What follows belongs to an exercise in optimizing a design on an open flow for small area and a short achievable clock period; a production flow would make more cautious choices.
In this exercise RTL edits were held to simulation tests only and were not proved equivalent to the original.
The series may have gaps, and a smaller design here may also do less where the tests do not look.

File: design/flow/design.v
`timescale 1ns/1ps
module CSA_3_2 (
    input a,
    input b,
    input cin,
    output cout,
    output sum
);
  assign sum = a ^ b ^ cin;
  assign cout = (a & b) | (cin & (a | b));
endmodule
module HA_2_2 (
    input a,
    input b,
    output cout,
    output sum
);
  assign sum = a ^ b;
  assign cout = a & b;
endmodule
`timescale 1ns/1ps
module conv1d (
    input clk,
    input rst_n,
    input w_valid,
    input [47:0] w_in,
    input [15:0] x,
    input [15:0] b,
    output [31:0] y
);
  wire [16:0] xe = {x, 1'b0};
  wire [7:0] nneg, none, ntwo;
  genvar gi;
  generate for (gi = 0; gi < 8; gi = gi + 1) begin : enc
    assign nneg[gi] = xe[2*gi+2];
    assign none[gi] = xe[2*gi+1] ^ xe[2*gi];
    assign ntwo[gi] = (xe[2*gi+2] & ~xe[2*gi+1] & ~xe[2*gi]) | (~xe[2*gi+2] & xe[2*gi+1] & xe[2*gi]);
  end endgenerate
  reg [7:0] dneg, done, dtwo;
  always @(posedge clk) begin
    done <= none; dtwo <= ntwo;
  end
  wire [17:0] bn = {1'b0, ~b[15], b[15:0]} + {3'b000, x[15], 14'd0};
  reg [15:0] w0, w1, w2;
  reg [17:0] br;
  reg [31:0] a, a2, bs, b2, yr;
  always @(posedge clk or negedge rst_n) begin
    if (!rst_n) begin
      dneg <= 8'd0;
      w0 <= 16'd0; w1 <= 16'd0; w2 <= 16'd0;
      br <= 18'h10000;
    end else begin
      dneg <= nneg;
      if (w_valid) begin
        w0 <= w_in[15:0]; w1 <= w_in[31:16]; w2 <= w_in[47:32];
      end
      br <= bn;
    end
  end
  wire m0_0 = (w0[0] & done[0]) ^ dneg[0];
  wire m0_1 = ((w0[1] & done[0]) | (w0[0] & dtwo[0])) ^ dneg[0];
  wire m0_2 = ((w0[2] & done[0]) | (w0[1] & dtwo[0])) ^ dneg[0];
  wire m0_3 = ((w0[3] & done[0]) | (w0[2] & dtwo[0])) ^ dneg[0];
  wire m0_4 = ((w0[4] & done[0]) | (w0[3] & dtwo[0])) ^ dneg[0];
  wire m0_5 = ((w0[5] & done[0]) | (w0[4] & dtwo[0])) ^ dneg[0];
  wire m0_6 = ((w0[6] & done[0]) | (w0[5] & dtwo[0])) ^ dneg[0];
  wire m0_7 = ((w0[7] & done[0]) | (w0[6] & dtwo[0])) ^ dneg[0];
  wire m0_8 = ((w0[8] & done[0]) | (w0[7] & dtwo[0])) ^ dneg[0];
  wire m0_9 = ((w0[9] & done[0]) | (w0[8] & dtwo[0])) ^ dneg[0];
  wire m0_10 = ((w0[10] & done[0]) | (w0[9] & dtwo[0])) ^ dneg[0];
  wire m0_11 = ((w0[11] & done[0]) | (w0[10] & dtwo[0])) ^ dneg[0];
  wire m0_12 = ((w0[12] & done[0]) | (w0[11] & dtwo[0])) ^ dneg[0];
  wire m0_13 = ((w0[13] & done[0]) | (w0[12] & dtwo[0])) ^ dneg[0];
  wire m0_14 = ((w0[14] & done[0]) | (w0[13] & dtwo[0])) ^ dneg[0];
  wire m0_15 = ((w0[15] & done[0]) | (w0[14] & dtwo[0])) ^ dneg[0];
  wire m0_16 = ~(((w0[15] & done[0]) | (w0[15] & dtwo[0])) ^ dneg[0]);
  wire m0_17 = (w0[0] & done[1]) ^ dneg[1];
  wire m0_18 = ((w0[1] & done[1]) | (w0[0] & dtwo[1])) ^ dneg[1];
  wire m0_19 = ((w0[2] & done[1]) | (w0[1] & dtwo[1])) ^ dneg[1];
  wire m0_20 = ((w0[3] & done[1]) | (w0[2] & dtwo[1])) ^ dneg[1];
  wire m0_21 = ((w0[4] & done[1]) | (w0[3] & dtwo[1])) ^ dneg[1];
  wire m0_22 = ((w0[5] & done[1]) | (w0[4] & dtwo[1])) ^ dneg[1];
  wire m0_23 = ((w0[6] & done[1]) | (w0[5] & dtwo[1])) ^ dneg[1];
  wire m0_24 = ((w0[7] & done[1]) | (w0[6] & dtwo[1])) ^ dneg[1];
  wire m0_25 = ((w0[8] & done[1]) | (w0[7] & dtwo[1])) ^ dneg[1];
  wire m0_26 = ((w0[9] & done[1]) | (w0[8] & dtwo[1])) ^ dneg[1];
  wire m0_27 = ((w0[10] & done[1]) | (w0[9] & dtwo[1])) ^ dneg[1];
  wire m0_28 = ((w0[11] & done[1]) | (w0[10] & dtwo[1])) ^ dneg[1];
  wire m0_29 = ((w0[12] & done[1]) | (w0[11] & dtwo[1])) ^ dneg[1];
  wire m0_30 = ((w0[13] & done[1]) | (w0[12] & dtwo[1])) ^ dneg[1];
  wire m0_31 = ((w0[14] & done[1]) | (w0[13] & dtwo[1])) ^ dneg[1];
  wire m0_32 = ((w0[15] & done[1]) | (w0[14] & dtwo[1])) ^ dneg[1];
  wire m0_33 = ~(((w0[15] & done[1]) | (w0[15] & dtwo[1])) ^ dneg[1]);
  wire m0_34 = (w0[0] & done[2]) ^ dneg[2];
  wire m0_35 = ((w0[1] & done[2]) | (w0[0] & dtwo[2])) ^ dneg[2];
  wire m0_36 = ((w0[2] & done[2]) | (w0[1] & dtwo[2])) ^ dneg[2];
  wire m0_37 = ((w0[3] & done[2]) | (w0[2] & dtwo[2])) ^ dneg[2];
  wire m0_38 = ((w0[4] & done[2]) | (w0[3] & dtwo[2])) ^ dneg[2];
  wire m0_39 = ((w0[5] & done[2]) | (w0[4] & dtwo[2])) ^ dneg[2];
  wire m0_40 = ((w0[6] & done[2]) | (w0[5] & dtwo[2])) ^ dneg[2];
  wire m0_41 = ((w0[7] & done[2]) | (w0[6] & dtwo[2])) ^ dneg[2];
  wire m0_42 = ((w0[8] & done[2]) | (w0[7] & dtwo[2])) ^ dneg[2];
  wire m0_43 = ((w0[9] & done[2]) | (w0[8] & dtwo[2])) ^ dneg[2];
  wire m0_44 = ((w0[10] & done[2]) | (w0[9] & dtwo[2])) ^ dneg[2];
  wire m0_45 = ((w0[11] & done[2]) | (w0[10] & dtwo[2])) ^ dneg[2];
  wire m0_46 = ((w0[12] & done[2]) | (w0[11] & dtwo[2])) ^ dneg[2];
  wire m0_47 = ((w0[13] & done[2]) | (w0[12] & dtwo[2])) ^ dneg[2];
  wire m0_48 = ((w0[14] & done[2]) | (w0[13] & dtwo[2])) ^ dneg[2];
  wire m0_49 = ((w0[15] & done[2]) | (w0[14] & dtwo[2])) ^ dneg[2];
  wire m0_50 = ~(((w0[15] & done[2]) | (w0[15] & dtwo[2])) ^ dneg[2]);
  wire m0_51 = (w0[0] & done[3]) ^ dneg[3];
  wire m0_52 = ((w0[1] & done[3]) | (w0[0] & dtwo[3])) ^ dneg[3];
  wire m0_53 = ((w0[2] & done[3]) | (w0[1] & dtwo[3])) ^ dneg[3];
  wire m0_54 = ((w0[3] & done[3]) | (w0[2] & dtwo[3])) ^ dneg[3];
  wire m0_55 = ((w0[4] & done[3]) | (w0[3] & dtwo[3])) ^ dneg[3];
  wire m0_56 = ((w0[5] & done[3]) | (w0[4] & dtwo[3])) ^ dneg[3];
  wire m0_57 = ((w0[6] & done[3]) | (w0[5] & dtwo[3])) ^ dneg[3];
  wire m0_58 = ((w0[7] & done[3]) | (w0[6] & dtwo[3])) ^ dneg[3];
  wire m0_59 = ((w0[8] & done[3]) | (w0[7] & dtwo[3])) ^ dneg[3];
  wire m0_60 = ((w0[9] & done[3]) | (w0[8] & dtwo[3])) ^ dneg[3];
  wire m0_61 = ((w0[10] & done[3]) | (w0[9] & dtwo[3])) ^ dneg[3];
  wire m0_62 = ((w0[11] & done[3]) | (w0[10] & dtwo[3])) ^ dneg[3];
  wire m0_63 = ((w0[12] & done[3]) | (w0[11] & dtwo[3])) ^ dneg[3];
  wire m0_64 = ((w0[13] & done[3]) | (w0[12] & dtwo[3])) ^ dneg[3];
  wire m0_65 = ((w0[14] & done[3]) | (w0[13] & dtwo[3])) ^ dneg[3];
  wire m0_66 = ((w0[15] & done[3]) | (w0[14] & dtwo[3])) ^ dneg[3];
  wire m0_67 = ~(((w0[15] & done[3]) | (w0[15] & dtwo[3])) ^ dneg[3]);
  wire m0_68 = (w0[0] & done[4]) ^ dneg[4];
  wire m0_69 = ((w0[1] & done[4]) | (w0[0] & dtwo[4])) ^ dneg[4];
  wire m0_70 = ((w0[2] & done[4]) | (w0[1] & dtwo[4])) ^ dneg[4];
  wire m0_71 = ((w0[3] & done[4]) | (w0[2] & dtwo[4])) ^ dneg[4];
  wire m0_72 = ((w0[4] & done[4]) | (w0[3] & dtwo[4])) ^ dneg[4];
  wire m0_73 = ((w0[5] & done[4]) | (w0[4] & dtwo[4])) ^ dneg[4];
  wire m0_74 = ((w0[6] & done[4]) | (w0[5] & dtwo[4])) ^ dneg[4];
  wire m0_75 = ((w0[7] & done[4]) | (w0[6] & dtwo[4])) ^ dneg[4];
  wire m0_76 = ((w0[8] & done[4]) | (w0[7] & dtwo[4])) ^ dneg[4];
  wire m0_77 = ((w0[9] & done[4]) | (w0[8] & dtwo[4])) ^ dneg[4];
  wire m0_78 = ((w0[10] & done[4]) | (w0[9] & dtwo[4])) ^ dneg[4];
  wire m0_79 = ((w0[11] & done[4]) | (w0[10] & dtwo[4])) ^ dneg[4];
  wire m0_80 = ((w0[12] & done[4]) | (w0[11] & dtwo[4])) ^ dneg[4];
  wire m0_81 = ((w0[13] & done[4]) | (w0[12] & dtwo[4])) ^ dneg[4];
  wire m0_82 = ((w0[14] & done[4]) | (w0[13] & dtwo[4])) ^ dneg[4];
  wire m0_83 = ((w0[15] & done[4]) | (w0[14] & dtwo[4])) ^ dneg[4];
  wire m0_84 = ~(((w0[15] & done[4]) | (w0[15] & dtwo[4])) ^ dneg[4]);
  wire m0_85 = (w0[0] & done[5]) ^ dneg[5];
  wire m0_86 = ((w0[1] & done[5]) | (w0[0] & dtwo[5])) ^ dneg[5];
  wire m0_87 = ((w0[2] & done[5]) | (w0[1] & dtwo[5])) ^ dneg[5];
  wire m0_88 = ((w0[3] & done[5]) | (w0[2] & dtwo[5])) ^ dneg[5];
  wire m0_89 = ((w0[4] & done[5]) | (w0[3] & dtwo[5])) ^ dneg[5];
  wire m0_90 = ((w0[5] & done[5]) | (w0[4] & dtwo[5])) ^ dneg[5];
  wire m0_91 = ((w0[6] & done[5]) | (w0[5] & dtwo[5])) ^ dneg[5];
  wire m0_92 = ((w0[7] & done[5]) | (w0[6] & dtwo[5])) ^ dneg[5];
  wire m0_93 = ((w0[8] & done[5]) | (w0[7] & dtwo[5])) ^ dneg[5];
  wire m0_94 = ((w0[9] & done[5]) | (w0[8] & dtwo[5])) ^ dneg[5];
  wire m0_95 = ((w0[10] & done[5]) | (w0[9] & dtwo[5])) ^ dneg[5];
  wire m0_96 = ((w0[11] & done[5]) | (w0[10] & dtwo[5])) ^ dneg[5];
  wire m0_97 = ((w0[12] & done[5]) | (w0[11] & dtwo[5])) ^ dneg[5];
  wire m0_98 = ((w0[13] & done[5]) | (w0[12] & dtwo[5])) ^ dneg[5];
  wire m0_99 = ((w0[14] & done[5]) | (w0[13] & dtwo[5])) ^ dneg[5];
  wire m0_100 = ((w0[15] & done[5]) | (w0[14] & dtwo[5])) ^ dneg[5];
  wire m0_101 = ~(((w0[15] & done[5]) | (w0[15] & dtwo[5])) ^ dneg[5]);
  wire m0_102 = (w0[0] & done[6]) ^ dneg[6];
  wire m0_103 = ((w0[1] & done[6]) | (w0[0] & dtwo[6])) ^ dneg[6];
  wire m0_104 = ((w0[2] & done[6]) | (w0[1] & dtwo[6])) ^ dneg[6];
  wire m0_105 = ((w0[3] & done[6]) | (w0[2] & dtwo[6])) ^ dneg[6];
  wire m0_106 = ((w0[4] & done[6]) | (w0[3] & dtwo[6])) ^ dneg[6];
  wire m0_107 = ((w0[5] & done[6]) | (w0[4] & dtwo[6])) ^ dneg[6];
  wire m0_108 = ((w0[6] & done[6]) | (w0[5] & dtwo[6])) ^ dneg[6];
  wire m0_109 = ((w0[7] & done[6]) | (w0[6] & dtwo[6])) ^ dneg[6];
  wire m0_110 = ((w0[8] & done[6]) | (w0[7] & dtwo[6])) ^ dneg[6];
  wire m0_111 = ((w0[9] & done[6]) | (w0[8] & dtwo[6])) ^ dneg[6];
  wire m0_112 = ((w0[10] & done[6]) | (w0[9] & dtwo[6])) ^ dneg[6];
  wire m0_113 = ((w0[11] & done[6]) | (w0[10] & dtwo[6])) ^ dneg[6];
  wire m0_114 = ((w0[12] & done[6]) | (w0[11] & dtwo[6])) ^ dneg[6];
  wire m0_115 = ((w0[13] & done[6]) | (w0[12] & dtwo[6])) ^ dneg[6];
  wire m0_116 = ((w0[14] & done[6]) | (w0[13] & dtwo[6])) ^ dneg[6];
  wire m0_117 = ((w0[15] & done[6]) | (w0[14] & dtwo[6])) ^ dneg[6];
  wire m0_118 = ~(((w0[15] & done[6]) | (w0[15] & dtwo[6])) ^ dneg[6]);
  wire m0_119 = (w0[0] & done[7]) ^ dneg[7];
  wire m0_120 = ((w0[1] & done[7]) | (w0[0] & dtwo[7])) ^ dneg[7];
  wire m0_121 = ((w0[2] & done[7]) | (w0[1] & dtwo[7])) ^ dneg[7];
  wire m0_122 = ((w0[3] & done[7]) | (w0[2] & dtwo[7])) ^ dneg[7];
  wire m0_123 = ((w0[4] & done[7]) | (w0[3] & dtwo[7])) ^ dneg[7];
  wire m0_124 = ((w0[5] & done[7]) | (w0[4] & dtwo[7])) ^ dneg[7];
  wire m0_125 = ((w0[6] & done[7]) | (w0[5] & dtwo[7])) ^ dneg[7];
  wire m0_126 = ((w0[7] & done[7]) | (w0[6] & dtwo[7])) ^ dneg[7];
  wire m0_127 = ((w0[8] & done[7]) | (w0[7] & dtwo[7])) ^ dneg[7];
  wire m0_128 = ((w0[9] & done[7]) | (w0[8] & dtwo[7])) ^ dneg[7];
  wire m0_129 = ((w0[10] & done[7]) | (w0[9] & dtwo[7])) ^ dneg[7];
  wire m0_130 = ((w0[11] & done[7]) | (w0[10] & dtwo[7])) ^ dneg[7];
  wire m0_131 = ((w0[12] & done[7]) | (w0[11] & dtwo[7])) ^ dneg[7];
  wire m0_132 = ((w0[13] & done[7]) | (w0[12] & dtwo[7])) ^ dneg[7];
  wire m0_133 = ((w0[14] & done[7]) | (w0[13] & dtwo[7])) ^ dneg[7];
  wire m0_134 = ((w0[15] & done[7]) | (w0[14] & dtwo[7])) ^ dneg[7];
  wire m0_135 = ~(((w0[15] & done[7]) | (w0[15] & dtwo[7])) ^ dneg[7]);
  wire m0_136, m0_137;
  HA_2_2 u_m0_136 (.a(br[8]), .b(dneg[4]), .cout(m0_137), .sum(m0_136));
  wire m0_138, m0_139;
  HA_2_2 u_m0_138 (.a(br[9]), .b(m0_24), .cout(m0_139), .sum(m0_138));
  wire m0_140, m0_141;
  CSA_3_2 u_m0_140 (.a(br[10]), .b(dneg[5]), .cin(m0_10), .cout(m0_141), .sum(m0_140));
  wire m0_142, m0_143;
  HA_2_2 u_m0_142 (.a(m0_25), .b(m0_40), .cout(m0_143), .sum(m0_142));
  wire m0_144, m0_145;
  CSA_3_2 u_m0_144 (.a(br[11]), .b(m0_11), .cin(m0_26), .cout(m0_145), .sum(m0_144));
  wire m0_146, m0_147;
  HA_2_2 u_m0_146 (.a(m0_41), .b(m0_56), .cout(m0_147), .sum(m0_146));
  wire m0_148, m0_149;
  CSA_3_2 u_m0_148 (.a(br[12]), .b(dneg[6]), .cin(m0_102), .cout(m0_149), .sum(m0_148));
  wire m0_150, m0_151;
  CSA_3_2 u_m0_150 (.a(m0_12), .b(m0_27), .cin(m0_42), .cout(m0_151), .sum(m0_150));
  wire m0_152, m0_153;
  HA_2_2 u_m0_152 (.a(m0_57), .b(m0_72), .cout(m0_153), .sum(m0_152));
  wire m0_154, m0_155;
  CSA_3_2 u_m0_154 (.a(br[13]), .b(m0_103), .cin(m0_13), .cout(m0_155), .sum(m0_154));
  wire m0_156, m0_157;
  CSA_3_2 u_m0_156 (.a(m0_28), .b(m0_43), .cin(m0_58), .cout(m0_157), .sum(m0_156));
  wire m0_158, m0_159;
  HA_2_2 u_m0_158 (.a(m0_73), .b(m0_88), .cout(m0_159), .sum(m0_158));
  wire m0_160, m0_161;
  CSA_3_2 u_m0_160 (.a(br[14]), .b(m0_104), .cin(m0_119), .cout(m0_161), .sum(m0_160));
  wire m0_162, m0_163;
  CSA_3_2 u_m0_162 (.a(m0_14), .b(m0_29), .cin(m0_44), .cout(m0_163), .sum(m0_162));
  wire m0_164, m0_165;
  CSA_3_2 u_m0_164 (.a(m0_59), .b(m0_74), .cin(m0_89), .cout(m0_165), .sum(m0_164));
  wire m0_166, m0_167;
  CSA_3_2 u_m0_166 (.a(br[15]), .b(m0_105), .cin(m0_120), .cout(m0_167), .sum(m0_166));
  wire m0_168, m0_169;
  CSA_3_2 u_m0_168 (.a(m0_15), .b(m0_30), .cin(m0_45), .cout(m0_169), .sum(m0_168));
  wire m0_170, m0_171;
  CSA_3_2 u_m0_170 (.a(m0_60), .b(m0_75), .cin(m0_90), .cout(m0_171), .sum(m0_170));
  wire m0_172, m0_173;
  CSA_3_2 u_m0_172 (.a(br[16]), .b(m0_106), .cin(m0_121), .cout(m0_173), .sum(m0_172));
  wire m0_174, m0_175;
  CSA_3_2 u_m0_174 (.a(m0_16), .b(m0_31), .cin(m0_46), .cout(m0_175), .sum(m0_174));
  wire m0_176, m0_177;
  CSA_3_2 u_m0_176 (.a(m0_61), .b(m0_76), .cin(m0_91), .cout(m0_177), .sum(m0_176));
  wire m0_178, m0_179;
  CSA_3_2 u_m0_178 (.a(br[17]), .b(m0_107), .cin(m0_122), .cout(m0_179), .sum(m0_178));
  wire m0_180, m0_181;
  CSA_3_2 u_m0_180 (.a(m0_32), .b(m0_47), .cin(m0_62), .cout(m0_181), .sum(m0_180));
  wire m0_182, m0_183;
  HA_2_2 u_m0_182 (.a(m0_77), .b(m0_92), .cout(m0_183), .sum(m0_182));
  wire m0_184, m0_185;
  CSA_3_2 u_m0_184 (.a(m0_108), .b(m0_123), .cin(m0_33), .cout(m0_185), .sum(m0_184));
  wire m0_186, m0_187;
  CSA_3_2 u_m0_186 (.a(m0_48), .b(m0_63), .cin(m0_78), .cout(m0_187), .sum(m0_186));
  wire m0_188, m0_189;
  CSA_3_2 u_m0_188 (.a(m0_109), .b(m0_124), .cin(m0_49), .cout(m0_189), .sum(m0_188));
  wire m0_190, m0_191;
  HA_2_2 u_m0_190 (.a(m0_110), .b(m0_125), .cout(m0_191), .sum(m0_190));
  wire m0_192, m0_193;
  HA_2_2 u_m0_192 (.a(br[4]), .b(dneg[2]), .cout(m0_193), .sum(m0_192));
  wire m0_194, m0_195;
  HA_2_2 u_m0_194 (.a(br[5]), .b(m0_20), .cout(m0_195), .sum(m0_194));
  wire m0_196, m0_197;
  CSA_3_2 u_m0_196 (.a(br[6]), .b(dneg[3]), .cin(m0_21), .cout(m0_197), .sum(m0_196));
  wire m0_198, m0_199;
  HA_2_2 u_m0_198 (.a(m0_36), .b(m0_51), .cout(m0_199), .sum(m0_198));
  wire m0_200, m0_201;
  CSA_3_2 u_m0_200 (.a(br[7]), .b(m0_22), .cin(m0_37), .cout(m0_201), .sum(m0_200));
  wire m0_202, m0_203;
  HA_2_2 u_m0_202 (.a(m0_52), .b(m0_7), .cout(m0_203), .sum(m0_202));
  wire m0_204, m0_205;
  CSA_3_2 u_m0_204 (.a(m0_136), .b(m0_23), .cin(m0_38), .cout(m0_205), .sum(m0_204));
  wire m0_206, m0_207;
  CSA_3_2 u_m0_206 (.a(m0_53), .b(m0_68), .cin(m0_8), .cout(m0_207), .sum(m0_206));
  wire m0_208, m0_209;
  CSA_3_2 u_m0_208 (.a(m0_137), .b(m0_39), .cin(m0_54), .cout(m0_209), .sum(m0_208));
  wire m0_210, m0_211;
  CSA_3_2 u_m0_210 (.a(m0_69), .b(m0_9), .cin(m0_138), .cout(m0_211), .sum(m0_210));
  wire m0_212, m0_213;
  CSA_3_2 u_m0_212 (.a(m0_55), .b(m0_70), .cin(m0_85), .cout(m0_213), .sum(m0_212));
  wire m0_214, m0_215;
  CSA_3_2 u_m0_214 (.a(m0_139), .b(m0_142), .cin(m0_140), .cout(m0_215), .sum(m0_214));
  wire m0_216, m0_217;
  CSA_3_2 u_m0_216 (.a(m0_71), .b(m0_86), .cin(m0_143), .cout(m0_217), .sum(m0_216));
  wire m0_218, m0_219;
  CSA_3_2 u_m0_218 (.a(m0_146), .b(m0_141), .cin(m0_144), .cout(m0_219), .sum(m0_218));
  wire m0_220, m0_221;
  CSA_3_2 u_m0_220 (.a(m0_87), .b(m0_147), .cin(m0_152), .cout(m0_221), .sum(m0_220));
  wire m0_222, m0_223;
  CSA_3_2 u_m0_222 (.a(m0_145), .b(m0_148), .cin(m0_150), .cout(m0_223), .sum(m0_222));
  wire m0_224, m0_225;
  CSA_3_2 u_m0_224 (.a(m0_153), .b(m0_158), .cin(m0_149), .cout(m0_225), .sum(m0_224));
  wire m0_226, m0_227;
  CSA_3_2 u_m0_226 (.a(m0_151), .b(m0_154), .cin(m0_156), .cout(m0_227), .sum(m0_226));
  wire m0_228, m0_229;
  CSA_3_2 u_m0_228 (.a(m0_159), .b(m0_155), .cin(m0_157), .cout(m0_229), .sum(m0_228));
  wire m0_230, m0_231;
  CSA_3_2 u_m0_230 (.a(m0_160), .b(m0_162), .cin(m0_164), .cout(m0_231), .sum(m0_230));
  wire m0_232, m0_233;
  CSA_3_2 u_m0_232 (.a(m0_161), .b(m0_163), .cin(m0_165), .cout(m0_233), .sum(m0_232));
  wire m0_234, m0_235;
  CSA_3_2 u_m0_234 (.a(m0_166), .b(m0_168), .cin(m0_170), .cout(m0_235), .sum(m0_234));
  wire m0_236, m0_237;
  CSA_3_2 u_m0_236 (.a(m0_167), .b(m0_169), .cin(m0_171), .cout(m0_237), .sum(m0_236));
  wire m0_238, m0_239;
  CSA_3_2 u_m0_238 (.a(m0_172), .b(m0_174), .cin(m0_176), .cout(m0_239), .sum(m0_238));
  wire m0_240, m0_241;
  CSA_3_2 u_m0_240 (.a(m0_182), .b(m0_173), .cin(m0_175), .cout(m0_241), .sum(m0_240));
  wire m0_242, m0_243;
  CSA_3_2 u_m0_242 (.a(m0_177), .b(m0_178), .cin(m0_180), .cout(m0_243), .sum(m0_242));
  wire m0_244, m0_245;
  CSA_3_2 u_m0_244 (.a(m0_93), .b(m0_183), .cin(m0_179), .cout(m0_245), .sum(m0_244));
  wire m0_246, m0_247;
  CSA_3_2 u_m0_246 (.a(m0_181), .b(m0_184), .cin(m0_186), .cout(m0_247), .sum(m0_246));
  wire m0_248, m0_249;
  CSA_3_2 u_m0_248 (.a(m0_64), .b(m0_79), .cin(m0_94), .cout(m0_249), .sum(m0_248));
  wire m0_250, m0_251;
  CSA_3_2 u_m0_250 (.a(m0_185), .b(m0_187), .cin(m0_188), .cout(m0_251), .sum(m0_250));
  wire m0_252, m0_253;
  CSA_3_2 u_m0_252 (.a(m0_50), .b(m0_65), .cin(m0_80), .cout(m0_253), .sum(m0_252));
  wire m0_254, m0_255;
  CSA_3_2 u_m0_254 (.a(m0_95), .b(m0_190), .cin(m0_189), .cout(m0_255), .sum(m0_254));
  wire m0_256, m0_257;
  CSA_3_2 u_m0_256 (.a(m0_111), .b(m0_126), .cin(m0_66), .cout(m0_257), .sum(m0_256));
  wire m0_258, m0_259;
  CSA_3_2 u_m0_258 (.a(m0_81), .b(m0_96), .cin(m0_191), .cout(m0_259), .sum(m0_258));
  wire m0_260, m0_261;
  CSA_3_2 u_m0_260 (.a(m0_112), .b(m0_127), .cin(m0_67), .cout(m0_261), .sum(m0_260));
  wire m0_262, m0_263;
  HA_2_2 u_m0_262 (.a(m0_82), .b(m0_97), .cout(m0_263), .sum(m0_262));
  wire m0_264, m0_265;
  CSA_3_2 u_m0_264 (.a(m0_113), .b(m0_128), .cin(m0_83), .cout(m0_265), .sum(m0_264));
  wire m0_266, m0_267;
  HA_2_2 u_m0_266 (.a(m0_114), .b(m0_129), .cout(m0_267), .sum(m0_266));
  wire m0_268, m0_269;
  HA_2_2 u_m0_268 (.a(br[2]), .b(dneg[1]), .cout(m0_269), .sum(m0_268));
  wire m0_270, m0_271;
  HA_2_2 u_m0_270 (.a(br[3]), .b(m0_18), .cout(m0_271), .sum(m0_270));
  wire m0_272, m0_273;
  CSA_3_2 u_m0_272 (.a(m0_192), .b(m0_19), .cin(m0_34), .cout(m0_273), .sum(m0_272));
  wire m0_274, m0_275;
  CSA_3_2 u_m0_274 (.a(m0_193), .b(m0_35), .cin(m0_5), .cout(m0_275), .sum(m0_274));
  wire m0_276, m0_277;
  CSA_3_2 u_m0_276 (.a(m0_6), .b(m0_195), .cin(m0_198), .cout(m0_277), .sum(m0_276));
  wire m0_278, m0_279;
  CSA_3_2 u_m0_278 (.a(m0_199), .b(m0_202), .cin(m0_197), .cout(m0_279), .sum(m0_278));
  wire m0_280, m0_281;
  CSA_3_2 u_m0_280 (.a(m0_203), .b(m0_201), .cin(m0_204), .cout(m0_281), .sum(m0_280));
  wire m0_282, m0_283;
  CSA_3_2 u_m0_282 (.a(m0_205), .b(m0_207), .cin(m0_208), .cout(m0_283), .sum(m0_282));
  wire m0_284, m0_285;
  CSA_3_2 u_m0_284 (.a(m0_209), .b(m0_212), .cin(m0_211), .cout(m0_285), .sum(m0_284));
  wire m0_286, m0_287;
  CSA_3_2 u_m0_286 (.a(m0_213), .b(m0_216), .cin(m0_215), .cout(m0_287), .sum(m0_286));
  wire m0_288, m0_289;
  CSA_3_2 u_m0_288 (.a(m0_217), .b(m0_220), .cin(m0_219), .cout(m0_289), .sum(m0_288));
  wire m0_290, m0_291;
  CSA_3_2 u_m0_290 (.a(m0_221), .b(m0_223), .cin(m0_224), .cout(m0_291), .sum(m0_290));
  wire m0_292, m0_293;
  CSA_3_2 u_m0_292 (.a(m0_225), .b(m0_227), .cin(m0_228), .cout(m0_293), .sum(m0_292));
  wire m0_294, m0_295;
  CSA_3_2 u_m0_294 (.a(m0_229), .b(m0_231), .cin(m0_232), .cout(m0_295), .sum(m0_294));
  wire m0_296, m0_297;
  CSA_3_2 u_m0_296 (.a(m0_233), .b(m0_235), .cin(m0_236), .cout(m0_297), .sum(m0_296));
  wire m0_298, m0_299;
  CSA_3_2 u_m0_298 (.a(m0_237), .b(m0_239), .cin(m0_240), .cout(m0_299), .sum(m0_298));
  wire m0_300, m0_301;
  CSA_3_2 u_m0_300 (.a(m0_241), .b(m0_243), .cin(m0_244), .cout(m0_301), .sum(m0_300));
  wire m0_302, m0_303;
  CSA_3_2 u_m0_302 (.a(m0_248), .b(m0_245), .cin(m0_247), .cout(m0_303), .sum(m0_302));
  wire m0_304, m0_305;
  CSA_3_2 u_m0_304 (.a(m0_249), .b(m0_252), .cin(m0_251), .cout(m0_305), .sum(m0_304));
  wire m0_306, m0_307;
  CSA_3_2 u_m0_306 (.a(m0_253), .b(m0_256), .cin(m0_258), .cout(m0_307), .sum(m0_306));
  wire m0_308, m0_309;
  CSA_3_2 u_m0_308 (.a(m0_262), .b(m0_257), .cin(m0_260), .cout(m0_309), .sum(m0_308));
  wire m0_310, m0_311;
  CSA_3_2 u_m0_310 (.a(m0_98), .b(m0_263), .cin(m0_261), .cout(m0_311), .sum(m0_310));
  wire m0_312, m0_313;
  CSA_3_2 u_m0_312 (.a(m0_84), .b(m0_99), .cin(m0_266), .cout(m0_313), .sum(m0_312));
  wire m0_314, m0_315;
  CSA_3_2 u_m0_314 (.a(m0_100), .b(m0_115), .cin(m0_130), .cout(m0_315), .sum(m0_314));
  wire m0_316, m0_317;
  HA_2_2 u_m0_316 (.a(m0_101), .b(m0_116), .cout(m0_317), .sum(m0_316));
  wire m0_318, m0_319;
  HA_2_2 u_m0_318 (.a(br[0]), .b(dneg[0]), .cout(m0_319), .sum(m0_318));
  wire m0_320, m0_321;
  HA_2_2 u_m0_320 (.a(br[1]), .b(m0_1), .cout(m0_321), .sum(m0_320));
  wire m0_322, m0_323;
  CSA_3_2 u_m0_322 (.a(m0_268), .b(m0_17), .cin(m0_2), .cout(m0_323), .sum(m0_322));
  wire m0_324, m0_325;
  CSA_3_2 u_m0_324 (.a(m0_269), .b(m0_3), .cin(m0_270), .cout(m0_325), .sum(m0_324));
  wire m0_326, m0_327;
  CSA_3_2 u_m0_326 (.a(m0_4), .b(m0_271), .cin(m0_272), .cout(m0_327), .sum(m0_326));
  wire m0_328, m0_329;
  CSA_3_2 u_m0_328 (.a(m0_194), .b(m0_273), .cin(m0_274), .cout(m0_329), .sum(m0_328));
  wire m0_330, m0_331;
  CSA_3_2 u_m0_330 (.a(m0_275), .b(m0_196), .cin(m0_276), .cout(m0_331), .sum(m0_330));
  wire m0_332, m0_333;
  CSA_3_2 u_m0_332 (.a(m0_200), .b(m0_277), .cin(m0_278), .cout(m0_333), .sum(m0_332));
  wire m0_334, m0_335;
  CSA_3_2 u_m0_334 (.a(m0_206), .b(m0_279), .cin(m0_280), .cout(m0_335), .sum(m0_334));
  wire m0_336, m0_337;
  CSA_3_2 u_m0_336 (.a(m0_210), .b(m0_281), .cin(m0_282), .cout(m0_337), .sum(m0_336));
  wire m0_338, m0_339;
  CSA_3_2 u_m0_338 (.a(m0_283), .b(m0_214), .cin(m0_284), .cout(m0_339), .sum(m0_338));
  wire m0_340, m0_341;
  CSA_3_2 u_m0_340 (.a(m0_218), .b(m0_285), .cin(m0_286), .cout(m0_341), .sum(m0_340));
  wire m0_342, m0_343;
  CSA_3_2 u_m0_342 (.a(m0_222), .b(m0_287), .cin(m0_288), .cout(m0_343), .sum(m0_342));
  wire m0_344, m0_345;
  CSA_3_2 u_m0_344 (.a(m0_226), .b(m0_289), .cin(m0_290), .cout(m0_345), .sum(m0_344));
  wire m0_346, m0_347;
  CSA_3_2 u_m0_346 (.a(m0_230), .b(m0_291), .cin(m0_292), .cout(m0_347), .sum(m0_346));
  wire m0_348, m0_349;
  CSA_3_2 u_m0_348 (.a(m0_234), .b(m0_293), .cin(m0_294), .cout(m0_349), .sum(m0_348));
  wire m0_350, m0_351;
  CSA_3_2 u_m0_350 (.a(m0_238), .b(m0_295), .cin(m0_296), .cout(m0_351), .sum(m0_350));
  wire m0_352, m0_353;
  CSA_3_2 u_m0_352 (.a(m0_242), .b(m0_297), .cin(m0_298), .cout(m0_353), .sum(m0_352));
  wire m0_354, m0_355;
  CSA_3_2 u_m0_354 (.a(m0_246), .b(m0_299), .cin(m0_300), .cout(m0_355), .sum(m0_354));
  wire m0_356, m0_357;
  CSA_3_2 u_m0_356 (.a(m0_250), .b(m0_301), .cin(m0_302), .cout(m0_357), .sum(m0_356));
  wire m0_358, m0_359;
  CSA_3_2 u_m0_358 (.a(m0_254), .b(m0_303), .cin(m0_304), .cout(m0_359), .sum(m0_358));
  wire m0_360, m0_361;
  CSA_3_2 u_m0_360 (.a(m0_255), .b(m0_306), .cin(m0_305), .cout(m0_361), .sum(m0_360));
  wire m0_362, m0_363;
  CSA_3_2 u_m0_362 (.a(m0_259), .b(m0_308), .cin(m0_307), .cout(m0_363), .sum(m0_362));
  wire m0_364, m0_365;
  CSA_3_2 u_m0_364 (.a(m0_264), .b(m0_309), .cin(m0_310), .cout(m0_365), .sum(m0_364));
  wire m0_366, m0_367;
  CSA_3_2 u_m0_366 (.a(m0_265), .b(m0_312), .cin(m0_311), .cout(m0_367), .sum(m0_366));
  wire m0_368, m0_369;
  CSA_3_2 u_m0_368 (.a(m0_267), .b(m0_314), .cin(m0_313), .cout(m0_369), .sum(m0_368));
  wire m0_370, m0_371;
  CSA_3_2 u_m0_370 (.a(m0_131), .b(m0_316), .cin(m0_315), .cout(m0_371), .sum(m0_370));
  wire m0_372, m0_373;
  CSA_3_2 u_m0_372 (.a(m0_117), .b(m0_132), .cin(m0_317), .cout(m0_373), .sum(m0_372));
  wire m0_374, m0_375;
  HA_2_2 u_m0_374 (.a(m0_118), .b(m0_133), .cout(m0_375), .sum(m0_374));
  wire [31:0] m0_376 = {1'b0, m0_135, m0_134, m0_374, m0_372, m0_370, m0_368, m0_365, m0_364, m0_362, m0_359, m0_357, m0_355, m0_353, m0_351, m0_349, m0_347, m0_345, m0_343, m0_341, m0_339, m0_337, m0_335, m0_333, m0_331, m0_329, m0_327, m0_325, m0_323, m0_321, m0_319, m0_318};
  wire [31:0] m0_377 = {1'b0, 1'b0, m0_375, m0_373, m0_371, m0_369, m0_367, m0_366, m0_363, m0_361, m0_360, m0_358, m0_356, m0_354, m0_352, m0_350, m0_348, m0_346, m0_344, m0_342, m0_340, m0_338, m0_336, m0_334, m0_332, m0_330, m0_328, m0_326, m0_324, m0_322, m0_320, m0_0};
  wire m1_0 = (w1[0] & done[0]) ^ dneg[0];
  wire m1_1 = ((w1[1] & done[0]) | (w1[0] & dtwo[0])) ^ dneg[0];
  wire m1_2 = ((w1[2] & done[0]) | (w1[1] & dtwo[0])) ^ dneg[0];
  wire m1_3 = ((w1[3] & done[0]) | (w1[2] & dtwo[0])) ^ dneg[0];
  wire m1_4 = ((w1[4] & done[0]) | (w1[3] & dtwo[0])) ^ dneg[0];
  wire m1_5 = ((w1[5] & done[0]) | (w1[4] & dtwo[0])) ^ dneg[0];
  wire m1_6 = ((w1[6] & done[0]) | (w1[5] & dtwo[0])) ^ dneg[0];
  wire m1_7 = ((w1[7] & done[0]) | (w1[6] & dtwo[0])) ^ dneg[0];
  wire m1_8 = ((w1[8] & done[0]) | (w1[7] & dtwo[0])) ^ dneg[0];
  wire m1_9 = ((w1[9] & done[0]) | (w1[8] & dtwo[0])) ^ dneg[0];
  wire m1_10 = ((w1[10] & done[0]) | (w1[9] & dtwo[0])) ^ dneg[0];
  wire m1_11 = ((w1[11] & done[0]) | (w1[10] & dtwo[0])) ^ dneg[0];
  wire m1_12 = ((w1[12] & done[0]) | (w1[11] & dtwo[0])) ^ dneg[0];
  wire m1_13 = ((w1[13] & done[0]) | (w1[12] & dtwo[0])) ^ dneg[0];
  wire m1_14 = ((w1[14] & done[0]) | (w1[13] & dtwo[0])) ^ dneg[0];
  wire m1_15 = ((w1[15] & done[0]) | (w1[14] & dtwo[0])) ^ dneg[0];
  wire m1_16 = ~(((w1[15] & done[0]) | (w1[15] & dtwo[0])) ^ dneg[0]);
  wire m1_17 = (w1[0] & done[1]) ^ dneg[1];
  wire m1_18 = ((w1[1] & done[1]) | (w1[0] & dtwo[1])) ^ dneg[1];
  wire m1_19 = ((w1[2] & done[1]) | (w1[1] & dtwo[1])) ^ dneg[1];
  wire m1_20 = ((w1[3] & done[1]) | (w1[2] & dtwo[1])) ^ dneg[1];
  wire m1_21 = ((w1[4] & done[1]) | (w1[3] & dtwo[1])) ^ dneg[1];
  wire m1_22 = ((w1[5] & done[1]) | (w1[4] & dtwo[1])) ^ dneg[1];
  wire m1_23 = ((w1[6] & done[1]) | (w1[5] & dtwo[1])) ^ dneg[1];
  wire m1_24 = ((w1[7] & done[1]) | (w1[6] & dtwo[1])) ^ dneg[1];
  wire m1_25 = ((w1[8] & done[1]) | (w1[7] & dtwo[1])) ^ dneg[1];
  wire m1_26 = ((w1[9] & done[1]) | (w1[8] & dtwo[1])) ^ dneg[1];
  wire m1_27 = ((w1[10] & done[1]) | (w1[9] & dtwo[1])) ^ dneg[1];
  wire m1_28 = ((w1[11] & done[1]) | (w1[10] & dtwo[1])) ^ dneg[1];
  wire m1_29 = ((w1[12] & done[1]) | (w1[11] & dtwo[1])) ^ dneg[1];
  wire m1_30 = ((w1[13] & done[1]) | (w1[12] & dtwo[1])) ^ dneg[1];
  wire m1_31 = ((w1[14] & done[1]) | (w1[13] & dtwo[1])) ^ dneg[1];
  wire m1_32 = ((w1[15] & done[1]) | (w1[14] & dtwo[1])) ^ dneg[1];
  wire m1_33 = ~(((w1[15] & done[1]) | (w1[15] & dtwo[1])) ^ dneg[1]);
  wire m1_34 = (w1[0] & done[2]) ^ dneg[2];
  wire m1_35 = ((w1[1] & done[2]) | (w1[0] & dtwo[2])) ^ dneg[2];
  wire m1_36 = ((w1[2] & done[2]) | (w1[1] & dtwo[2])) ^ dneg[2];
  wire m1_37 = ((w1[3] & done[2]) | (w1[2] & dtwo[2])) ^ dneg[2];
  wire m1_38 = ((w1[4] & done[2]) | (w1[3] & dtwo[2])) ^ dneg[2];
  wire m1_39 = ((w1[5] & done[2]) | (w1[4] & dtwo[2])) ^ dneg[2];
  wire m1_40 = ((w1[6] & done[2]) | (w1[5] & dtwo[2])) ^ dneg[2];
  wire m1_41 = ((w1[7] & done[2]) | (w1[6] & dtwo[2])) ^ dneg[2];
  wire m1_42 = ((w1[8] & done[2]) | (w1[7] & dtwo[2])) ^ dneg[2];
  wire m1_43 = ((w1[9] & done[2]) | (w1[8] & dtwo[2])) ^ dneg[2];
  wire m1_44 = ((w1[10] & done[2]) | (w1[9] & dtwo[2])) ^ dneg[2];
  wire m1_45 = ((w1[11] & done[2]) | (w1[10] & dtwo[2])) ^ dneg[2];
  wire m1_46 = ((w1[12] & done[2]) | (w1[11] & dtwo[2])) ^ dneg[2];
  wire m1_47 = ((w1[13] & done[2]) | (w1[12] & dtwo[2])) ^ dneg[2];
  wire m1_48 = ((w1[14] & done[2]) | (w1[13] & dtwo[2])) ^ dneg[2];
  wire m1_49 = ((w1[15] & done[2]) | (w1[14] & dtwo[2])) ^ dneg[2];
  wire m1_50 = ~(((w1[15] & done[2]) | (w1[15] & dtwo[2])) ^ dneg[2]);
  wire m1_51 = (w1[0] & done[3]) ^ dneg[3];
  wire m1_52 = ((w1[1] & done[3]) | (w1[0] & dtwo[3])) ^ dneg[3];
  wire m1_53 = ((w1[2] & done[3]) | (w1[1] & dtwo[3])) ^ dneg[3];
  wire m1_54 = ((w1[3] & done[3]) | (w1[2] & dtwo[3])) ^ dneg[3];
  wire m1_55 = ((w1[4] & done[3]) | (w1[3] & dtwo[3])) ^ dneg[3];
  wire m1_56 = ((w1[5] & done[3]) | (w1[4] & dtwo[3])) ^ dneg[3];
  wire m1_57 = ((w1[6] & done[3]) | (w1[5] & dtwo[3])) ^ dneg[3];
  wire m1_58 = ((w1[7] & done[3]) | (w1[6] & dtwo[3])) ^ dneg[3];
  wire m1_59 = ((w1[8] & done[3]) | (w1[7] & dtwo[3])) ^ dneg[3];
  wire m1_60 = ((w1[9] & done[3]) | (w1[8] & dtwo[3])) ^ dneg[3];
  wire m1_61 = ((w1[10] & done[3]) | (w1[9] & dtwo[3])) ^ dneg[3];
  wire m1_62 = ((w1[11] & done[3]) | (w1[10] & dtwo[3])) ^ dneg[3];
  wire m1_63 = ((w1[12] & done[3]) | (w1[11] & dtwo[3])) ^ dneg[3];
  wire m1_64 = ((w1[13] & done[3]) | (w1[12] & dtwo[3])) ^ dneg[3];
  wire m1_65 = ((w1[14] & done[3]) | (w1[13] & dtwo[3])) ^ dneg[3];
  wire m1_66 = ((w1[15] & done[3]) | (w1[14] & dtwo[3])) ^ dneg[3];
  wire m1_67 = ~(((w1[15] & done[3]) | (w1[15] & dtwo[3])) ^ dneg[3]);
  wire m1_68 = (w1[0] & done[4]) ^ dneg[4];
  wire m1_69 = ((w1[1] & done[4]) | (w1[0] & dtwo[4])) ^ dneg[4];
  wire m1_70 = ((w1[2] & done[4]) | (w1[1] & dtwo[4])) ^ dneg[4];
  wire m1_71 = ((w1[3] & done[4]) | (w1[2] & dtwo[4])) ^ dneg[4];
  wire m1_72 = ((w1[4] & done[4]) | (w1[3] & dtwo[4])) ^ dneg[4];
  wire m1_73 = ((w1[5] & done[4]) | (w1[4] & dtwo[4])) ^ dneg[4];
  wire m1_74 = ((w1[6] & done[4]) | (w1[5] & dtwo[4])) ^ dneg[4];
  wire m1_75 = ((w1[7] & done[4]) | (w1[6] & dtwo[4])) ^ dneg[4];
  wire m1_76 = ((w1[8] & done[4]) | (w1[7] & dtwo[4])) ^ dneg[4];
  wire m1_77 = ((w1[9] & done[4]) | (w1[8] & dtwo[4])) ^ dneg[4];
  wire m1_78 = ((w1[10] & done[4]) | (w1[9] & dtwo[4])) ^ dneg[4];
  wire m1_79 = ((w1[11] & done[4]) | (w1[10] & dtwo[4])) ^ dneg[4];
  wire m1_80 = ((w1[12] & done[4]) | (w1[11] & dtwo[4])) ^ dneg[4];
  wire m1_81 = ((w1[13] & done[4]) | (w1[12] & dtwo[4])) ^ dneg[4];
  wire m1_82 = ((w1[14] & done[4]) | (w1[13] & dtwo[4])) ^ dneg[4];
  wire m1_83 = ((w1[15] & done[4]) | (w1[14] & dtwo[4])) ^ dneg[4];
  wire m1_84 = ~(((w1[15] & done[4]) | (w1[15] & dtwo[4])) ^ dneg[4]);
  wire m1_85 = (w1[0] & done[5]) ^ dneg[5];
  wire m1_86 = ((w1[1] & done[5]) | (w1[0] & dtwo[5])) ^ dneg[5];
  wire m1_87 = ((w1[2] & done[5]) | (w1[1] & dtwo[5])) ^ dneg[5];
  wire m1_88 = ((w1[3] & done[5]) | (w1[2] & dtwo[5])) ^ dneg[5];
  wire m1_89 = ((w1[4] & done[5]) | (w1[3] & dtwo[5])) ^ dneg[5];
  wire m1_90 = ((w1[5] & done[5]) | (w1[4] & dtwo[5])) ^ dneg[5];
  wire m1_91 = ((w1[6] & done[5]) | (w1[5] & dtwo[5])) ^ dneg[5];
  wire m1_92 = ((w1[7] & done[5]) | (w1[6] & dtwo[5])) ^ dneg[5];
  wire m1_93 = ((w1[8] & done[5]) | (w1[7] & dtwo[5])) ^ dneg[5];
  wire m1_94 = ((w1[9] & done[5]) | (w1[8] & dtwo[5])) ^ dneg[5];
  wire m1_95 = ((w1[10] & done[5]) | (w1[9] & dtwo[5])) ^ dneg[5];
  wire m1_96 = ((w1[11] & done[5]) | (w1[10] & dtwo[5])) ^ dneg[5];
  wire m1_97 = ((w1[12] & done[5]) | (w1[11] & dtwo[5])) ^ dneg[5];
  wire m1_98 = ((w1[13] & done[5]) | (w1[12] & dtwo[5])) ^ dneg[5];
  wire m1_99 = ((w1[14] & done[5]) | (w1[13] & dtwo[5])) ^ dneg[5];
  wire m1_100 = ((w1[15] & done[5]) | (w1[14] & dtwo[5])) ^ dneg[5];
  wire m1_101 = ~(((w1[15] & done[5]) | (w1[15] & dtwo[5])) ^ dneg[5]);
  wire m1_102 = (w1[0] & done[6]) ^ dneg[6];
  wire m1_103 = ((w1[1] & done[6]) | (w1[0] & dtwo[6])) ^ dneg[6];
  wire m1_104 = ((w1[2] & done[6]) | (w1[1] & dtwo[6])) ^ dneg[6];
  wire m1_105 = ((w1[3] & done[6]) | (w1[2] & dtwo[6])) ^ dneg[6];
  wire m1_106 = ((w1[4] & done[6]) | (w1[3] & dtwo[6])) ^ dneg[6];
  wire m1_107 = ((w1[5] & done[6]) | (w1[4] & dtwo[6])) ^ dneg[6];
  wire m1_108 = ((w1[6] & done[6]) | (w1[5] & dtwo[6])) ^ dneg[6];
  wire m1_109 = ((w1[7] & done[6]) | (w1[6] & dtwo[6])) ^ dneg[6];
  wire m1_110 = ((w1[8] & done[6]) | (w1[7] & dtwo[6])) ^ dneg[6];
  wire m1_111 = ((w1[9] & done[6]) | (w1[8] & dtwo[6])) ^ dneg[6];
  wire m1_112 = ((w1[10] & done[6]) | (w1[9] & dtwo[6])) ^ dneg[6];
  wire m1_113 = ((w1[11] & done[6]) | (w1[10] & dtwo[6])) ^ dneg[6];
  wire m1_114 = ((w1[12] & done[6]) | (w1[11] & dtwo[6])) ^ dneg[6];
  wire m1_115 = ((w1[13] & done[6]) | (w1[12] & dtwo[6])) ^ dneg[6];
  wire m1_116 = ((w1[14] & done[6]) | (w1[13] & dtwo[6])) ^ dneg[6];
  wire m1_117 = ((w1[15] & done[6]) | (w1[14] & dtwo[6])) ^ dneg[6];
  wire m1_118 = ~(((w1[15] & done[6]) | (w1[15] & dtwo[6])) ^ dneg[6]);
  wire m1_119 = (w1[0] & done[7]) ^ dneg[7];
  wire m1_120 = ((w1[1] & done[7]) | (w1[0] & dtwo[7])) ^ dneg[7];
  wire m1_121 = ((w1[2] & done[7]) | (w1[1] & dtwo[7])) ^ dneg[7];
  wire m1_122 = ((w1[3] & done[7]) | (w1[2] & dtwo[7])) ^ dneg[7];
  wire m1_123 = ((w1[4] & done[7]) | (w1[3] & dtwo[7])) ^ dneg[7];
  wire m1_124 = ((w1[5] & done[7]) | (w1[4] & dtwo[7])) ^ dneg[7];
  wire m1_125 = ((w1[6] & done[7]) | (w1[5] & dtwo[7])) ^ dneg[7];
  wire m1_126 = ((w1[7] & done[7]) | (w1[6] & dtwo[7])) ^ dneg[7];
  wire m1_127 = ((w1[8] & done[7]) | (w1[7] & dtwo[7])) ^ dneg[7];
  wire m1_128 = ((w1[9] & done[7]) | (w1[8] & dtwo[7])) ^ dneg[7];
  wire m1_129 = ((w1[10] & done[7]) | (w1[9] & dtwo[7])) ^ dneg[7];
  wire m1_130 = ((w1[11] & done[7]) | (w1[10] & dtwo[7])) ^ dneg[7];
  wire m1_131 = ((w1[12] & done[7]) | (w1[11] & dtwo[7])) ^ dneg[7];
  wire m1_132 = ((w1[13] & done[7]) | (w1[12] & dtwo[7])) ^ dneg[7];
  wire m1_133 = ((w1[14] & done[7]) | (w1[13] & dtwo[7])) ^ dneg[7];
  wire m1_134 = ((w1[15] & done[7]) | (w1[14] & dtwo[7])) ^ dneg[7];
  wire m1_135 = ~(((w1[15] & done[7]) | (w1[15] & dtwo[7])) ^ dneg[7]);
  wire m1_136, m1_137;
  HA_2_2 u_m1_136 (.a(a2[8]), .b(dneg[4]), .cout(m1_137), .sum(m1_136));
  wire m1_138, m1_139;
  HA_2_2 u_m1_138 (.a(a2[9]), .b(m1_24), .cout(m1_139), .sum(m1_138));
  wire m1_140, m1_141;
  CSA_3_2 u_m1_140 (.a(a2[10]), .b(dneg[5]), .cin(m1_10), .cout(m1_141), .sum(m1_140));
  wire m1_142, m1_143;
  HA_2_2 u_m1_142 (.a(m1_25), .b(m1_40), .cout(m1_143), .sum(m1_142));
  wire m1_144, m1_145;
  CSA_3_2 u_m1_144 (.a(a2[11]), .b(m1_11), .cin(m1_26), .cout(m1_145), .sum(m1_144));
  wire m1_146, m1_147;
  HA_2_2 u_m1_146 (.a(m1_41), .b(m1_56), .cout(m1_147), .sum(m1_146));
  wire m1_148, m1_149;
  CSA_3_2 u_m1_148 (.a(a2[12]), .b(dneg[6]), .cin(m1_102), .cout(m1_149), .sum(m1_148));
  wire m1_150, m1_151;
  CSA_3_2 u_m1_150 (.a(m1_12), .b(m1_27), .cin(m1_42), .cout(m1_151), .sum(m1_150));
  wire m1_152, m1_153;
  HA_2_2 u_m1_152 (.a(m1_57), .b(m1_72), .cout(m1_153), .sum(m1_152));
  wire m1_154, m1_155;
  CSA_3_2 u_m1_154 (.a(a2[13]), .b(m1_103), .cin(m1_13), .cout(m1_155), .sum(m1_154));
  wire m1_156, m1_157;
  CSA_3_2 u_m1_156 (.a(m1_28), .b(m1_43), .cin(m1_58), .cout(m1_157), .sum(m1_156));
  wire m1_158, m1_159;
  HA_2_2 u_m1_158 (.a(m1_73), .b(m1_88), .cout(m1_159), .sum(m1_158));
  wire m1_160, m1_161;
  CSA_3_2 u_m1_160 (.a(a2[14]), .b(m1_104), .cin(m1_119), .cout(m1_161), .sum(m1_160));
  wire m1_162, m1_163;
  CSA_3_2 u_m1_162 (.a(m1_14), .b(m1_29), .cin(m1_44), .cout(m1_163), .sum(m1_162));
  wire m1_164, m1_165;
  CSA_3_2 u_m1_164 (.a(m1_59), .b(m1_74), .cin(m1_89), .cout(m1_165), .sum(m1_164));
  wire m1_166, m1_167;
  CSA_3_2 u_m1_166 (.a(a2[15]), .b(m1_105), .cin(m1_120), .cout(m1_167), .sum(m1_166));
  wire m1_168, m1_169;
  CSA_3_2 u_m1_168 (.a(m1_15), .b(m1_30), .cin(m1_45), .cout(m1_169), .sum(m1_168));
  wire m1_170, m1_171;
  CSA_3_2 u_m1_170 (.a(m1_60), .b(m1_75), .cin(m1_90), .cout(m1_171), .sum(m1_170));
  wire m1_172, m1_173;
  CSA_3_2 u_m1_172 (.a(a2[16]), .b(m1_106), .cin(m1_121), .cout(m1_173), .sum(m1_172));
  wire m1_174, m1_175;
  CSA_3_2 u_m1_174 (.a(m1_16), .b(m1_31), .cin(m1_46), .cout(m1_175), .sum(m1_174));
  wire m1_176, m1_177;
  CSA_3_2 u_m1_176 (.a(m1_61), .b(m1_76), .cin(m1_91), .cout(m1_177), .sum(m1_176));
  wire m1_178, m1_179;
  CSA_3_2 u_m1_178 (.a(a2[17]), .b(m1_107), .cin(m1_122), .cout(m1_179), .sum(m1_178));
  wire m1_180, m1_181;
  CSA_3_2 u_m1_180 (.a(m1_32), .b(m1_47), .cin(m1_62), .cout(m1_181), .sum(m1_180));
  wire m1_182, m1_183;
  HA_2_2 u_m1_182 (.a(m1_77), .b(m1_92), .cout(m1_183), .sum(m1_182));
  wire m1_184, m1_185;
  CSA_3_2 u_m1_184 (.a(a2[18]), .b(m1_108), .cin(m1_123), .cout(m1_185), .sum(m1_184));
  wire m1_186, m1_187;
  CSA_3_2 u_m1_186 (.a(m1_33), .b(m1_48), .cin(m1_63), .cout(m1_187), .sum(m1_186));
  wire m1_188, m1_189;
  HA_2_2 u_m1_188 (.a(m1_78), .b(m1_93), .cout(m1_189), .sum(m1_188));
  wire m1_190, m1_191;
  CSA_3_2 u_m1_190 (.a(a2[19]), .b(m1_109), .cin(m1_124), .cout(m1_191), .sum(m1_190));
  wire m1_192, m1_193;
  CSA_3_2 u_m1_192 (.a(m1_49), .b(m1_64), .cin(m1_79), .cout(m1_193), .sum(m1_192));
  wire m1_194, m1_195;
  CSA_3_2 u_m1_194 (.a(a2[20]), .b(m1_110), .cin(m1_125), .cout(m1_195), .sum(m1_194));
  wire m1_196, m1_197;
  HA_2_2 u_m1_196 (.a(m1_50), .b(m1_65), .cout(m1_197), .sum(m1_196));
  wire m1_198, m1_199;
  CSA_3_2 u_m1_198 (.a(a2[21]), .b(m1_111), .cin(m1_126), .cout(m1_199), .sum(m1_198));
  wire m1_200, m1_201;
  HA_2_2 u_m1_200 (.a(a2[22]), .b(m1_112), .cout(m1_201), .sum(m1_200));
  wire m1_202, m1_203;
  HA_2_2 u_m1_202 (.a(a2[4]), .b(dneg[2]), .cout(m1_203), .sum(m1_202));
  wire m1_204, m1_205;
  HA_2_2 u_m1_204 (.a(a2[5]), .b(m1_20), .cout(m1_205), .sum(m1_204));
  wire m1_206, m1_207;
  CSA_3_2 u_m1_206 (.a(a2[6]), .b(dneg[3]), .cin(m1_21), .cout(m1_207), .sum(m1_206));
  wire m1_208, m1_209;
  HA_2_2 u_m1_208 (.a(m1_36), .b(m1_51), .cout(m1_209), .sum(m1_208));
  wire m1_210, m1_211;
  CSA_3_2 u_m1_210 (.a(a2[7]), .b(m1_22), .cin(m1_37), .cout(m1_211), .sum(m1_210));
  wire m1_212, m1_213;
  HA_2_2 u_m1_212 (.a(m1_52), .b(m1_7), .cout(m1_213), .sum(m1_212));
  wire m1_214, m1_215;
  CSA_3_2 u_m1_214 (.a(m1_136), .b(m1_23), .cin(m1_38), .cout(m1_215), .sum(m1_214));
  wire m1_216, m1_217;
  CSA_3_2 u_m1_216 (.a(m1_53), .b(m1_68), .cin(m1_8), .cout(m1_217), .sum(m1_216));
  wire m1_218, m1_219;
  CSA_3_2 u_m1_218 (.a(m1_137), .b(m1_39), .cin(m1_54), .cout(m1_219), .sum(m1_218));
  wire m1_220, m1_221;
  CSA_3_2 u_m1_220 (.a(m1_69), .b(m1_9), .cin(m1_138), .cout(m1_221), .sum(m1_220));
  wire m1_222, m1_223;
  CSA_3_2 u_m1_222 (.a(m1_55), .b(m1_70), .cin(m1_85), .cout(m1_223), .sum(m1_222));
  wire m1_224, m1_225;
  CSA_3_2 u_m1_224 (.a(m1_139), .b(m1_142), .cin(m1_140), .cout(m1_225), .sum(m1_224));
  wire m1_226, m1_227;
  CSA_3_2 u_m1_226 (.a(m1_71), .b(m1_86), .cin(m1_143), .cout(m1_227), .sum(m1_226));
  wire m1_228, m1_229;
  CSA_3_2 u_m1_228 (.a(m1_146), .b(m1_141), .cin(m1_144), .cout(m1_229), .sum(m1_228));
  wire m1_230, m1_231;
  CSA_3_2 u_m1_230 (.a(m1_87), .b(m1_147), .cin(m1_152), .cout(m1_231), .sum(m1_230));
  wire m1_232, m1_233;
  CSA_3_2 u_m1_232 (.a(m1_145), .b(m1_148), .cin(m1_150), .cout(m1_233), .sum(m1_232));
  wire m1_234, m1_235;
  CSA_3_2 u_m1_234 (.a(m1_153), .b(m1_158), .cin(m1_149), .cout(m1_235), .sum(m1_234));
  wire m1_236, m1_237;
  CSA_3_2 u_m1_236 (.a(m1_151), .b(m1_154), .cin(m1_156), .cout(m1_237), .sum(m1_236));
  wire m1_238, m1_239;
  CSA_3_2 u_m1_238 (.a(m1_159), .b(m1_155), .cin(m1_157), .cout(m1_239), .sum(m1_238));
  wire m1_240, m1_241;
  CSA_3_2 u_m1_240 (.a(m1_160), .b(m1_162), .cin(m1_164), .cout(m1_241), .sum(m1_240));
  wire m1_242, m1_243;
  CSA_3_2 u_m1_242 (.a(m1_161), .b(m1_163), .cin(m1_165), .cout(m1_243), .sum(m1_242));
  wire m1_244, m1_245;
  CSA_3_2 u_m1_244 (.a(m1_166), .b(m1_168), .cin(m1_170), .cout(m1_245), .sum(m1_244));
  wire m1_246, m1_247;
  CSA_3_2 u_m1_246 (.a(m1_167), .b(m1_169), .cin(m1_171), .cout(m1_247), .sum(m1_246));
  wire m1_248, m1_249;
  CSA_3_2 u_m1_248 (.a(m1_172), .b(m1_174), .cin(m1_176), .cout(m1_249), .sum(m1_248));
  wire m1_250, m1_251;
  CSA_3_2 u_m1_250 (.a(m1_182), .b(m1_173), .cin(m1_175), .cout(m1_251), .sum(m1_250));
  wire m1_252, m1_253;
  CSA_3_2 u_m1_252 (.a(m1_177), .b(m1_178), .cin(m1_180), .cout(m1_253), .sum(m1_252));
  wire m1_254, m1_255;
  CSA_3_2 u_m1_254 (.a(m1_183), .b(m1_188), .cin(m1_179), .cout(m1_255), .sum(m1_254));
  wire m1_256, m1_257;
  CSA_3_2 u_m1_256 (.a(m1_181), .b(m1_184), .cin(m1_186), .cout(m1_257), .sum(m1_256));
  wire m1_258, m1_259;
  CSA_3_2 u_m1_258 (.a(m1_94), .b(m1_189), .cin(m1_185), .cout(m1_259), .sum(m1_258));
  wire m1_260, m1_261;
  CSA_3_2 u_m1_260 (.a(m1_187), .b(m1_190), .cin(m1_192), .cout(m1_261), .sum(m1_260));
  wire m1_262, m1_263;
  CSA_3_2 u_m1_262 (.a(m1_80), .b(m1_95), .cin(m1_196), .cout(m1_263), .sum(m1_262));
  wire m1_264, m1_265;
  CSA_3_2 u_m1_264 (.a(m1_191), .b(m1_193), .cin(m1_194), .cout(m1_265), .sum(m1_264));
  wire m1_266, m1_267;
  CSA_3_2 u_m1_266 (.a(m1_66), .b(m1_81), .cin(m1_96), .cout(m1_267), .sum(m1_266));
  wire m1_268, m1_269;
  CSA_3_2 u_m1_268 (.a(m1_197), .b(m1_195), .cin(m1_198), .cout(m1_269), .sum(m1_268));
  wire m1_270, m1_271;
  CSA_3_2 u_m1_270 (.a(m1_127), .b(m1_67), .cin(m1_82), .cout(m1_271), .sum(m1_270));
  wire m1_272, m1_273;
  CSA_3_2 u_m1_272 (.a(m1_97), .b(m1_200), .cin(m1_199), .cout(m1_273), .sum(m1_272));
  wire m1_274, m1_275;
  CSA_3_2 u_m1_274 (.a(a2[23]), .b(m1_113), .cin(m1_128), .cout(m1_275), .sum(m1_274));
  wire m1_276, m1_277;
  CSA_3_2 u_m1_276 (.a(m1_83), .b(m1_98), .cin(m1_201), .cout(m1_277), .sum(m1_276));
  wire m1_278, m1_279;
  CSA_3_2 u_m1_278 (.a(a2[24]), .b(m1_114), .cin(m1_129), .cout(m1_279), .sum(m1_278));
  wire m1_280, m1_281;
  HA_2_2 u_m1_280 (.a(m1_84), .b(m1_99), .cout(m1_281), .sum(m1_280));
  wire m1_282, m1_283;
  CSA_3_2 u_m1_282 (.a(a2[25]), .b(m1_100), .cin(m1_115), .cout(m1_283), .sum(m1_282));
  wire m1_284, m1_285;
  HA_2_2 u_m1_284 (.a(a2[26]), .b(m1_101), .cout(m1_285), .sum(m1_284));
  wire m1_286, m1_287;
  HA_2_2 u_m1_286 (.a(a2[2]), .b(dneg[1]), .cout(m1_287), .sum(m1_286));
  wire m1_288, m1_289;
  HA_2_2 u_m1_288 (.a(a2[3]), .b(m1_18), .cout(m1_289), .sum(m1_288));
  wire m1_290, m1_291;
  CSA_3_2 u_m1_290 (.a(m1_202), .b(m1_19), .cin(m1_34), .cout(m1_291), .sum(m1_290));
  wire m1_292, m1_293;
  CSA_3_2 u_m1_292 (.a(m1_203), .b(m1_35), .cin(m1_5), .cout(m1_293), .sum(m1_292));
  wire m1_294, m1_295;
  CSA_3_2 u_m1_294 (.a(m1_6), .b(m1_205), .cin(m1_208), .cout(m1_295), .sum(m1_294));
  wire m1_296, m1_297;
  CSA_3_2 u_m1_296 (.a(m1_209), .b(m1_212), .cin(m1_207), .cout(m1_297), .sum(m1_296));
  wire m1_298, m1_299;
  CSA_3_2 u_m1_298 (.a(m1_213), .b(m1_211), .cin(m1_214), .cout(m1_299), .sum(m1_298));
  wire m1_300, m1_301;
  CSA_3_2 u_m1_300 (.a(m1_215), .b(m1_217), .cin(m1_218), .cout(m1_301), .sum(m1_300));
  wire m1_302, m1_303;
  CSA_3_2 u_m1_302 (.a(m1_219), .b(m1_222), .cin(m1_221), .cout(m1_303), .sum(m1_302));
  wire m1_304, m1_305;
  CSA_3_2 u_m1_304 (.a(m1_223), .b(m1_226), .cin(m1_225), .cout(m1_305), .sum(m1_304));
  wire m1_306, m1_307;
  CSA_3_2 u_m1_306 (.a(m1_227), .b(m1_230), .cin(m1_229), .cout(m1_307), .sum(m1_306));
  wire m1_308, m1_309;
  CSA_3_2 u_m1_308 (.a(m1_231), .b(m1_233), .cin(m1_234), .cout(m1_309), .sum(m1_308));
  wire m1_310, m1_311;
  CSA_3_2 u_m1_310 (.a(m1_235), .b(m1_237), .cin(m1_238), .cout(m1_311), .sum(m1_310));
  wire m1_312, m1_313;
  CSA_3_2 u_m1_312 (.a(m1_239), .b(m1_241), .cin(m1_242), .cout(m1_313), .sum(m1_312));
  wire m1_314, m1_315;
  CSA_3_2 u_m1_314 (.a(m1_243), .b(m1_245), .cin(m1_246), .cout(m1_315), .sum(m1_314));
  wire m1_316, m1_317;
  CSA_3_2 u_m1_316 (.a(m1_247), .b(m1_249), .cin(m1_250), .cout(m1_317), .sum(m1_316));
  wire m1_318, m1_319;
  CSA_3_2 u_m1_318 (.a(m1_251), .b(m1_253), .cin(m1_254), .cout(m1_319), .sum(m1_318));
  wire m1_320, m1_321;
  CSA_3_2 u_m1_320 (.a(m1_255), .b(m1_257), .cin(m1_258), .cout(m1_321), .sum(m1_320));
  wire m1_322, m1_323;
  CSA_3_2 u_m1_322 (.a(m1_262), .b(m1_259), .cin(m1_261), .cout(m1_323), .sum(m1_322));
  wire m1_324, m1_325;
  CSA_3_2 u_m1_324 (.a(m1_266), .b(m1_263), .cin(m1_265), .cout(m1_325), .sum(m1_324));
  wire m1_326, m1_327;
  CSA_3_2 u_m1_326 (.a(m1_267), .b(m1_270), .cin(m1_269), .cout(m1_327), .sum(m1_326));
  wire m1_328, m1_329;
  CSA_3_2 u_m1_328 (.a(m1_271), .b(m1_274), .cin(m1_276), .cout(m1_329), .sum(m1_328));
  wire m1_330, m1_331;
  CSA_3_2 u_m1_330 (.a(m1_280), .b(m1_275), .cin(m1_278), .cout(m1_331), .sum(m1_330));
  wire m1_332, m1_333;
  CSA_3_2 u_m1_332 (.a(m1_130), .b(m1_281), .cin(m1_279), .cout(m1_333), .sum(m1_332));
  wire m1_334, m1_335;
  CSA_3_2 u_m1_334 (.a(m1_116), .b(m1_131), .cin(m1_284), .cout(m1_335), .sum(m1_334));
  wire m1_336, m1_337;
  CSA_3_2 u_m1_336 (.a(a2[27]), .b(m1_117), .cin(m1_132), .cout(m1_337), .sum(m1_336));
  wire m1_338, m1_339;
  HA_2_2 u_m1_338 (.a(a2[28]), .b(m1_118), .cout(m1_339), .sum(m1_338));
  wire m1_340, m1_341;
  HA_2_2 u_m1_340 (.a(a2[0]), .b(dneg[0]), .cout(m1_341), .sum(m1_340));
  wire m1_342, m1_343;
  HA_2_2 u_m1_342 (.a(a2[1]), .b(m1_1), .cout(m1_343), .sum(m1_342));
  wire m1_344, m1_345;
  CSA_3_2 u_m1_344 (.a(m1_286), .b(m1_17), .cin(m1_2), .cout(m1_345), .sum(m1_344));
  wire m1_346, m1_347;
  CSA_3_2 u_m1_346 (.a(m1_287), .b(m1_3), .cin(m1_288), .cout(m1_347), .sum(m1_346));
  wire m1_348, m1_349;
  CSA_3_2 u_m1_348 (.a(m1_4), .b(m1_289), .cin(m1_290), .cout(m1_349), .sum(m1_348));
  wire m1_350, m1_351;
  CSA_3_2 u_m1_350 (.a(m1_204), .b(m1_291), .cin(m1_292), .cout(m1_351), .sum(m1_350));
  wire m1_352, m1_353;
  CSA_3_2 u_m1_352 (.a(m1_293), .b(m1_206), .cin(m1_294), .cout(m1_353), .sum(m1_352));
  wire m1_354, m1_355;
  CSA_3_2 u_m1_354 (.a(m1_210), .b(m1_295), .cin(m1_296), .cout(m1_355), .sum(m1_354));
  wire m1_356, m1_357;
  CSA_3_2 u_m1_356 (.a(m1_216), .b(m1_297), .cin(m1_298), .cout(m1_357), .sum(m1_356));
  wire m1_358, m1_359;
  CSA_3_2 u_m1_358 (.a(m1_220), .b(m1_299), .cin(m1_300), .cout(m1_359), .sum(m1_358));
  wire m1_360, m1_361;
  CSA_3_2 u_m1_360 (.a(m1_301), .b(m1_224), .cin(m1_302), .cout(m1_361), .sum(m1_360));
  wire m1_362, m1_363;
  CSA_3_2 u_m1_362 (.a(m1_228), .b(m1_303), .cin(m1_304), .cout(m1_363), .sum(m1_362));
  wire m1_364, m1_365;
  CSA_3_2 u_m1_364 (.a(m1_232), .b(m1_305), .cin(m1_306), .cout(m1_365), .sum(m1_364));
  wire m1_366, m1_367;
  CSA_3_2 u_m1_366 (.a(m1_236), .b(m1_307), .cin(m1_308), .cout(m1_367), .sum(m1_366));
  wire m1_368, m1_369;
  CSA_3_2 u_m1_368 (.a(m1_240), .b(m1_309), .cin(m1_310), .cout(m1_369), .sum(m1_368));
  wire m1_370, m1_371;
  CSA_3_2 u_m1_370 (.a(m1_244), .b(m1_311), .cin(m1_312), .cout(m1_371), .sum(m1_370));
  wire m1_372, m1_373;
  CSA_3_2 u_m1_372 (.a(m1_248), .b(m1_313), .cin(m1_314), .cout(m1_373), .sum(m1_372));
  wire m1_374, m1_375;
  CSA_3_2 u_m1_374 (.a(m1_252), .b(m1_315), .cin(m1_316), .cout(m1_375), .sum(m1_374));
  wire m1_376, m1_377;
  CSA_3_2 u_m1_376 (.a(m1_256), .b(m1_317), .cin(m1_318), .cout(m1_377), .sum(m1_376));
  wire m1_378, m1_379;
  CSA_3_2 u_m1_378 (.a(m1_260), .b(m1_319), .cin(m1_320), .cout(m1_379), .sum(m1_378));
  wire m1_380, m1_381;
  CSA_3_2 u_m1_380 (.a(m1_264), .b(m1_321), .cin(m1_322), .cout(m1_381), .sum(m1_380));
  wire m1_382, m1_383;
  CSA_3_2 u_m1_382 (.a(m1_268), .b(m1_323), .cin(m1_324), .cout(m1_383), .sum(m1_382));
  wire m1_384, m1_385;
  CSA_3_2 u_m1_384 (.a(m1_272), .b(m1_325), .cin(m1_326), .cout(m1_385), .sum(m1_384));
  wire m1_386, m1_387;
  CSA_3_2 u_m1_386 (.a(m1_273), .b(m1_328), .cin(m1_327), .cout(m1_387), .sum(m1_386));
  wire m1_388, m1_389;
  CSA_3_2 u_m1_388 (.a(m1_277), .b(m1_330), .cin(m1_329), .cout(m1_389), .sum(m1_388));
  wire m1_390, m1_391;
  CSA_3_2 u_m1_390 (.a(m1_282), .b(m1_331), .cin(m1_332), .cout(m1_391), .sum(m1_390));
  wire m1_392, m1_393;
  CSA_3_2 u_m1_392 (.a(m1_283), .b(m1_334), .cin(m1_333), .cout(m1_393), .sum(m1_392));
  wire m1_394, m1_395;
  CSA_3_2 u_m1_394 (.a(m1_285), .b(m1_336), .cin(m1_335), .cout(m1_395), .sum(m1_394));
  wire m1_396, m1_397;
  CSA_3_2 u_m1_396 (.a(m1_133), .b(m1_338), .cin(m1_337), .cout(m1_397), .sum(m1_396));
  wire m1_398, m1_399;
  CSA_3_2 u_m1_398 (.a(a2[29]), .b(m1_134), .cin(m1_339), .cout(m1_399), .sum(m1_398));
  wire m1_400, m1_401;
  HA_2_2 u_m1_400 (.a(a2[30]), .b(m1_135), .cout(m1_401), .sum(m1_400));
  wire [31:0] m1_402 = {a2[31], m1_400, m1_398, m1_396, m1_394, m1_391, m1_390, m1_388, m1_385, m1_383, m1_381, m1_379, m1_377, m1_375, m1_373, m1_371, m1_369, m1_367, m1_365, m1_363, m1_361, m1_359, m1_357, m1_355, m1_353, m1_351, m1_349, m1_347, m1_345, m1_343, m1_341, m1_340};
  wire [31:0] m1_403 = {m1_401, m1_399, m1_397, m1_395, m1_393, m1_392, m1_389, m1_387, m1_386, m1_384, m1_382, m1_380, m1_378, m1_376, m1_374, m1_372, m1_370, m1_368, m1_366, m1_364, m1_362, m1_360, m1_358, m1_356, m1_354, m1_352, m1_350, m1_348, m1_346, m1_344, m1_342, m1_0};
  wire m2_0 = (w2[0] & done[0]) ^ dneg[0];
  wire m2_1 = ((w2[1] & done[0]) | (w2[0] & dtwo[0])) ^ dneg[0];
  wire m2_2 = ((w2[2] & done[0]) | (w2[1] & dtwo[0])) ^ dneg[0];
  wire m2_3 = ((w2[3] & done[0]) | (w2[2] & dtwo[0])) ^ dneg[0];
  wire m2_4 = ((w2[4] & done[0]) | (w2[3] & dtwo[0])) ^ dneg[0];
  wire m2_5 = ((w2[5] & done[0]) | (w2[4] & dtwo[0])) ^ dneg[0];
  wire m2_6 = ((w2[6] & done[0]) | (w2[5] & dtwo[0])) ^ dneg[0];
  wire m2_7 = ((w2[7] & done[0]) | (w2[6] & dtwo[0])) ^ dneg[0];
  wire m2_8 = ((w2[8] & done[0]) | (w2[7] & dtwo[0])) ^ dneg[0];
  wire m2_9 = ((w2[9] & done[0]) | (w2[8] & dtwo[0])) ^ dneg[0];
  wire m2_10 = ((w2[10] & done[0]) | (w2[9] & dtwo[0])) ^ dneg[0];
  wire m2_11 = ((w2[11] & done[0]) | (w2[10] & dtwo[0])) ^ dneg[0];
  wire m2_12 = ((w2[12] & done[0]) | (w2[11] & dtwo[0])) ^ dneg[0];
  wire m2_13 = ((w2[13] & done[0]) | (w2[12] & dtwo[0])) ^ dneg[0];
  wire m2_14 = ((w2[14] & done[0]) | (w2[13] & dtwo[0])) ^ dneg[0];
  wire m2_15 = ((w2[15] & done[0]) | (w2[14] & dtwo[0])) ^ dneg[0];
  wire m2_16 = ~(((w2[15] & done[0]) | (w2[15] & dtwo[0])) ^ dneg[0]);
  wire m2_17 = (w2[0] & done[1]) ^ dneg[1];
  wire m2_18 = ((w2[1] & done[1]) | (w2[0] & dtwo[1])) ^ dneg[1];
  wire m2_19 = ((w2[2] & done[1]) | (w2[1] & dtwo[1])) ^ dneg[1];
  wire m2_20 = ((w2[3] & done[1]) | (w2[2] & dtwo[1])) ^ dneg[1];
  wire m2_21 = ((w2[4] & done[1]) | (w2[3] & dtwo[1])) ^ dneg[1];
  wire m2_22 = ((w2[5] & done[1]) | (w2[4] & dtwo[1])) ^ dneg[1];
  wire m2_23 = ((w2[6] & done[1]) | (w2[5] & dtwo[1])) ^ dneg[1];
  wire m2_24 = ((w2[7] & done[1]) | (w2[6] & dtwo[1])) ^ dneg[1];
  wire m2_25 = ((w2[8] & done[1]) | (w2[7] & dtwo[1])) ^ dneg[1];
  wire m2_26 = ((w2[9] & done[1]) | (w2[8] & dtwo[1])) ^ dneg[1];
  wire m2_27 = ((w2[10] & done[1]) | (w2[9] & dtwo[1])) ^ dneg[1];
  wire m2_28 = ((w2[11] & done[1]) | (w2[10] & dtwo[1])) ^ dneg[1];
  wire m2_29 = ((w2[12] & done[1]) | (w2[11] & dtwo[1])) ^ dneg[1];
  wire m2_30 = ((w2[13] & done[1]) | (w2[12] & dtwo[1])) ^ dneg[1];
  wire m2_31 = ((w2[14] & done[1]) | (w2[13] & dtwo[1])) ^ dneg[1];
  wire m2_32 = ((w2[15] & done[1]) | (w2[14] & dtwo[1])) ^ dneg[1];
  wire m2_33 = ~(((w2[15] & done[1]) | (w2[15] & dtwo[1])) ^ dneg[1]);
  wire m2_34 = (w2[0] & done[2]) ^ dneg[2];
  wire m2_35 = ((w2[1] & done[2]) | (w2[0] & dtwo[2])) ^ dneg[2];
  wire m2_36 = ((w2[2] & done[2]) | (w2[1] & dtwo[2])) ^ dneg[2];
  wire m2_37 = ((w2[3] & done[2]) | (w2[2] & dtwo[2])) ^ dneg[2];
  wire m2_38 = ((w2[4] & done[2]) | (w2[3] & dtwo[2])) ^ dneg[2];
  wire m2_39 = ((w2[5] & done[2]) | (w2[4] & dtwo[2])) ^ dneg[2];
  wire m2_40 = ((w2[6] & done[2]) | (w2[5] & dtwo[2])) ^ dneg[2];
  wire m2_41 = ((w2[7] & done[2]) | (w2[6] & dtwo[2])) ^ dneg[2];
  wire m2_42 = ((w2[8] & done[2]) | (w2[7] & dtwo[2])) ^ dneg[2];
  wire m2_43 = ((w2[9] & done[2]) | (w2[8] & dtwo[2])) ^ dneg[2];
  wire m2_44 = ((w2[10] & done[2]) | (w2[9] & dtwo[2])) ^ dneg[2];
  wire m2_45 = ((w2[11] & done[2]) | (w2[10] & dtwo[2])) ^ dneg[2];
  wire m2_46 = ((w2[12] & done[2]) | (w2[11] & dtwo[2])) ^ dneg[2];
  wire m2_47 = ((w2[13] & done[2]) | (w2[12] & dtwo[2])) ^ dneg[2];
  wire m2_48 = ((w2[14] & done[2]) | (w2[13] & dtwo[2])) ^ dneg[2];
  wire m2_49 = ((w2[15] & done[2]) | (w2[14] & dtwo[2])) ^ dneg[2];
  wire m2_50 = ~(((w2[15] & done[2]) | (w2[15] & dtwo[2])) ^ dneg[2]);
  wire m2_51 = (w2[0] & done[3]) ^ dneg[3];
  wire m2_52 = ((w2[1] & done[3]) | (w2[0] & dtwo[3])) ^ dneg[3];
  wire m2_53 = ((w2[2] & done[3]) | (w2[1] & dtwo[3])) ^ dneg[3];
  wire m2_54 = ((w2[3] & done[3]) | (w2[2] & dtwo[3])) ^ dneg[3];
  wire m2_55 = ((w2[4] & done[3]) | (w2[3] & dtwo[3])) ^ dneg[3];
  wire m2_56 = ((w2[5] & done[3]) | (w2[4] & dtwo[3])) ^ dneg[3];
  wire m2_57 = ((w2[6] & done[3]) | (w2[5] & dtwo[3])) ^ dneg[3];
  wire m2_58 = ((w2[7] & done[3]) | (w2[6] & dtwo[3])) ^ dneg[3];
  wire m2_59 = ((w2[8] & done[3]) | (w2[7] & dtwo[3])) ^ dneg[3];
  wire m2_60 = ((w2[9] & done[3]) | (w2[8] & dtwo[3])) ^ dneg[3];
  wire m2_61 = ((w2[10] & done[3]) | (w2[9] & dtwo[3])) ^ dneg[3];
  wire m2_62 = ((w2[11] & done[3]) | (w2[10] & dtwo[3])) ^ dneg[3];
  wire m2_63 = ((w2[12] & done[3]) | (w2[11] & dtwo[3])) ^ dneg[3];
  wire m2_64 = ((w2[13] & done[3]) | (w2[12] & dtwo[3])) ^ dneg[3];
  wire m2_65 = ((w2[14] & done[3]) | (w2[13] & dtwo[3])) ^ dneg[3];
  wire m2_66 = ((w2[15] & done[3]) | (w2[14] & dtwo[3])) ^ dneg[3];
  wire m2_67 = ~(((w2[15] & done[3]) | (w2[15] & dtwo[3])) ^ dneg[3]);
  wire m2_68 = (w2[0] & done[4]) ^ dneg[4];
  wire m2_69 = ((w2[1] & done[4]) | (w2[0] & dtwo[4])) ^ dneg[4];
  wire m2_70 = ((w2[2] & done[4]) | (w2[1] & dtwo[4])) ^ dneg[4];
  wire m2_71 = ((w2[3] & done[4]) | (w2[2] & dtwo[4])) ^ dneg[4];
  wire m2_72 = ((w2[4] & done[4]) | (w2[3] & dtwo[4])) ^ dneg[4];
  wire m2_73 = ((w2[5] & done[4]) | (w2[4] & dtwo[4])) ^ dneg[4];
  wire m2_74 = ((w2[6] & done[4]) | (w2[5] & dtwo[4])) ^ dneg[4];
  wire m2_75 = ((w2[7] & done[4]) | (w2[6] & dtwo[4])) ^ dneg[4];
  wire m2_76 = ((w2[8] & done[4]) | (w2[7] & dtwo[4])) ^ dneg[4];
  wire m2_77 = ((w2[9] & done[4]) | (w2[8] & dtwo[4])) ^ dneg[4];
  wire m2_78 = ((w2[10] & done[4]) | (w2[9] & dtwo[4])) ^ dneg[4];
  wire m2_79 = ((w2[11] & done[4]) | (w2[10] & dtwo[4])) ^ dneg[4];
  wire m2_80 = ((w2[12] & done[4]) | (w2[11] & dtwo[4])) ^ dneg[4];
  wire m2_81 = ((w2[13] & done[4]) | (w2[12] & dtwo[4])) ^ dneg[4];
  wire m2_82 = ((w2[14] & done[4]) | (w2[13] & dtwo[4])) ^ dneg[4];
  wire m2_83 = ((w2[15] & done[4]) | (w2[14] & dtwo[4])) ^ dneg[4];
  wire m2_84 = ~(((w2[15] & done[4]) | (w2[15] & dtwo[4])) ^ dneg[4]);
  wire m2_85 = (w2[0] & done[5]) ^ dneg[5];
  wire m2_86 = ((w2[1] & done[5]) | (w2[0] & dtwo[5])) ^ dneg[5];
  wire m2_87 = ((w2[2] & done[5]) | (w2[1] & dtwo[5])) ^ dneg[5];
  wire m2_88 = ((w2[3] & done[5]) | (w2[2] & dtwo[5])) ^ dneg[5];
  wire m2_89 = ((w2[4] & done[5]) | (w2[3] & dtwo[5])) ^ dneg[5];
  wire m2_90 = ((w2[5] & done[5]) | (w2[4] & dtwo[5])) ^ dneg[5];
  wire m2_91 = ((w2[6] & done[5]) | (w2[5] & dtwo[5])) ^ dneg[5];
  wire m2_92 = ((w2[7] & done[5]) | (w2[6] & dtwo[5])) ^ dneg[5];
  wire m2_93 = ((w2[8] & done[5]) | (w2[7] & dtwo[5])) ^ dneg[5];
  wire m2_94 = ((w2[9] & done[5]) | (w2[8] & dtwo[5])) ^ dneg[5];
  wire m2_95 = ((w2[10] & done[5]) | (w2[9] & dtwo[5])) ^ dneg[5];
  wire m2_96 = ((w2[11] & done[5]) | (w2[10] & dtwo[5])) ^ dneg[5];
  wire m2_97 = ((w2[12] & done[5]) | (w2[11] & dtwo[5])) ^ dneg[5];
  wire m2_98 = ((w2[13] & done[5]) | (w2[12] & dtwo[5])) ^ dneg[5];
  wire m2_99 = ((w2[14] & done[5]) | (w2[13] & dtwo[5])) ^ dneg[5];
  wire m2_100 = ((w2[15] & done[5]) | (w2[14] & dtwo[5])) ^ dneg[5];
  wire m2_101 = ~(((w2[15] & done[5]) | (w2[15] & dtwo[5])) ^ dneg[5]);
  wire m2_102 = (w2[0] & done[6]) ^ dneg[6];
  wire m2_103 = ((w2[1] & done[6]) | (w2[0] & dtwo[6])) ^ dneg[6];
  wire m2_104 = ((w2[2] & done[6]) | (w2[1] & dtwo[6])) ^ dneg[6];
  wire m2_105 = ((w2[3] & done[6]) | (w2[2] & dtwo[6])) ^ dneg[6];
  wire m2_106 = ((w2[4] & done[6]) | (w2[3] & dtwo[6])) ^ dneg[6];
  wire m2_107 = ((w2[5] & done[6]) | (w2[4] & dtwo[6])) ^ dneg[6];
  wire m2_108 = ((w2[6] & done[6]) | (w2[5] & dtwo[6])) ^ dneg[6];
  wire m2_109 = ((w2[7] & done[6]) | (w2[6] & dtwo[6])) ^ dneg[6];
  wire m2_110 = ((w2[8] & done[6]) | (w2[7] & dtwo[6])) ^ dneg[6];
  wire m2_111 = ((w2[9] & done[6]) | (w2[8] & dtwo[6])) ^ dneg[6];
  wire m2_112 = ((w2[10] & done[6]) | (w2[9] & dtwo[6])) ^ dneg[6];
  wire m2_113 = ((w2[11] & done[6]) | (w2[10] & dtwo[6])) ^ dneg[6];
  wire m2_114 = ((w2[12] & done[6]) | (w2[11] & dtwo[6])) ^ dneg[6];
  wire m2_115 = ((w2[13] & done[6]) | (w2[12] & dtwo[6])) ^ dneg[6];
  wire m2_116 = ((w2[14] & done[6]) | (w2[13] & dtwo[6])) ^ dneg[6];
  wire m2_117 = ((w2[15] & done[6]) | (w2[14] & dtwo[6])) ^ dneg[6];
  wire m2_118 = ~(((w2[15] & done[6]) | (w2[15] & dtwo[6])) ^ dneg[6]);
  wire m2_119 = (w2[0] & done[7]) ^ dneg[7];
  wire m2_120 = ((w2[1] & done[7]) | (w2[0] & dtwo[7])) ^ dneg[7];
  wire m2_121 = ((w2[2] & done[7]) | (w2[1] & dtwo[7])) ^ dneg[7];
  wire m2_122 = ((w2[3] & done[7]) | (w2[2] & dtwo[7])) ^ dneg[7];
  wire m2_123 = ((w2[4] & done[7]) | (w2[3] & dtwo[7])) ^ dneg[7];
  wire m2_124 = ((w2[5] & done[7]) | (w2[4] & dtwo[7])) ^ dneg[7];
  wire m2_125 = ((w2[6] & done[7]) | (w2[5] & dtwo[7])) ^ dneg[7];
  wire m2_126 = ((w2[7] & done[7]) | (w2[6] & dtwo[7])) ^ dneg[7];
  wire m2_127 = ((w2[8] & done[7]) | (w2[7] & dtwo[7])) ^ dneg[7];
  wire m2_128 = ((w2[9] & done[7]) | (w2[8] & dtwo[7])) ^ dneg[7];
  wire m2_129 = ((w2[10] & done[7]) | (w2[9] & dtwo[7])) ^ dneg[7];
  wire m2_130 = ((w2[11] & done[7]) | (w2[10] & dtwo[7])) ^ dneg[7];
  wire m2_131 = ((w2[12] & done[7]) | (w2[11] & dtwo[7])) ^ dneg[7];
  wire m2_132 = ((w2[13] & done[7]) | (w2[12] & dtwo[7])) ^ dneg[7];
  wire m2_133 = ((w2[14] & done[7]) | (w2[13] & dtwo[7])) ^ dneg[7];
  wire m2_134 = ((w2[15] & done[7]) | (w2[14] & dtwo[7])) ^ dneg[7];
  wire m2_135 = ~(((w2[15] & done[7]) | (w2[15] & dtwo[7])) ^ dneg[7]);
  wire m2_136, m2_137;
  HA_2_2 u_m2_136 (.a(b2[8]), .b(dneg[4]), .cout(m2_137), .sum(m2_136));
  wire m2_138, m2_139;
  HA_2_2 u_m2_138 (.a(b2[9]), .b(m2_24), .cout(m2_139), .sum(m2_138));
  wire m2_140, m2_141;
  CSA_3_2 u_m2_140 (.a(b2[10]), .b(dneg[5]), .cin(m2_10), .cout(m2_141), .sum(m2_140));
  wire m2_142, m2_143;
  HA_2_2 u_m2_142 (.a(m2_25), .b(m2_40), .cout(m2_143), .sum(m2_142));
  wire m2_144, m2_145;
  CSA_3_2 u_m2_144 (.a(b2[11]), .b(m2_11), .cin(m2_26), .cout(m2_145), .sum(m2_144));
  wire m2_146, m2_147;
  HA_2_2 u_m2_146 (.a(m2_41), .b(m2_56), .cout(m2_147), .sum(m2_146));
  wire m2_148, m2_149;
  CSA_3_2 u_m2_148 (.a(b2[12]), .b(dneg[6]), .cin(m2_102), .cout(m2_149), .sum(m2_148));
  wire m2_150, m2_151;
  CSA_3_2 u_m2_150 (.a(m2_12), .b(m2_27), .cin(m2_42), .cout(m2_151), .sum(m2_150));
  wire m2_152, m2_153;
  HA_2_2 u_m2_152 (.a(m2_57), .b(m2_72), .cout(m2_153), .sum(m2_152));
  wire m2_154, m2_155;
  CSA_3_2 u_m2_154 (.a(b2[13]), .b(m2_103), .cin(m2_13), .cout(m2_155), .sum(m2_154));
  wire m2_156, m2_157;
  CSA_3_2 u_m2_156 (.a(m2_28), .b(m2_43), .cin(m2_58), .cout(m2_157), .sum(m2_156));
  wire m2_158, m2_159;
  HA_2_2 u_m2_158 (.a(m2_73), .b(m2_88), .cout(m2_159), .sum(m2_158));
  wire m2_160, m2_161;
  CSA_3_2 u_m2_160 (.a(b2[14]), .b(m2_104), .cin(m2_119), .cout(m2_161), .sum(m2_160));
  wire m2_162, m2_163;
  CSA_3_2 u_m2_162 (.a(m2_14), .b(m2_29), .cin(m2_44), .cout(m2_163), .sum(m2_162));
  wire m2_164, m2_165;
  CSA_3_2 u_m2_164 (.a(m2_59), .b(m2_74), .cin(m2_89), .cout(m2_165), .sum(m2_164));
  wire m2_166, m2_167;
  CSA_3_2 u_m2_166 (.a(b2[15]), .b(m2_105), .cin(m2_120), .cout(m2_167), .sum(m2_166));
  wire m2_168, m2_169;
  CSA_3_2 u_m2_168 (.a(m2_15), .b(m2_30), .cin(m2_45), .cout(m2_169), .sum(m2_168));
  wire m2_170, m2_171;
  CSA_3_2 u_m2_170 (.a(m2_60), .b(m2_75), .cin(m2_90), .cout(m2_171), .sum(m2_170));
  wire m2_172, m2_173;
  CSA_3_2 u_m2_172 (.a(b2[16]), .b(m2_106), .cin(m2_121), .cout(m2_173), .sum(m2_172));
  wire m2_174, m2_175;
  CSA_3_2 u_m2_174 (.a(m2_16), .b(m2_31), .cin(m2_46), .cout(m2_175), .sum(m2_174));
  wire m2_176, m2_177;
  CSA_3_2 u_m2_176 (.a(m2_61), .b(m2_76), .cin(m2_91), .cout(m2_177), .sum(m2_176));
  wire m2_178, m2_179;
  CSA_3_2 u_m2_178 (.a(b2[17]), .b(m2_107), .cin(m2_122), .cout(m2_179), .sum(m2_178));
  wire m2_180, m2_181;
  CSA_3_2 u_m2_180 (.a(m2_32), .b(m2_47), .cin(m2_62), .cout(m2_181), .sum(m2_180));
  wire m2_182, m2_183;
  HA_2_2 u_m2_182 (.a(m2_77), .b(m2_92), .cout(m2_183), .sum(m2_182));
  wire m2_184, m2_185;
  CSA_3_2 u_m2_184 (.a(b2[18]), .b(m2_108), .cin(m2_123), .cout(m2_185), .sum(m2_184));
  wire m2_186, m2_187;
  CSA_3_2 u_m2_186 (.a(m2_33), .b(m2_48), .cin(m2_63), .cout(m2_187), .sum(m2_186));
  wire m2_188, m2_189;
  HA_2_2 u_m2_188 (.a(m2_78), .b(m2_93), .cout(m2_189), .sum(m2_188));
  wire m2_190, m2_191;
  CSA_3_2 u_m2_190 (.a(b2[19]), .b(m2_109), .cin(m2_124), .cout(m2_191), .sum(m2_190));
  wire m2_192, m2_193;
  CSA_3_2 u_m2_192 (.a(m2_49), .b(m2_64), .cin(m2_79), .cout(m2_193), .sum(m2_192));
  wire m2_194, m2_195;
  CSA_3_2 u_m2_194 (.a(b2[20]), .b(m2_110), .cin(m2_125), .cout(m2_195), .sum(m2_194));
  wire m2_196, m2_197;
  HA_2_2 u_m2_196 (.a(m2_50), .b(m2_65), .cout(m2_197), .sum(m2_196));
  wire m2_198, m2_199;
  CSA_3_2 u_m2_198 (.a(b2[21]), .b(m2_111), .cin(m2_126), .cout(m2_199), .sum(m2_198));
  wire m2_200, m2_201;
  HA_2_2 u_m2_200 (.a(b2[22]), .b(m2_112), .cout(m2_201), .sum(m2_200));
  wire m2_202, m2_203;
  HA_2_2 u_m2_202 (.a(b2[4]), .b(dneg[2]), .cout(m2_203), .sum(m2_202));
  wire m2_204, m2_205;
  HA_2_2 u_m2_204 (.a(b2[5]), .b(m2_20), .cout(m2_205), .sum(m2_204));
  wire m2_206, m2_207;
  CSA_3_2 u_m2_206 (.a(b2[6]), .b(dneg[3]), .cin(m2_21), .cout(m2_207), .sum(m2_206));
  wire m2_208, m2_209;
  HA_2_2 u_m2_208 (.a(m2_36), .b(m2_51), .cout(m2_209), .sum(m2_208));
  wire m2_210, m2_211;
  CSA_3_2 u_m2_210 (.a(b2[7]), .b(m2_22), .cin(m2_37), .cout(m2_211), .sum(m2_210));
  wire m2_212, m2_213;
  HA_2_2 u_m2_212 (.a(m2_52), .b(m2_7), .cout(m2_213), .sum(m2_212));
  wire m2_214, m2_215;
  CSA_3_2 u_m2_214 (.a(m2_136), .b(m2_23), .cin(m2_38), .cout(m2_215), .sum(m2_214));
  wire m2_216, m2_217;
  CSA_3_2 u_m2_216 (.a(m2_53), .b(m2_68), .cin(m2_8), .cout(m2_217), .sum(m2_216));
  wire m2_218, m2_219;
  CSA_3_2 u_m2_218 (.a(m2_137), .b(m2_39), .cin(m2_54), .cout(m2_219), .sum(m2_218));
  wire m2_220, m2_221;
  CSA_3_2 u_m2_220 (.a(m2_69), .b(m2_9), .cin(m2_138), .cout(m2_221), .sum(m2_220));
  wire m2_222, m2_223;
  CSA_3_2 u_m2_222 (.a(m2_55), .b(m2_70), .cin(m2_85), .cout(m2_223), .sum(m2_222));
  wire m2_224, m2_225;
  CSA_3_2 u_m2_224 (.a(m2_139), .b(m2_142), .cin(m2_140), .cout(m2_225), .sum(m2_224));
  wire m2_226, m2_227;
  CSA_3_2 u_m2_226 (.a(m2_71), .b(m2_86), .cin(m2_143), .cout(m2_227), .sum(m2_226));
  wire m2_228, m2_229;
  CSA_3_2 u_m2_228 (.a(m2_146), .b(m2_141), .cin(m2_144), .cout(m2_229), .sum(m2_228));
  wire m2_230, m2_231;
  CSA_3_2 u_m2_230 (.a(m2_87), .b(m2_147), .cin(m2_152), .cout(m2_231), .sum(m2_230));
  wire m2_232, m2_233;
  CSA_3_2 u_m2_232 (.a(m2_145), .b(m2_148), .cin(m2_150), .cout(m2_233), .sum(m2_232));
  wire m2_234, m2_235;
  CSA_3_2 u_m2_234 (.a(m2_153), .b(m2_158), .cin(m2_149), .cout(m2_235), .sum(m2_234));
  wire m2_236, m2_237;
  CSA_3_2 u_m2_236 (.a(m2_151), .b(m2_154), .cin(m2_156), .cout(m2_237), .sum(m2_236));
  wire m2_238, m2_239;
  CSA_3_2 u_m2_238 (.a(m2_159), .b(m2_155), .cin(m2_157), .cout(m2_239), .sum(m2_238));
  wire m2_240, m2_241;
  CSA_3_2 u_m2_240 (.a(m2_160), .b(m2_162), .cin(m2_164), .cout(m2_241), .sum(m2_240));
  wire m2_242, m2_243;
  CSA_3_2 u_m2_242 (.a(m2_161), .b(m2_163), .cin(m2_165), .cout(m2_243), .sum(m2_242));
  wire m2_244, m2_245;
  CSA_3_2 u_m2_244 (.a(m2_166), .b(m2_168), .cin(m2_170), .cout(m2_245), .sum(m2_244));
  wire m2_246, m2_247;
  CSA_3_2 u_m2_246 (.a(m2_167), .b(m2_169), .cin(m2_171), .cout(m2_247), .sum(m2_246));
  wire m2_248, m2_249;
  CSA_3_2 u_m2_248 (.a(m2_172), .b(m2_174), .cin(m2_176), .cout(m2_249), .sum(m2_248));
  wire m2_250, m2_251;
  CSA_3_2 u_m2_250 (.a(m2_182), .b(m2_173), .cin(m2_175), .cout(m2_251), .sum(m2_250));
  wire m2_252, m2_253;
  CSA_3_2 u_m2_252 (.a(m2_177), .b(m2_178), .cin(m2_180), .cout(m2_253), .sum(m2_252));
  wire m2_254, m2_255;
  CSA_3_2 u_m2_254 (.a(m2_183), .b(m2_188), .cin(m2_179), .cout(m2_255), .sum(m2_254));
  wire m2_256, m2_257;
  CSA_3_2 u_m2_256 (.a(m2_181), .b(m2_184), .cin(m2_186), .cout(m2_257), .sum(m2_256));
  wire m2_258, m2_259;
  CSA_3_2 u_m2_258 (.a(m2_94), .b(m2_189), .cin(m2_185), .cout(m2_259), .sum(m2_258));
  wire m2_260, m2_261;
  CSA_3_2 u_m2_260 (.a(m2_187), .b(m2_190), .cin(m2_192), .cout(m2_261), .sum(m2_260));
  wire m2_262, m2_263;
  CSA_3_2 u_m2_262 (.a(m2_80), .b(m2_95), .cin(m2_196), .cout(m2_263), .sum(m2_262));
  wire m2_264, m2_265;
  CSA_3_2 u_m2_264 (.a(m2_191), .b(m2_193), .cin(m2_194), .cout(m2_265), .sum(m2_264));
  wire m2_266, m2_267;
  CSA_3_2 u_m2_266 (.a(m2_66), .b(m2_81), .cin(m2_96), .cout(m2_267), .sum(m2_266));
  wire m2_268, m2_269;
  CSA_3_2 u_m2_268 (.a(m2_197), .b(m2_195), .cin(m2_198), .cout(m2_269), .sum(m2_268));
  wire m2_270, m2_271;
  CSA_3_2 u_m2_270 (.a(m2_127), .b(m2_67), .cin(m2_82), .cout(m2_271), .sum(m2_270));
  wire m2_272, m2_273;
  CSA_3_2 u_m2_272 (.a(m2_97), .b(m2_200), .cin(m2_199), .cout(m2_273), .sum(m2_272));
  wire m2_274, m2_275;
  CSA_3_2 u_m2_274 (.a(b2[23]), .b(m2_113), .cin(m2_128), .cout(m2_275), .sum(m2_274));
  wire m2_276, m2_277;
  CSA_3_2 u_m2_276 (.a(m2_83), .b(m2_98), .cin(m2_201), .cout(m2_277), .sum(m2_276));
  wire m2_278, m2_279;
  CSA_3_2 u_m2_278 (.a(b2[24]), .b(m2_114), .cin(m2_129), .cout(m2_279), .sum(m2_278));
  wire m2_280, m2_281;
  HA_2_2 u_m2_280 (.a(m2_84), .b(m2_99), .cout(m2_281), .sum(m2_280));
  wire m2_282, m2_283;
  CSA_3_2 u_m2_282 (.a(b2[25]), .b(m2_100), .cin(m2_115), .cout(m2_283), .sum(m2_282));
  wire m2_284, m2_285;
  HA_2_2 u_m2_284 (.a(b2[26]), .b(m2_101), .cout(m2_285), .sum(m2_284));
  wire m2_286, m2_287;
  HA_2_2 u_m2_286 (.a(b2[2]), .b(dneg[1]), .cout(m2_287), .sum(m2_286));
  wire m2_288, m2_289;
  HA_2_2 u_m2_288 (.a(b2[3]), .b(m2_18), .cout(m2_289), .sum(m2_288));
  wire m2_290, m2_291;
  CSA_3_2 u_m2_290 (.a(m2_202), .b(m2_19), .cin(m2_34), .cout(m2_291), .sum(m2_290));
  wire m2_292, m2_293;
  CSA_3_2 u_m2_292 (.a(m2_203), .b(m2_35), .cin(m2_5), .cout(m2_293), .sum(m2_292));
  wire m2_294, m2_295;
  CSA_3_2 u_m2_294 (.a(m2_6), .b(m2_205), .cin(m2_208), .cout(m2_295), .sum(m2_294));
  wire m2_296, m2_297;
  CSA_3_2 u_m2_296 (.a(m2_209), .b(m2_212), .cin(m2_207), .cout(m2_297), .sum(m2_296));
  wire m2_298, m2_299;
  CSA_3_2 u_m2_298 (.a(m2_213), .b(m2_211), .cin(m2_214), .cout(m2_299), .sum(m2_298));
  wire m2_300, m2_301;
  CSA_3_2 u_m2_300 (.a(m2_215), .b(m2_217), .cin(m2_218), .cout(m2_301), .sum(m2_300));
  wire m2_302, m2_303;
  CSA_3_2 u_m2_302 (.a(m2_219), .b(m2_222), .cin(m2_221), .cout(m2_303), .sum(m2_302));
  wire m2_304, m2_305;
  CSA_3_2 u_m2_304 (.a(m2_223), .b(m2_226), .cin(m2_225), .cout(m2_305), .sum(m2_304));
  wire m2_306, m2_307;
  CSA_3_2 u_m2_306 (.a(m2_227), .b(m2_230), .cin(m2_229), .cout(m2_307), .sum(m2_306));
  wire m2_308, m2_309;
  CSA_3_2 u_m2_308 (.a(m2_231), .b(m2_233), .cin(m2_234), .cout(m2_309), .sum(m2_308));
  wire m2_310, m2_311;
  CSA_3_2 u_m2_310 (.a(m2_235), .b(m2_237), .cin(m2_238), .cout(m2_311), .sum(m2_310));
  wire m2_312, m2_313;
  CSA_3_2 u_m2_312 (.a(m2_239), .b(m2_241), .cin(m2_242), .cout(m2_313), .sum(m2_312));
  wire m2_314, m2_315;
  CSA_3_2 u_m2_314 (.a(m2_243), .b(m2_245), .cin(m2_246), .cout(m2_315), .sum(m2_314));
  wire m2_316, m2_317;
  CSA_3_2 u_m2_316 (.a(m2_247), .b(m2_249), .cin(m2_250), .cout(m2_317), .sum(m2_316));
  wire m2_318, m2_319;
  CSA_3_2 u_m2_318 (.a(m2_251), .b(m2_253), .cin(m2_254), .cout(m2_319), .sum(m2_318));
  wire m2_320, m2_321;
  CSA_3_2 u_m2_320 (.a(m2_255), .b(m2_257), .cin(m2_258), .cout(m2_321), .sum(m2_320));
  wire m2_322, m2_323;
  CSA_3_2 u_m2_322 (.a(m2_262), .b(m2_259), .cin(m2_261), .cout(m2_323), .sum(m2_322));
  wire m2_324, m2_325;
  CSA_3_2 u_m2_324 (.a(m2_266), .b(m2_263), .cin(m2_265), .cout(m2_325), .sum(m2_324));
  wire m2_326, m2_327;
  CSA_3_2 u_m2_326 (.a(m2_267), .b(m2_270), .cin(m2_269), .cout(m2_327), .sum(m2_326));
  wire m2_328, m2_329;
  CSA_3_2 u_m2_328 (.a(m2_271), .b(m2_274), .cin(m2_276), .cout(m2_329), .sum(m2_328));
  wire m2_330, m2_331;
  CSA_3_2 u_m2_330 (.a(m2_280), .b(m2_275), .cin(m2_278), .cout(m2_331), .sum(m2_330));
  wire m2_332, m2_333;
  CSA_3_2 u_m2_332 (.a(m2_130), .b(m2_281), .cin(m2_279), .cout(m2_333), .sum(m2_332));
  wire m2_334, m2_335;
  CSA_3_2 u_m2_334 (.a(m2_116), .b(m2_131), .cin(m2_284), .cout(m2_335), .sum(m2_334));
  wire m2_336, m2_337;
  CSA_3_2 u_m2_336 (.a(b2[27]), .b(m2_117), .cin(m2_132), .cout(m2_337), .sum(m2_336));
  wire m2_338, m2_339;
  HA_2_2 u_m2_338 (.a(b2[28]), .b(m2_118), .cout(m2_339), .sum(m2_338));
  wire m2_340, m2_341;
  HA_2_2 u_m2_340 (.a(b2[0]), .b(dneg[0]), .cout(m2_341), .sum(m2_340));
  wire m2_342, m2_343;
  HA_2_2 u_m2_342 (.a(b2[1]), .b(m2_1), .cout(m2_343), .sum(m2_342));
  wire m2_344, m2_345;
  CSA_3_2 u_m2_344 (.a(m2_286), .b(m2_17), .cin(m2_2), .cout(m2_345), .sum(m2_344));
  wire m2_346, m2_347;
  CSA_3_2 u_m2_346 (.a(m2_287), .b(m2_3), .cin(m2_288), .cout(m2_347), .sum(m2_346));
  wire m2_348, m2_349;
  CSA_3_2 u_m2_348 (.a(m2_4), .b(m2_289), .cin(m2_290), .cout(m2_349), .sum(m2_348));
  wire m2_350, m2_351;
  CSA_3_2 u_m2_350 (.a(m2_204), .b(m2_291), .cin(m2_292), .cout(m2_351), .sum(m2_350));
  wire m2_352, m2_353;
  CSA_3_2 u_m2_352 (.a(m2_293), .b(m2_206), .cin(m2_294), .cout(m2_353), .sum(m2_352));
  wire m2_354, m2_355;
  CSA_3_2 u_m2_354 (.a(m2_210), .b(m2_295), .cin(m2_296), .cout(m2_355), .sum(m2_354));
  wire m2_356, m2_357;
  CSA_3_2 u_m2_356 (.a(m2_216), .b(m2_297), .cin(m2_298), .cout(m2_357), .sum(m2_356));
  wire m2_358, m2_359;
  CSA_3_2 u_m2_358 (.a(m2_220), .b(m2_299), .cin(m2_300), .cout(m2_359), .sum(m2_358));
  wire m2_360, m2_361;
  CSA_3_2 u_m2_360 (.a(m2_301), .b(m2_224), .cin(m2_302), .cout(m2_361), .sum(m2_360));
  wire m2_362, m2_363;
  CSA_3_2 u_m2_362 (.a(m2_228), .b(m2_303), .cin(m2_304), .cout(m2_363), .sum(m2_362));
  wire m2_364, m2_365;
  CSA_3_2 u_m2_364 (.a(m2_232), .b(m2_305), .cin(m2_306), .cout(m2_365), .sum(m2_364));
  wire m2_366, m2_367;
  CSA_3_2 u_m2_366 (.a(m2_236), .b(m2_307), .cin(m2_308), .cout(m2_367), .sum(m2_366));
  wire m2_368, m2_369;
  CSA_3_2 u_m2_368 (.a(m2_240), .b(m2_309), .cin(m2_310), .cout(m2_369), .sum(m2_368));
  wire m2_370, m2_371;
  CSA_3_2 u_m2_370 (.a(m2_244), .b(m2_311), .cin(m2_312), .cout(m2_371), .sum(m2_370));
  wire m2_372, m2_373;
  CSA_3_2 u_m2_372 (.a(m2_248), .b(m2_313), .cin(m2_314), .cout(m2_373), .sum(m2_372));
  wire m2_374, m2_375;
  CSA_3_2 u_m2_374 (.a(m2_252), .b(m2_315), .cin(m2_316), .cout(m2_375), .sum(m2_374));
  wire m2_376, m2_377;
  CSA_3_2 u_m2_376 (.a(m2_256), .b(m2_317), .cin(m2_318), .cout(m2_377), .sum(m2_376));
  wire m2_378, m2_379;
  CSA_3_2 u_m2_378 (.a(m2_260), .b(m2_319), .cin(m2_320), .cout(m2_379), .sum(m2_378));
  wire m2_380, m2_381;
  CSA_3_2 u_m2_380 (.a(m2_264), .b(m2_321), .cin(m2_322), .cout(m2_381), .sum(m2_380));
  wire m2_382, m2_383;
  CSA_3_2 u_m2_382 (.a(m2_268), .b(m2_323), .cin(m2_324), .cout(m2_383), .sum(m2_382));
  wire m2_384, m2_385;
  CSA_3_2 u_m2_384 (.a(m2_272), .b(m2_325), .cin(m2_326), .cout(m2_385), .sum(m2_384));
  wire m2_386, m2_387;
  CSA_3_2 u_m2_386 (.a(m2_273), .b(m2_328), .cin(m2_327), .cout(m2_387), .sum(m2_386));
  wire m2_388, m2_389;
  CSA_3_2 u_m2_388 (.a(m2_277), .b(m2_330), .cin(m2_329), .cout(m2_389), .sum(m2_388));
  wire m2_390, m2_391;
  CSA_3_2 u_m2_390 (.a(m2_282), .b(m2_331), .cin(m2_332), .cout(m2_391), .sum(m2_390));
  wire m2_392, m2_393;
  CSA_3_2 u_m2_392 (.a(m2_283), .b(m2_334), .cin(m2_333), .cout(m2_393), .sum(m2_392));
  wire m2_394, m2_395;
  CSA_3_2 u_m2_394 (.a(m2_285), .b(m2_336), .cin(m2_335), .cout(m2_395), .sum(m2_394));
  wire m2_396, m2_397;
  CSA_3_2 u_m2_396 (.a(m2_133), .b(m2_338), .cin(m2_337), .cout(m2_397), .sum(m2_396));
  wire m2_398, m2_399;
  CSA_3_2 u_m2_398 (.a(b2[29]), .b(m2_134), .cin(m2_339), .cout(m2_399), .sum(m2_398));
  wire m2_400, m2_401;
  HA_2_2 u_m2_400 (.a(b2[30]), .b(m2_135), .cout(m2_401), .sum(m2_400));
  wire [31:0] m2_402 = {b2[31], m2_400, m2_398, m2_396, m2_394, m2_391, m2_390, m2_388, m2_385, m2_383, m2_381, m2_379, m2_377, m2_375, m2_373, m2_371, m2_369, m2_367, m2_365, m2_363, m2_361, m2_359, m2_357, m2_355, m2_353, m2_351, m2_349, m2_347, m2_345, m2_343, m2_341, m2_340};
  wire [31:0] m2_403 = {m2_401, m2_399, m2_397, m2_395, m2_393, m2_392, m2_389, m2_387, m2_386, m2_384, m2_382, m2_380, m2_378, m2_376, m2_374, m2_372, m2_370, m2_368, m2_366, m2_364, m2_362, m2_360, m2_358, m2_356, m2_354, m2_352, m2_350, m2_348, m2_346, m2_344, m2_342, m2_0};
  wire [31:0] s0 = m0_376 + m0_377;
  wire [31:0] s1 = m1_402 + m1_403;
  wire [31:0] s2 = m2_402 + m2_403;
  wire [17:0] a2n = a[31:14] + {17'd0, x[15]};
  wire [17:0] b2n = bs[31:14] + {17'd0, x[15]};
  always @(posedge clk or negedge rst_n) begin
    if (!rst_n) begin
      a <= 32'h55560000; a2 <= 32'h55560000;
      bs <= 32'hAAAB0000; b2 <= 32'hAAAB0000;
      yr <= 32'd0;
    end else begin
      a <= s0;
      a2 <= {a2n, a[13:0]};
      bs <= s1;
      b2 <= {b2n, bs[13:0]};
      yr <= s2;
    end
  end
  assign y = yr;
endmodule
File: design/flow/constraint.sdc
create_clock -name core_clock -period 10.0 [get_ports {clk}]
set_input_delay 2.0000 -clock core_clock [delete_from_list [all_inputs] [get_ports {clk}]]
set_output_delay 2.0000 -clock core_clock [all_outputs]
set_load 0.01 [all_outputs]
File: design/flow/config.mk
export PLATFORM = sky130hd
export DESIGN_NAME = conv1d
export DESIGN_NICKNAME = conv1d
export VERILOG_FILES = /design/flow/design.v
export SDC_FILE = /design/flow/constraint.sdc
export NUM_CORES = 4
export LEC_CHECK = 0
export CAP_MARGIN = 20
export CORE_MARGIN = 2
export CORE_UTILIZATION = 40
export SLEW_MARGIN = 20
export SYNTH_HIERARCHICAL = 1
export SYNTH_MINIMUM_KEEP_SIZE = 0
File: design/flow/run.sh
#!/bin/bash
# synth_recipe.tcl (not shown) runs the flow's synth.tcl, then flattens the netlist and writes it again
# the make line also repeats each setting of config.mk as NAME=value (left out here)
make -C /OpenROAD-flow-scripts/flow DESIGN_CONFIG=/design/flow/config.mk WORK_HOME=/design/flow/orfs CLKGATE_MAP_FILE= SYNTH_SCRIPT=/design/flow/synth_recipe.tcl finish
==> impl_metrics.env, run 1 <==
export IMPL_worst_hold_slack_ns=0.343
export IMPL_r2r_end="yr[31]$_DFF_PN0_"
export IMPL_synth_compound_area_share_pct=17.5
export IMPL_fin_area_mm2=0.0298
export IMPL_synth_xor_area_share_pct=16.9
export IMPL_crit_chain="buf_4, a22oi_1, xnor2_1, fa_1, fa_1, fa_1, fa_1, ha_1, nand3_1, nor2_1, nand2_1, a21oi_1, o21ai_0, o21ai_0, a21oi_1, xnor2_1"
export IMPL_wl_met1_um=31900
export IMPL_drive_gt1_share_pct=7.86
export IMPL_worst_pin_slew_ns=1.04
export IMPL_multi_input_area_mm2=0.0200
export IMPL_dr_max_layer_used="met4"
export IMPL_status="finished clean"
export IMPL_io_pins=115
export IMPL_skew_ns=0.0123
export IMPL_ys_flop_type="dfrtp_1"
export IMPL_grt_busiest_layer="met2"
export IMPL_syn_to_final_growth_pct=9.49
export IMPL_clock_buffers=45
export IMPL_dp_slack_ns=4.14
export IMPL_layout_nets=3077
export IMPL_yosysMostFrequentCell="xnor2_1"
export IMPL_grt_util_met2_pct=36.6
export IMPL_use_met3_pct=3.41
export IMPL_area_share_clock_buf_inv_pct=3.58
export IMPL_route_met3_wl_um=5110
export IMPL_synth_simple_area_share_pct=5.56
export IMPL_vias_per_cell=5.93
export IMPL_cts_root_buf="clkbuf_16"
export IMPL_ctsHoldBuffers=0
export IMPL_cts_tree="yes"
export IMPL_ys_top_cells_by_count="xnor2_1, a22oi_1, fa_1"
export IMPL_yosys_area_top_type="fa_1"
==> run 1: Yosys stat by module, one instance, submodules excluded <==
| module | area (um2) | cells inside |
|---|---|---|
| CSA_3_2 | 20.0 | 1 |
| HA_2_2 | 12.5 | 1 |
| conv1d | 20000 | 2206 |
==> run 1: worst max-delay path by stage <==
stage,end,startpoint,slack [ns]
6_report,yr[31]$_DFF_PN0_,dtwo[5]$_DFF_P_,4.10
5_1_grt,a[29]$_DFF_PN0_,dneg[3]$_DFF_PN0_,3.77
4_1_cts,a[28]$_DFF_PN1_,dneg[0]$_DFF_PN0_,4.10
3_5_place_dp,a[28]$_DFF_PN1_,dneg[0]$_DFF_PN0_,4.14
3_3_place_gp,a[28]$_DFF_PN1_,dneg[0]$_DFF_PN0_,4.22
2_1_floorplan,a[28]$_DFF_PN1_,dneg[6]$_DFF_PN0_,4.80
==> run 1: kinds of logic after synthesis <==
| kind of cell | count (synthesis) |
|---|---|
| flops | 249 |
| xor+xnor | 526 |
| buf+inv | 290 |
| simple gates | 309 |
| fa+ha+maj | 487 |
| other cells | 1 |
| compound gates | 681 |
| mux | 49 |
run_1/m3.png
Scale bar: 100 um.
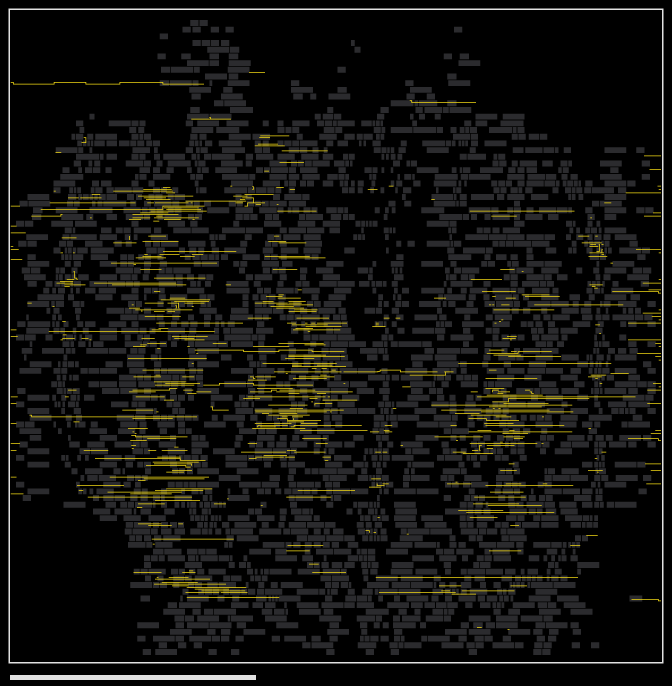
main direction = horizontal
nets with wire on the layer = 262
share of all routed wire = 6.7%

run_1/critical_path.png
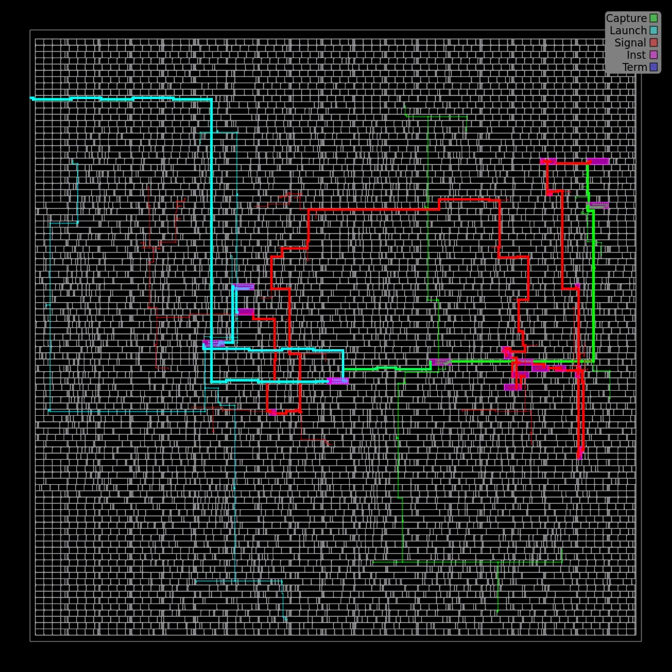
setup_tns: 0 ns
final worst slack: 4.10 ns

run_1/class_map.png
Scale bar: 100 um.
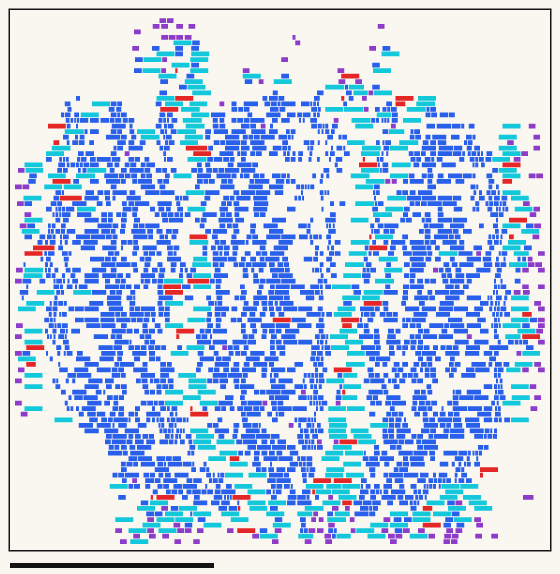
registers -> cyan  # cells 249, share of their area 22%
remaining buffers and delay cells -> purple  # cells 148, share of their area 4.9%
clock drivers and dummy loads -> red  # cells 56, share of their area 3.7%
remaining logic cells -> blue  # cells 2078, share of their area 70%

==> run 1 -> run 2 <==
--- a/design/flow/config.mk
+++ b/design/flow/config.mk
@@ -10,2 +10,3 @@
 export CORE_UTILIZATION = 40
+export SETUP_SLACK_MARGIN = 5
 export SLEW_MARGIN = 20
==> run 2 against run 1 <==
Effect of this change: area after synthesis unchanged; sequential share of layout area down 1.4 points; worst setup slack better by 0.93 ns; core utilization up 4.8 points; worst hold slack worse by 0.0021 ns; via count up 6.6%; first-iteration DRC count up 22%; die area unchanged; synthesized cell count unchanged; critical path depth down 1.
==> impl_metrics.env, run 2 <==
export IMPL_status="finished clean"
export IMPL_r2r_setup_slack_ns=5.03
export IMPL_worst_pin_slew_ns=0.870
export IMPL_insertion_delay_ns=0.59
export IMPL_crit_path_end="yr[24]$_DFF_PN0_"
export IMPL_mappedNetlistArea_mm2=0.0273
export IMPL_drive_gt1_share_pct=21.0
export IMPL_min_to="b2[1]$_DFF_PN0_"
export IMPL_dr_max_layer_used="met4"
export IMPL_yosysMostFrequentCell="xnor2_1"
export IMPL_syn_to_final_growth_pct=21.2
export IMPL_synth_xor_area_share_pct=16.9
export IMPL_synth_compound_area_share_pct=17.5
export IMPL_diodes=0
export IMPL_wl_met1_um=36000
export IMPL_wl_per_cell_um=25.4
export IMPL_worst_hold_slack_ns=0.341
export IMPL_cts_root_buf="clkbuf_16"
export IMPL_dp_slack_ns=4.05
export IMPL_cts_tree="yes"
export IMPL_io_buffers=114
export IMPL_r2r_end="yr[24]$_DFF_PN0_"
export IMPL_layout_nets=3221
export IMPL_fin_area_mm2=0.0330
export IMPL_yosys_area_top_type="fa_1"
export IMPL_tns_ns=0
export IMPL_skew_ns=0.0186
export IMPL_synth_simple_area_share_pct=5.56
export IMPL_ctsHoldBuffers=0
export IMPL_ys_async_sr_fraction_pct=93.6
export IMPL_crit_chain="a22oi_2, xnor2_1, fa_1, fa_2, fa_1, fa_1, ha_4, a21o_1, a31oi_4, or3b_4, a32o_2, a311oi_4, a21oi_2, o2111a_1, nor3_2"
export IMPL_post_synth_cell_area_avg_um2=10.5
export IMPL_ys_flop_type="dfrtp_1"
export IMPL_path_common_cell="fa_1"
export IMPL_ys_top_cells_by_count="xnor2_1, a22oi_1, fa_1"
export IMPL_chipHeight_um=265
export IMPL_vias_per_cell=6.07
export IMPL_io_pins=115
export IMPL_route_met3_wl_um=7670
export IMPL_grt_overflow=0
export IMPL_via_count=21500
export IMPL_crit_start="w2[9]$_DFFE_PN0P_"
export IMPL_wl_um=90000
export IMPL_max_clock_freq_mhz=201
==> run 2: cell types whose count changed in the layout (fill, tap and decap cells not counted), moves of 23 or more <==
cell | before | now
buf_4 | 34 | 105
dfrtp_1 | 190 | 144
dfrtp_4 | 0 | 43
ha_1 | 162 | 126
a22oi_1 | 361 | 330
a22oi_2 | 0 | 31
buf_12 | 0 | 30
fa_1 | 325 | 301
fa_2 | 0 | 24
xnor2_1 | 460 | 437
==> run 2: per-module statistics from Yosys, one instance, submodules excluded <==
module | times used | flip-flops and latches | cells inside
HA_2_2 | 64 | 0 | 1
conv1d | 1 | 249 | 2206
CSA_3_2 | 322 | 0 | 1
==> run 2: cell type report <==
type | instances | area (um2) | area share, %
flip-flops and latches | 249 | 6420 | 19.4
well taps | 873 | 1090 | 3.31
inverters | 25 | 93.8 | 0.284
clock inverters | 12 | 119 | 0.360
repair buffers | 292 | 3450 | 10.4
clock buffers | 42 | 887 | 2.68
multi-input cells | 2053 | 21000 | 63.5
==> run 2: routing by layer <==
metal | GRT usage (%) | up-vias
met2 | 39.0 | 1210
met3 | 3.01 | 269
met1 | 30.4 | 10900
met4 | 7.18 | 0
met5 | 0 | -
li1 | - | 9173
run_2/util_map.png
Scale bar: 100 um. 27 x 27 tiles, from black (low) to pale yellow (high), 0 to 100% covered.
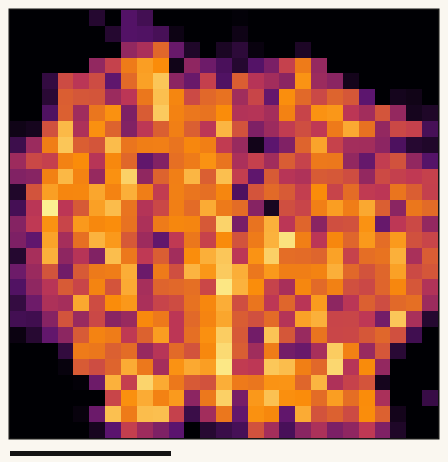
emptiest ninth of the die = top right
nearly empty tiles = 18%
mean over tiles = 46%
tiles over 75% full = 16%

run_2/critical_path.png
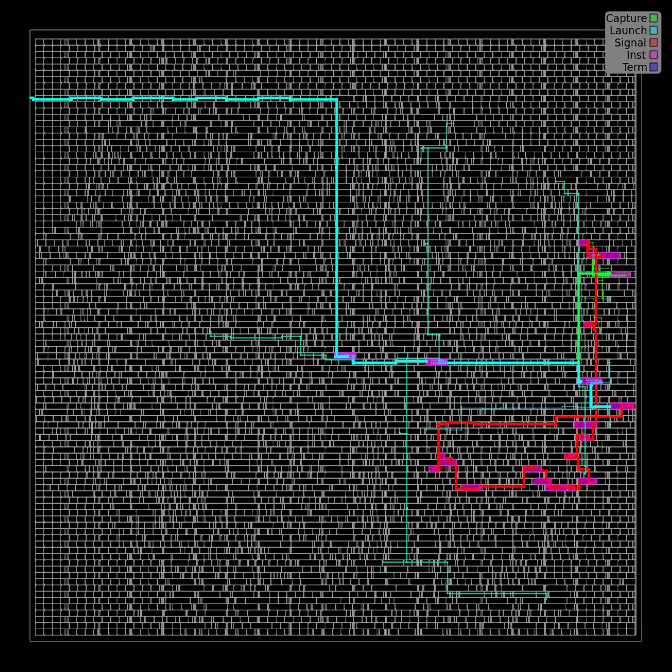
final worst slack: 5.03 ns
fin util: 49.1%
clock period minus worst slack: 4.97 ns

run_2/layers.png
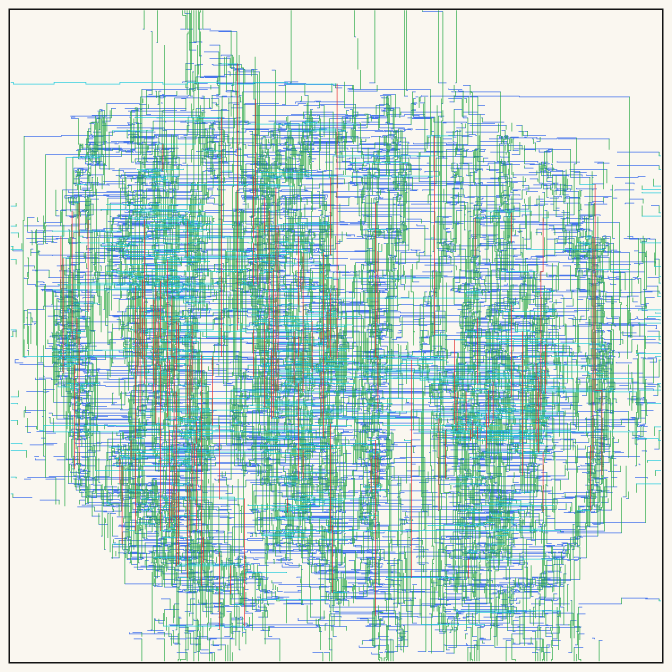
M1 -> blue  # wire length 36.0 mm
M4 -> red  # wire length 3970 um
M3 -> cyan  # wire length 7670 um
M2 -> green  # wire length 42.4 mm

==> run 2 -> run 3 <==
--- a/design/flow/design.v
+++ b/design/flow/design.v
@@ -20,2 +20,9 @@
 endmodule
+module CPA_32 (
+    input [31:0] a,
+    input [31:0] b,
+    output [31:0] s
+);
+  assign s = a + b;
+endmodule
 `timescale 1ns/1ps
@@ -1245,5 +1252,6 @@
   wire [31:0] m2_403 = {m2_401, m2_399, m2_397, m2_395, m2_393, m2_392, m2_389, m2_387, m2_386, m2_384, m2_382, m2_380, m2_378, m2_376, m2_374, m2_372, m2_370, m2_368, m2_366, m2_364, m2_362, m2_360, m2_358, m2_356, m2_354, m2_352, m2_350, m2_348, m2_346, m2_344, m2_342, m2_0};
-  wire [31:0] s0 = m0_376 + m0_377;
-  wire [31:0] s1 = m1_402 + m1_403;
-  wire [31:0] s2 = m2_402 + m2_403;
+  wire [31:0] s0, s1, s2;
+  CPA_32 u_cpa0 (.a(m0_376), .b(m0_377), .s(s0));
+  CPA_32 u_cpa1 (.a(m1_402), .b(m1_403), .s(s1));
+  CPA_32 u_cpa2 (.a(m2_402), .b(m2_403), .s(s2));
   wire [17:0] a2n = a[31:14] + {17'd0, x[15]};
==> run 3 against run 2 <==
Effect of this change: critical path depth down 1; worst setup slack better by 0.037 ns; sequential cell count unchanged; still clean; maximum frequency up 0.75%; non-clock buffer count down 56; critical path type unchanged; routed wire length down 5.6%; global-route usage down 1.3 points; largest cell class unchanged.
==> impl_metrics.env, run 3 <==
export IMPL_drive_gt1_share_pct=16.3
export IMPL_multi_input_area_mm2=0.0201
export IMPL_via_count=20800
export IMPL_final_cell_mix="xnor2_1, a22oi_1, fa_1"
export IMPL_layout_nets=3113
export IMPL_chipHeight_um=264
export IMPL_fin_area_mm2=0.0315
export IMPL_crit_path_end="bs[30]$_DFF_PN0_"
export IMPL_ys_top_cells_by_count="xnor2_1, a22oi_1, fa_1"
export IMPL_path_common_cell="fa_1"
export IMPL_grt_overflow=0
export IMPL_hold_class="reg2reg"
export IMPL_synth_simple_area_share_pct=4.80
export IMPL_ys_types=59
export IMPL_io_pins=115
export IMPL_crit_chain="a22oi_1, xnor2_1, fa_1, fa_1, fa_1, fa_1, ha_1, a21oi_1, nor3b_1, a31oi_2, o211ai_2, o21ai_2, a221oi_2, xnor2_1"
export IMPL_post_synth_cell_area_avg_um2=10.7
export IMPL_io_buffers=114
export IMPL_wl_um=84900
export IMPL_insertion_delay_ns=0.59
export IMPL_worst_pin_slew_ns=0.884
export IMPL_cts_root_buf="clkbuf_16"
export IMPL_max_clock_freq_mhz=203
export IMPL_r2r_end="bs[30]$_DFF_PN0_"
export IMPL_r2r_setup_slack_ns=5.07
export IMPL_syn_to_final_growth_pct=16.5
export IMPL_min_to="b2[12]$_DFF_PN0_"
export IMPL_diodes=0
export IMPL_synth_xor_area_share_pct=17.3
export IMPL_status="finished clean"
export IMPL_yosysMostFrequentCell="xnor2_1"
export IMPL_tns_ns=0
export IMPL_synth_compound_area_share_pct=17.4
export IMPL_skew_ns=0.0236
export IMPL_register_area_mm2=0.00640
## run 3: area by class of cell
type,instances,area share (%)
tap,873,3.46
sequential,249,20.3
inverter,26,0.309
clock buffer,45,2.75
multi-input combinational,1999,63.9
clock inverter,11,0.290
timing repair buffer,236,9.05
## run 3: repair_timing
action	4_1_cts	5_1_grt
resized for setup	138	124
gates cloned	0	26
setup endpoints to repair	44	29
buffers inserted	6	60
pin swaps	2	19
hold buffers	0	0
## run 3: metrics by stage
step / setup slack (ns) / hold slack, ns / util [%]
detailed placement: 4.23 / 0.335 / 42.5
finish: 5.07 / 0.341 / 47.0
global route: 4.88 / 0.350 / 47.0
floorplan: 5.28 / 0.331 / -
CTS: 4.97 / 0.346 / 44.6
global placement: 4.24 / 0.332 / 42.5
## run 3: layer usage
metal / wire length (um) / share of wire [%] / global-route usage (%) / vias up
met5: 0 / 0 / 0 / -
met4: 2790 / 3.3 / 7.00 / 0
met3: 8170 / 9.6 / 3.25 / 220
met2: 39300 / 46 / 36.9 / 1156
met1: 34700 / 41 / 28.2 / 10600
li1: - / - / - / 8860
run_3/util_map.png
Scale bar: 100 um. 26 x 26 tiles, from black (low) to pale yellow (high), 0 to 100% covered.
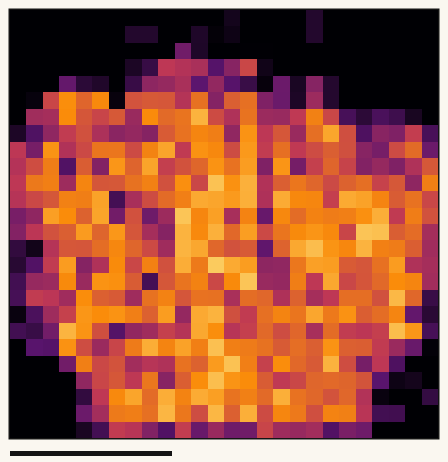
mean over tiles = 44%
tiles over 75% full = 14%
emptiest ninth of the die = top right

run_3/critical_path.png
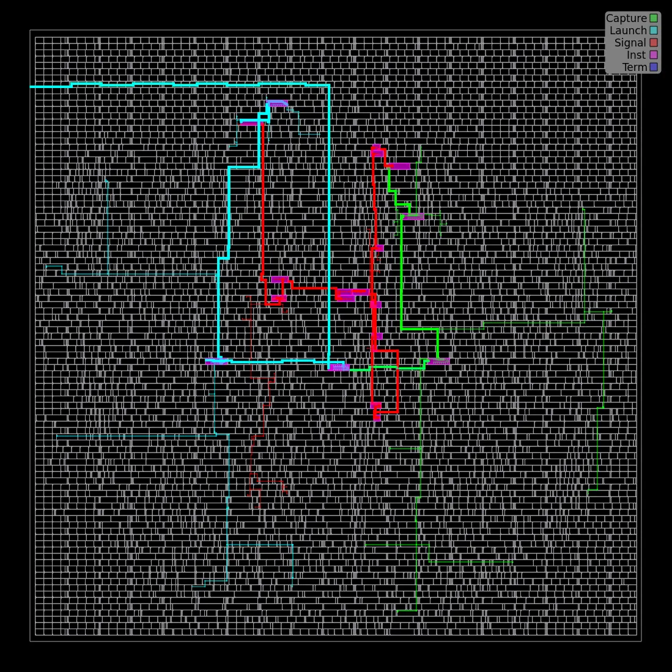
final worst slack: 5.07 ns
Final Non-Filler Cells: 3439
clock period minus worst slack: 4.93 ns
fin util: 47.0%

run_3/layers.png
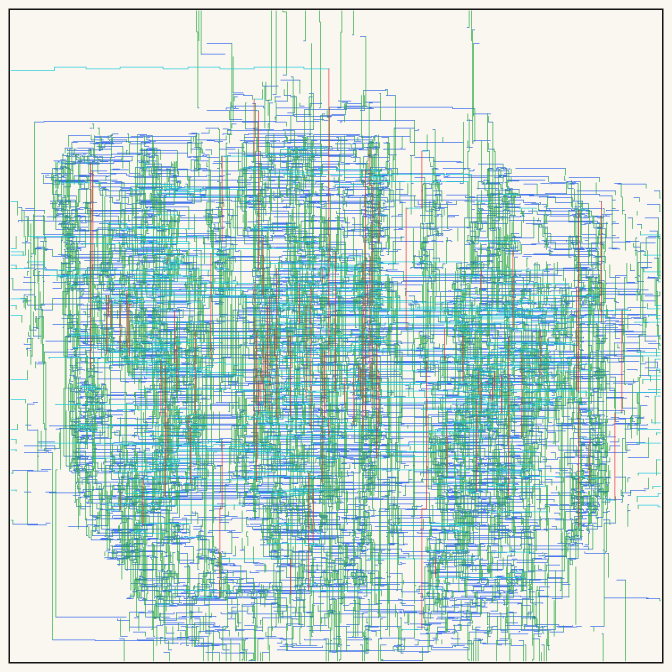
M4 -> red  # wire length 2790 um
M3 -> cyan  # wire length 8170 um
M1 -> blue  # wire length 34.7 mm
M2 -> green  # wire length 39.3 mm

==> run 3 -> run 4 <==
--- a/design/flow/design.v
+++ b/design/flow/design.v
@@ -25,3 +25,196 @@
 );
-  assign s = a + b;
+  wire [31:0] p0 = a ^ b;
+  wire [31:0] g0 = a & b;
+  wire G0 = g0[1] | (p0[1] & g0[0]);
+  wire P0 = p0[1] & p0[0];
+  wire G1 = g0[3] | (p0[3] & g0[2]);
+  wire P1 = p0[3] & p0[2];
+  wire G2 = g0[5] | (p0[5] & g0[4]);
+  wire P2 = p0[5] & p0[4];
+  wire G3 = g0[7] | (p0[7] & g0[6]);
+  wire P3 = p0[7] & p0[6];
+  wire G4 = g0[9] | (p0[9] & g0[8]);
+  wire P4 = p0[9] & p0[8];
+  wire G5 = g0[11] | (p0[11] & g0[10]);
+  wire P5 = p0[11] & p0[10];
+  wire G6 = g0[13] | (p0[13] & g0[12]);
+  wire P6 = p0[13] & p0[12];
+  wire G7 = g0[15] | (p0[15] & g0[14]);
+  wire P7 = p0[15] & p0[14];
+  wire G8 = g0[17] | (p0[17] & g0[16]);
+  wire P8 = p0[17] & p0[16];
+  wire G9 = g0[19] | (p0[19] & g0[18]);
+  wire P9 = p0[19] & p0[18];
+  wire G10 = g0[21] | (p0[21] & g0[20]);
+  wire P10 = p0[21] & p0[20];
+  wire G11 = g0[23] | (p0[23] & g0[22]);
+  wire P11 = p0[23] & p0[22];
+  wire G12 = g0[25] | (p0[25] & g0[24]);
+  wire P12 = p0[25] & p0[24];
+  wire G13 = g0[27] | (p0[27] & g0[26]);
+  wire P13 = p0[27] & p0[26];
+  wire G14 = g0[29] | (p0[29] & g0[28]);
+  wire P14 = p0[29] & p0[28];
+  wire G15 = g0[31] | (p0[31] & g0[30]);
+  wire P15 = p0[31] & p0[30];
+  wire G16 = g0[2] | (p0[2] & G0);
+  wire P16 = p0[2] & P0;
+  wire G17 = G1 | (P1 & G0);
+  wire P17 = P1 & P0;
+  wire G18 = g0[6] | (p0[6] & G2);
+  wire P18 = p0[6] & P2;
+  wire G19 = G3 | (P3 & G2);
+  wire P19 = P3 & P2;
+  wire G20 = g0[10] | (p0[10] & G4);
+  wire P20 = p0[10] & P4;
+  wire G21 = G5 | (P5 & G4);
+  wire P21 = P5 & P4;
+  wire G22 = g0[14] | (p0[14] & G6);
+  wire P22 = p0[14] & P6;
+  wire G23 = G7 | (P7 & G6);
+  wire P23 = P7 & P6;
+  wire G24 = g0[18] | (p0[18] & G8);
+  wire P24 = p0[18] & P8;
+  wire G25 = G9 | (P9 & G8);
+  wire P25 = P9 & P8;
+  wire G26 = g0[22] | (p0[22] & G10);
+  wire P26 = p0[22] & P10;
+  wire G27 = G11 | (P11 & G10);
+  wire P27 = P11 & P10;
+  wire G28 = g0[26] | (p0[26] & G12);
+  wire P28 = p0[26] & P12;
+  wire G29 = G13 | (P13 & G12);
+  wire P29 = P13 & P12;
+  wire G30 = g0[30] | (p0[30] & G14);
+  wire P30 = p0[30] & P14;
+  wire G31 = G15 | (P15 & G14);
+  wire P31 = P15 & P14;
+  wire G32 = g0[4] | (p0[4] & G17);
+  wire P32 = p0[4] & P17;
+  wire G33 = G2 | (P2 & G17);
+  wire P33 = P2 & P17;
+  wire G34 = G18 | (P18 & G17);
+  wire P34 = P18 & P17;
+  wire G35 = G19 | (P19 & G17);
+  wire P35 = P19 & P17;
+  wire G36 = g0[12] | (p0[12] & G21);
+  wire P36 = p0[12] & P21;
+  wire G37 = G6 | (P6 & G21);
+  wire P37 = P6 & P21;
+  wire G38 = G22 | (P22 & G21);
+  wire P38 = P22 & P21;
+  wire G39 = G23 | (P23 & G21);
+  wire P39 = P23 & P21;
+  wire G40 = g0[20] | (p0[20] & G25);
+  wire P40 = p0[20] & P25;
+  wire G41 = G10 | (P10 & G25);
+  wire P41 = P10 & P25;
+  wire G42 = G26 | (P26 & G25);
+  wire P42 = P26 & P25;
+  wire G43 = G27 | (P27 & G25);
+  wire P43 = P27 & P25;
+  wire G44 = g0[28] | (p0[28] & G29);
+  wire P44 = p0[28] & P29;
+  wire G45 = G14 | (P14 & G29);
+  wire P45 = P14 & P29;
+  wire G46 = G30 | (P30 & G29);
+  wire P46 = P30 & P29;
+  wire G47 = G31 | (P31 & G29);
+  wire P47 = P31 & P29;
+  wire G48 = g0[8] | (p0[8] & G35);
+  wire P48 = p0[8] & P35;
+  wire G49 = G4 | (P4 & G35);
+  wire P49 = P4 & P35;
+  wire G50 = G20 | (P20 & G35);
+  wire P50 = P20 & P35;
+  wire G51 = G21 | (P21 & G35);
+  wire P51 = P21 & P35;
+  wire G52 = G36 | (P36 & G35);
+  wire P52 = P36 & P35;
+  wire G53 = G37 | (P37 & G35);
+  wire P53 = P37 & P35;
+  wire G54 = G38 | (P38 & G35);
+  wire P54 = P38 & P35;
+  wire G55 = G39 | (P39 & G35);
+  wire P55 = P39 & P35;
+  wire G56 = g0[24] | (p0[24] & G43);
+  wire P56 = p0[24] & P43;
+  wire G57 = G12 | (P12 & G43);
+  wire P57 = P12 & P43;
+  wire G58 = G28 | (P28 & G43);
+  wire P58 = P28 & P43;
+  wire G59 = G29 | (P29 & G43);
+  wire P59 = P29 & P43;
+  wire G60 = G44 | (P44 & G43);
+  wire P60 = P44 & P43;
+  wire G61 = G45 | (P45 & G43);
+  wire P61 = P45 & P43;
+  wire G62 = G46 | (P46 & G43);
+  wire P62 = P46 & P43;
+  wire G63 = G47 | (P47 & G43);
+  wire P63 = P47 & P43;
+  wire G64 = g0[16] | (p0[16] & G55);
+  wire P64 = p0[16] & P55;
+  wire G65 = G8 | (P8 & G55);
+  wire P65 = P8 & P55;
+  wire G66 = G24 | (P24 & G55);
+  wire P66 = P24 & P55;
+  wire G67 = G25 | (P25 & G55);
+  wire P67 = P25 & P55;
+  wire G68 = G40 | (P40 & G55);
+  wire P68 = P40 & P55;
+  wire G69 = G41 | (P41 & G55);
+  wire P69 = P41 & P55;
+  wire G70 = G42 | (P42 & G55);
+  wire P70 = P42 & P55;
+  wire G71 = G43 | (P43 & G55);
+  wire P71 = P43 & P55;
+  wire G72 = G56 | (P56 & G55);
+  wire P72 = P56 & P55;
+  wire G73 = G57 | (P57 & G55);
+  wire P73 = P57 & P55;
+  wire G74 = G58 | (P58 & G55);
+  wire P74 = P58 & P55;
+  wire G75 = G59 | (P59 & G55);
+  wire P75 = P59 & P55;
+  wire G76 = G60 | (P60 & G55);
+  wire P76 = P60 & P55;
+  wire G77 = G61 | (P61 & G55);
+  wire P77 = P61 & P55;
+  wire G78 = G62 | (P62 & G55);
+  wire P78 = P62 & P55;
+  wire G79 = G63 | (P63 & G55);
+  wire P79 = P63 & P55;
+  assign s[0] = p0[0];
+  assign s[1] = p0[1] ^ g0[0];
+  assign s[2] = p0[2] ^ G0;
+  assign s[3] = p0[3] ^ G16;
+  assign s[4] = p0[4] ^ G17;
+  assign s[5] = p0[5] ^ G32;
+  assign s[6] = p0[6] ^ G33;
+  assign s[7] = p0[7] ^ G34;
+  assign s[8] = p0[8] ^ G35;
+  assign s[9] = p0[9] ^ G48;
+  assign s[10] = p0[10] ^ G49;
+  assign s[11] = p0[11] ^ G50;
+  assign s[12] = p0[12] ^ G51;
+  assign s[13] = p0[13] ^ G52;
+  assign s[14] = p0[14] ^ G53;
+  assign s[15] = p0[15] ^ G54;
+  assign s[16] = p0[16] ^ G55;
+  assign s[17] = p0[17] ^ G64;
+  assign s[18] = p0[18] ^ G65;
+  assign s[19] = p0[19] ^ G66;
+  assign s[20] = p0[20] ^ G67;
+  assign s[21] = p0[21] ^ G68;
+  assign s[22] = p0[22] ^ G69;
+  assign s[23] = p0[23] ^ G70;
+  assign s[24] = p0[24] ^ G71;
+  assign s[25] = p0[25] ^ G72;
+  assign s[26] = p0[26] ^ G73;
+  assign s[27] = p0[27] ^ G74;
+  assign s[28] = p0[28] ^ G75;
+  assign s[29] = p0[29] ^ G76;
+  assign s[30] = p0[30] ^ G77;
+  assign s[31] = p0[31] ^ G78;
 endmodule
==> run 4 against run 3 <==
Effect of this change: worst hold slack is essentially flat; clock-buffer cell count is 1 lower; critical path depth rose by 1; final area is 0.52% lower; maximum frequency down 0.26%; global-route usage shrank 0.29 points; via count shrank 3.2%; routed wire length is 4.7% lower; non-clock buffer count grew 24.
==> impl_metrics.env, run 4 <==
export IMPL_status="finished clean"
export IMPL_area_share_clock_buf_inv_pct=3.29
export IMPL_cts_resized=149
export IMPL_postCtsSetupRepairBufs=29
export IMPL_worst_hold_slack_ns=0.341
export IMPL_layout_nets=3105
export IMPL_synth_compound_area_share_pct=15.9
export IMPL_n_all_buffers=260
export IMPL_fin_area_mm2=0.0314
export IMPL_wl_um=80900
export IMPL_worst_pin_slew_ns=0.902
export IMPL_diodes=0
export IMPL_post_synth_cell_area_avg_um2=10.9
export IMPL_ys_types=57
export IMPL_multi_input_area_share_pct=62.4
export IMPL_flops_and_latches=249
export IMPL_multi_input_area_mm2=0.0196
export IMPL_drive_gt1_share_pct=16.6
export IMPL_via_count=20100
export IMPL_dp_slack_ns=4.26
export IMPL_n_all_inverters=80
export IMPL_nonClkBufAreaFrac_pct=9.45
export IMPL_r2r_end="yr[30]$_DFF_PN0_"
export IMPL_io_pins=115
export IMPL_clock_buffers=44
export IMPL_hold_class="reg2reg"
export IMPL_skew_ns=0.0157
export IMPL_grt_overflow=0
export IMPL_register_area_mm2=0.00641
export IMPL_largest_cell_class="multi-input gates"
export IMPL_ctsHoldBuffers=0
export IMPL_path_common_cell="fa_1"
export IMPL_min_to="a2[3]$_DFF_PN0_"
[run 4: changes by cell type after synthesis, sizes merged, moves of 9 or more]
| cell | previous run | this run |
|---|---|---|
| nor2 | 34 | 52 |
| fa | 325 | 337 |
| a21o | 36 | 12 |
| o21ai | 91 | 46 |
| xnor2 | 463 | 442 |
| clkbuf | 178 | 163 |
| or4 | 0 | 9 |
| nand4 | 22 | 7 |
| xor2 | 71 | 56 |
| a21oi | 96 | 57 |
| inv | 26 | 80 |
| nor3 | 10 | 28 |
| nand2 | 77 | 65 |
[run 4: layer usage]
| layer | share of wire, % | wire (um) | vias to the layer above | track usage [%] |
|---|---|---|---|---|
| met5 | 0 | 0 | - | 0 |
| met4 | 3.4 | 2720 | 0 | 6.28 |
| met3 | 8.0 | 6500 | 189 | 3.22 |
| met2 | 48 | 38800 | 954 | 37.3 |
| met1 | 41 | 32900 | 10300 | 27.4 |
| li1 | - | - | 8674 | - |
run_4/class_map.png
Scale bar: 100 um.
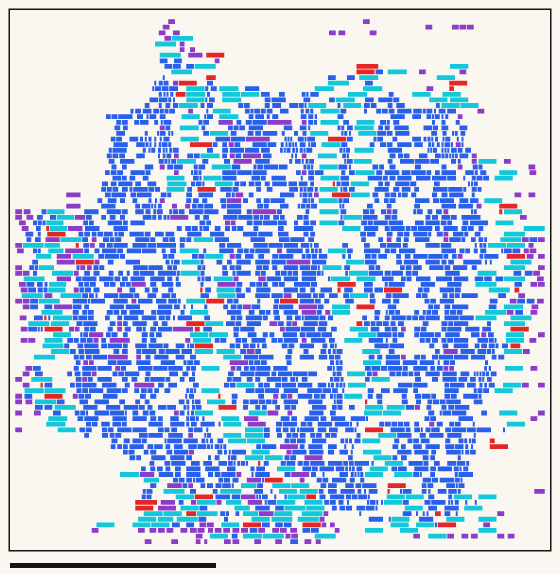
remaining logic cells -> blue  # cells 1983, share of their area 66%
registers -> cyan  # cells 249, share of their area 21%
clock drivers and dummy loads -> red  # cells 57, share of their area 3.4%
remaining buffers and delay cells -> purple  # cells 260, share of their area 9.8%

run_4/critical_path.png
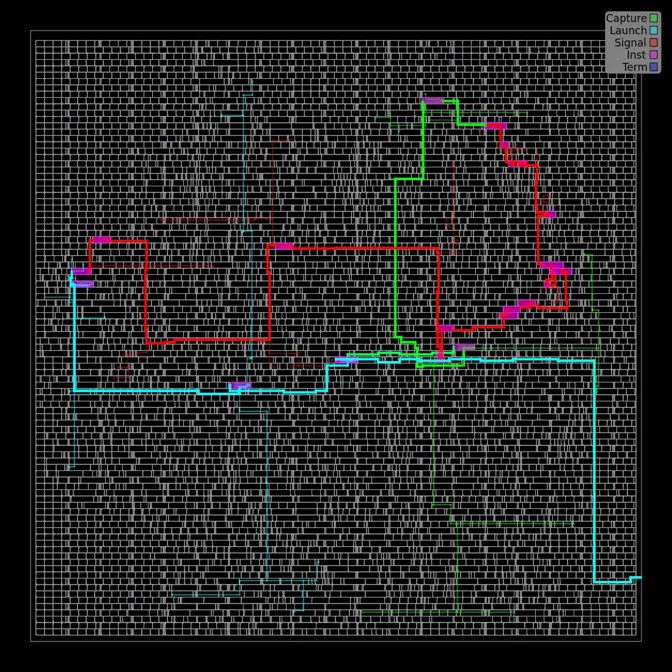
clock period minus worst slack: 4.94 ns
final worst slack: 5.06 ns
Final Non-Filler Cells: 3413
fin util: 47.6%

run_4/m3.png
Scale bar: 100 um.
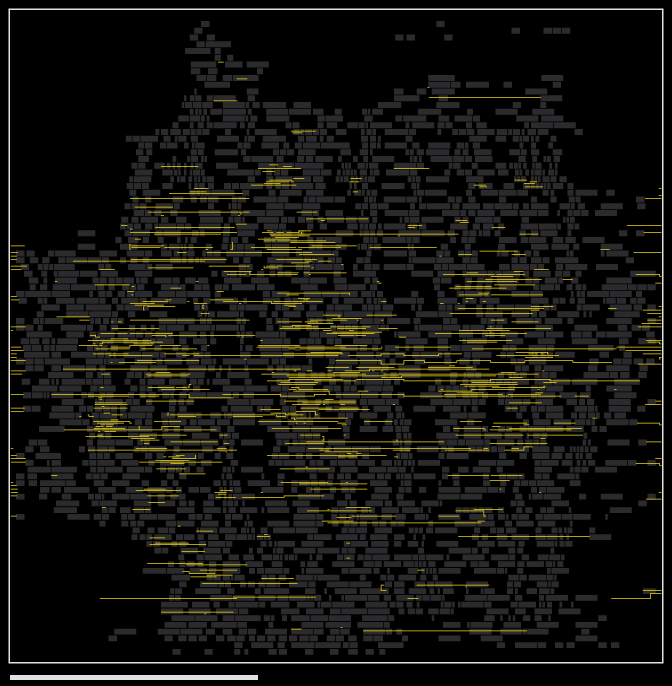
main direction = horizontal
longest straight run = 95.7 um
share of all routed wire = 8.0%

==> run 4 -> run 5 <==
--- a/design/flow/config.mk
+++ b/design/flow/config.mk
@@ -9,3 +9,4 @@
 export CORE_MARGIN = 2
-export CORE_UTILIZATION = 40
+export CORE_UTILIZATION = 65
+export PLACE_DENSITY = 0.75
 export SETUP_SLACK_MARGIN = 5
==> run 5 against run 4 <==
Effect of this change: final area up 0.91%; critical path depth decreased by 1; worst setup slack got worse by 0.10 ns; die area shrank 38%; largest cell class unchanged.
==> impl_metrics.env, run 5 <==
export IMPL_status="finished clean"
export IMPL_hold_start="a[12]$_DFF_PN0_"
export IMPL_diodes=0
export IMPL_drive_gt1_share_pct=18.9
export IMPL_layout_worst_path_cycle_share_pct=50.4
export IMPL_yosysMostFrequentCell="xnor2_1"
export IMPL_grt_busiest_layer="met2"
export IMPL_hold_viol_final=0
export IMPL_grtUsageMet1_pct=42.2
export IMPL_worst_pin_slew_ns=0.869
export IMPL_dp_slack_ns=4.20
export IMPL_wl_met2_um=38700
export IMPL_synth_top_family_by_area="adder cells"
export IMPL_post_synth_cell_area_avg_um2=10.9
export IMPL_fin_area_mm2=0.0317
export IMPL_grt_util_met2_pct=58.2
export IMPL_worst_hold_slack_ns=0.342
export IMPL_crit_path_end_kind="flop"
export IMPL_cp_arrival_ns=5.51
export IMPL_ys_seq_area_share_pct=23.1
export IMPL_cts_htree_levels=1
export IMPL_worstSetupPathType="reg2reg"
export IMPL_synth_compound_area_share_pct=15.9
export IMPL_wl_um=86600
export IMPL_gp_congestion=0.836
export IMPL_critPathMaxStageDelay_ns=0.50
export IMPL_layout_nets=3132
export IMPL_synth_mux_area_share_pct=2.02
export IMPL_clock_path_buffers=3
export IMPL_route_met3_wl_um=12100
export IMPL_io_pins=115
export IMPL_r2r_end="bs[30]$_DFF_PN0_"
export IMPL_skew_ns=0.0211
export IMPL_fp_dieW_um=207
export IMPL_use_met3_pct=7.32
export IMPL_min_to="a2[12]$_DFF_PN0_"
export IMPL_crit_path_end="bs[30]$_DFF_PN0_"
export IMPL_grt_overflow=0
export IMPL_multi_input_area_mm2=0.0198
export IMPL_via_count=21800
export IMPL_ys_types=57
export IMPL_wl_met1_um=29700
export IMPL_synth_xor_area_share_pct=16.3
export IMPL_hold_class="reg2reg"
export IMPL_register_area_mm2=0.00642
export IMPL_maxSlewHeadroom_pct=41.8
export IMPL_dr_max_layer_used="met5"
export IMPL_path_common_cell="fa_1"
## run 5: timing repair
item	in CTS	in global routing
endpoints found under the setup margin	48	37
buffers inserted	24	87
cloned	6	31
resized for setup	139	158
hold buffers	0	0
pin swaps	5	42
## run 5: worst max-delay path: cells and delay by family (launching register included)
| kind | cells | cell delay, ns |
|---|---|---|
| AOI/OAI and AO/OA | 7 | 1.67 |
| xor gates and xnor gates | 1 | 0.36 |
| DFF | 1 | 0.44 |
| adders and majority gates | 5 | 2.20 |
| buffers and inverters | 1 | 0.24 |
## run 5: per-module statistics from Yosys, one instance, submodules excluded
module   cells  flip-flops and latches
CPA_32     202                       0
conv1d    1474                     249
CSA_3_2      1                       0
HA_2_2       1                       0
## run 5: final cells by class
cell class	count	share of cell area, %
Clock buffer	35	2.46
Inverter	80	0.948
Sequential cell	249	20.3
Tap cell	532	2.10
Timing Repair Buffer	289	11.0
Multi-Input combinational cell	1903	62.5
Clock inverter	18	0.711
run_5/m3.png
Scale bar: 50 um.
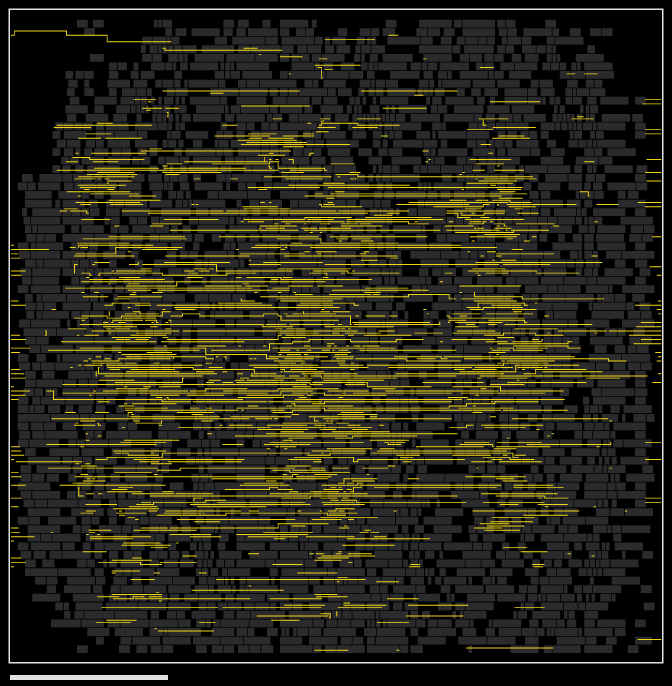
main direction = horizontal
share of all routed wire = 14%
longest straight run = 77.3 um
nets with wire on the layer = 412
wire length on this layer = 12100 um

run_5/class_map.png
Scale bar: 50 um.
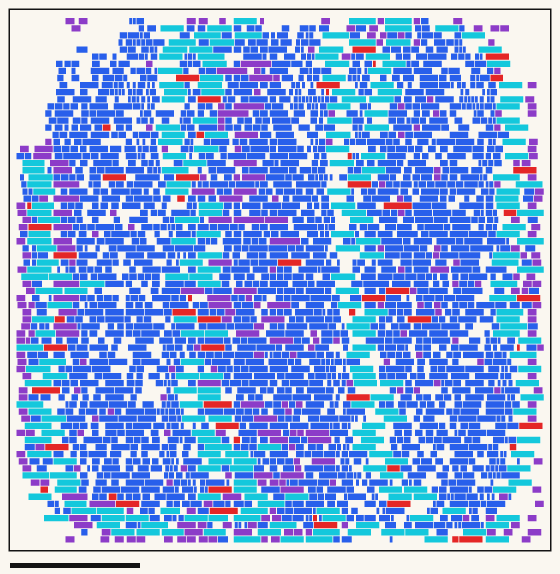
remaining logic cells -> blue  # cells 1983, share of their area 65%
clock drivers and dummy loads -> red  # cells 53, share of their area 3.2%
registers -> cyan  # cells 249, share of their area 21%
remaining buffers and delay cells -> purple  # cells 289, share of their area 11%

run_5/critical_path.png
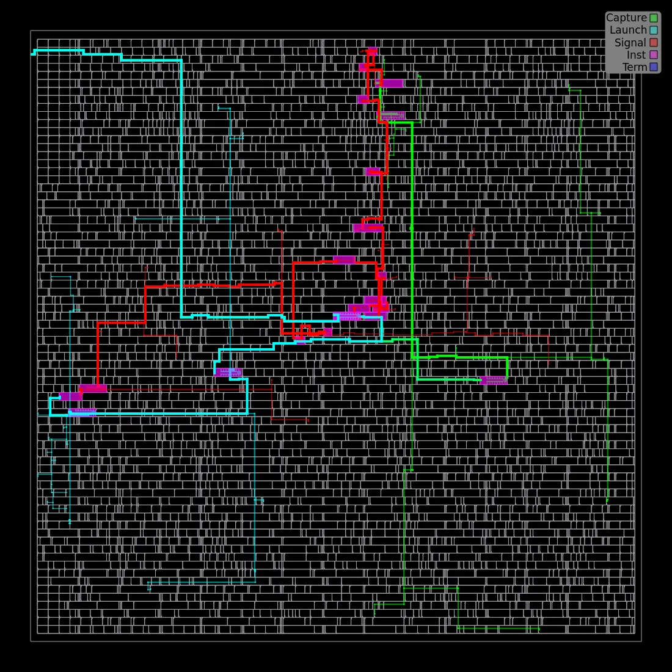
clock period minus worst slack: 5.04 ns
Final Non-Filler Cells: 3106
final worst slack: 4.96 ns
fin util: 77.7%

==> run 6: too many edits to list; what changed since run 5 <==
design/flow/design.v: 1466 -> 2303 lines; modules unchanged: 3
  BOOTH_ENC: new, 10 lines
  conv1d: edited, 1245 -> 2072 lines
==> module BOOTH_ENC as of run 6 <==
module BOOTH_ENC (
    input [2:0] g,
    output neg,
    output one,
    output two
);
  assign neg = g[2];
  assign one = g[1] ^ g[0];
  assign two = (g[2] & ~g[1] & ~g[0]) | (~g[2] & g[1] & g[0]);
endmodule
--- a/design/flow/config.mk
+++ b/design/flow/config.mk
@@ -8,6 +8,5 @@
 export CAP_MARGIN = 20
 export CORE_MARGIN = 2
-export CORE_UTILIZATION = 65
-export PLACE_DENSITY = 0.75
+export CORE_UTILIZATION = 40
 export SETUP_SLACK_MARGIN = 5
 export SLEW_MARGIN = 20
==> run 6 against run 5 <==
Effect of this change: still clean on timing, DRC and antenna; sequential share of layout area grew 10 points; worst setup slack better by 0.33 ns; first-iteration DRC count is 45% lower; largest cell class unchanged; highest routed layer is now met4.
==> impl_metrics.env, run 6 <==
export IMPL_status="finished clean"
export IMPL_grt_busiest_layer="met2"
export IMPL_layout_nets=3196
export IMPL_register_area_mm2=0.0106
export IMPL_wl_met1_um=34200
export IMPL_wl_met2_um=40500
export IMPL_crit_path_end_kind="flop"
export IMPL_ys_seq_area_share_pct=33.8
export IMPL_diodes=0
export IMPL_worst_hold_slack_ns=0.380
export IMPL_fp_dieW_um=284
export IMPL_route_met3_wl_um=4440
export IMPL_nonClkBufAreaFrac_pct=4.09
export IMPL_grtUsageMet1_pct=26.5
export IMPL_crit_buf_inv=1
export IMPL_multi_input_cells=1905
export IMPL_gp_congestion=0.846
export IMPL_critPathMaxStageDelay_ns=0.57
export IMPL_path_delay_family="adder cells"
export IMPL_worst_pin_slew_ns=1.05
export IMPL_path_common_cell="fa_1"
export IMPL_clock_buffers=76
export IMPL_min_to="bc0_31$_DFF_PN1_"
export IMPL_post_synth_cell_area_avg_um2=12.0
export IMPL_layout_worst_path_cycle_share_pct=47.1
export IMPL_wl_um=81300
export IMPL_r2r_end="yr[25]$_DFF_PN0_"
export IMPL_multi_input_area_share_pct=55.8
export IMPL_dr_max_layer_used="met4"
export IMPL_hold_viol_final=0
==> run 6: changes by cell type in the layout (fill, tap and decap cells not counted), sizes merged, moves of 3 or more <==
cell,delta
dfrtp,+186
buf,-97
dfstp,-9
nand2,+9
o22ai,+8
clkbuf,+7
nand3b,-7
o21ai,-7
bufbuf,-6
clkinv,+6
inv,-4
conb,+3
nand3,-3
nor2,+3
==> run 6: per-module statistics from Yosys, one instance, submodules excluded <==
module,times used,cell area [um2]
CPA_32,3,1490
conv1d,1,19400
CSA_3_2,322,20.0
BOOTH_ENC,8,38.8
HA_2_2,64,12.5
==> run 6: cell families after synthesis <==
logic type	count (synthesis)	share of synthesized area, %
fa+ha+maj	497	27.9
xor+xnor	499	13.9
simple gates	270	4.23
other cells	1	0.0119
buf+inv	302	4.27
compound gates	584	14.0
flops	426	33.8
mux	48	1.91
==> run 6: repair_timing <==
action | 4_1_cts | 5_1_grt
hold buffers | 0 | 0
gates resized for setup | 0 | 1
setup endpoints to repair | 0 | 3
buffers inserted | 0 | 0
run_6/layers.png
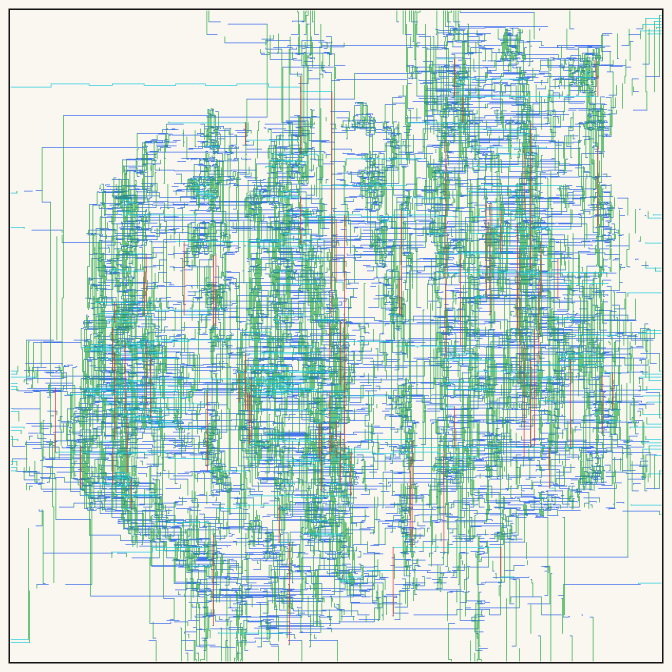
M3 -> cyan  # wire length 4440 um
M1 -> blue  # wire length 34.2 mm
M4 -> red  # wire length 2180 um
M2 -> green  # wire length 40.5 mm

run_6/critical_path.png
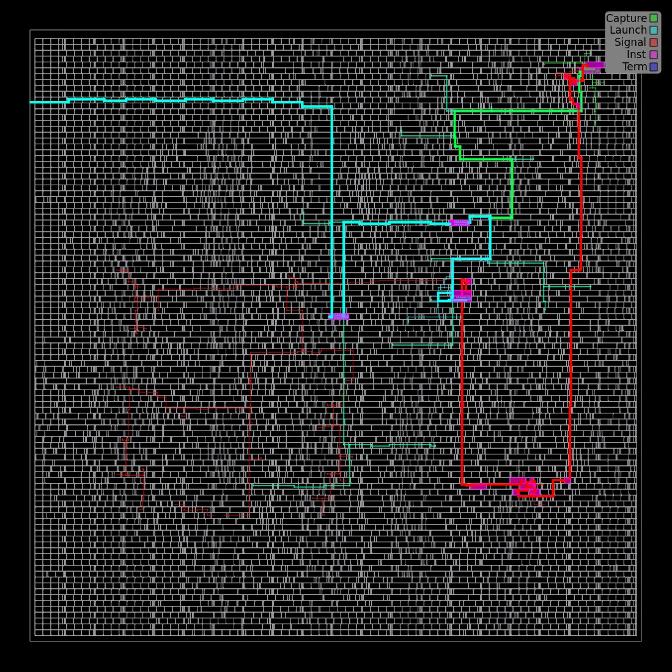
clock period minus worst slack: 4.71 ns
final worst slack: 5.29 ns
Final Non-Filler Cells: 3698

run_6/util_map.png
Scale bar: 100 um. 28 x 28 tiles, from black (low) to pale yellow (high), 0 to 100% covered.
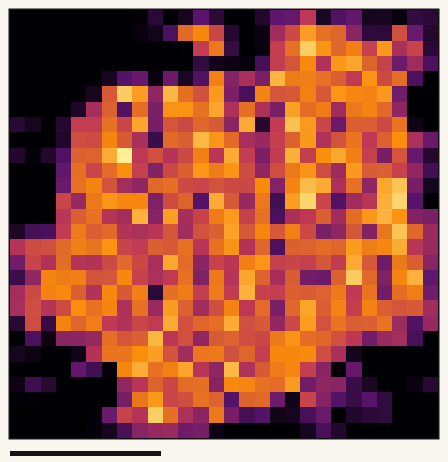
tiles over 75% full = 11%
nearly empty tiles = 19%
fullest tile = 97%

==> run 6 -> run 7 <==
--- a/design/flow/config.mk
+++ b/design/flow/config.mk
@@ -9,3 +9,4 @@
 export CORE_MARGIN = 2
-export CORE_UTILIZATION = 40
+export CORE_UTILIZATION = 65
+export PLACE_DENSITY = 0.75
 export SETUP_SLACK_MARGIN = 5
==> run 7 against run 6 <==
Effect of this change: non-clock buffer count up 1; synthesized cell count unchanged.
==> impl_metrics.env, run 7 <==
export IMPL_crit_buf_inv=1
export IMPL_fin_cells=3269
export IMPL_critPathMaxStageDelay_ns=0.66
export IMPL_dr_max_layer_used="met4"
export IMPL_hold_viol_final=0
export IMPL_gp_congestion=0.861
export IMPL_status="finished clean"
export IMPL_post_synth_cell_area_avg_um2=12.0
export IMPL_wl_met1_um=29500
export IMPL_register_area_mm2=0.0106
export IMPL_ctsHoldBuffers=0
export IMPL_path_common_cell="fa_1"
export IMPL_ys_seq_area_share_pct=33.8
export IMPL_min_to="bc0_31$_DFF_PN1_"
export IMPL_grtUsageMet1_pct=39.9
export IMPL_worst_pin_slew_ns=1.08
export IMPL_min_period_ns=4.63
export IMPL_route_met3_wl_um=5330
export IMPL_cts_resized=0
export IMPL_wl_met2_um=38600
export IMPL_layout_worst_path_cycle_share_pct=46.3
==> run 7: cell types whose count changed in the layout (fill, tap and decap cells not counted), moves of 2 or more <==
cell and change:
clkinv_4 -2, bufinv_16 +2, dfxtp_2 -4, clkbuf_1 -2, clkinv_2 -2, buf_12 +2
clkbuf_16 -3, dfxtp_1 +4
==> run 7: cell families (layout without fill, tap and decap cells) <==
| family | after synthesis | in the layout | synth area share, % |
|---|---|---|---|
| AOI/OAI and AO/OA | 584 | 584 | 14.0 |
| xor gates and xnor gates | 499 | 499 | 13.9 |
| adders and majority gates | 497 | 497 | 27.9 |
| DFF | 426 | 426 | 33.8 |
| buffers and inverters | 302 | 323 | 4.27 |
| and+or+nand+nor | 270 | 270 | 4.23 |
| muxes | 48 | 48 | 1.91 |
| other | 1 | 7 | 0.0119 |
==> run 7: area by class of cell <==
cell class                 count  share of cell area [%]
multi-input combinational   1905                    56.7
tap                          615                    2.24
clock buffer                  71                    4.15
inverter                      80                   0.874
sequential                   426                    30.9
clock inverter                19                   0.906
timing repair buffer         153                    4.24
run_7/layers.png
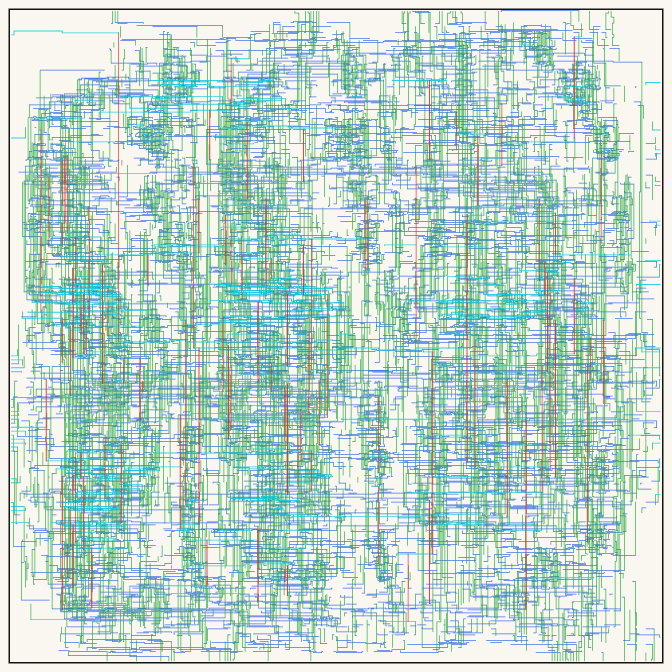
M3 -> cyan  # wire length 5330 um
M1 -> blue  # wire length 29.5 mm
M2 -> green  # wire length 38.6 mm
M4 -> red  # wire length 2710 um

run_7/class_map.png
Scale bar: 50 um.
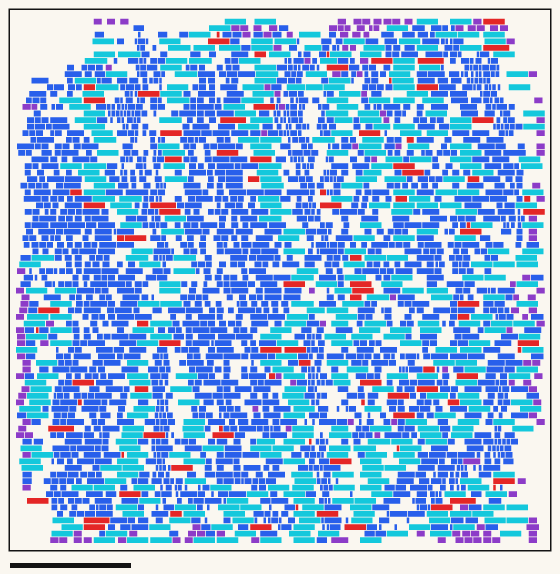
registers -> cyan  # cells 426, share of their area 32%
remaining buffers and delay cells -> purple  # cells 153, share of their area 4.3%
clock drivers and dummy loads -> red  # cells 90, share of their area 5.2%
remaining logic cells -> blue  # cells 1985, share of their area 59%

run_7/m3.png
Scale bar: 50 um.
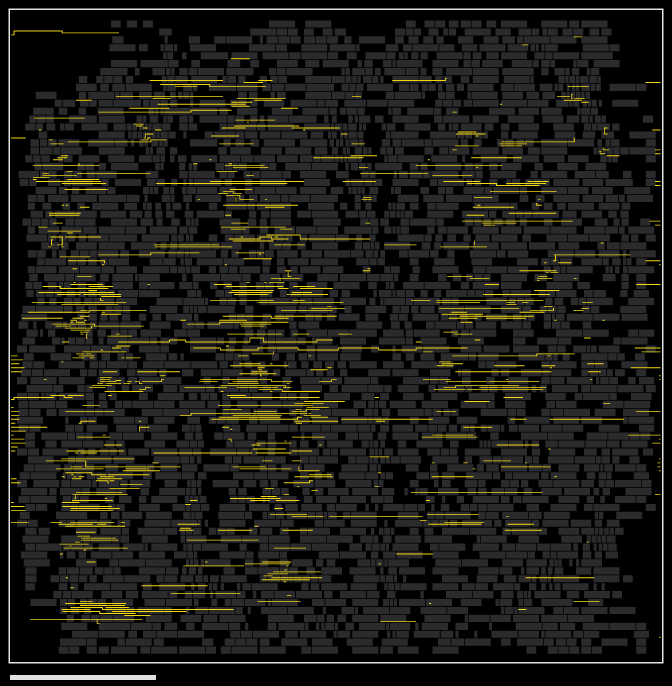
nets with wire on the layer = 244
main direction = horizontal

## Run 8: large edit since run 7, in outline
design/flow/design.v: 2303 -> 2375 lines; modules unchanged: 3
  CPA_32: edited, 200 -> 267 lines
  conv1d: edited, 2072 -> 2077 lines
==> module CPA_32 as of run 8 <==
module CPA_32 (
    input [31:0] a,
    input [31:0] b,
    output [31:0] s
);
  wire [31:0] p0 = a ^ b;
  wire [31:0] g0 = a & b;
  wire G0 = g0[1] | (p0[1] & g0[0]);
  wire G1 = g0[2] | (p0[2] & g0[1]);
  wire P1 = p0[2] & p0[1];
  wire G2 = g0[3] | (p0[3] & g0[2]);
  wire P2 = p0[3] & p0[2];
  wire G3 = g0[4] | (p0[4] & g0[3]);
  wire P3 = p0[4] & p0[3];
  wire G4 = g0[5] | (p0[5] & g0[4]);
  wire P4 = p0[5] & p0[4];
  wire G5 = g0[6] | (p0[6] & g0[5]);
  wire P5 = p0[6] & p0[5];
  wire G6 = g0[7] | (p0[7] & g0[6]);
  wire P6 = p0[7] & p0[6];
  wire G7 = g0[8] | (p0[8] & g0[7]);
  wire P7 = p0[8] & p0[7];
  wire G8 = g0[9] | (p0[9] & g0[8]);
  wire P8 = p0[9] & p0[8];
  wire G9 = g0[10] | (p0[10] & g0[9]);
  wire P9 = p0[10] & p0[9];
  wire G10 = g0[11] | (p0[11] & g0[10]);
  wire P10 = p0[11] & p0[10];
  wire G11 = g0[12] | (p0[12] & g0[11]);
  wire P11 = p0[12] & p0[11];
  wire G12 = g0[13] | (p0[13] & g0[12]);
  wire P12 = p0[13] & p0[12];
  wire G13 = g0[14] | (p0[14] & g0[13]);
  wire P13 = p0[14] & p0[13];
  wire G14 = g0[15] | (p0[15] & g0[14]);
  wire P14 = p0[15] & p0[14];
  wire G15 = g0[16] | (p0[16] & g0[15]);
  wire P15 = p0[16] & p0[15];
  wire G16 = g0[17] | (p0[17] & g0[16]);
  wire P16 = p0[17] & p0[16];
  wire G17 = g0[18] | (p0[18] & g0[17]);
  wire P17 = p0[18] & p0[17];
  wire G18 = g0[19] | (p0[19] & g0[18]);
  wire P18 = p0[19] & p0[18];
  wire G19 = g0[20] | (p0[20] & g0[19]);
  wire P19 = p0[20] & p0[19];
  wire G20 = g0[21] | (p0[21] & g0[20]);
  wire P20 = p0[21] & p0[20];
  wire G21 = g0[22] | (p0[22] & g0[21]);
  wire P21 = p0[22] & p0[21];
  wire G22 = g0[23] | (p0[23] & g0[22]);
  wire P22 = p0[23] & p0[22];
  wire G23 = g0[24] | (p0[24] & g0[23]);
  wire P23 = p0[24] & p0[23];
  wire G24 = g0[25] | (p0[25] & g0[24]);
  wire P24 = p0[25] & p0[24];
  wire G25 = g0[26] | (p0[26] & g0[25]);
  wire P25 = p0[26] & p0[25];
  wire G26 = g0[27] | (p0[27] & g0[26]);
  wire P26 = p0[27] & p0[26];
  wire G27 = g0[28] | (p0[28] & g0[27]);
  wire P27 = p0[28] & p0[27];
  wire G28 = g0[29] | (p0[29] & g0[28]);
  wire P28 = p0[29] & p0[28];
  wire G29 = g0[30] | (p0[30] & g0[29]);
  wire P29 = p0[30] & p0[29];
  wire G30 = g0[31] | (p0[31] & g0[30]);
  wire P30 = p0[31] & p0[30];
  wire G31 = G1 | (P1 & g0[0]);
  wire G32 = G2 | (P2 & G0);
  wire G33 = G3 | (P3 & G1);
  wire P33 = P3 & P1;
  wire G34 = G4 | (P4 & G2);
  wire P34 = P4 & P2;
  wire G35 = G5 | (P5 & G3);
  wire P35 = P5 & P3;
  wire G36 = G6 | (P6 & G4);
  wire P36 = P6 & P4;
  wire G37 = G7 | (P7 & G5);
  wire P37 = P7 & P5;
  wire G38 = G8 | (P8 & G6);
  wire P38 = P8 & P6;
  wire G39 = G9 | (P9 & G7);
  wire P39 = P9 & P7;
  wire G40 = G10 | (P10 & G8);
  wire P40 = P10 & P8;
  wire G41 = G11 | (P11 & G9);
  wire P41 = P11 & P9;
  wire G42 = G12 | (P12 & G10);
  wire P42 = P12 & P10;
  wire G43 = G13 | (P13 & G11);
  wire P43 = P13 & P11;
  wire G44 = G14 | (P14 & G12);
  wire P44 = P14 & P12;
  wire G45 = G15 | (P15 & G13);
  wire P45 = P15 & P13;
  wire G46 = G16 | (P16 & G14);
  wire P46 = P16 & P14;
  wire G47 = G17 | (P17 & G15);
  wire P47 = P17 & P15;
  wire G48 = G18 | (P18 & G16);
  wire P48 = P18 & P16;
  wire G49 = G19 | (P19 & G17);
  wire P49 = P19 & P17;
  wire G50 = G20 | (P20 & G18);
  wire P50 = P20 & P18;
  wire G51 = G21 | (P21 & G19);
  wire P51 = P21 & P19;
  wire G52 = G22 | (P22 & G20);
  wire P52 = P22 & P20;
  wire G53 = G23 | (P23 & G21);
  wire P53 = P23 & P21;
  wire G54 = G24 | (P24 & G22);
  wire P54 = P24 & P22;
  wire G55 = G25 | (P25 & G23);
  wire P55 = P25 & P23;
  wire G56 = G26 | (P26 & G24);
  wire P56 = P26 & P24;
  wire G57 = G27 | (P27 & G25);
  wire P57 = P27 & P25;
  wire G58 = G28 | (P28 & G26);
  wire P58 = P28 & P26;
  wire G59 = G29 | (P29 & G27);
  wire P59 = P29 & P27;
  wire G60 = G30 | (P30 & G28);
  wire P60 = P30 & P28;
  wire G61 = G33 | (P33 & g0[0]);
  wire G62 = G34 | (P34 & G0);
  wire G63 = G35 | (P35 & G31);
  wire G64 = G36 | (P36 & G32);
  wire G65 = G37 | (P37 & G33);
  wire P65 = P37 & P33;
  wire G66 = G38 | (P38 & G34);
  wire P66 = P38 & P34;
  wire G67 = G39 | (P39 & G35);
  wire P67 = P39 & P35;
  wire G68 = G40 | (P40 & G36);
  wire P68 = P40 & P36;
  wire G69 = G41 | (P41 & G37);
  wire P69 = P41 & P37;
  wire G70 = G42 | (P42 & G38);
  wire P70 = P42 & P38;
  wire G71 = G43 | (P43 & G39);
  wire P71 = P43 & P39;
  wire G72 = G44 | (P44 & G40);
  wire P72 = P44 & P40;
  wire G73 = G45 | (P45 & G41);
  wire P73 = P45 & P41;
  wire G74 = G46 | (P46 & G42);
  wire P74 = P46 & P42;
  wire G75 = G47 | (P47 & G43);
  wire P75 = P47 & P43;
  wire G76 = G48 | (P48 & G44);
  wire P76 = P48 & P44;
  wire G77 = G49 | (P49 & G45);
  wire P77 = P49 & P45;
  wire G78 = G50 | (P50 & G46);
  wire P78 = P50 & P46;
  wire G79 = G51 | (P51 & G47);
  wire P79 = P51 & P47;
  wire G80 = G52 | (P52 & G48);
  wire P80 = P52 & P48;
  wire G81 = G53 | (P53 & G49);
  wire P81 = P53 & P49;
  wire G82 = G54 | (P54 & G50);
  wire P82 = P54 & P50;
  wire G83 = G55 | (P55 & G51);
  wire P83 = P55 & P51;
  wire G84 = G56 | (P56 & G52);
  wire P84 = P56 & P52;
  wire G85 = G57 | (P57 & G53);
  wire P85 = P57 & P53;
  wire G86 = G58 | (P58 & G54);
  wire P86 = P58 & P54;
  wire G87 = G59 | (P59 & G55);
  wire P87 = P59 & P55;
  wire G88 = G60 | (P60 & G56);
  wire P88 = P60 & P56;
  wire G89 = G65 | (P65 & g0[0]);
  wire G90 = G66 | (P66 & G0);
  wire G91 = G67 | (P67 & G31);
  wire G92 = G68 | (P68 & G32);
  wire G93 = G69 | (P69 & G61);
  wire G94 = G70 | (P70 & G62);
  wire G95 = G71 | (P71 & G63);
  wire G96 = G72 | (P72 & G64);
  wire G97 = G73 | (P73 & G65);
  wire P97 = P73 & P65;
  wire G98 = G74 | (P74 & G66);
  wire P98 = P74 & P66;
  wire G99 = G75 | (P75 & G67);
  wire P99 = P75 & P67;
  wire G100 = G76 | (P76 & G68);
  wire P100 = P76 & P68;
  wire G101 = G77 | (P77 & G69);
  wire P101 = P77 & P69;
  wire G102 = G78 | (P78 & G70);
  wire P102 = P78 & P70;
  wire G103 = G79 | (P79 & G71);
  wire P103 = P79 & P71;
  wire G104 = G80 | (P80 & G72);
  wire P104 = P80 & P72;
  wire G105 = G81 | (P81 & G73);
  wire P105 = P81 & P73;
  wire G106 = G82 | (P82 & G74);
  wire P106 = P82 & P74;
  wire G107 = G83 | (P83 & G75);
  wire P107 = P83 & P75;
  wire G108 = G84 | (P84 & G76);
  wire P108 = P84 & P76;
  wire G109 = G85 | (P85 & G77);
  wire P109 = P85 & P77;
  wire G110 = G86 | (P86 & G78);
  wire P110 = P86 & P78;
  wire G111 = G87 | (P87 & G79);
  wire P111 = P87 & P79;
  wire G112 = G88 | (P88 & G80);
  wire P112 = P88 & P80;
  wire G113 = G97 | (P97 & g0[0]);
  wire G114 = G98 | (P98 & G0);
  wire G115 = G99 | (P99 & G31);
  wire G116 = G100 | (P100 & G32);
  wire G117 = G101 | (P101 & G61);
  wire G118 = G102 | (P102 & G62);
  wire G119 = G103 | (P103 & G63);
  wire G120 = G104 | (P104 & G64);
  wire G121 = G105 | (P105 & G89);
  wire G122 = G106 | (P106 & G90);
  wire G123 = G107 | (P107 & G91);
  wire G124 = G108 | (P108 & G92);
  wire G125 = G109 | (P109 & G93);
  wire G126 = G110 | (P110 & G94);
  wire G127 = G111 | (P111 & G95);
  wire G128 = G112 | (P112 & G96);
  assign s[0] = p0[0];
  assign s[1] = p0[1] ^ g0[0];
  assign s[2] = p0[2] ^ G0;
  assign s[3] = p0[3] ^ G31;
  assign s[4] = p0[4] ^ G32;
  assign s[5] = p0[5] ^ G61;
  assign s[6] = p0[6] ^ G62;
  assign s[7] = p0[7] ^ G63;
  assign s[8] = p0[8] ^ G64;
  assign s[9] = p0[9] ^ G89;
  assign s[10] = p0[10] ^ G90;
  assign s[11] = p0[11] ^ G91;
  assign s[12] = p0[12] ^ G92;
  assign s[13] = p0[13] ^ G93;
  assign s[14] = p0[14] ^ G94;
  assign s[15] = p0[15] ^ G95;
  assign s[16] = p0[16] ^ G96;
  assign s[17] = p0[17] ^ G113;
  assign s[18] = p0[18] ^ G114;
  assign s[19] = p0[19] ^ G115;
  assign s[20] = p0[20] ^ G116;
  assign s[21] = p0[21] ^ G117;
  assign s[22] = p0[22] ^ G118;
  assign s[23] = p0[23] ^ G119;
  assign s[24] = p0[24] ^ G120;
  assign s[25] = p0[25] ^ G121;
  assign s[26] = p0[26] ^ G122;
  assign s[27] = p0[27] ^ G123;
  assign s[28] = p0[28] ^ G124;
  assign s[29] = p0[29] ^ G125;
  assign s[30] = p0[30] ^ G126;
  assign s[31] = p0[31] ^ G127;
endmodule
==> run 8 against run 7 <==
Effect of this change: sequential cell count unchanged; core utilization about the same; first-iteration DRC count up 1.1%; worst hold slack worse by 0.018 ns; critical path type unchanged; critical endpoint unchanged; highest routed layer unchanged.
==> impl_metrics.env, run 8 <==
export IMPL_ctsHoldBuffers=0
export IMPL_synth_compound_area_share_pct=15.6
export IMPL_yosysTopAreaCellShare_pct=30.4
export IMPL_setup_viol=0
export IMPL_synth_simple_area_share_pct=3.63
export IMPL_dp_hpwl_um=53300
export IMPL_status="finished clean"
export IMPL_start_util_pct=66.0
export IMPL_worst_pin_slew_ns=1.11
export IMPL_critPathMaxStageDelay_ns=0.59
export IMPL_post_synth_cell_area_avg_um2=11.9
export IMPL_ys_seq_area_share_pct=33.6
export IMPL_min_period_ns=4.50
export IMPL_layout_worst_path_cycle_share_pct=45.0
export IMPL_cp_slowest_cell="buf_4"
export IMPL_grt_util_met2_pct=55.0
export IMPL_wl_um=79900
export IMPL_synth_fa_ha_area_share_pct=27.1
export IMPL_cp_start_kind="flop"
export IMPL_insertion_delay_ns=0.60
export IMPL_grt_overflow=0
export IMPL_dr_max_layer_used="met4"
export IMPL_synth_xor_area_share_pct=14.5
export IMPL_wl_met2_um=39500
export IMPL_grt_busiest_layer="met2"
export IMPL_grtUsageMet1_pct=41.2
export IMPL_diodes=0
export IMPL_synth_top_family_by_area="adder cells"
export IMPL_r2r_start="dneg[2]$_DFF_PN0_"
export IMPL_cts_resized=0
export IMPL_first_pass_iters=6
export IMPL_cts_root_buf="clkbuf_16"
export IMPL_grt_pass1_wl_um=128000
export IMPL_route_met3_wl_um=6790
export IMPL_yosysWarnings=7
export IMPL_maxCapViolCount=0
export IMPL_crit_buf_inv=1
export IMPL_hold_viol_final=0
export IMPL_utilization_pct=72.0
export IMPL_crit_path_end_kind="flop"
export IMPL_synth_mux_area_share_pct=1.90
export IMPL_skew_ns=0.0252
export IMPL_gp_congestion=0.925
export IMPL_chipHeight_um=224
export IMPL_postCtsSetupRepairBufs=0
export IMPL_vias_per_cell=6.62
export IMPL_hold_class="reg2reg"
export IMPL_wl_met1_um=30400
==> run 8: final timing paths <==
path                       cells after the start  slack (ns)                end
setup / recovery                              12        5.50   yr[28]$_DFF_PN0_
min in group asynchronous                      1        1.42    yr[7]$_DFF_PN0_
setup reg to reg                              12        5.50   yr[28]$_DFF_PN0_
max in group asynchronous                      3        6.49  dneg[7]$_DFF_PN0_
hold reg to reg                                0        0.33   bc0_31$_DFF_PN1_
hold / removal                                 0        0.33   bc0_31$_DFF_PN1_
==> run 8: per-stage QoR <==
stage | instances | hold slack (ns)
after floorplan | 2650 | 0.333
after global placement | 3185 | 0.337
after detailed placement | 3185 | 0.337
after CTS | 3276 | 0.336
after global routing | 3276 | 0.347
final | 3276 | 0.334
==> run 8: cell type report <==
class                           count  area [um2]
Multi-Input combinational cell   1973       19800
Fill cell                        3319       13400
Sequential cell                   426       10600
Timing Repair Buffer              157        1460
Clock buffer                       71        1460
Tap cell                          615         769
Clock inverter                     20         219
Inverter                           14        52.6
run_8/class_map.png
Scale bar: 50 um.
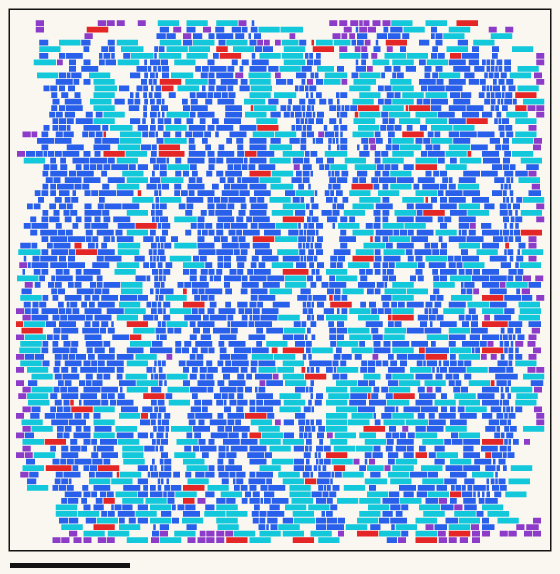
registers -> cyan  # cells 426, share of their area 32%
remaining buffers and delay cells -> purple  # cells 157, share of their area 4.3%
remaining logic cells -> blue  # cells 1987, share of their area 59%
clock drivers and dummy loads -> red  # cells 91, share of their area 5.0%

run_8/util_map.png
Scale bar: 50 um. 22 x 22 tiles, from black (low) to pale yellow (high), 0 to 100% covered.
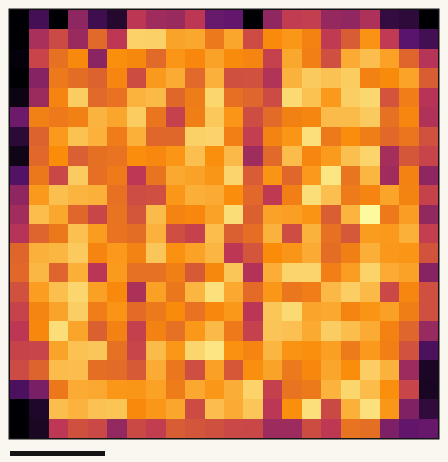
emptiest ninth of the die = top left
tiles over 75% full = 42%
nearly empty tiles = 1.9%
fullest tile = 99%
mean over tiles = 67%

run_8/layers.png
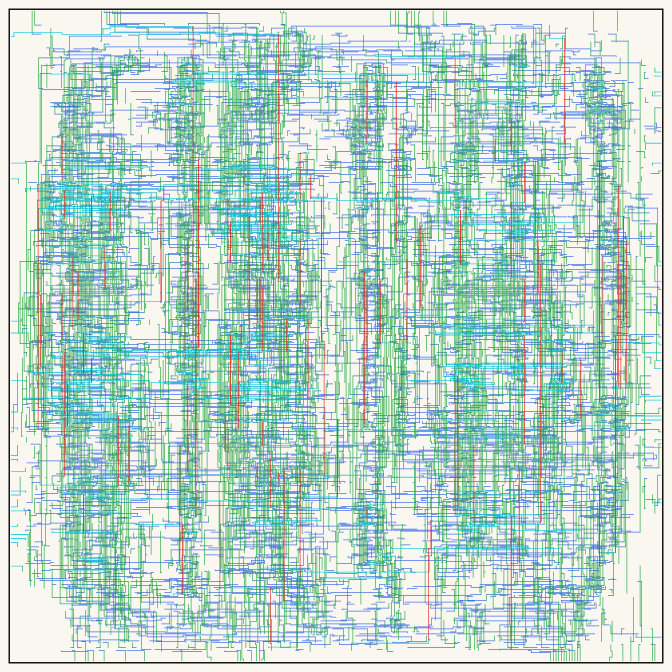
M3 -> cyan  # wire length 6790 um
M4 -> red  # wire length 3280 um
M2 -> green  # wire length 39.5 mm
M1 -> blue  # wire length 30.4 mm

==> run 8 -> run 9 <==
--- a/design/flow/config.mk
+++ b/design/flow/config.mk
@@ -7,3 +7,3 @@
 export LEC_CHECK = 0
-export CAP_MARGIN = 20
+export CAP_MARGIN = 70
 export CORE_MARGIN = 2
@@ -12,3 +12,3 @@
 export SETUP_SLACK_MARGIN = 5
-export SLEW_MARGIN = 20
+export SLEW_MARGIN = 70
 export SYNTH_HIERARCHICAL = 1
==> run 9 against run 8 <==
Effect of this change: critical endpoint unchanged; still clean; area after synthesis is the same; critical path type unchanged.
==> impl_metrics.env, run 9 <==
export IMPL_n_all_buffers=193
export IMPL_status="finished clean"
export IMPL_hold_viol_final=0
export IMPL_gp_congestion=0.925
export IMPL_ctsHoldBuffers=0
export IMPL_crit_buf_inv=1
export IMPL_cp_slowest_cell="fa_1"
export IMPL_wl_um=80800
export IMPL_layout_worst_path_cycle_share_pct=42.6
export IMPL_synth_mux_area_share_pct=1.90
export IMPL_n_all_inverters=14
export IMPL_cts_resized=0
export IMPL_synth_simple_area_share_pct=3.63
export IMPL_area_share_clock_buf_inv_pct=4.98
export IMPL_ys_seq_area_share_pct=33.6
export IMPL_cp_start_kind="flop"
export IMPL_flops_and_latches=426
export IMPL_grt_overflow=0
export IMPL_min_path_cells=0
export IMPL_chipHeight_um=224
export IMPL_crit_path_end_kind="flop"
export IMPL_yosysTopAreaCellShare_pct=30.4
export IMPL_utilization_pct=74.1
export IMPL_dp_hpwl_um=55500
export IMPL_nonClkBufAreaFrac_pct=6.30
[run 9: cell counts after synthesis]
No cell type changed its count.
[run 9: Yosys stat by module (local to each module, per instance)]
module / times used / area [um2]
conv1d: 1 / 19100
CPA_32: 3 / 1620
CSA_3_2: 323 / 20.0
HA_2_2: 66 / 12.5
BOOTH_ENC: 8 / 38.8
[run 9: how the worst max path moves through the flow]
stage	end	cells past startpoint	start	slack [ns]
after floorplan	sc4_10$_DFF_PN0_	7	w_valid	6.37
after global placement	sc2_15$_DFF_PN0_	7	x[1]	5.21
after detailed placement	sc2_15$_DFF_PN0_	8	x[13]	5.47
after CTS	yr[29]$_DFF_PN0_	12	dneg[3]$_DFF_PN0_	5.80
after global routing	yr[25]$_DFF_PN0_	12	dneg[3]$_DFF_PN0_	5.57
final	yr[28]$_DFF_PN0_	12	dneg[3]$_DFF_PN0_	5.74
[run 9: per-layer routing]
metal	track usage (%)	up-vias	part of all wire [%]
met4	15.2	0	3.7
li1	-	9246	-
met1	41.3	11100	38
met2	56.3	1191	50
met3	5.17	248	7.9
met5	0	-	0
run_9/class_map.png
Scale bar: 50 um.
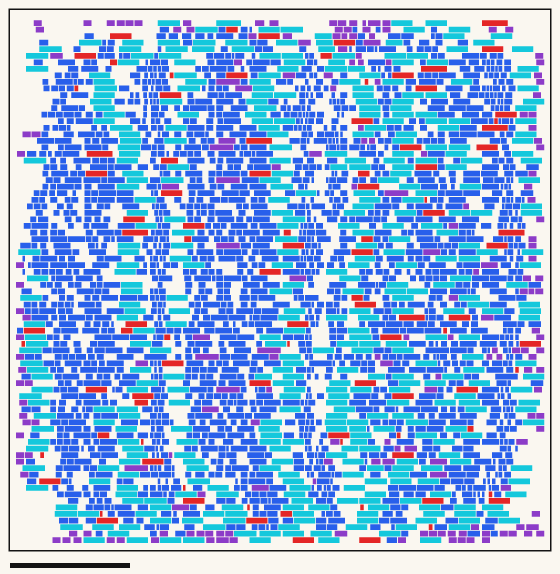
clock drivers and dummy loads -> red  # cells 92, share of their area 5.1%
remaining buffers and delay cells -> purple  # cells 193, share of their area 6.4%
registers -> cyan  # cells 426, share of their area 31%
remaining logic cells -> blue  # cells 1987, share of their area 58%

run_9/layers.png
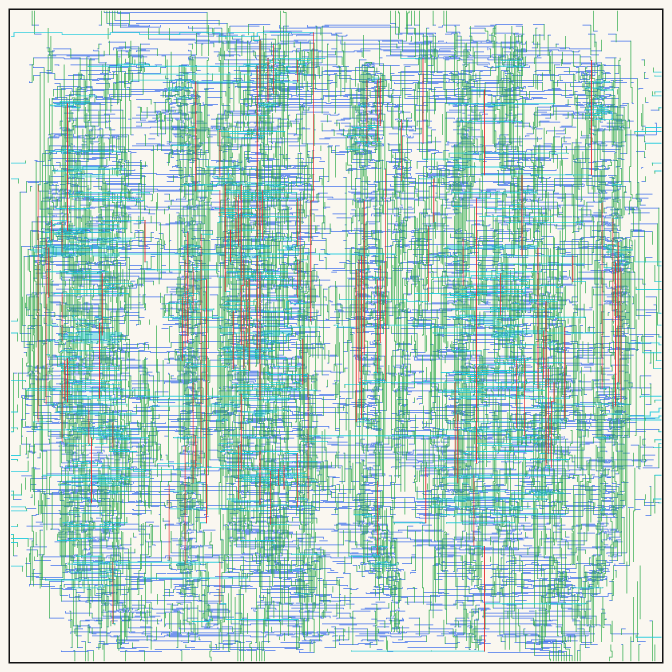
M1 -> blue  # wire length 30.9 mm
M2 -> green  # wire length 40.6 mm
M4 -> red  # wire length 3020 um
M3 -> cyan  # wire length 6360 um

run_9/critical_path.png
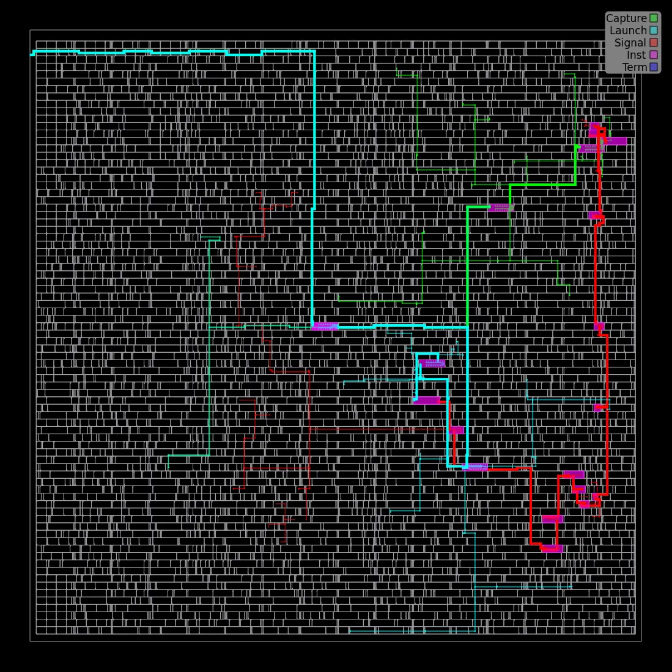
Final Non-Filler Cells: 3313
final worst slack: 5.74 ns

==> run 9 -> run 10 <==
--- a/design/flow/config.mk
+++ b/design/flow/config.mk
@@ -7,3 +7,3 @@
 export LEC_CHECK = 0
-export CAP_MARGIN = 70
+export CAP_MARGIN = 90
 export CORE_MARGIN = 2
@@ -12,3 +12,3 @@
 export SETUP_SLACK_MARGIN = 5
-export SLEW_MARGIN = 70
+export SLEW_MARGIN = 90
 export SYNTH_HIERARCHICAL = 1
==> run 10 against run 9 <==
Effect of this change: the run now fails in detailed placement (3_5_place_dp); area after synthesis unchanged; synthesized cell count unchanged.
==> impl_metrics.env, run 10 <==
export IMPL_status="stopped before the end"
export IMPL_lastStage="detailed placement (3_5_place_dp)"
export IMPL_first_error="[ERROR DPL-0038] Utilization greater than 100%, impossible to legalize"
export IMPL_yosysWarnings=7
export IMPL_synth_cells=2644
export IMPL_io_pins=115
export IMPL_yosys_top_cells_area="dfrtp_1, fa_1, xnor2_1, a22oi_1, ha_1"
export IMPL_ys_top_cells_by_count="xnor2_1, dfrtp_1, a22oi_1"
export IMPL_ys_types=64
export IMPL_fp_dieW_um=224
export IMPL_ys_async_sr_fraction_pct=96.2
export IMPL_ys_flop_type="dfrtp_1"
export IMPL_synth_edf_count=0
export IMPL_io_buffers=114
export IMPL_yosysTopAreaCellShare_pct=30.4
export IMPL_start_util_pct=66.0
export IMPL_ys_seq_area_share_pct=33.6
export IMPL_chipHeight_um=224
export IMPL_yosysMostFrequentCell="xnor2_1"
export IMPL_post_synth_cell_area_avg_um2=11.9
export IMPL_mappedNetlistArea_mm2=0.0316
export IMPL_gp_congestion=0.925
export IMPL_synth_seq_cells=426
export IMPL_rows=80
export IMPL_yosys_area_top_type="dfrtp_1"
==> run 10: cell counts after synthesis <==
No cell type changed its count.
==> run 10: through the flow <==
step	hold WS [ns]
3_3_place_gp	0.337
2_1_floorplan	0.333
==> run 10: modules after synthesis, one instance, submodules excluded <==
module / flip-flops and latches / cells
CPA_32: 0 / 219
HA_2_2: 0 / 1
BOOTH_ENC: 0 / 5
CSA_3_2: 0 / 1
conv1d: 426 / 1558
==> run 10: cell families after synthesis <==
logic type | share of synthesized area [%]
compound gates | 15.6
xor+xnor | 14.5
fa+ha+maj | 27.1
flops | 33.6
buf+inv | 3.66
simple gates | 3.63
mux | 1.90
other cells | 0.0119
==> run 10: worst max-delay path by stage <==
stage | start | end | slack, ns | cells past startpoint
2_1_floorplan | w_valid | sc4_10$_DFF_PN0_ | 6.37 | 7
3_3_place_gp | x[1] | sc2_15$_DFF_PN0_ | 5.21 | 7
==> run 10 -> run 11 <==
==> design/flow/flow/run.sh (new file) <==
#!/bin/bash
# The standard layout (standard.sh, unchanged), with plain buf_1
# cells as the port buffers instead of the delay buffers that ORFS's
# buffer_ports picks by default.  standard.sh's full output goes to
# standard.log; ORFS writes each step's log under orfs/logs/.
export BUFFER_PORTS_ARGS="-buffer_cell sky130_fd_sc_hd__buf_1"
bash standard.sh > standard.log 2>&1
==> design/flow/standard.sh (new file) <==
#!/bin/bash
# synth_recipe.tcl (not shown) runs the flow's synth.tcl, then flattens the netlist and writes it again
# the make line also repeats each setting of config.mk as NAME=value (left out here)
make -C /OpenROAD-flow-scripts/flow DESIGN_CONFIG=/design/flow/config.mk WORK_HOME=/design/flow/orfs CLKGATE_MAP_FILE= SYNTH_SCRIPT=/design/flow/synth_recipe.tcl "${@:-finish}"
--- a/design/flow/config.mk
+++ b/design/flow/config.mk
@@ -7,3 +7,3 @@
 export LEC_CHECK = 0
-export CAP_MARGIN = 90
+export CAP_MARGIN = 70
 export CORE_MARGIN = 2
@@ -12,3 +12,3 @@
 export SETUP_SLACK_MARGIN = 5
-export SLEW_MARGIN = 90
+export SLEW_MARGIN = 70
 export SYNTH_HIERARCHICAL = 1
removed: design/flow/run.sh
==> run 11 against run 10 <==
Effect of this change: the run now finishes clean; synthesized cell count is the same; area after synthesis unchanged.
==> impl_metrics.env, run 11 <==
export IMPL_biggestRegsByFlops="a2: 32 flops, yr: 32 flops, br: 17 flops"
export IMPL_cp_slowest_cell="fa_1"
export IMPL_ys_async_sr_fraction_pct=96.2
export IMPL_ys_seq_area_share_pct=33.6
export IMPL_yosys_area_top_type="dfrtp_1"
export IMPL_yosys_top_cells_area="dfrtp_1, fa_1, xnor2_1, a22oi_1, ha_1"
export IMPL_yosysMostFrequentCell="xnor2_1"
export IMPL_cts_root_buf="clkbuf_16"
export IMPL_yosysTopAreaCellShare_pct=30.4
export IMPL_drc=0
export IMPL_crit_cells=12
export IMPL_io_pins=115
export IMPL_synth_seq_cells=426
export IMPL_clock_path_buffers=3
export IMPL_mappedNetlistArea_mm2=0.0316
export IMPL_crit_path_end="yr[25]$_DFF_PN0_"
export IMPL_clock_buffers=63
export IMPL_path_clk_slew_ns=0.06
export IMPL_skew_ns=0.0282
export IMPL_via_count=21700
export IMPL_grt_pass1_wl_um=127000
export IMPL_post_synth_cell_area_avg_um2=11.9
export IMPL_worst_hold_slack_ns=0.356
export IMPL_chipHeight_um=224
export IMPL_ys_types=64
export IMPL_status="finished clean"
export IMPL_clkSinkCount=426
export IMPL_fp_dieW_um=224
export IMPL_synth_edf_count=0
export IMPL_ys_top_cells_by_count="xnor2_1, dfrtp_1, a22oi_1"
export IMPL_cts_tree="yes"
export IMPL_start_util_pct=66.0
export IMPL_nWellTaps=615
export IMPL_rows=80
export IMPL_cts_resized=0
export IMPL_layout_commonest_cell="xnor2_1"
export IMPL_critPathMaxStageDelay_ns=0.51
export IMPL_seq_share_pct=30.8
export IMPL_io_buffers=114
export IMPL_worstSetupPathType="reg2reg"
export IMPL_yosysWarnings=7
export IMPL_synth_cells=2644
export IMPL_r2r_start="dneg[3]$_DFF_PN0_"
export IMPL_crit_buf_inv=1
export IMPL_layout_worst_path_cycle_share_pct=41.8
export IMPL_ys_flop_type="dfrtp_1"
export IMPL_largest_cell_class="multi-input gates"
export IMPL_r2r_cells=12
export IMPL_gp_congestion=0.993
export IMPL_flops_and_latches=426
export IMPL_n_all_buffers=179
export IMPL_area_share_clock_buf_inv_pct=5.04
==> run 11: layer usage <==
layer	track usage, %	routed length (um)
met1	41.3	30600
met2	56.2	40100
met3	5.03	6180
met4	13.5	2840
met5	0	0
==> run 11: worst min path at each step <==
stage,startpoint,end,slack [ns],depth (start not counted)
2_1_floorplan,a2[31]$_DFF_PN0_,bc0_31$_DFF_PN1_,0.33,0
3_3_place_gp,a2[31]$_DFF_PN0_,bc0_31$_DFF_PN1_,0.34,0
3_5_place_dp,a2[31]$_DFF_PN0_,bc0_31$_DFF_PN1_,0.34,0
4_1_cts,a2[31]$_DFF_PN0_,bc0_31$_DFF_PN1_,0.35,0
5_1_grt,a2[31]$_DFF_PN0_,bc0_31$_DFF_PN1_,0.36,0
6_report,a2[31]$_DFF_PN0_,bc0_31$_DFF_PN1_,0.36,0
==> run 11: cells by family after synthesis <==
logic type / Yosys count / synth area share (%)
flip-flops: 426 / 33.6
AND/OR/NAND/NOR: 239 / 3.63
multiplexers: 48 / 1.90
buffers and inverters: 251 / 3.66
XOR/XNOR: 522 / 14.5
AO/OA/AOI/OAI: 668 / 15.6
adder cells (fa/ha/maj): 489 / 27.1
other: 1 / 0.0119
run_11/critical_path.png
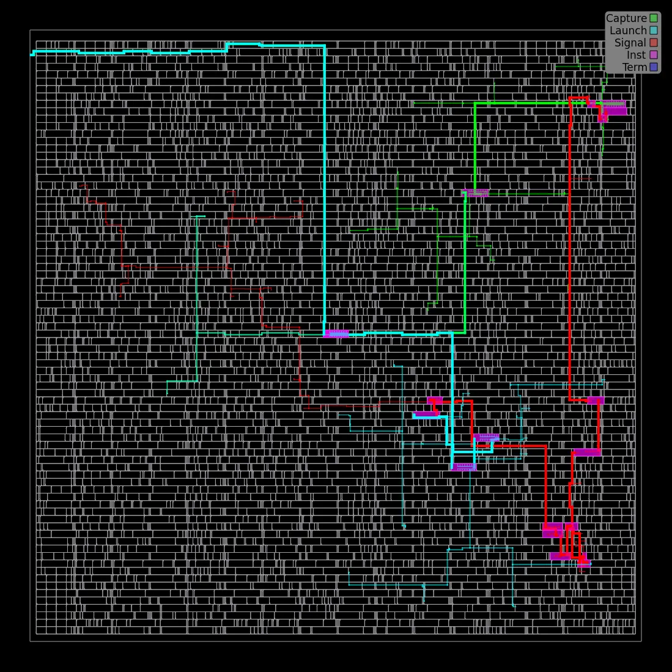
clock period minus worst slack: 4.18 ns
final worst slack: 5.82 ns
Final Non-Filler Cells: 3297
fin util: 72.5%

run_11/layers.png
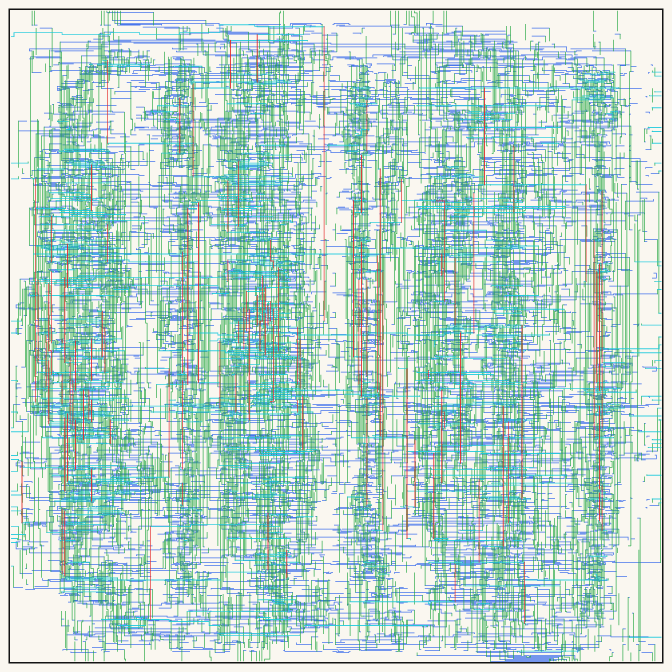
M3 -> cyan  # wire length 6180 um
M1 -> blue  # wire length 30.6 mm
M4 -> red  # wire length 2840 um
M2 -> green  # wire length 40.1 mm

run_11/m3.png
Scale bar: 50 um.
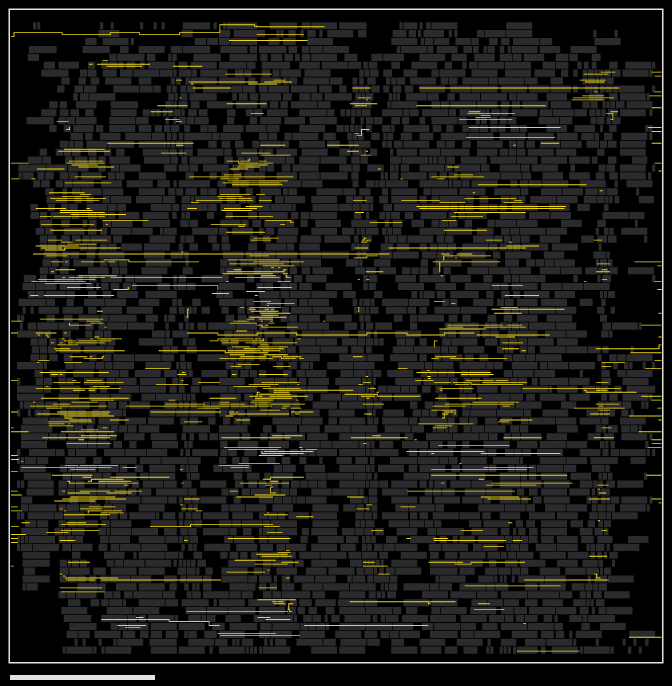
main direction = horizontal
nets with wire on the layer = 309

## Run 12: large edit since run 11, in outline
design/flow/design.v: 2375 -> 2610 lines; modules unchanged: 4
  conv1d: edited, 2077 -> 2312 lines
==> run 12 against run 11 <==
Effect of this change: still clean on timing, DRC and antenna; final area decreased by 0.89%; clock skew is 0.0050 ns higher; worst hold slack worse by 0.015 ns; sequential share of layout area up 2.4 points; cell count shrank 4.5%; critical path depth decreased by 1; sequential cell count is 28 higher; worst setup slack lost 0.19 ns; first-iteration DRC count down 7.2%; critical endpoint is now yr[27]$_DFF_PN0_; highest routed layer unchanged.
==> impl_metrics.env, run 12 <==
export IMPL_synth_seq_cells=454
export IMPL_yosysTopAreaCellShare_pct=33.0
export IMPL_mappedNetlistArea_mm2=0.0312
export IMPL_worstSetupPathType="reg2reg"
export IMPL_post_synth_cell_area_avg_um2=12.6
export IMPL_skew_ns=0.0331
export IMPL_start_util_pct=65.6
export IMPL_yosys_area_top_type="dfrtp_1"
export IMPL_yosysMostFrequentCell="xnor2_1"
export IMPL_critPathMaxStageDelay_ns=0.57
export IMPL_synth_simple_area_share_pct=2.79
export IMPL_r2r_start="sc1_14$_DFF_PN0_"
export IMPL_cts_resized=0
export IMPL_worst_hold_slack_ns=0.342
export IMPL_ys_async_sr_fraction_pct=96.5
export IMPL_wl_met1_um=30100
export IMPL_dr_max_layer_used="met4"
export IMPL_min_period_ns=4.37
export IMPL_synth_xor_area_share_pct=13.8
export IMPL_yosysWarnings=7
export IMPL_grt_busiest_layer="met2"
export IMPL_io_pins=115
export IMPL_cts_tree="yes"
export IMPL_cp_slowest_cell="fa_1"
export IMPL_biggestRegsByFlops="yr: 32 flops, br: 17 flops"
export IMPL_utilization_pct=72.2
export IMPL_gp_congestion=0.912
export IMPL_synth_compound_area_share_pct=13.7
export IMPL_chipHeight_um=223
export IMPL_route_met3_wl_um=6760
export IMPL_wl_met2_um=38100
export IMPL_status="finished clean"
export IMPL_ys_flop_type="dfrtp_1"
export IMPL_hold_start="ac1_18$_DFF_PN0_"
export IMPL_use_met3_pct=5.82
export IMPL_rows=80
export IMPL_crit_path_end="yr[27]$_DFF_PN0_"
export IMPL_r2r_cells=11
export IMPL_layout_worst_path_cycle_share_pct=43.7
export IMPL_synth_edf_count=0
export IMPL_fp_dieW_um=223
export IMPL_yosys_top_cells_area="dfrtp_1, fa_1, xnor2_1, a22oi_1, ha_1"
export IMPL_layout_commonest_cell="xnor2_1"
export IMPL_ys_top_cells_by_count="xnor2_1, dfrtp_1, fa_1"
export IMPL_ys_seq_area_share_pct=36.2
-- run 12: cell count changes in the layout (fill, tap and decap cells not counted), moves of 7 or more --
cell / before / now
clkbuf_1: 6 / 14
xor2_1: 77 / 64
dfrtp_2: 39 / 32
nand2_1: 101 / 80
a21oi_1: 79 / 52
xnor2_1: 437 / 424
ha_1: 163 / 132
o21ai_0: 68 / 54
nor2_1: 34 / 24
dfrtp_1: 344 / 375
nand3_1: 34 / 25
fa_1: 326 / 355
a21o_1: 39 / 26
-- run 12: how the worst min path moves through the flow --
stage	endpoint	slack [ns]	depth (start not counted)
finish	a21_18$_DFF_PN0_	0.34	0
global route	a21_18$_DFF_PN0_	0.35	0
CTS	a21_20$_DFF_PN0_	0.35	0
detailed placement	a20_12$_DFF_PN0_	0.33	0
global placement	a21_10$_DFF_PN0_	0.33	0
floorplan	a20_0$_DFF_PN0_	0.33	0
-- run 12: final cells by class --
type	count	area share (%)
Tap cell	615	2.24
Clock inverter	22	0.938
Timing Repair Buffer	186	4.33
Inverter	11	0.120
Clock buffer	71	4.13
Multi-Input combinational cell	1790	55.1
Sequential cell	454	33.1
run_12/layers.png
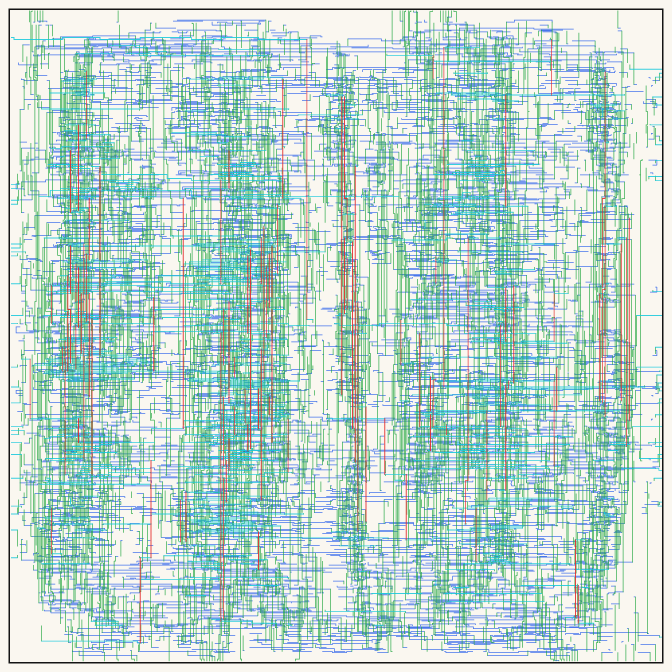
M1 -> blue  # wire length 30.1 mm
M2 -> green  # wire length 38.1 mm
M4 -> red  # wire length 3230 um
M3 -> cyan  # wire length 6760 um

run_12/util_map.png
Scale bar: 50 um. 22 x 22 tiles, from black (low) to pale yellow (high), 0 to 100% covered.
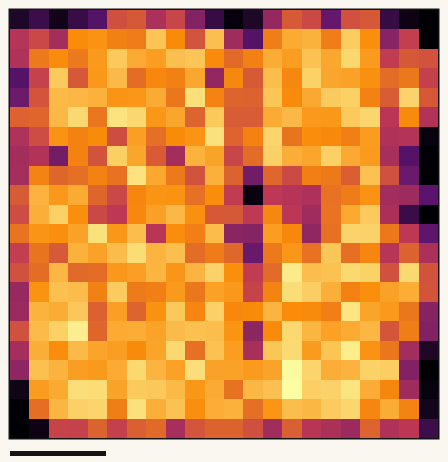
nearly empty tiles = 1.9%
tiles over 75% full = 47%
mean over tiles = 68%
fullest tile = 100%

run_12/m3.png
Scale bar: 50 um.
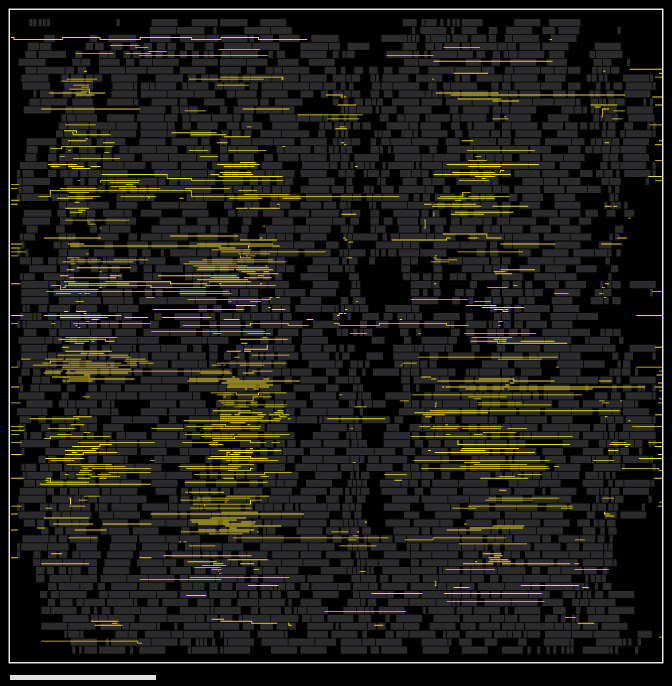
wire length on this layer = 6760 um
longest straight run = 71.1 um

--- run 13: outline of the changes from run 12 ---
design/flow/design.v: 2610 -> 2502 lines; modules unchanged: 4
  conv1d: edited, 2312 -> 2204 lines
==> run 13 against run 12 <==
Effect of this change: die area fell by 2.8%; area after synthesis fell by 2.8%; via count fell by 1.4%; critical path type unchanged; highest routed layer unchanged; still clean on timing, DRC and antenna.
==> impl_metrics.env, run 13 <==
export IMPL_drt_initial_drc_count=1911
export IMPL_layout_commonest_cell="xnor2_1"
export IMPL_clock_buffers=71
export IMPL_fp_dieW_um=220
export IMPL_multi_input_area_share_pct=56.5
export IMPL_yosysMostFrequentCell="xnor2_1"
export IMPL_ys_flop_type="dfrtp_1"
export IMPL_n_all_buffers=184
export IMPL_wl_per_cell_um=24.9
export IMPL_min_to="a21_15$_DFF_PN0_"
export IMPL_yosysWarnings=7
export IMPL_synth_seq_cells=420
export IMPL_critPathMaxStageDelay_ns=0.44
export IMPL_r2r_cells=13
export IMPL_synth_edf_count=0
export IMPL_cp_arrival_ns=4.63
export IMPL_synth_compound_area_share_pct=14.1
export IMPL_min_period_ns=4.18
export IMPL_cp_slowest_cell="fa_1"
export IMPL_seq_share_pct=31.4
export IMPL_wl_um=77100
export IMPL_mappedNetlistArea_mm2=0.0304
export IMPL_status="finished clean"
export IMPL_yosys_top_cells_area="dfrtp_1, fa_1, xnor2_1, a22oi_1, ha_1"
export IMPL_area_share_clock_buf_inv_pct=5.09
export IMPL_min_path_cells=0
export IMPL_ys_async_sr_fraction_pct=96.2
export IMPL_layout_worst_path_cycle_share_pct=41.8
export IMPL_cts_resized=0
export IMPL_hold_start="ac1_15$_DFF_PN0_"
export IMPL_antenna_found_initial=0
export IMPL_r2r_start="bc0_0$_DFF_PN0_"
export IMPL_cts_tree="yes"
export IMPL_n_all_inverters=9
export IMPL_gp_congestion=0.891
export IMPL_rows=79
export IMPL_biggestRegsByFlops="yr: 32 flops, br: 17 flops"
export IMPL_nWellTaps=607
export IMPL_utilization_pct=72.3
export IMPL_worst_hold_slack_ns=0.342
export IMPL_synth_xor_area_share_pct=14.2
export IMPL_yosysTopAreaCellShare_pct=31.1
export IMPL_start_util_pct=65.5
export IMPL_worstSetupPathType="reg2reg"
export IMPL_chipHeight_um=220
export IMPL_flops_and_latches=420
export IMPL_multi_input_cells=1787
export IMPL_io_pins=115
## run 13: Yosys stat by module, one instance, submodules excluded
module,cell area [um2],copies in the design
conv1d,18900,1
BOOTH_ENC,38.8,8
CPA_32,1620,2
HA_2_2,12.5,66
CSA_3_2,20.0,353
## run 13: worst max path at each step
stage | slack [ns] | endpoint
CTS | 5.85 | sc2_18$_DFF_PN0_
global route | 5.68 | sc3_22$_DFF_PN0_
global placement | 4.97 | sc3_19$_DFF_PN0_
floorplan | 5.88 | sc3_15$_DFF_PN0_
detailed placement | 5.37 | sc2_20$_DFF_PN0_
finish | 5.82 | sc2_18$_DFF_PN0_
## run 13: routing by layer
layer  global-route usage, %  up-vias  routed length (um)  part of all wire, %
met3                    5.35      257                6460                  8.4
met4                    15.6        0                3090                  4.0
met1                    43.8    10200               29800                   39
met5                       0        -                   0                    0
li1                        -     8463                   -                    -
met2                    54.8     1163               37800                   49
run_13/class_map.png
Scale bar: 50 um.
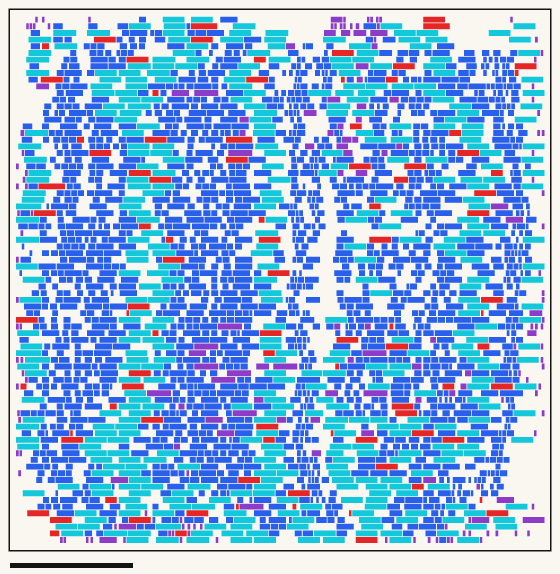
remaining logic cells -> blue  # cells 1796, share of their area 58%
clock drivers and dummy loads -> red  # cells 90, share of their area 5.2%
remaining buffers and delay cells -> purple  # cells 184, share of their area 4.7%
registers -> cyan  # cells 420, share of their area 32%

run_13/layers.png
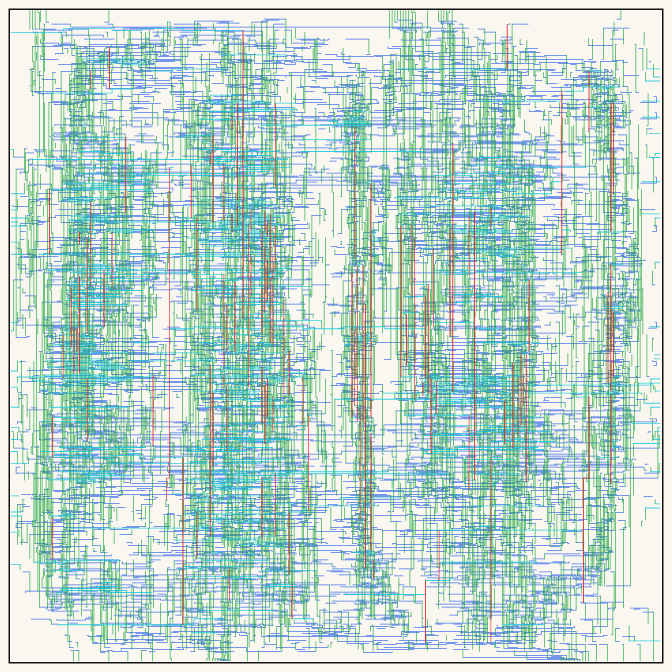
M2 -> green  # wire length 37.8 mm
M3 -> cyan  # wire length 6460 um
M4 -> red  # wire length 3090 um
M1 -> blue  # wire length 29.8 mm

run_13/util_map.png
Scale bar: 50 um. 22 x 22 tiles, from black (low) to pale yellow (high), 0 to 100% covered.
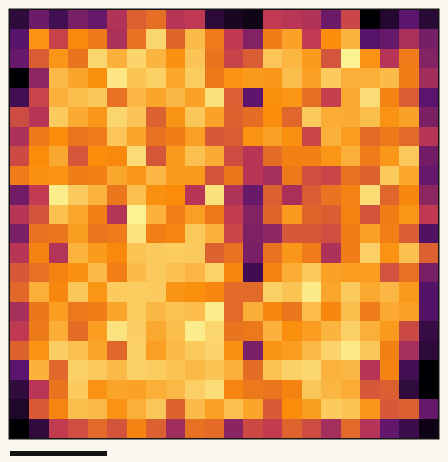
nearly empty tiles = 1.0%
mean over tiles = 68%
fullest tile = 97%
tiles over 75% full = 48%

==> run 13 -> run 14 <==
--- a/design/flow/config.mk
+++ b/design/flow/config.mk
@@ -10,2 +10,3 @@
 export CORE_UTILIZATION = 65
+export CTS_BUF_LIST = sky130_fd_sc_hd__clkbuf_4 sky130_fd_sc_hd__clkbuf_8
 export PLACE_DENSITY = 0.75
==> run 14 against run 13 <==
Effect of this change: still clean on timing, DRC and antenna; die area did not move; cell count increased by 1.5%; maximum frequency grew 0.19%; sequential cell count unchanged; via count increased by 1.2%; non-clock buffer count grew 3; critical path depth down 1; area after synthesis unchanged; clock-buffer cell count increased by 41; critical path type unchanged.
==> impl_metrics.env, run 14 <==
export IMPL_mappedNetlistArea_mm2=0.0304
export IMPL_start_util_pct=65.5
export IMPL_yosysTopAreaCellShare_pct=31.1
export IMPL_io_pins=115
export IMPL_cts_tree="yes"
export IMPL_fp_dieW_um=220
export IMPL_cp_arrival_ns=4.68
export IMPL_cp_slowest_cell="fa_1"
export IMPL_n_all_inverters=9
export IMPL_cts_resized=0
export IMPL_status="finished clean"
export IMPL_synth_edf_count=0
export IMPL_min_path_cells=0
export IMPL_ys_flop_type="dfrtp_1"
export IMPL_yosys_top_cells_area="dfrtp_1, fa_1, xnor2_1, a22oi_1, ha_1"
export IMPL_nWellTaps=607
export IMPL_wl_um=77300
export IMPL_gp_congestion=0.891
export IMPL_synth_compound_area_share_pct=14.1
export IMPL_layout_worst_path_cycle_share_pct=41.7
export IMPL_antenna_found_initial=0
-- run 14: cell counts after synthesis --
No cell type changed its count.
-- run 14: through the flow --
stage	util [%]	area (um2)	setup slack (ns)	cells
floorplan	-	30400	5.88	2448
CTS	72.0	33400	5.83	3136
detailed placement	68.3	31700	5.37	3002
global route	72.4	33600	5.65	3144
global placement	66.5	30800	4.97	2973
finish	72.4	33600	5.83	3144
-- run 14: metal layers --
| metal | track usage (%) | vias to the layer above | share of wire, % |
|---|---|---|---|
| li1 | - | 8527 | - |
| met1 | 43.4 | 10300 | 39 |
| met2 | 54.3 | 1198 | 48 |
| met3 | 6.76 | 293 | 8.8 |
| met4 | 15.3 | 0 | 4.3 |
| met5 | 0 | - | 0 |
-- run 14: modules after synthesis (local to each module, per instance) --
| module | cell area [um2] | cells |
|---|---|---|
| conv1d | 18900 | 1547 |
| CPA_32 | 1620 | 219 |
| BOOTH_ENC | 38.8 | 5 |
| CSA_3_2 | 20.0 | 1 |
| HA_2_2 | 12.5 | 1 |
run_14/m3.png
Scale bar: 50 um.
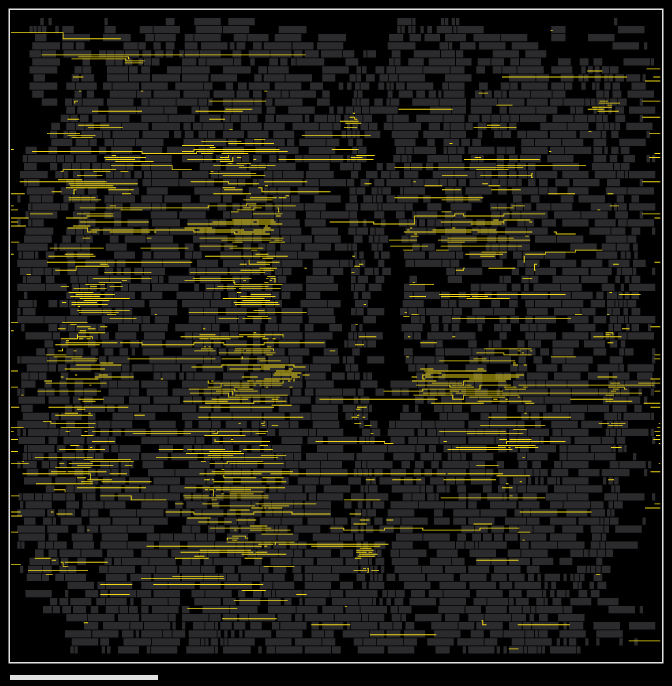
longest straight run = 62.6 um
share of all routed wire = 8.8%
wire length on this layer = 6770 um

run_14/layers.png
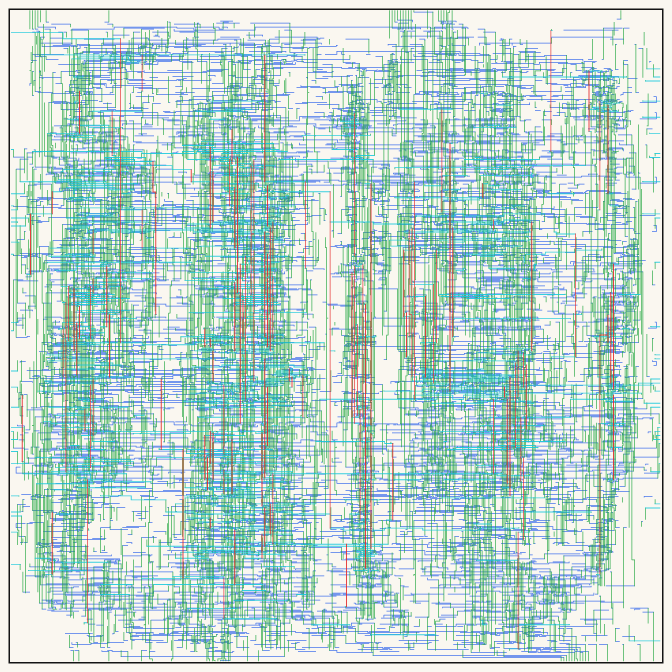
M1 -> blue  # wire length 30.0 mm
M2 -> green  # wire length 37.1 mm
M3 -> cyan  # wire length 6770 um
M4 -> red  # wire length 3360 um

run_14/class_map.png
Scale bar: 50 um.
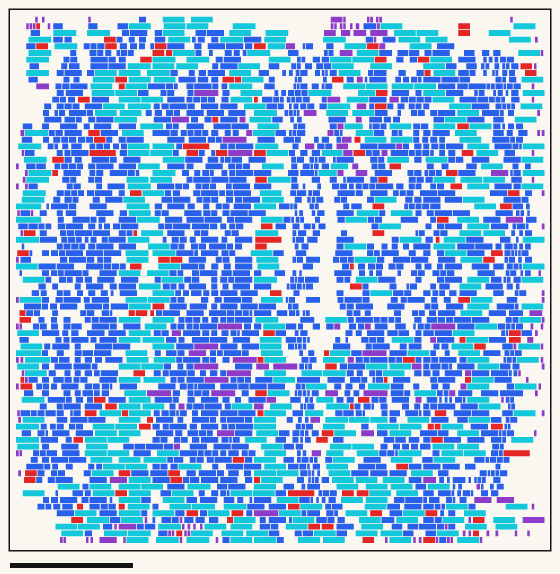
remaining logic cells -> blue  # cells 1796, share of their area 58%
clock drivers and dummy loads -> red  # cells 134, share of their area 5.1%
remaining buffers and delay cells -> purple  # cells 187, share of their area 4.9%
registers -> cyan  # cells 420, share of their area 32%

==> run 14 -> run 15 <==
--- a/design/flow/config.mk
+++ b/design/flow/config.mk
@@ -9,5 +9,5 @@
 export CORE_MARGIN = 2
-export CORE_UTILIZATION = 65
+export CORE_UTILIZATION = 72
 export CTS_BUF_LIST = sky130_fd_sc_hd__clkbuf_4 sky130_fd_sc_hd__clkbuf_8
-export PLACE_DENSITY = 0.75
+export PLACE_DENSITY = 0.8
 export SETUP_SLACK_MARGIN = 5
==> run 15 against run 14 <==
Effect of this change: cell count fell by 2.2%; area after synthesis did not move; still clean on timing, DRC and antenna; final area fell by 0.73%; die area fell by 9.5%; sequential cell count did not move; clock-buffer cell count fell by 2.
==> impl_metrics.env, run 15 <==
export IMPL_start_util_pct=72.7
export IMPL_min_path_cells=0
export IMPL_layout_worst_path_cycle_share_pct=42.1
export IMPL_dp_slack_ns=5.35
export IMPL_yosys_top_cells_area="dfrtp_1, fa_1, xnor2_1, a22oi_1, ha_1"
export IMPL_cts_root_buf="clkbuf_8"
export IMPL_status="finished clean"
export IMPL_cp_required_ns=10.53
export IMPL_wl_um=77500
export IMPL_route_met3_wl_um=7170
export IMPL_synth_top_family_by_area="adder cells"
export IMPL_synth_xor_area_share_pct=14.2
export IMPL_cts_resized=0
export IMPL_grt_util_met2_pct=62.0
export IMPL_die_area_mm2=0.0438
export IMPL_mappedNetlistArea_mm2=0.0304
export IMPL_via_count=20700
export IMPL_grt_busiest_layer="met2"
export IMPL_place_area_mm2=0.0314
export IMPL_tns_ns=0
export IMPL_yosys_area_top_type="dfrtp_1"
export IMPL_io_pins=115
export IMPL_antenna_found_initial=0
export IMPL_critPathMaxStageDelay_ns=0.49
export IMPL_hold_start="ac0_25$_DFF_PN0_"
export IMPL_synth_edf_count=0
export IMPL_ys_flop_type="dfrtp_1"
export IMPL_dr_max_layer_used="met4"
export IMPL_fin_area_mm2=0.0333
export IMPL_cp_start_kind="flop"
export IMPL_place_inst=2930
export IMPL_synth_compound_area_share_pct=14.1
export IMPL_fp_dieW_um=209
export IMPL_gp_congestion=0.897
export IMPL_cts_tree="yes"
export IMPL_cp_slowest_cell="fa_1"
export IMPL_yosysTopAreaCellShare_pct=31.1
export IMPL_syn_to_final_growth_pct=9.78
export IMPL_cp_arrival_ns=4.74
export IMPL_use_met3_pct=7.90
export IMPL_wl_met1_um=28500
export IMPL_synth_cells=2444
run 15: cell counts after synthesis:
No cell type changed its count.
run 15: final cells by class:
type                            instances  area, um2  area share [%]
Tap cell                              539        674            2.02
Sequential cell                       420      10500            31.6
Multi-Input combinational cell       1787      18900            56.8
Clock buffer                          110       1430            4.30
Inverter                                9       33.8           0.101
Clock inverter                         28        364            1.09
Timing Repair Buffer                  181       1370            4.10
run 15: how the worst max path moves through the flow:
stage	endpoint	cells past startpoint
floorplan	sc3_15$_DFF_PN0_	8
finish	sc3_16$_DFF_PN0_	13
global route	sc3_16$_DFF_PN0_	13
global placement	sc3_13$_DFF_PN0_	7
CTS	sc3_23$_DFF_PN0_	13
detailed placement	sc3_11$_DFF_PN0_	9
run 15: worst max-delay path, delay by kind of cell (launching register included):
kind	cells	cell delay, ns
buffers and inverters	1	0.21
adders and majority gates	6	2.07
AOI/OAI and AO/OA	4	0.94
xor gates and xnor gates	2	0.46
DFF	1	0.38
run_15/layers.png
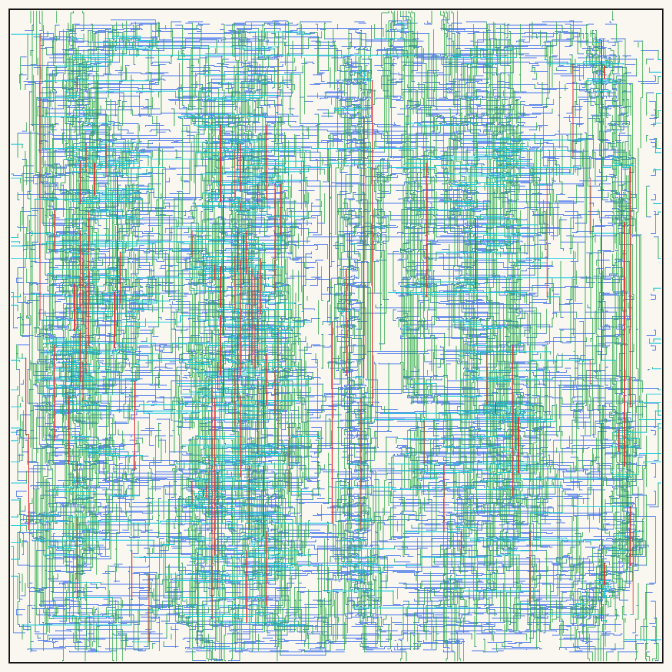
M4 -> red  # wire length 3050 um
M1 -> blue  # wire length 28.5 mm
M3 -> cyan  # wire length 7170 um
M2 -> green  # wire length 38.7 mm

run_15/class_map.png
Scale bar: 50 um.
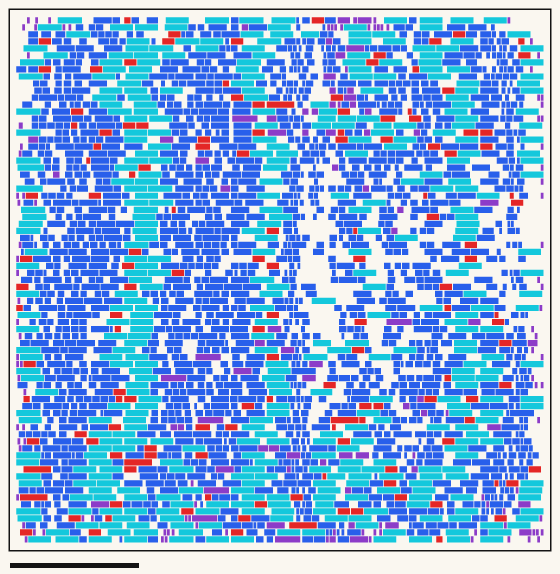
remaining logic cells -> blue  # cells 1796, share of their area 58%
registers -> cyan  # cells 420, share of their area 32%
clock drivers and dummy loads -> red  # cells 138, share of their area 5.5%
remaining buffers and delay cells -> purple  # cells 181, share of their area 4.2%

run_15/critical_path.png
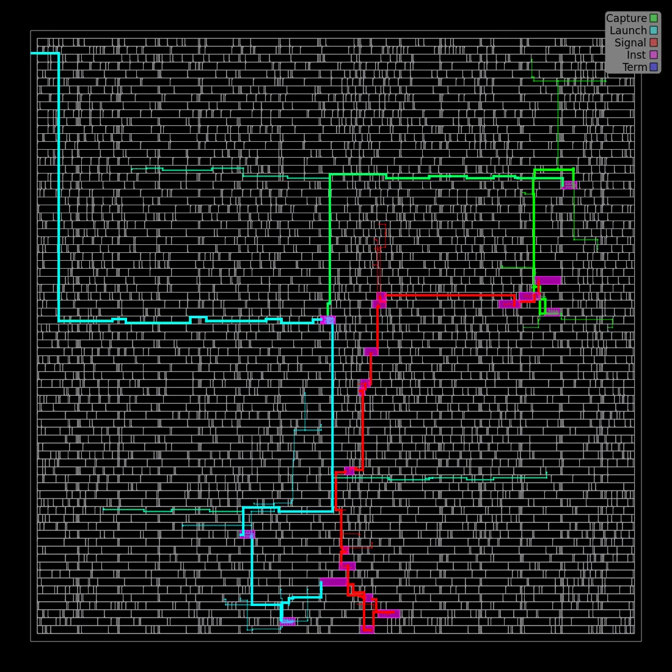
Final Non-Filler Cells: 3074
final worst slack: 5.79 ns
clock period minus worst slack: 4.21 ns
fin util: 79.8%

--- run 16: outline of the changes from run 15 ---
design/flow/design.v: 2502 -> 2772 lines; modules unchanged: 4
  C42_4_2: new, 16 lines
  C42N_4_2: new, 14 lines
  INC_18: new, 83 lines
  conv1d: edited, 2204 -> 2361 lines
==> module C42_4_2 as of run 16 <==
module C42_4_2 (
    input x1,
    input x2,
    input x3,
    input x4,
    input cin,
    output sum,
    output carry,
    output cout
);
  wire a = x1 ^ x2;
  wire d = a ^ x3 ^ x4;
  assign cout = a ? x3 : x1;
  assign sum = d ^ cin;
  assign carry = d ? cin : x4;
endmodule
==> module C42N_4_2 as of run 16 <==
module C42N_4_2 (
    input x1,
    input x2,
    input x3,
    input x4,
    output sum,
    output carry,
    output cout
);
  wire a = x1 ^ x2;
  assign cout = a ? x3 : x1;
  assign sum = a ^ x3 ^ x4;
  assign carry = (a ^ x3) & x4;
endmodule
==> module INC_18 as of run 16 <==
module INC_18 (
    input [17:0] a,
    input c,
    output [17:0] s
);
  wire q0 = a[1] & a[0];
  wire q1 = a[2] & a[1];
  wire q2 = a[3] & a[2];
  wire q3 = a[4] & a[3];
  wire q4 = a[5] & a[4];
  wire q5 = a[6] & a[5];
  wire q6 = a[7] & a[6];
  wire q7 = a[8] & a[7];
  wire q8 = a[9] & a[8];
  wire q9 = a[10] & a[9];
  wire q10 = a[11] & a[10];
  wire q11 = a[12] & a[11];
  wire q12 = a[13] & a[12];
  wire q13 = a[14] & a[13];
  wire q14 = a[15] & a[14];
  wire q15 = a[16] & a[15];
  wire q16 = a[17] & a[16];
  wire q17 = q1 & a[0];
  wire q18 = q2 & q0;
  wire q19 = q3 & q1;
  wire q20 = q4 & q2;
  wire q21 = q5 & q3;
  wire q22 = q6 & q4;
  wire q23 = q7 & q5;
  wire q24 = q8 & q6;
  wire q25 = q9 & q7;
  wire q26 = q10 & q8;
  wire q27 = q11 & q9;
  wire q28 = q12 & q10;
  wire q29 = q13 & q11;
  wire q30 = q14 & q12;
  wire q31 = q15 & q13;
  wire q32 = q16 & q14;
  wire q33 = q19 & a[0];
  wire q34 = q20 & q0;
  wire q35 = q21 & q17;
  wire q36 = q22 & q18;
  wire q37 = q23 & q19;
  wire q38 = q24 & q20;
  wire q39 = q25 & q21;
  wire q40 = q26 & q22;
  wire q41 = q27 & q23;
  wire q42 = q28 & q24;
  wire q43 = q29 & q25;
  wire q44 = q30 & q26;
  wire q45 = q31 & q27;
  wire q46 = q32 & q28;
  wire q47 = q37 & a[0];
  wire q48 = q38 & q0;
  wire q49 = q39 & q17;
  wire q50 = q40 & q18;
  wire q51 = q41 & q33;
  wire q52 = q42 & q34;
  wire q53 = q43 & q35;
  wire q54 = q44 & q36;
  wire q55 = q45 & q37;
  wire q56 = q46 & q38;
  wire q57 = q55 & a[0];
  wire q58 = q56 & q0;
  assign s[0] = a[0] ^ c;
  assign s[1] = a[1] ^ (c & a[0]);
  assign s[2] = a[2] ^ (c & q0);
  assign s[3] = a[3] ^ (c & q17);
  assign s[4] = a[4] ^ (c & q18);
  assign s[5] = a[5] ^ (c & q33);
  assign s[6] = a[6] ^ (c & q34);
  assign s[7] = a[7] ^ (c & q35);
  assign s[8] = a[8] ^ (c & q36);
  assign s[9] = a[9] ^ (c & q47);
  assign s[10] = a[10] ^ (c & q48);
  assign s[11] = a[11] ^ (c & q49);
  assign s[12] = a[12] ^ (c & q50);
  assign s[13] = a[13] ^ (c & q51);
  assign s[14] = a[14] ^ (c & q52);
  assign s[15] = a[15] ^ (c & q53);
  assign s[16] = a[16] ^ (c & q54);
  assign s[17] = a[17] ^ (c & q57);
endmodule
--- a/design/flow/config.mk
+++ b/design/flow/config.mk
@@ -8,7 +8,6 @@
 export CAP_MARGIN = 70
 export CORE_MARGIN = 2
-export CORE_UTILIZATION = 72
-export CTS_BUF_LIST = sky130_fd_sc_hd__clkbuf_4 sky130_fd_sc_hd__clkbuf_8
-export PLACE_DENSITY = 0.8
+export CORE_UTILIZATION = 65
+export PLACE_DENSITY = 0.75
 export SETUP_SLACK_MARGIN = 5
 export SLEW_MARGIN = 70
==> run 16 against run 15 <==
Effect of this change: die area up 13%; synthesized cell count fell by 1.8%; highest routed layer unchanged; sequential cell count rose by 49; core utilization is 7.8 points lower; still clean on timing, DRC and antenna; via count is 4.2% lower.
==> impl_metrics.env, run 16 <==
export IMPL_status="finished clean"
export IMPL_route_met3_wl_um=6460
export IMPL_grt_busiest_layer="met2"
export IMPL_multi_input_area_mm2=0.0183
export IMPL_n_all_inverters=6
export IMPL_min_period_ns=4.06
export IMPL_synth_edf_count=0
export IMPL_use_met3_pct=6.24
export IMPL_crit_buf_inv=1
export IMPL_cts_tree="yes"
export IMPL_crit_cells=13
export IMPL_yosys_area_top_type="dfrtp_1"
export IMPL_wl_um=76500
export IMPL_hold_start="ac1_15$_DFF_PN0_"
export IMPL_critPathMaxStageDelay_ns=0.52
export IMPL_dp_slack_ns=5.47
export IMPL_largest_cell_class="multi-input gates"
export IMPL_cp_slowest_cell="fa_1"
export IMPL_io_pins=115
export IMPL_utilization_pct=72.0
export IMPL_multi_input_area_share_pct=53.6
export IMPL_min_path_cells=0
export IMPL_path_delay_family="adder cells"
export IMPL_synth_cells=2401
export IMPL_start_util_pct=65.3
export IMPL_gp_congestion=0.875
export IMPL_fin_ws_ns=5.94
export IMPL_yosys_top_cells_area="dfrtp_1, fa_1, xnor2_1, a22oi_1, ha_1"
export IMPL_cp_start_kind="flop"
export IMPL_grt_util_met2_pct=51.3
export IMPL_clock_buffers=65
export IMPL_area_share_clock_buf_inv_pct=5.35
export IMPL_cts_root_buf="clkbuf_16"
export IMPL_nonClkBufAreaFrac_pct=4.32
export IMPL_fin_cells=3073
[run 16: logic make-up (layout without fill, tap and decap cells)]
group / after synthesis / after routing / synth area share, %
muxes: 48 / 48 / 1.93
and+or+nand+nor: 151 / 151 / 2.10
adders and majority gates: 459 / 459 / 26.3
buffers and inverters: 233 / 287 / 3.47
AOI/OAI and AO/OA: 511 / 511 / 12.3
DFF: 469 / 469 / 37.7
other: 1 / 4 / 0.0121
xor gates and xnor gates: 529 / 529 / 16.2
[run 16: worst register-to-register path, stage by stage (launching register included)]
cell and delay [ns]:
dfrtp_2 0.41, buf_8 0.19, fa_1 0.54, maj3_1 0.42
xor2_1 0.17, xnor2_1 0.13, ha_1 0.38, nand2_1 0.10
o32ai_1 0.26, nor2_1 0.14, o311ai_4 0.37, a41oi_2 0.30
o31ai_1 0.39, xor2_1 0.17
run_16/class_map.png
Scale bar: 50 um.
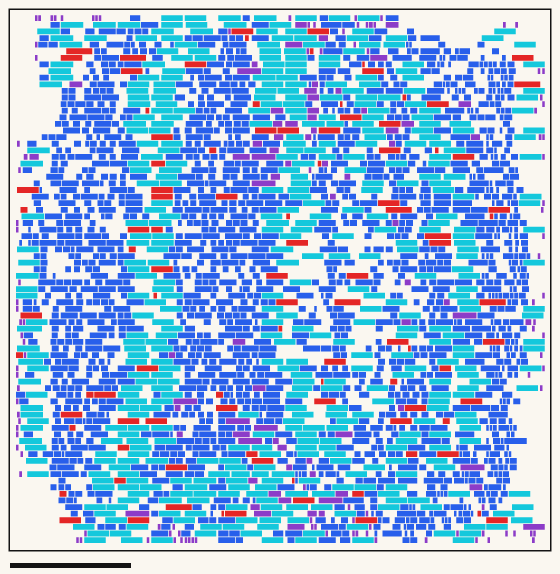
remaining buffers and delay cells -> purple  # cells 185, share of their area 4.4%
registers -> cyan  # cells 469, share of their area 35%
clock drivers and dummy loads -> red  # cells 96, share of their area 5.5%
remaining logic cells -> blue  # cells 1708, share of their area 55%

run_16/util_map.png
Scale bar: 50 um. 22 x 22 tiles, from black (low) to pale yellow (high), 0 to 100% covered.
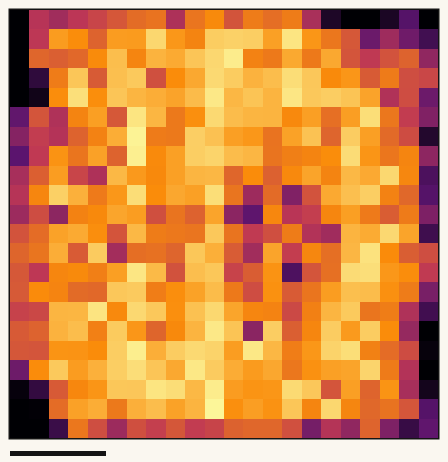
tiles over 75% full = 46%
fullest tile = 98%
nearly empty tiles = 3.3%
mean over tiles = 68%

run_16/layers.png
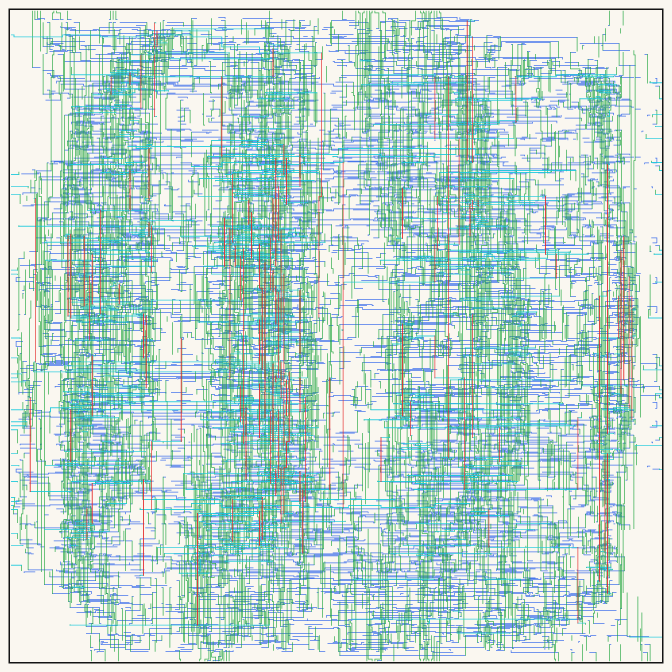
M2 -> green  # wire length 37.0 mm
M4 -> red  # wire length 2910 um
M1 -> blue  # wire length 30.1 mm
M3 -> cyan  # wire length 6460 um

==> run 16 -> run 17 <==
--- a/design/flow/config.mk
+++ b/design/flow/config.mk
@@ -7,3 +7,3 @@
 export LEC_CHECK = 0
-export CAP_MARGIN = 70
+export CAP_MARGIN = 75
 export CORE_MARGIN = 2
@@ -12,3 +12,3 @@
 export SETUP_SLACK_MARGIN = 5
-export SLEW_MARGIN = 70
+export SLEW_MARGIN = 75
 export SYNTH_HIERARCHICAL = 1
==> run 17 against run 16 <==
Effect of this change: still clean; non-clock buffer count grew 14; via count grew 0.23%; sequential cell count is the same; final area grew 0.51%; maximum frequency grew 0.22%; largest cell class unchanged; highest routed layer unchanged.
==> impl_metrics.env, run 17 <==
export IMPL_status="finished clean"
export IMPL_slew_viol_final=0
export IMPL_dp_slack_ns=5.42
export IMPL_grt_util_met2_pct=51.8
export IMPL_critPathMaxStageDelay_ns=0.48
export IMPL_crit_cells=13
export IMPL_path_delay_family="adder cells"
export IMPL_coreArea_mm2=0.0474
export IMPL_gp_congestion=0.875
export IMPL_io_pins=115
export IMPL_cts_root_buf="clkbuf_16"
export IMPL_crit_buf_inv=1
export IMPL_utilization_pct=72.4
export IMPL_place_area_mm2=0.0325
export IMPL_yosys_area_top_type="dfrtp_1"
export IMPL_use_met3_pct=6.14
export IMPL_synth_cells=2401
export IMPL_min_path_cells=0
export IMPL_grt_busiest_layer="met2"
export IMPL_cp_slowest_cell="fa_1"
export IMPL_fin_cells=3085
export IMPL_min_period_ns=4.05
export IMPL_clock_path_buffers=3
export IMPL_fin_ws_ns=5.95
export IMPL_synth_edf_count=0
export IMPL_drt_initial_drc_count=1834
export IMPL_cp_start_kind="flop"
export IMPL_crit_path_end="yr[28]$_DFF_PN0_"
export IMPL_route_met3_wl_um=6550
export IMPL_start_util_pct=65.3
export IMPL_path_max_fanout=16
export IMPL_wl_um=76800
export IMPL_cts_tree="yes"
export IMPL_yosys_top_cells_area="dfrtp_1, fa_1, xnor2_1, a22oi_1, ha_1"
run 17: cell count changes in the layout (fill, tap and decap cells not counted), moves of 5 or more:
cell	before	now
dfrtp_4	2	28
buf_12	7	21
dfrtp_2	35	9
buf_16	11	5
buf_8	14	19
buf_4	24	16
buf_2	1	9
clkbuf_1	6	14
run 17: area by class of cell:
class / instances / area (um2)
fillers: 3164 / 13100
clock inverters: 26 / 313
inverters: 6 / 22.5
clock buffers: 68 / 1370
repair buffers: 199 / 1650
multi-input cells: 1702 / 18400
well taps: 615 / 769
flip-flops and latches: 469 / 11800
run 17: cell families after synthesis:
logic type	Yosys count	synth area share, %
and+or+nand+nor	151	2.10
buffers and inverters	233	3.47
xor gates and xnor gates	529	16.2
adders and majority gates	459	26.3
AOI/OAI and AO/OA	511	12.3
DFF	469	37.7
other	1	0.0121
muxes	48	1.93
run_17/layers.png
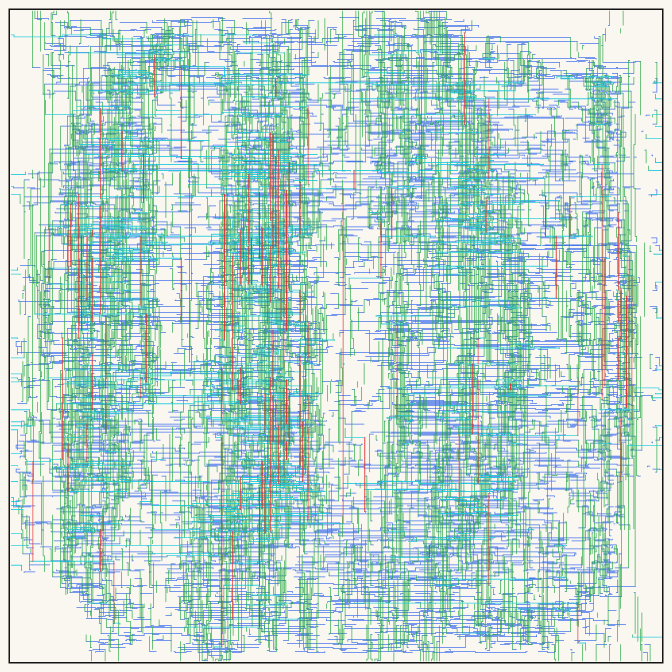
M1 -> blue  # wire length 30.3 mm
M4 -> red  # wire length 2970 um
M2 -> green  # wire length 37.0 mm
M3 -> cyan  # wire length 6550 um

run_17/m3.png
Scale bar: 50 um.
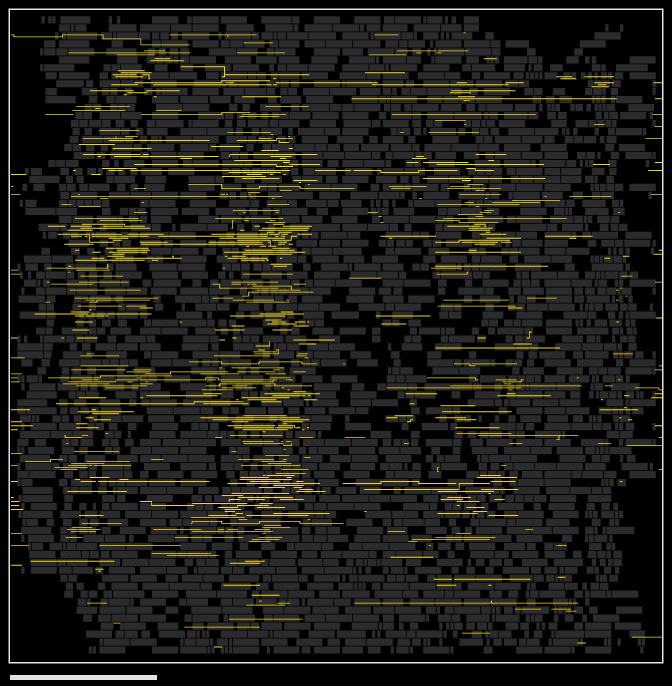
main direction = horizontal
longest straight run = 90.2 um

run_17/class_map.png
Scale bar: 50 um.
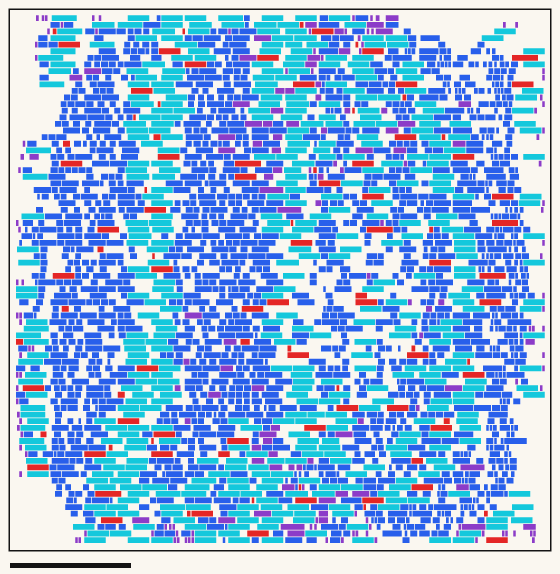
registers -> cyan  # cells 469, share of their area 35%
remaining logic cells -> blue  # cells 1708, share of their area 55%
remaining buffers and delay cells -> purple  # cells 199, share of their area 4.9%
clock drivers and dummy loads -> red  # cells 94, share of their area 5.0%

==> run 17 -> run 18 <==
--- a/design/flow/config.mk
+++ b/design/flow/config.mk
@@ -7,8 +7,8 @@
 export LEC_CHECK = 0
-export CAP_MARGIN = 75
+export CAP_MARGIN = 80
 export CORE_MARGIN = 2
-export CORE_UTILIZATION = 65
-export PLACE_DENSITY = 0.75
+export CORE_UTILIZATION = 60
+export PLACE_DENSITY = 0.7
 export SETUP_SLACK_MARGIN = 5
-export SLEW_MARGIN = 75
+export SLEW_MARGIN = 80
 export SYNTH_HIERARCHICAL = 1
==> run 18 against run 17 <==
Effect of this change: still clean; routed wire length grew 1.1%; critical endpoint is now yr[29]$_DFF_PN0_; largest cell class unchanged.
==> impl_metrics.env, run 18 <==
export IMPL_status="finished clean"
export IMPL_crit_buf_inv=3
export IMPL_yosys_area_top_type="dfrtp_1"
export IMPL_start_util_pct=60.5
export IMPL_min_period_ns=4.25
export IMPL_cts_tree="yes"
export IMPL_critPathMaxStageDelay_ns=0.47
export IMPL_gp_congestion=0.880
export IMPL_nFillCells=3583
export IMPL_path_max_fanout=14
export IMPL_crit_path_end="yr[29]$_DFF_PN0_"
export IMPL_io_pins=115
export IMPL_synth_compound_area_share_pct=12.3
export IMPL_wl_um=77700
export IMPL_synth_fa_ha_area_share_pct=26.3
export IMPL_grt_util_met2_pct=48.7
export IMPL_register_area_mm2=0.0118
export IMPL_grt_busiest_layer="met2"
export IMPL_synth_simple_area_share_pct=2.10
export IMPL_cp_start_kind="flop"
export IMPL_use_met3_pct=5.25
export IMPL_crit_cells=15
export IMPL_yosys_top_cells_area="dfrtp_1, fa_1, xnor2_1, a22oi_1, ha_1"
## run 18: changes by cell type in the layout (fill, tap and decap cells not counted), moves of 6 or more
cell / previous run / this run
buf_2: 9 / 15
xnor2_2: 1 / 9
clkbuf_1: 14 / 7
o21ai_1: 3 / 9
xnor2_1: 425 / 417
a21oi_1: 26 / 20
buf_6: 17 / 8
buf_16: 5 / 15
o21ai_0: 64 / 58
buf_8: 19 / 29
## run 18: area by class of cell
class | count | share of cell area [%]
Clock buffer | 63 | 3.92
Clock inverter | 31 | 1.24
Inverter | 6 | 0.0639
Multi-Input combinational cell | 1702 | 52.7
Sequential cell | 469 | 33.5
Tap cell | 680 | 2.42
Timing Repair Buffer | 227 | 6.10
## run 18: per-stage QoR
step	setup slack (ns)	utilization [%]	std cells	area, um2
2_1_floorplan	5.97	-	2404	31000
3_3_place_gp	5.20	61.7	3014	31600
3_5_place_dp	5.60	64.6	3068	33100
4_1_cts	5.75	68.1	3162	34900
5_1_grt	5.57	68.8	3178	35200
6_report	5.75	68.8	3178	35200
run_18/class_map.png
Scale bar: 50 um.
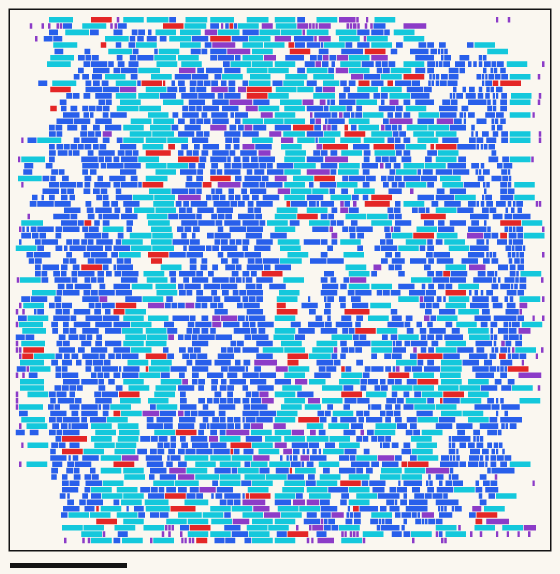
registers -> cyan  # cells 469, share of their area 34%
remaining logic cells -> blue  # cells 1708, share of their area 54%
clock drivers and dummy loads -> red  # cells 94, share of their area 5.3%
remaining buffers and delay cells -> purple  # cells 227, share of their area 6.2%

run_18/critical_path.png
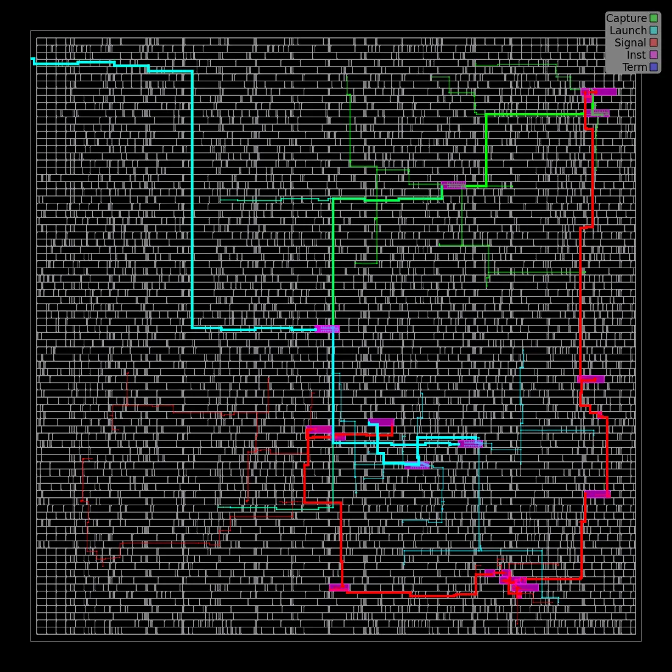
final worst slack: 5.75 ns
Final Non-Filler Cells: 3178

run_18/util_map.png
Scale bar: 50 um. 23 x 23 tiles, from black (low) to pale yellow (high), 0 to 100% covered.
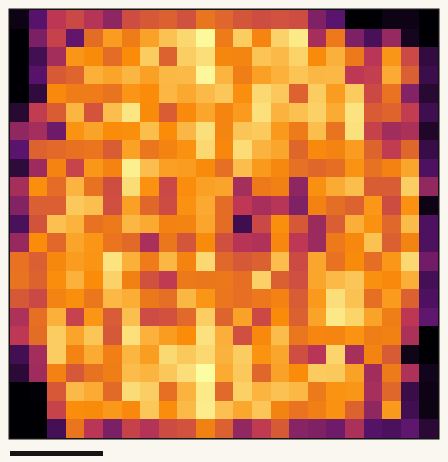
tiles over 75% full = 39%
mean over tiles = 64%
nearly empty tiles = 3.0%
fullest tile = 100%

==> run 18 -> run 19 <==
--- a/design/flow/design.v
+++ b/design/flow/design.v
@@ -1782,3 +1782,3 @@
   wire m2_136, m2_137;
-  HA_2_2 u_m2_136 (.a(bc0_12), .b(bc1_12), .cout(m2_137), .sum(m2_136));
+  HA_2_2 u_m2_136 (.a(nneg[6]), .b(bc0_12), .cout(m2_137), .sum(m2_136));
   wire m2_138, m2_139;
@@ -1802,3 +1802,3 @@
   wire m2_156, m2_157;
-  HA_2_2 u_m2_156 (.a(bc0_6), .b(bc1_6), .cout(m2_157), .sum(m2_156));
+  HA_2_2 u_m2_156 (.a(nneg[3]), .b(bc0_6), .cout(m2_157), .sum(m2_156));
   wire m2_158, m2_159;
@@ -1806,3 +1806,3 @@
   wire m2_160, m2_161;
-  CSA_3_2 u_m2_160 (.a(bc0_8), .b(bc1_8), .cin(nneg[4]), .cout(m2_161), .sum(m2_160));
+  CSA_3_2 u_m2_160 (.a(nneg[4]), .b(bc0_8), .cin(bc1_8), .cout(m2_161), .sum(m2_160));
   wire m2_162, m2_163;
@@ -1814,3 +1814,3 @@
   wire m2_168, m2_169;
-  CSA_3_2 u_m2_168 (.a(bc0_10), .b(bc1_10), .cin(nneg[5]), .cout(m2_169), .sum(m2_168));
+  CSA_3_2 u_m2_168 (.a(nneg[5]), .b(bc0_10), .cin(bc1_10), .cout(m2_169), .sum(m2_168));
   wire m2_170, m2_171;
@@ -1826,3 +1826,3 @@
   wire m2_180, m2_181;
-  CSA_3_2 u_m2_180 (.a(m2_136), .b(nneg[6]), .cin(m2_102), .cout(m2_181), .sum(m2_180));
+  CSA_3_2 u_m2_180 (.a(bc1_12), .b(m2_136), .cin(m2_102), .cout(m2_181), .sum(m2_180));
   wire m2_182, m2_183;
@@ -2600,5 +2600,5 @@
       bc0_31 <= m1_467;
-      sc0_0 <= bc0_0;
-      sc1_0 <= bc1_0;
-      sc2_0 <= nneg[0];
+      sc0_0 <= nneg[0];
+      sc1_0 <= bc0_0;
+      sc2_0 <= bc1_0;
       sc3_0 <= m2_0;
@@ -2607,5 +2607,5 @@
       sc2_1 <= m2_1;
-      sc0_2 <= bc0_2;
-      sc1_2 <= bc1_2;
-      sc2_2 <= nneg[1];
+      sc0_2 <= nneg[1];
+      sc1_2 <= bc0_2;
+      sc2_2 <= bc1_2;
       sc3_2 <= m2_17;
@@ -2616,5 +2616,5 @@
       sc3_3 <= m2_3;
-      sc0_4 <= bc0_4;
-      sc1_4 <= bc1_4;
-      sc2_4 <= nneg[2];
+      sc0_4 <= nneg[2];
+      sc1_4 <= bc0_4;
+      sc2_4 <= bc1_4;
       sc3_4 <= m2_19;
@@ -2627,4 +2627,4 @@
       sc4_5 <= m2_5;
-      sc0_6 <= m2_156;
-      sc1_6 <= nneg[3];
+      sc0_6 <= bc1_6;
+      sc1_6 <= m2_156;
       sc2_6 <= m2_21;
--- a/design/flow/config.mk
+++ b/design/flow/config.mk
@@ -7,8 +7,8 @@
 export LEC_CHECK = 0
-export CAP_MARGIN = 80
+export CAP_MARGIN = 70
 export CORE_MARGIN = 2
-export CORE_UTILIZATION = 60
-export PLACE_DENSITY = 0.7
+export CORE_UTILIZATION = 65
+export PLACE_DENSITY = 0.75
 export SETUP_SLACK_MARGIN = 5
-export SLEW_MARGIN = 80
+export SLEW_MARGIN = 70
 export SYNTH_HIERARCHICAL = 1
==> run 19 against run 18 <==
Effect of this change: still clean; critical path depth shrank 2; core utilization grew 3.1 points; area after synthesis is essentially flat; critical path type unchanged.
==> impl_metrics.env, run 19 <==
export IMPL_status="finished clean"
export IMPL_start_util_pct=65.4
export IMPL_grt_busiest_layer="met2"
export IMPL_dp_slack_ns=5.46
export IMPL_grt_util_met2_pct=51.1
export IMPL_fin_area_mm2=0.0341
export IMPL_yosys_area_top_type="dfrtp_1"
export IMPL_grt_pass1_vias=21500
export IMPL_gp_congestion=0.857
export IMPL_crit_buf_inv=1
export IMPL_min_period_ns=4.13
export IMPL_crit_cells=13
export IMPL_io_pins=115
export IMPL_synth_compound_area_share_pct=12.2
export IMPL_path_max_fanout=17
export IMPL_nFillCells=3202
export IMPL_critPathMaxStageDelay_ns=0.53
export IMPL_synth_simple_area_share_pct=2.09
export IMPL_yosys_top_cells_area="dfrtp_1, fa_1, xnor2_1, a22oi_1, ha_1"
export IMPL_synth_fa_ha_area_share_pct=26.2
-- run 19: changes by cell type in the layout (fill, tap and decap cells not counted), moves of 8 or more --
cell and change:
dfrtp_2 +26, dfrtp_4 -25, buf_12 -15, buf_2 -14, buf_8 -14, buf_4 +12, xnor2_1 +9, xnor2_2 -9
buf_16 -8, o21ai_0 +8, o21ai_1 -8
-- run 19: per-module statistics from Yosys (local to each module, per instance) --
module	cell area, um2	flip-flops and latches	copies in the design	cells inside
C42N_4_2	46.3	0	2	3
CSA_3_2	20.0	0	328	1
HA_2_2	12.5	0	66	1
CPA_32	1620	0	1	219
conv1d	19900	470	1	1554
C42_4_2	62.6	0	27	7
BOOTH_ENC	38.8	0	8	5
-- run 19: area by class of cell --
type	instances	area, um2	share of cell area, %
clock buffer	69	1460	4.27
sequential	470	11800	34.6
tap	615	769	2.26
inverter	6	22.5	0.0661
clock inverter	27	330	0.969
multi-input combinational	1702	18300	53.7
timing repair buffer	183	1410	4.13
-- run 19: cell families (layout without fill, tap and decap cells) --
kind of cell,count (synthesis),in the layout
xor gates and xnor gates,529,529
and+or+nand+nor,151,151
buffers and inverters,233,285
adders and majority gates,459,459
other,1,4
muxes,48,48
AOI/OAI and AO/OA,511,511
DFF,470,470
run_19/util_map.png
Scale bar: 50 um. 22 x 22 tiles, from black (low) to pale yellow (high), 0 to 100% covered.
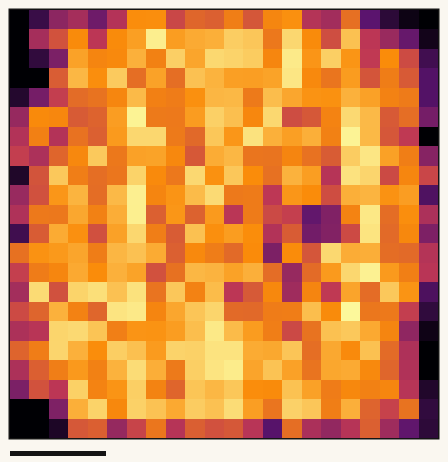
mean over tiles = 67%
nearly empty tiles = 2.7%
tiles over 75% full = 43%
fullest tile = 98%

run_19/m3.png
Scale bar: 50 um.
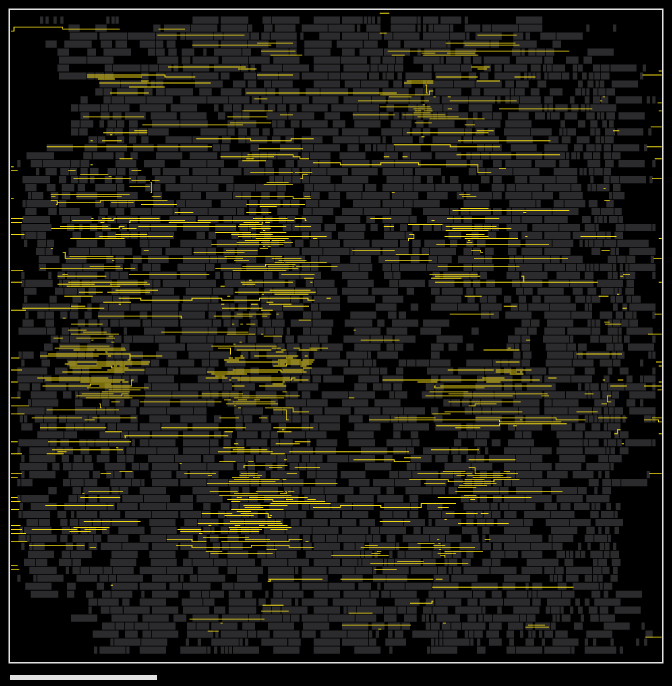
share of all routed wire = 8.9%
wire length on this layer = 6790 um
longest straight run = 61.6 um
nets with wire on the layer = 272
main direction = horizontal

run_19/critical_path.png
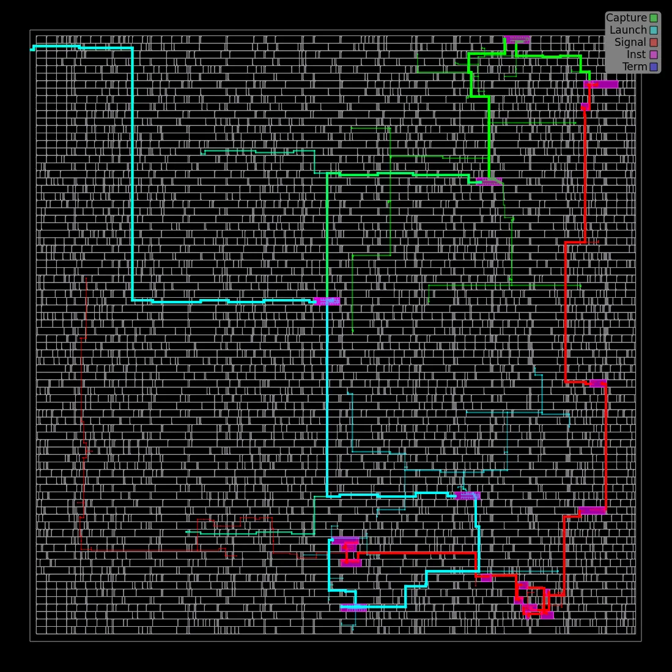
fin util: 71.9%
Final Non-Filler Cells: 3072
final worst slack: 5.87 ns


==> gallery <==
Placement density heat map.
shot_01.png
Scale bar: 50 um. 22 x 22 tiles, from black (low) to pale yellow (high), 0 to 100% covered.
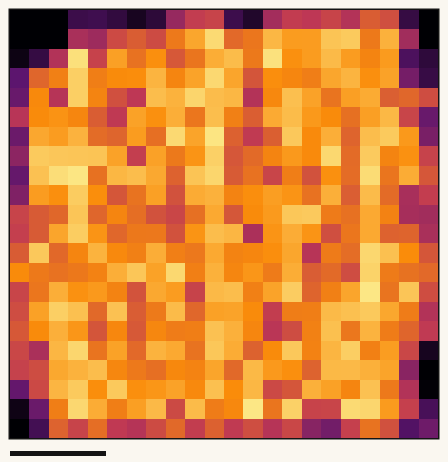
shot_02.png
Scale bar: 50 um. 22 x 22 tiles, from black (low) to pale yellow (high), 0 to 100% covered.
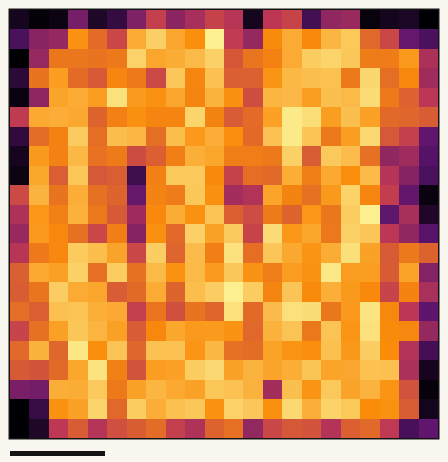
shot_03.png
Scale bar: 50 um. 21 x 21 tiles, from black (low) to pale yellow (high), 0 to 100% covered.
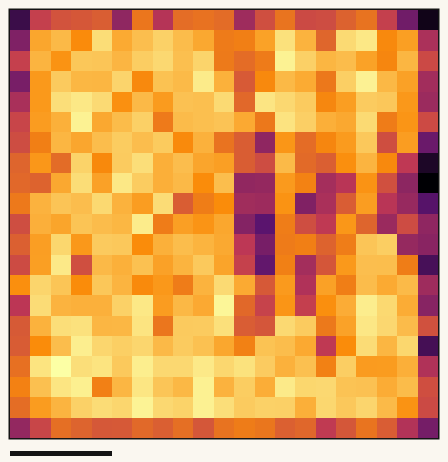
shot_04.png
Scale bar: 100 um. 26 x 26 tiles, from black (low) to pale yellow (high), 0 to 100% covered.
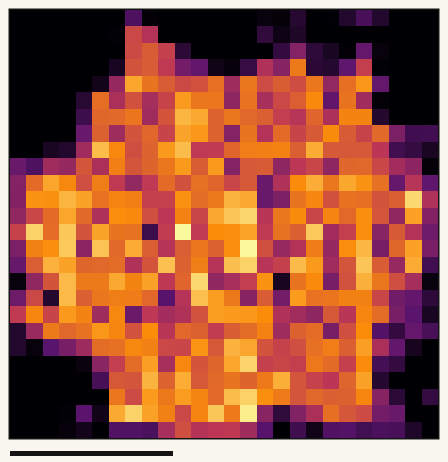
shot_05.png
Scale bar: 50 um. 22 x 22 tiles, from black (low) to pale yellow (high), 0 to 100% covered.
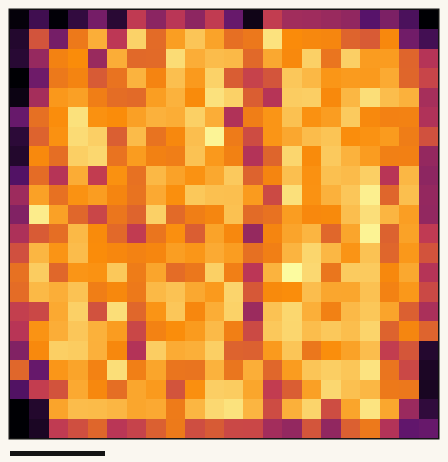
shot_06.png
Scale bar: 50 um. 22 x 22 tiles, from black (low) to pale yellow (high), 0 to 100% covered.
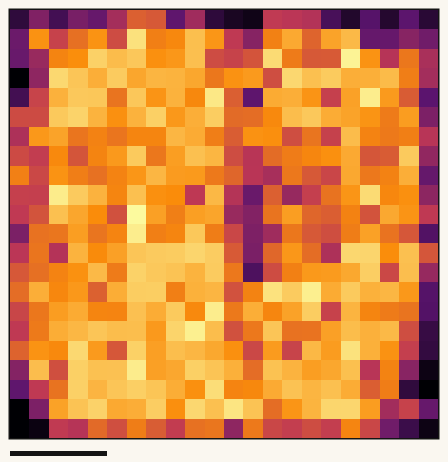
run 15 -> shot_03.png
run 7 -> shot_01.png
run 9 -> shot_05.png
run 14 -> shot_06.png
run 11 -> shot_02.png
run 4 -> shot_04.png
- lowest utilization: shot_04.png


==> layout pictures side by side <==
Placement density heat map.
picture 1
Scale bar: 100 um. 27 x 27 tiles, from black (low) to pale yellow (high), 0 to 100% covered.
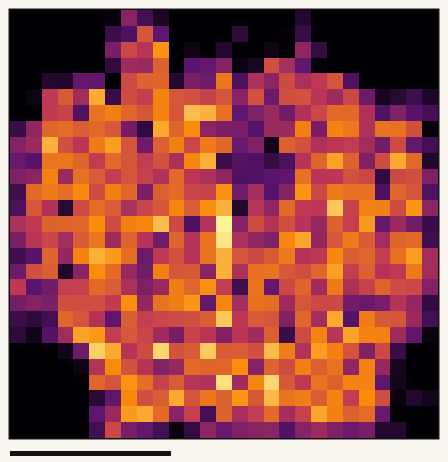
picture 2
Scale bar: 50 um. 22 x 22 tiles, from black (low) to pale yellow (high), 0 to 100% covered.
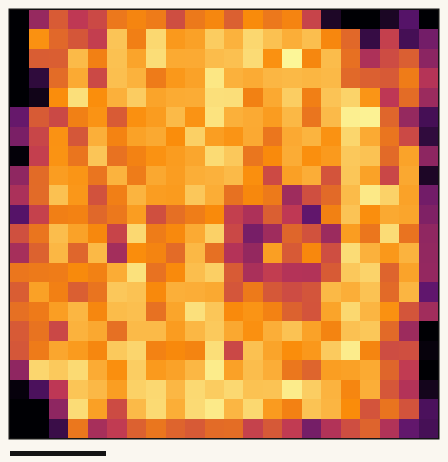
picture 3
Scale bar: 50 um. 21 x 21 tiles, from black (low) to pale yellow (high), 0 to 100% covered.
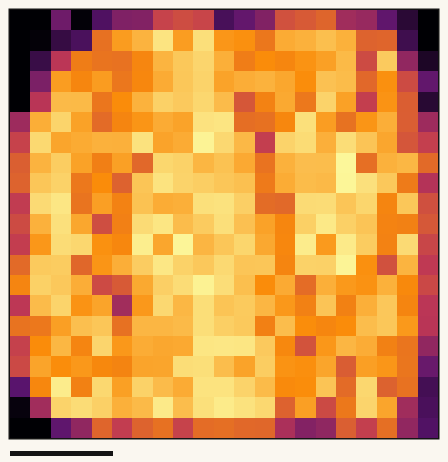
run 1 -> picture 1
run 17 -> picture 2
run 5 -> picture 3
The one with the largest die is picture 1.
The one with the lowest utilization is picture 1.

Key to picture 1:
emptiest ninth of the die = top right
mean over tiles = 41%
fullest tile = 98%

separate check: timing with driven ports:
The results above use ideal ports. As a check the final layouts listed here were re-extracted and re-timed, cells and wires unchanged. Step 1, drivers: a clkbuf_16 drives clk and a buf_2 each remaining input, both assumed. Step 2 adds t to the input delays and takes it off the output delays; t is the mean of the earliest and latest rising clock arrival at the registers after step 1. Input paths then give back, and output paths get back, about the clock's delay inside the block. Three values: ideal, step 1, step 2; two values: the first two.
| run | shift t [ns] | setup WS [ns] | worst hold slack (ns) | worst setup path at the end | cell pins on the clock port's net |
|---|---|---|---|---|---|
| run 1 | 0.631 | 4.099 / 4.099 / 4.099 | 0.343 / 0.343 / 0.343 | register to register | 1 |
| run 2 | 0.647 | 5.032 / 5.032 / 5.032 | 0.341 / 0.341 / 0.341 | register to register | 1 |
| run 3 | 0.639 | 5.069 / 5.069 / 5.069 | 0.341 / 0.341 / 0.341 | register to register | 1 |
| run 4 | 0.637 | 5.056 / 5.056 / 5.056 | 0.341 / 0.341 / 0.341 | register to register | 1 |
| run 5 | 0.637 | 4.955 / 4.955 / 4.955 | 0.342 / 0.342 / 0.342 | register to register | 1 |
| run 6 | 0.651 | 5.289 / 5.289 / 5.144 | 0.380 / 0.380 / 0.380 | input to register | 1 |
| run 7 | 0.657 | 5.370 / 5.370 / 5.178 | 0.352 / 0.352 / 0.352 | input to register | 1 |
| run 8 | 0.651 | 5.504 / 5.504 / 5.031 | 0.334 / 0.334 / 0.334 | input to register | 1 |
| run 9 | 0.653 | 5.737 / 5.737 / 5.434 | 0.351 / 0.351 / 0.351 | input to register | 1 |
| run 11 | 0.657 | 5.819 / 5.819 / 5.819 | 0.356 / 0.356 / 0.356 | register to register | 1 |
| run 12 | 0.648 | 5.631 / 5.631 / 5.631 | 0.342 / 0.342 / 0.342 | register to register | 1 |
| run 13 | 0.647 | 5.819 / 5.819 / 5.348 | 0.342 / 0.342 / 0.342 | input to register | 1 |
| run 14 | 0.699 | 5.827 / 5.827 / 5.332 | 0.329 / 0.329 / 0.329 | input to register | 1 |
| run 15 | 0.716 | 5.792 / 5.792 / 5.334 | 0.344 / 0.344 / 0.344 | input to register | 1 |
| run 16 | 0.655 | 5.942 / 5.942 / 5.485 | 0.321 / 0.321 / 0.321 | input to register | 1 |
| run 17 | 0.651 | 5.951 / 5.951 / 5.422 | 0.338 / 0.338 / 0.338 | input to register | 1 |
| run 18 | 0.644 | 5.748 / 5.748 / 5.554 | 0.342 / 0.342 / 0.342 | input to register | 1 |
| run 19 | 0.657 | 5.871 / 5.871 / 5.484 | 0.330 / 0.330 / 0.330 | input to register | 1 |
After both steps every run listed still meets setup and hold. For run 17, which loses most, drivers alone change the setup slack by 0.000 ns; drivers and shift together by -0.529 ns.
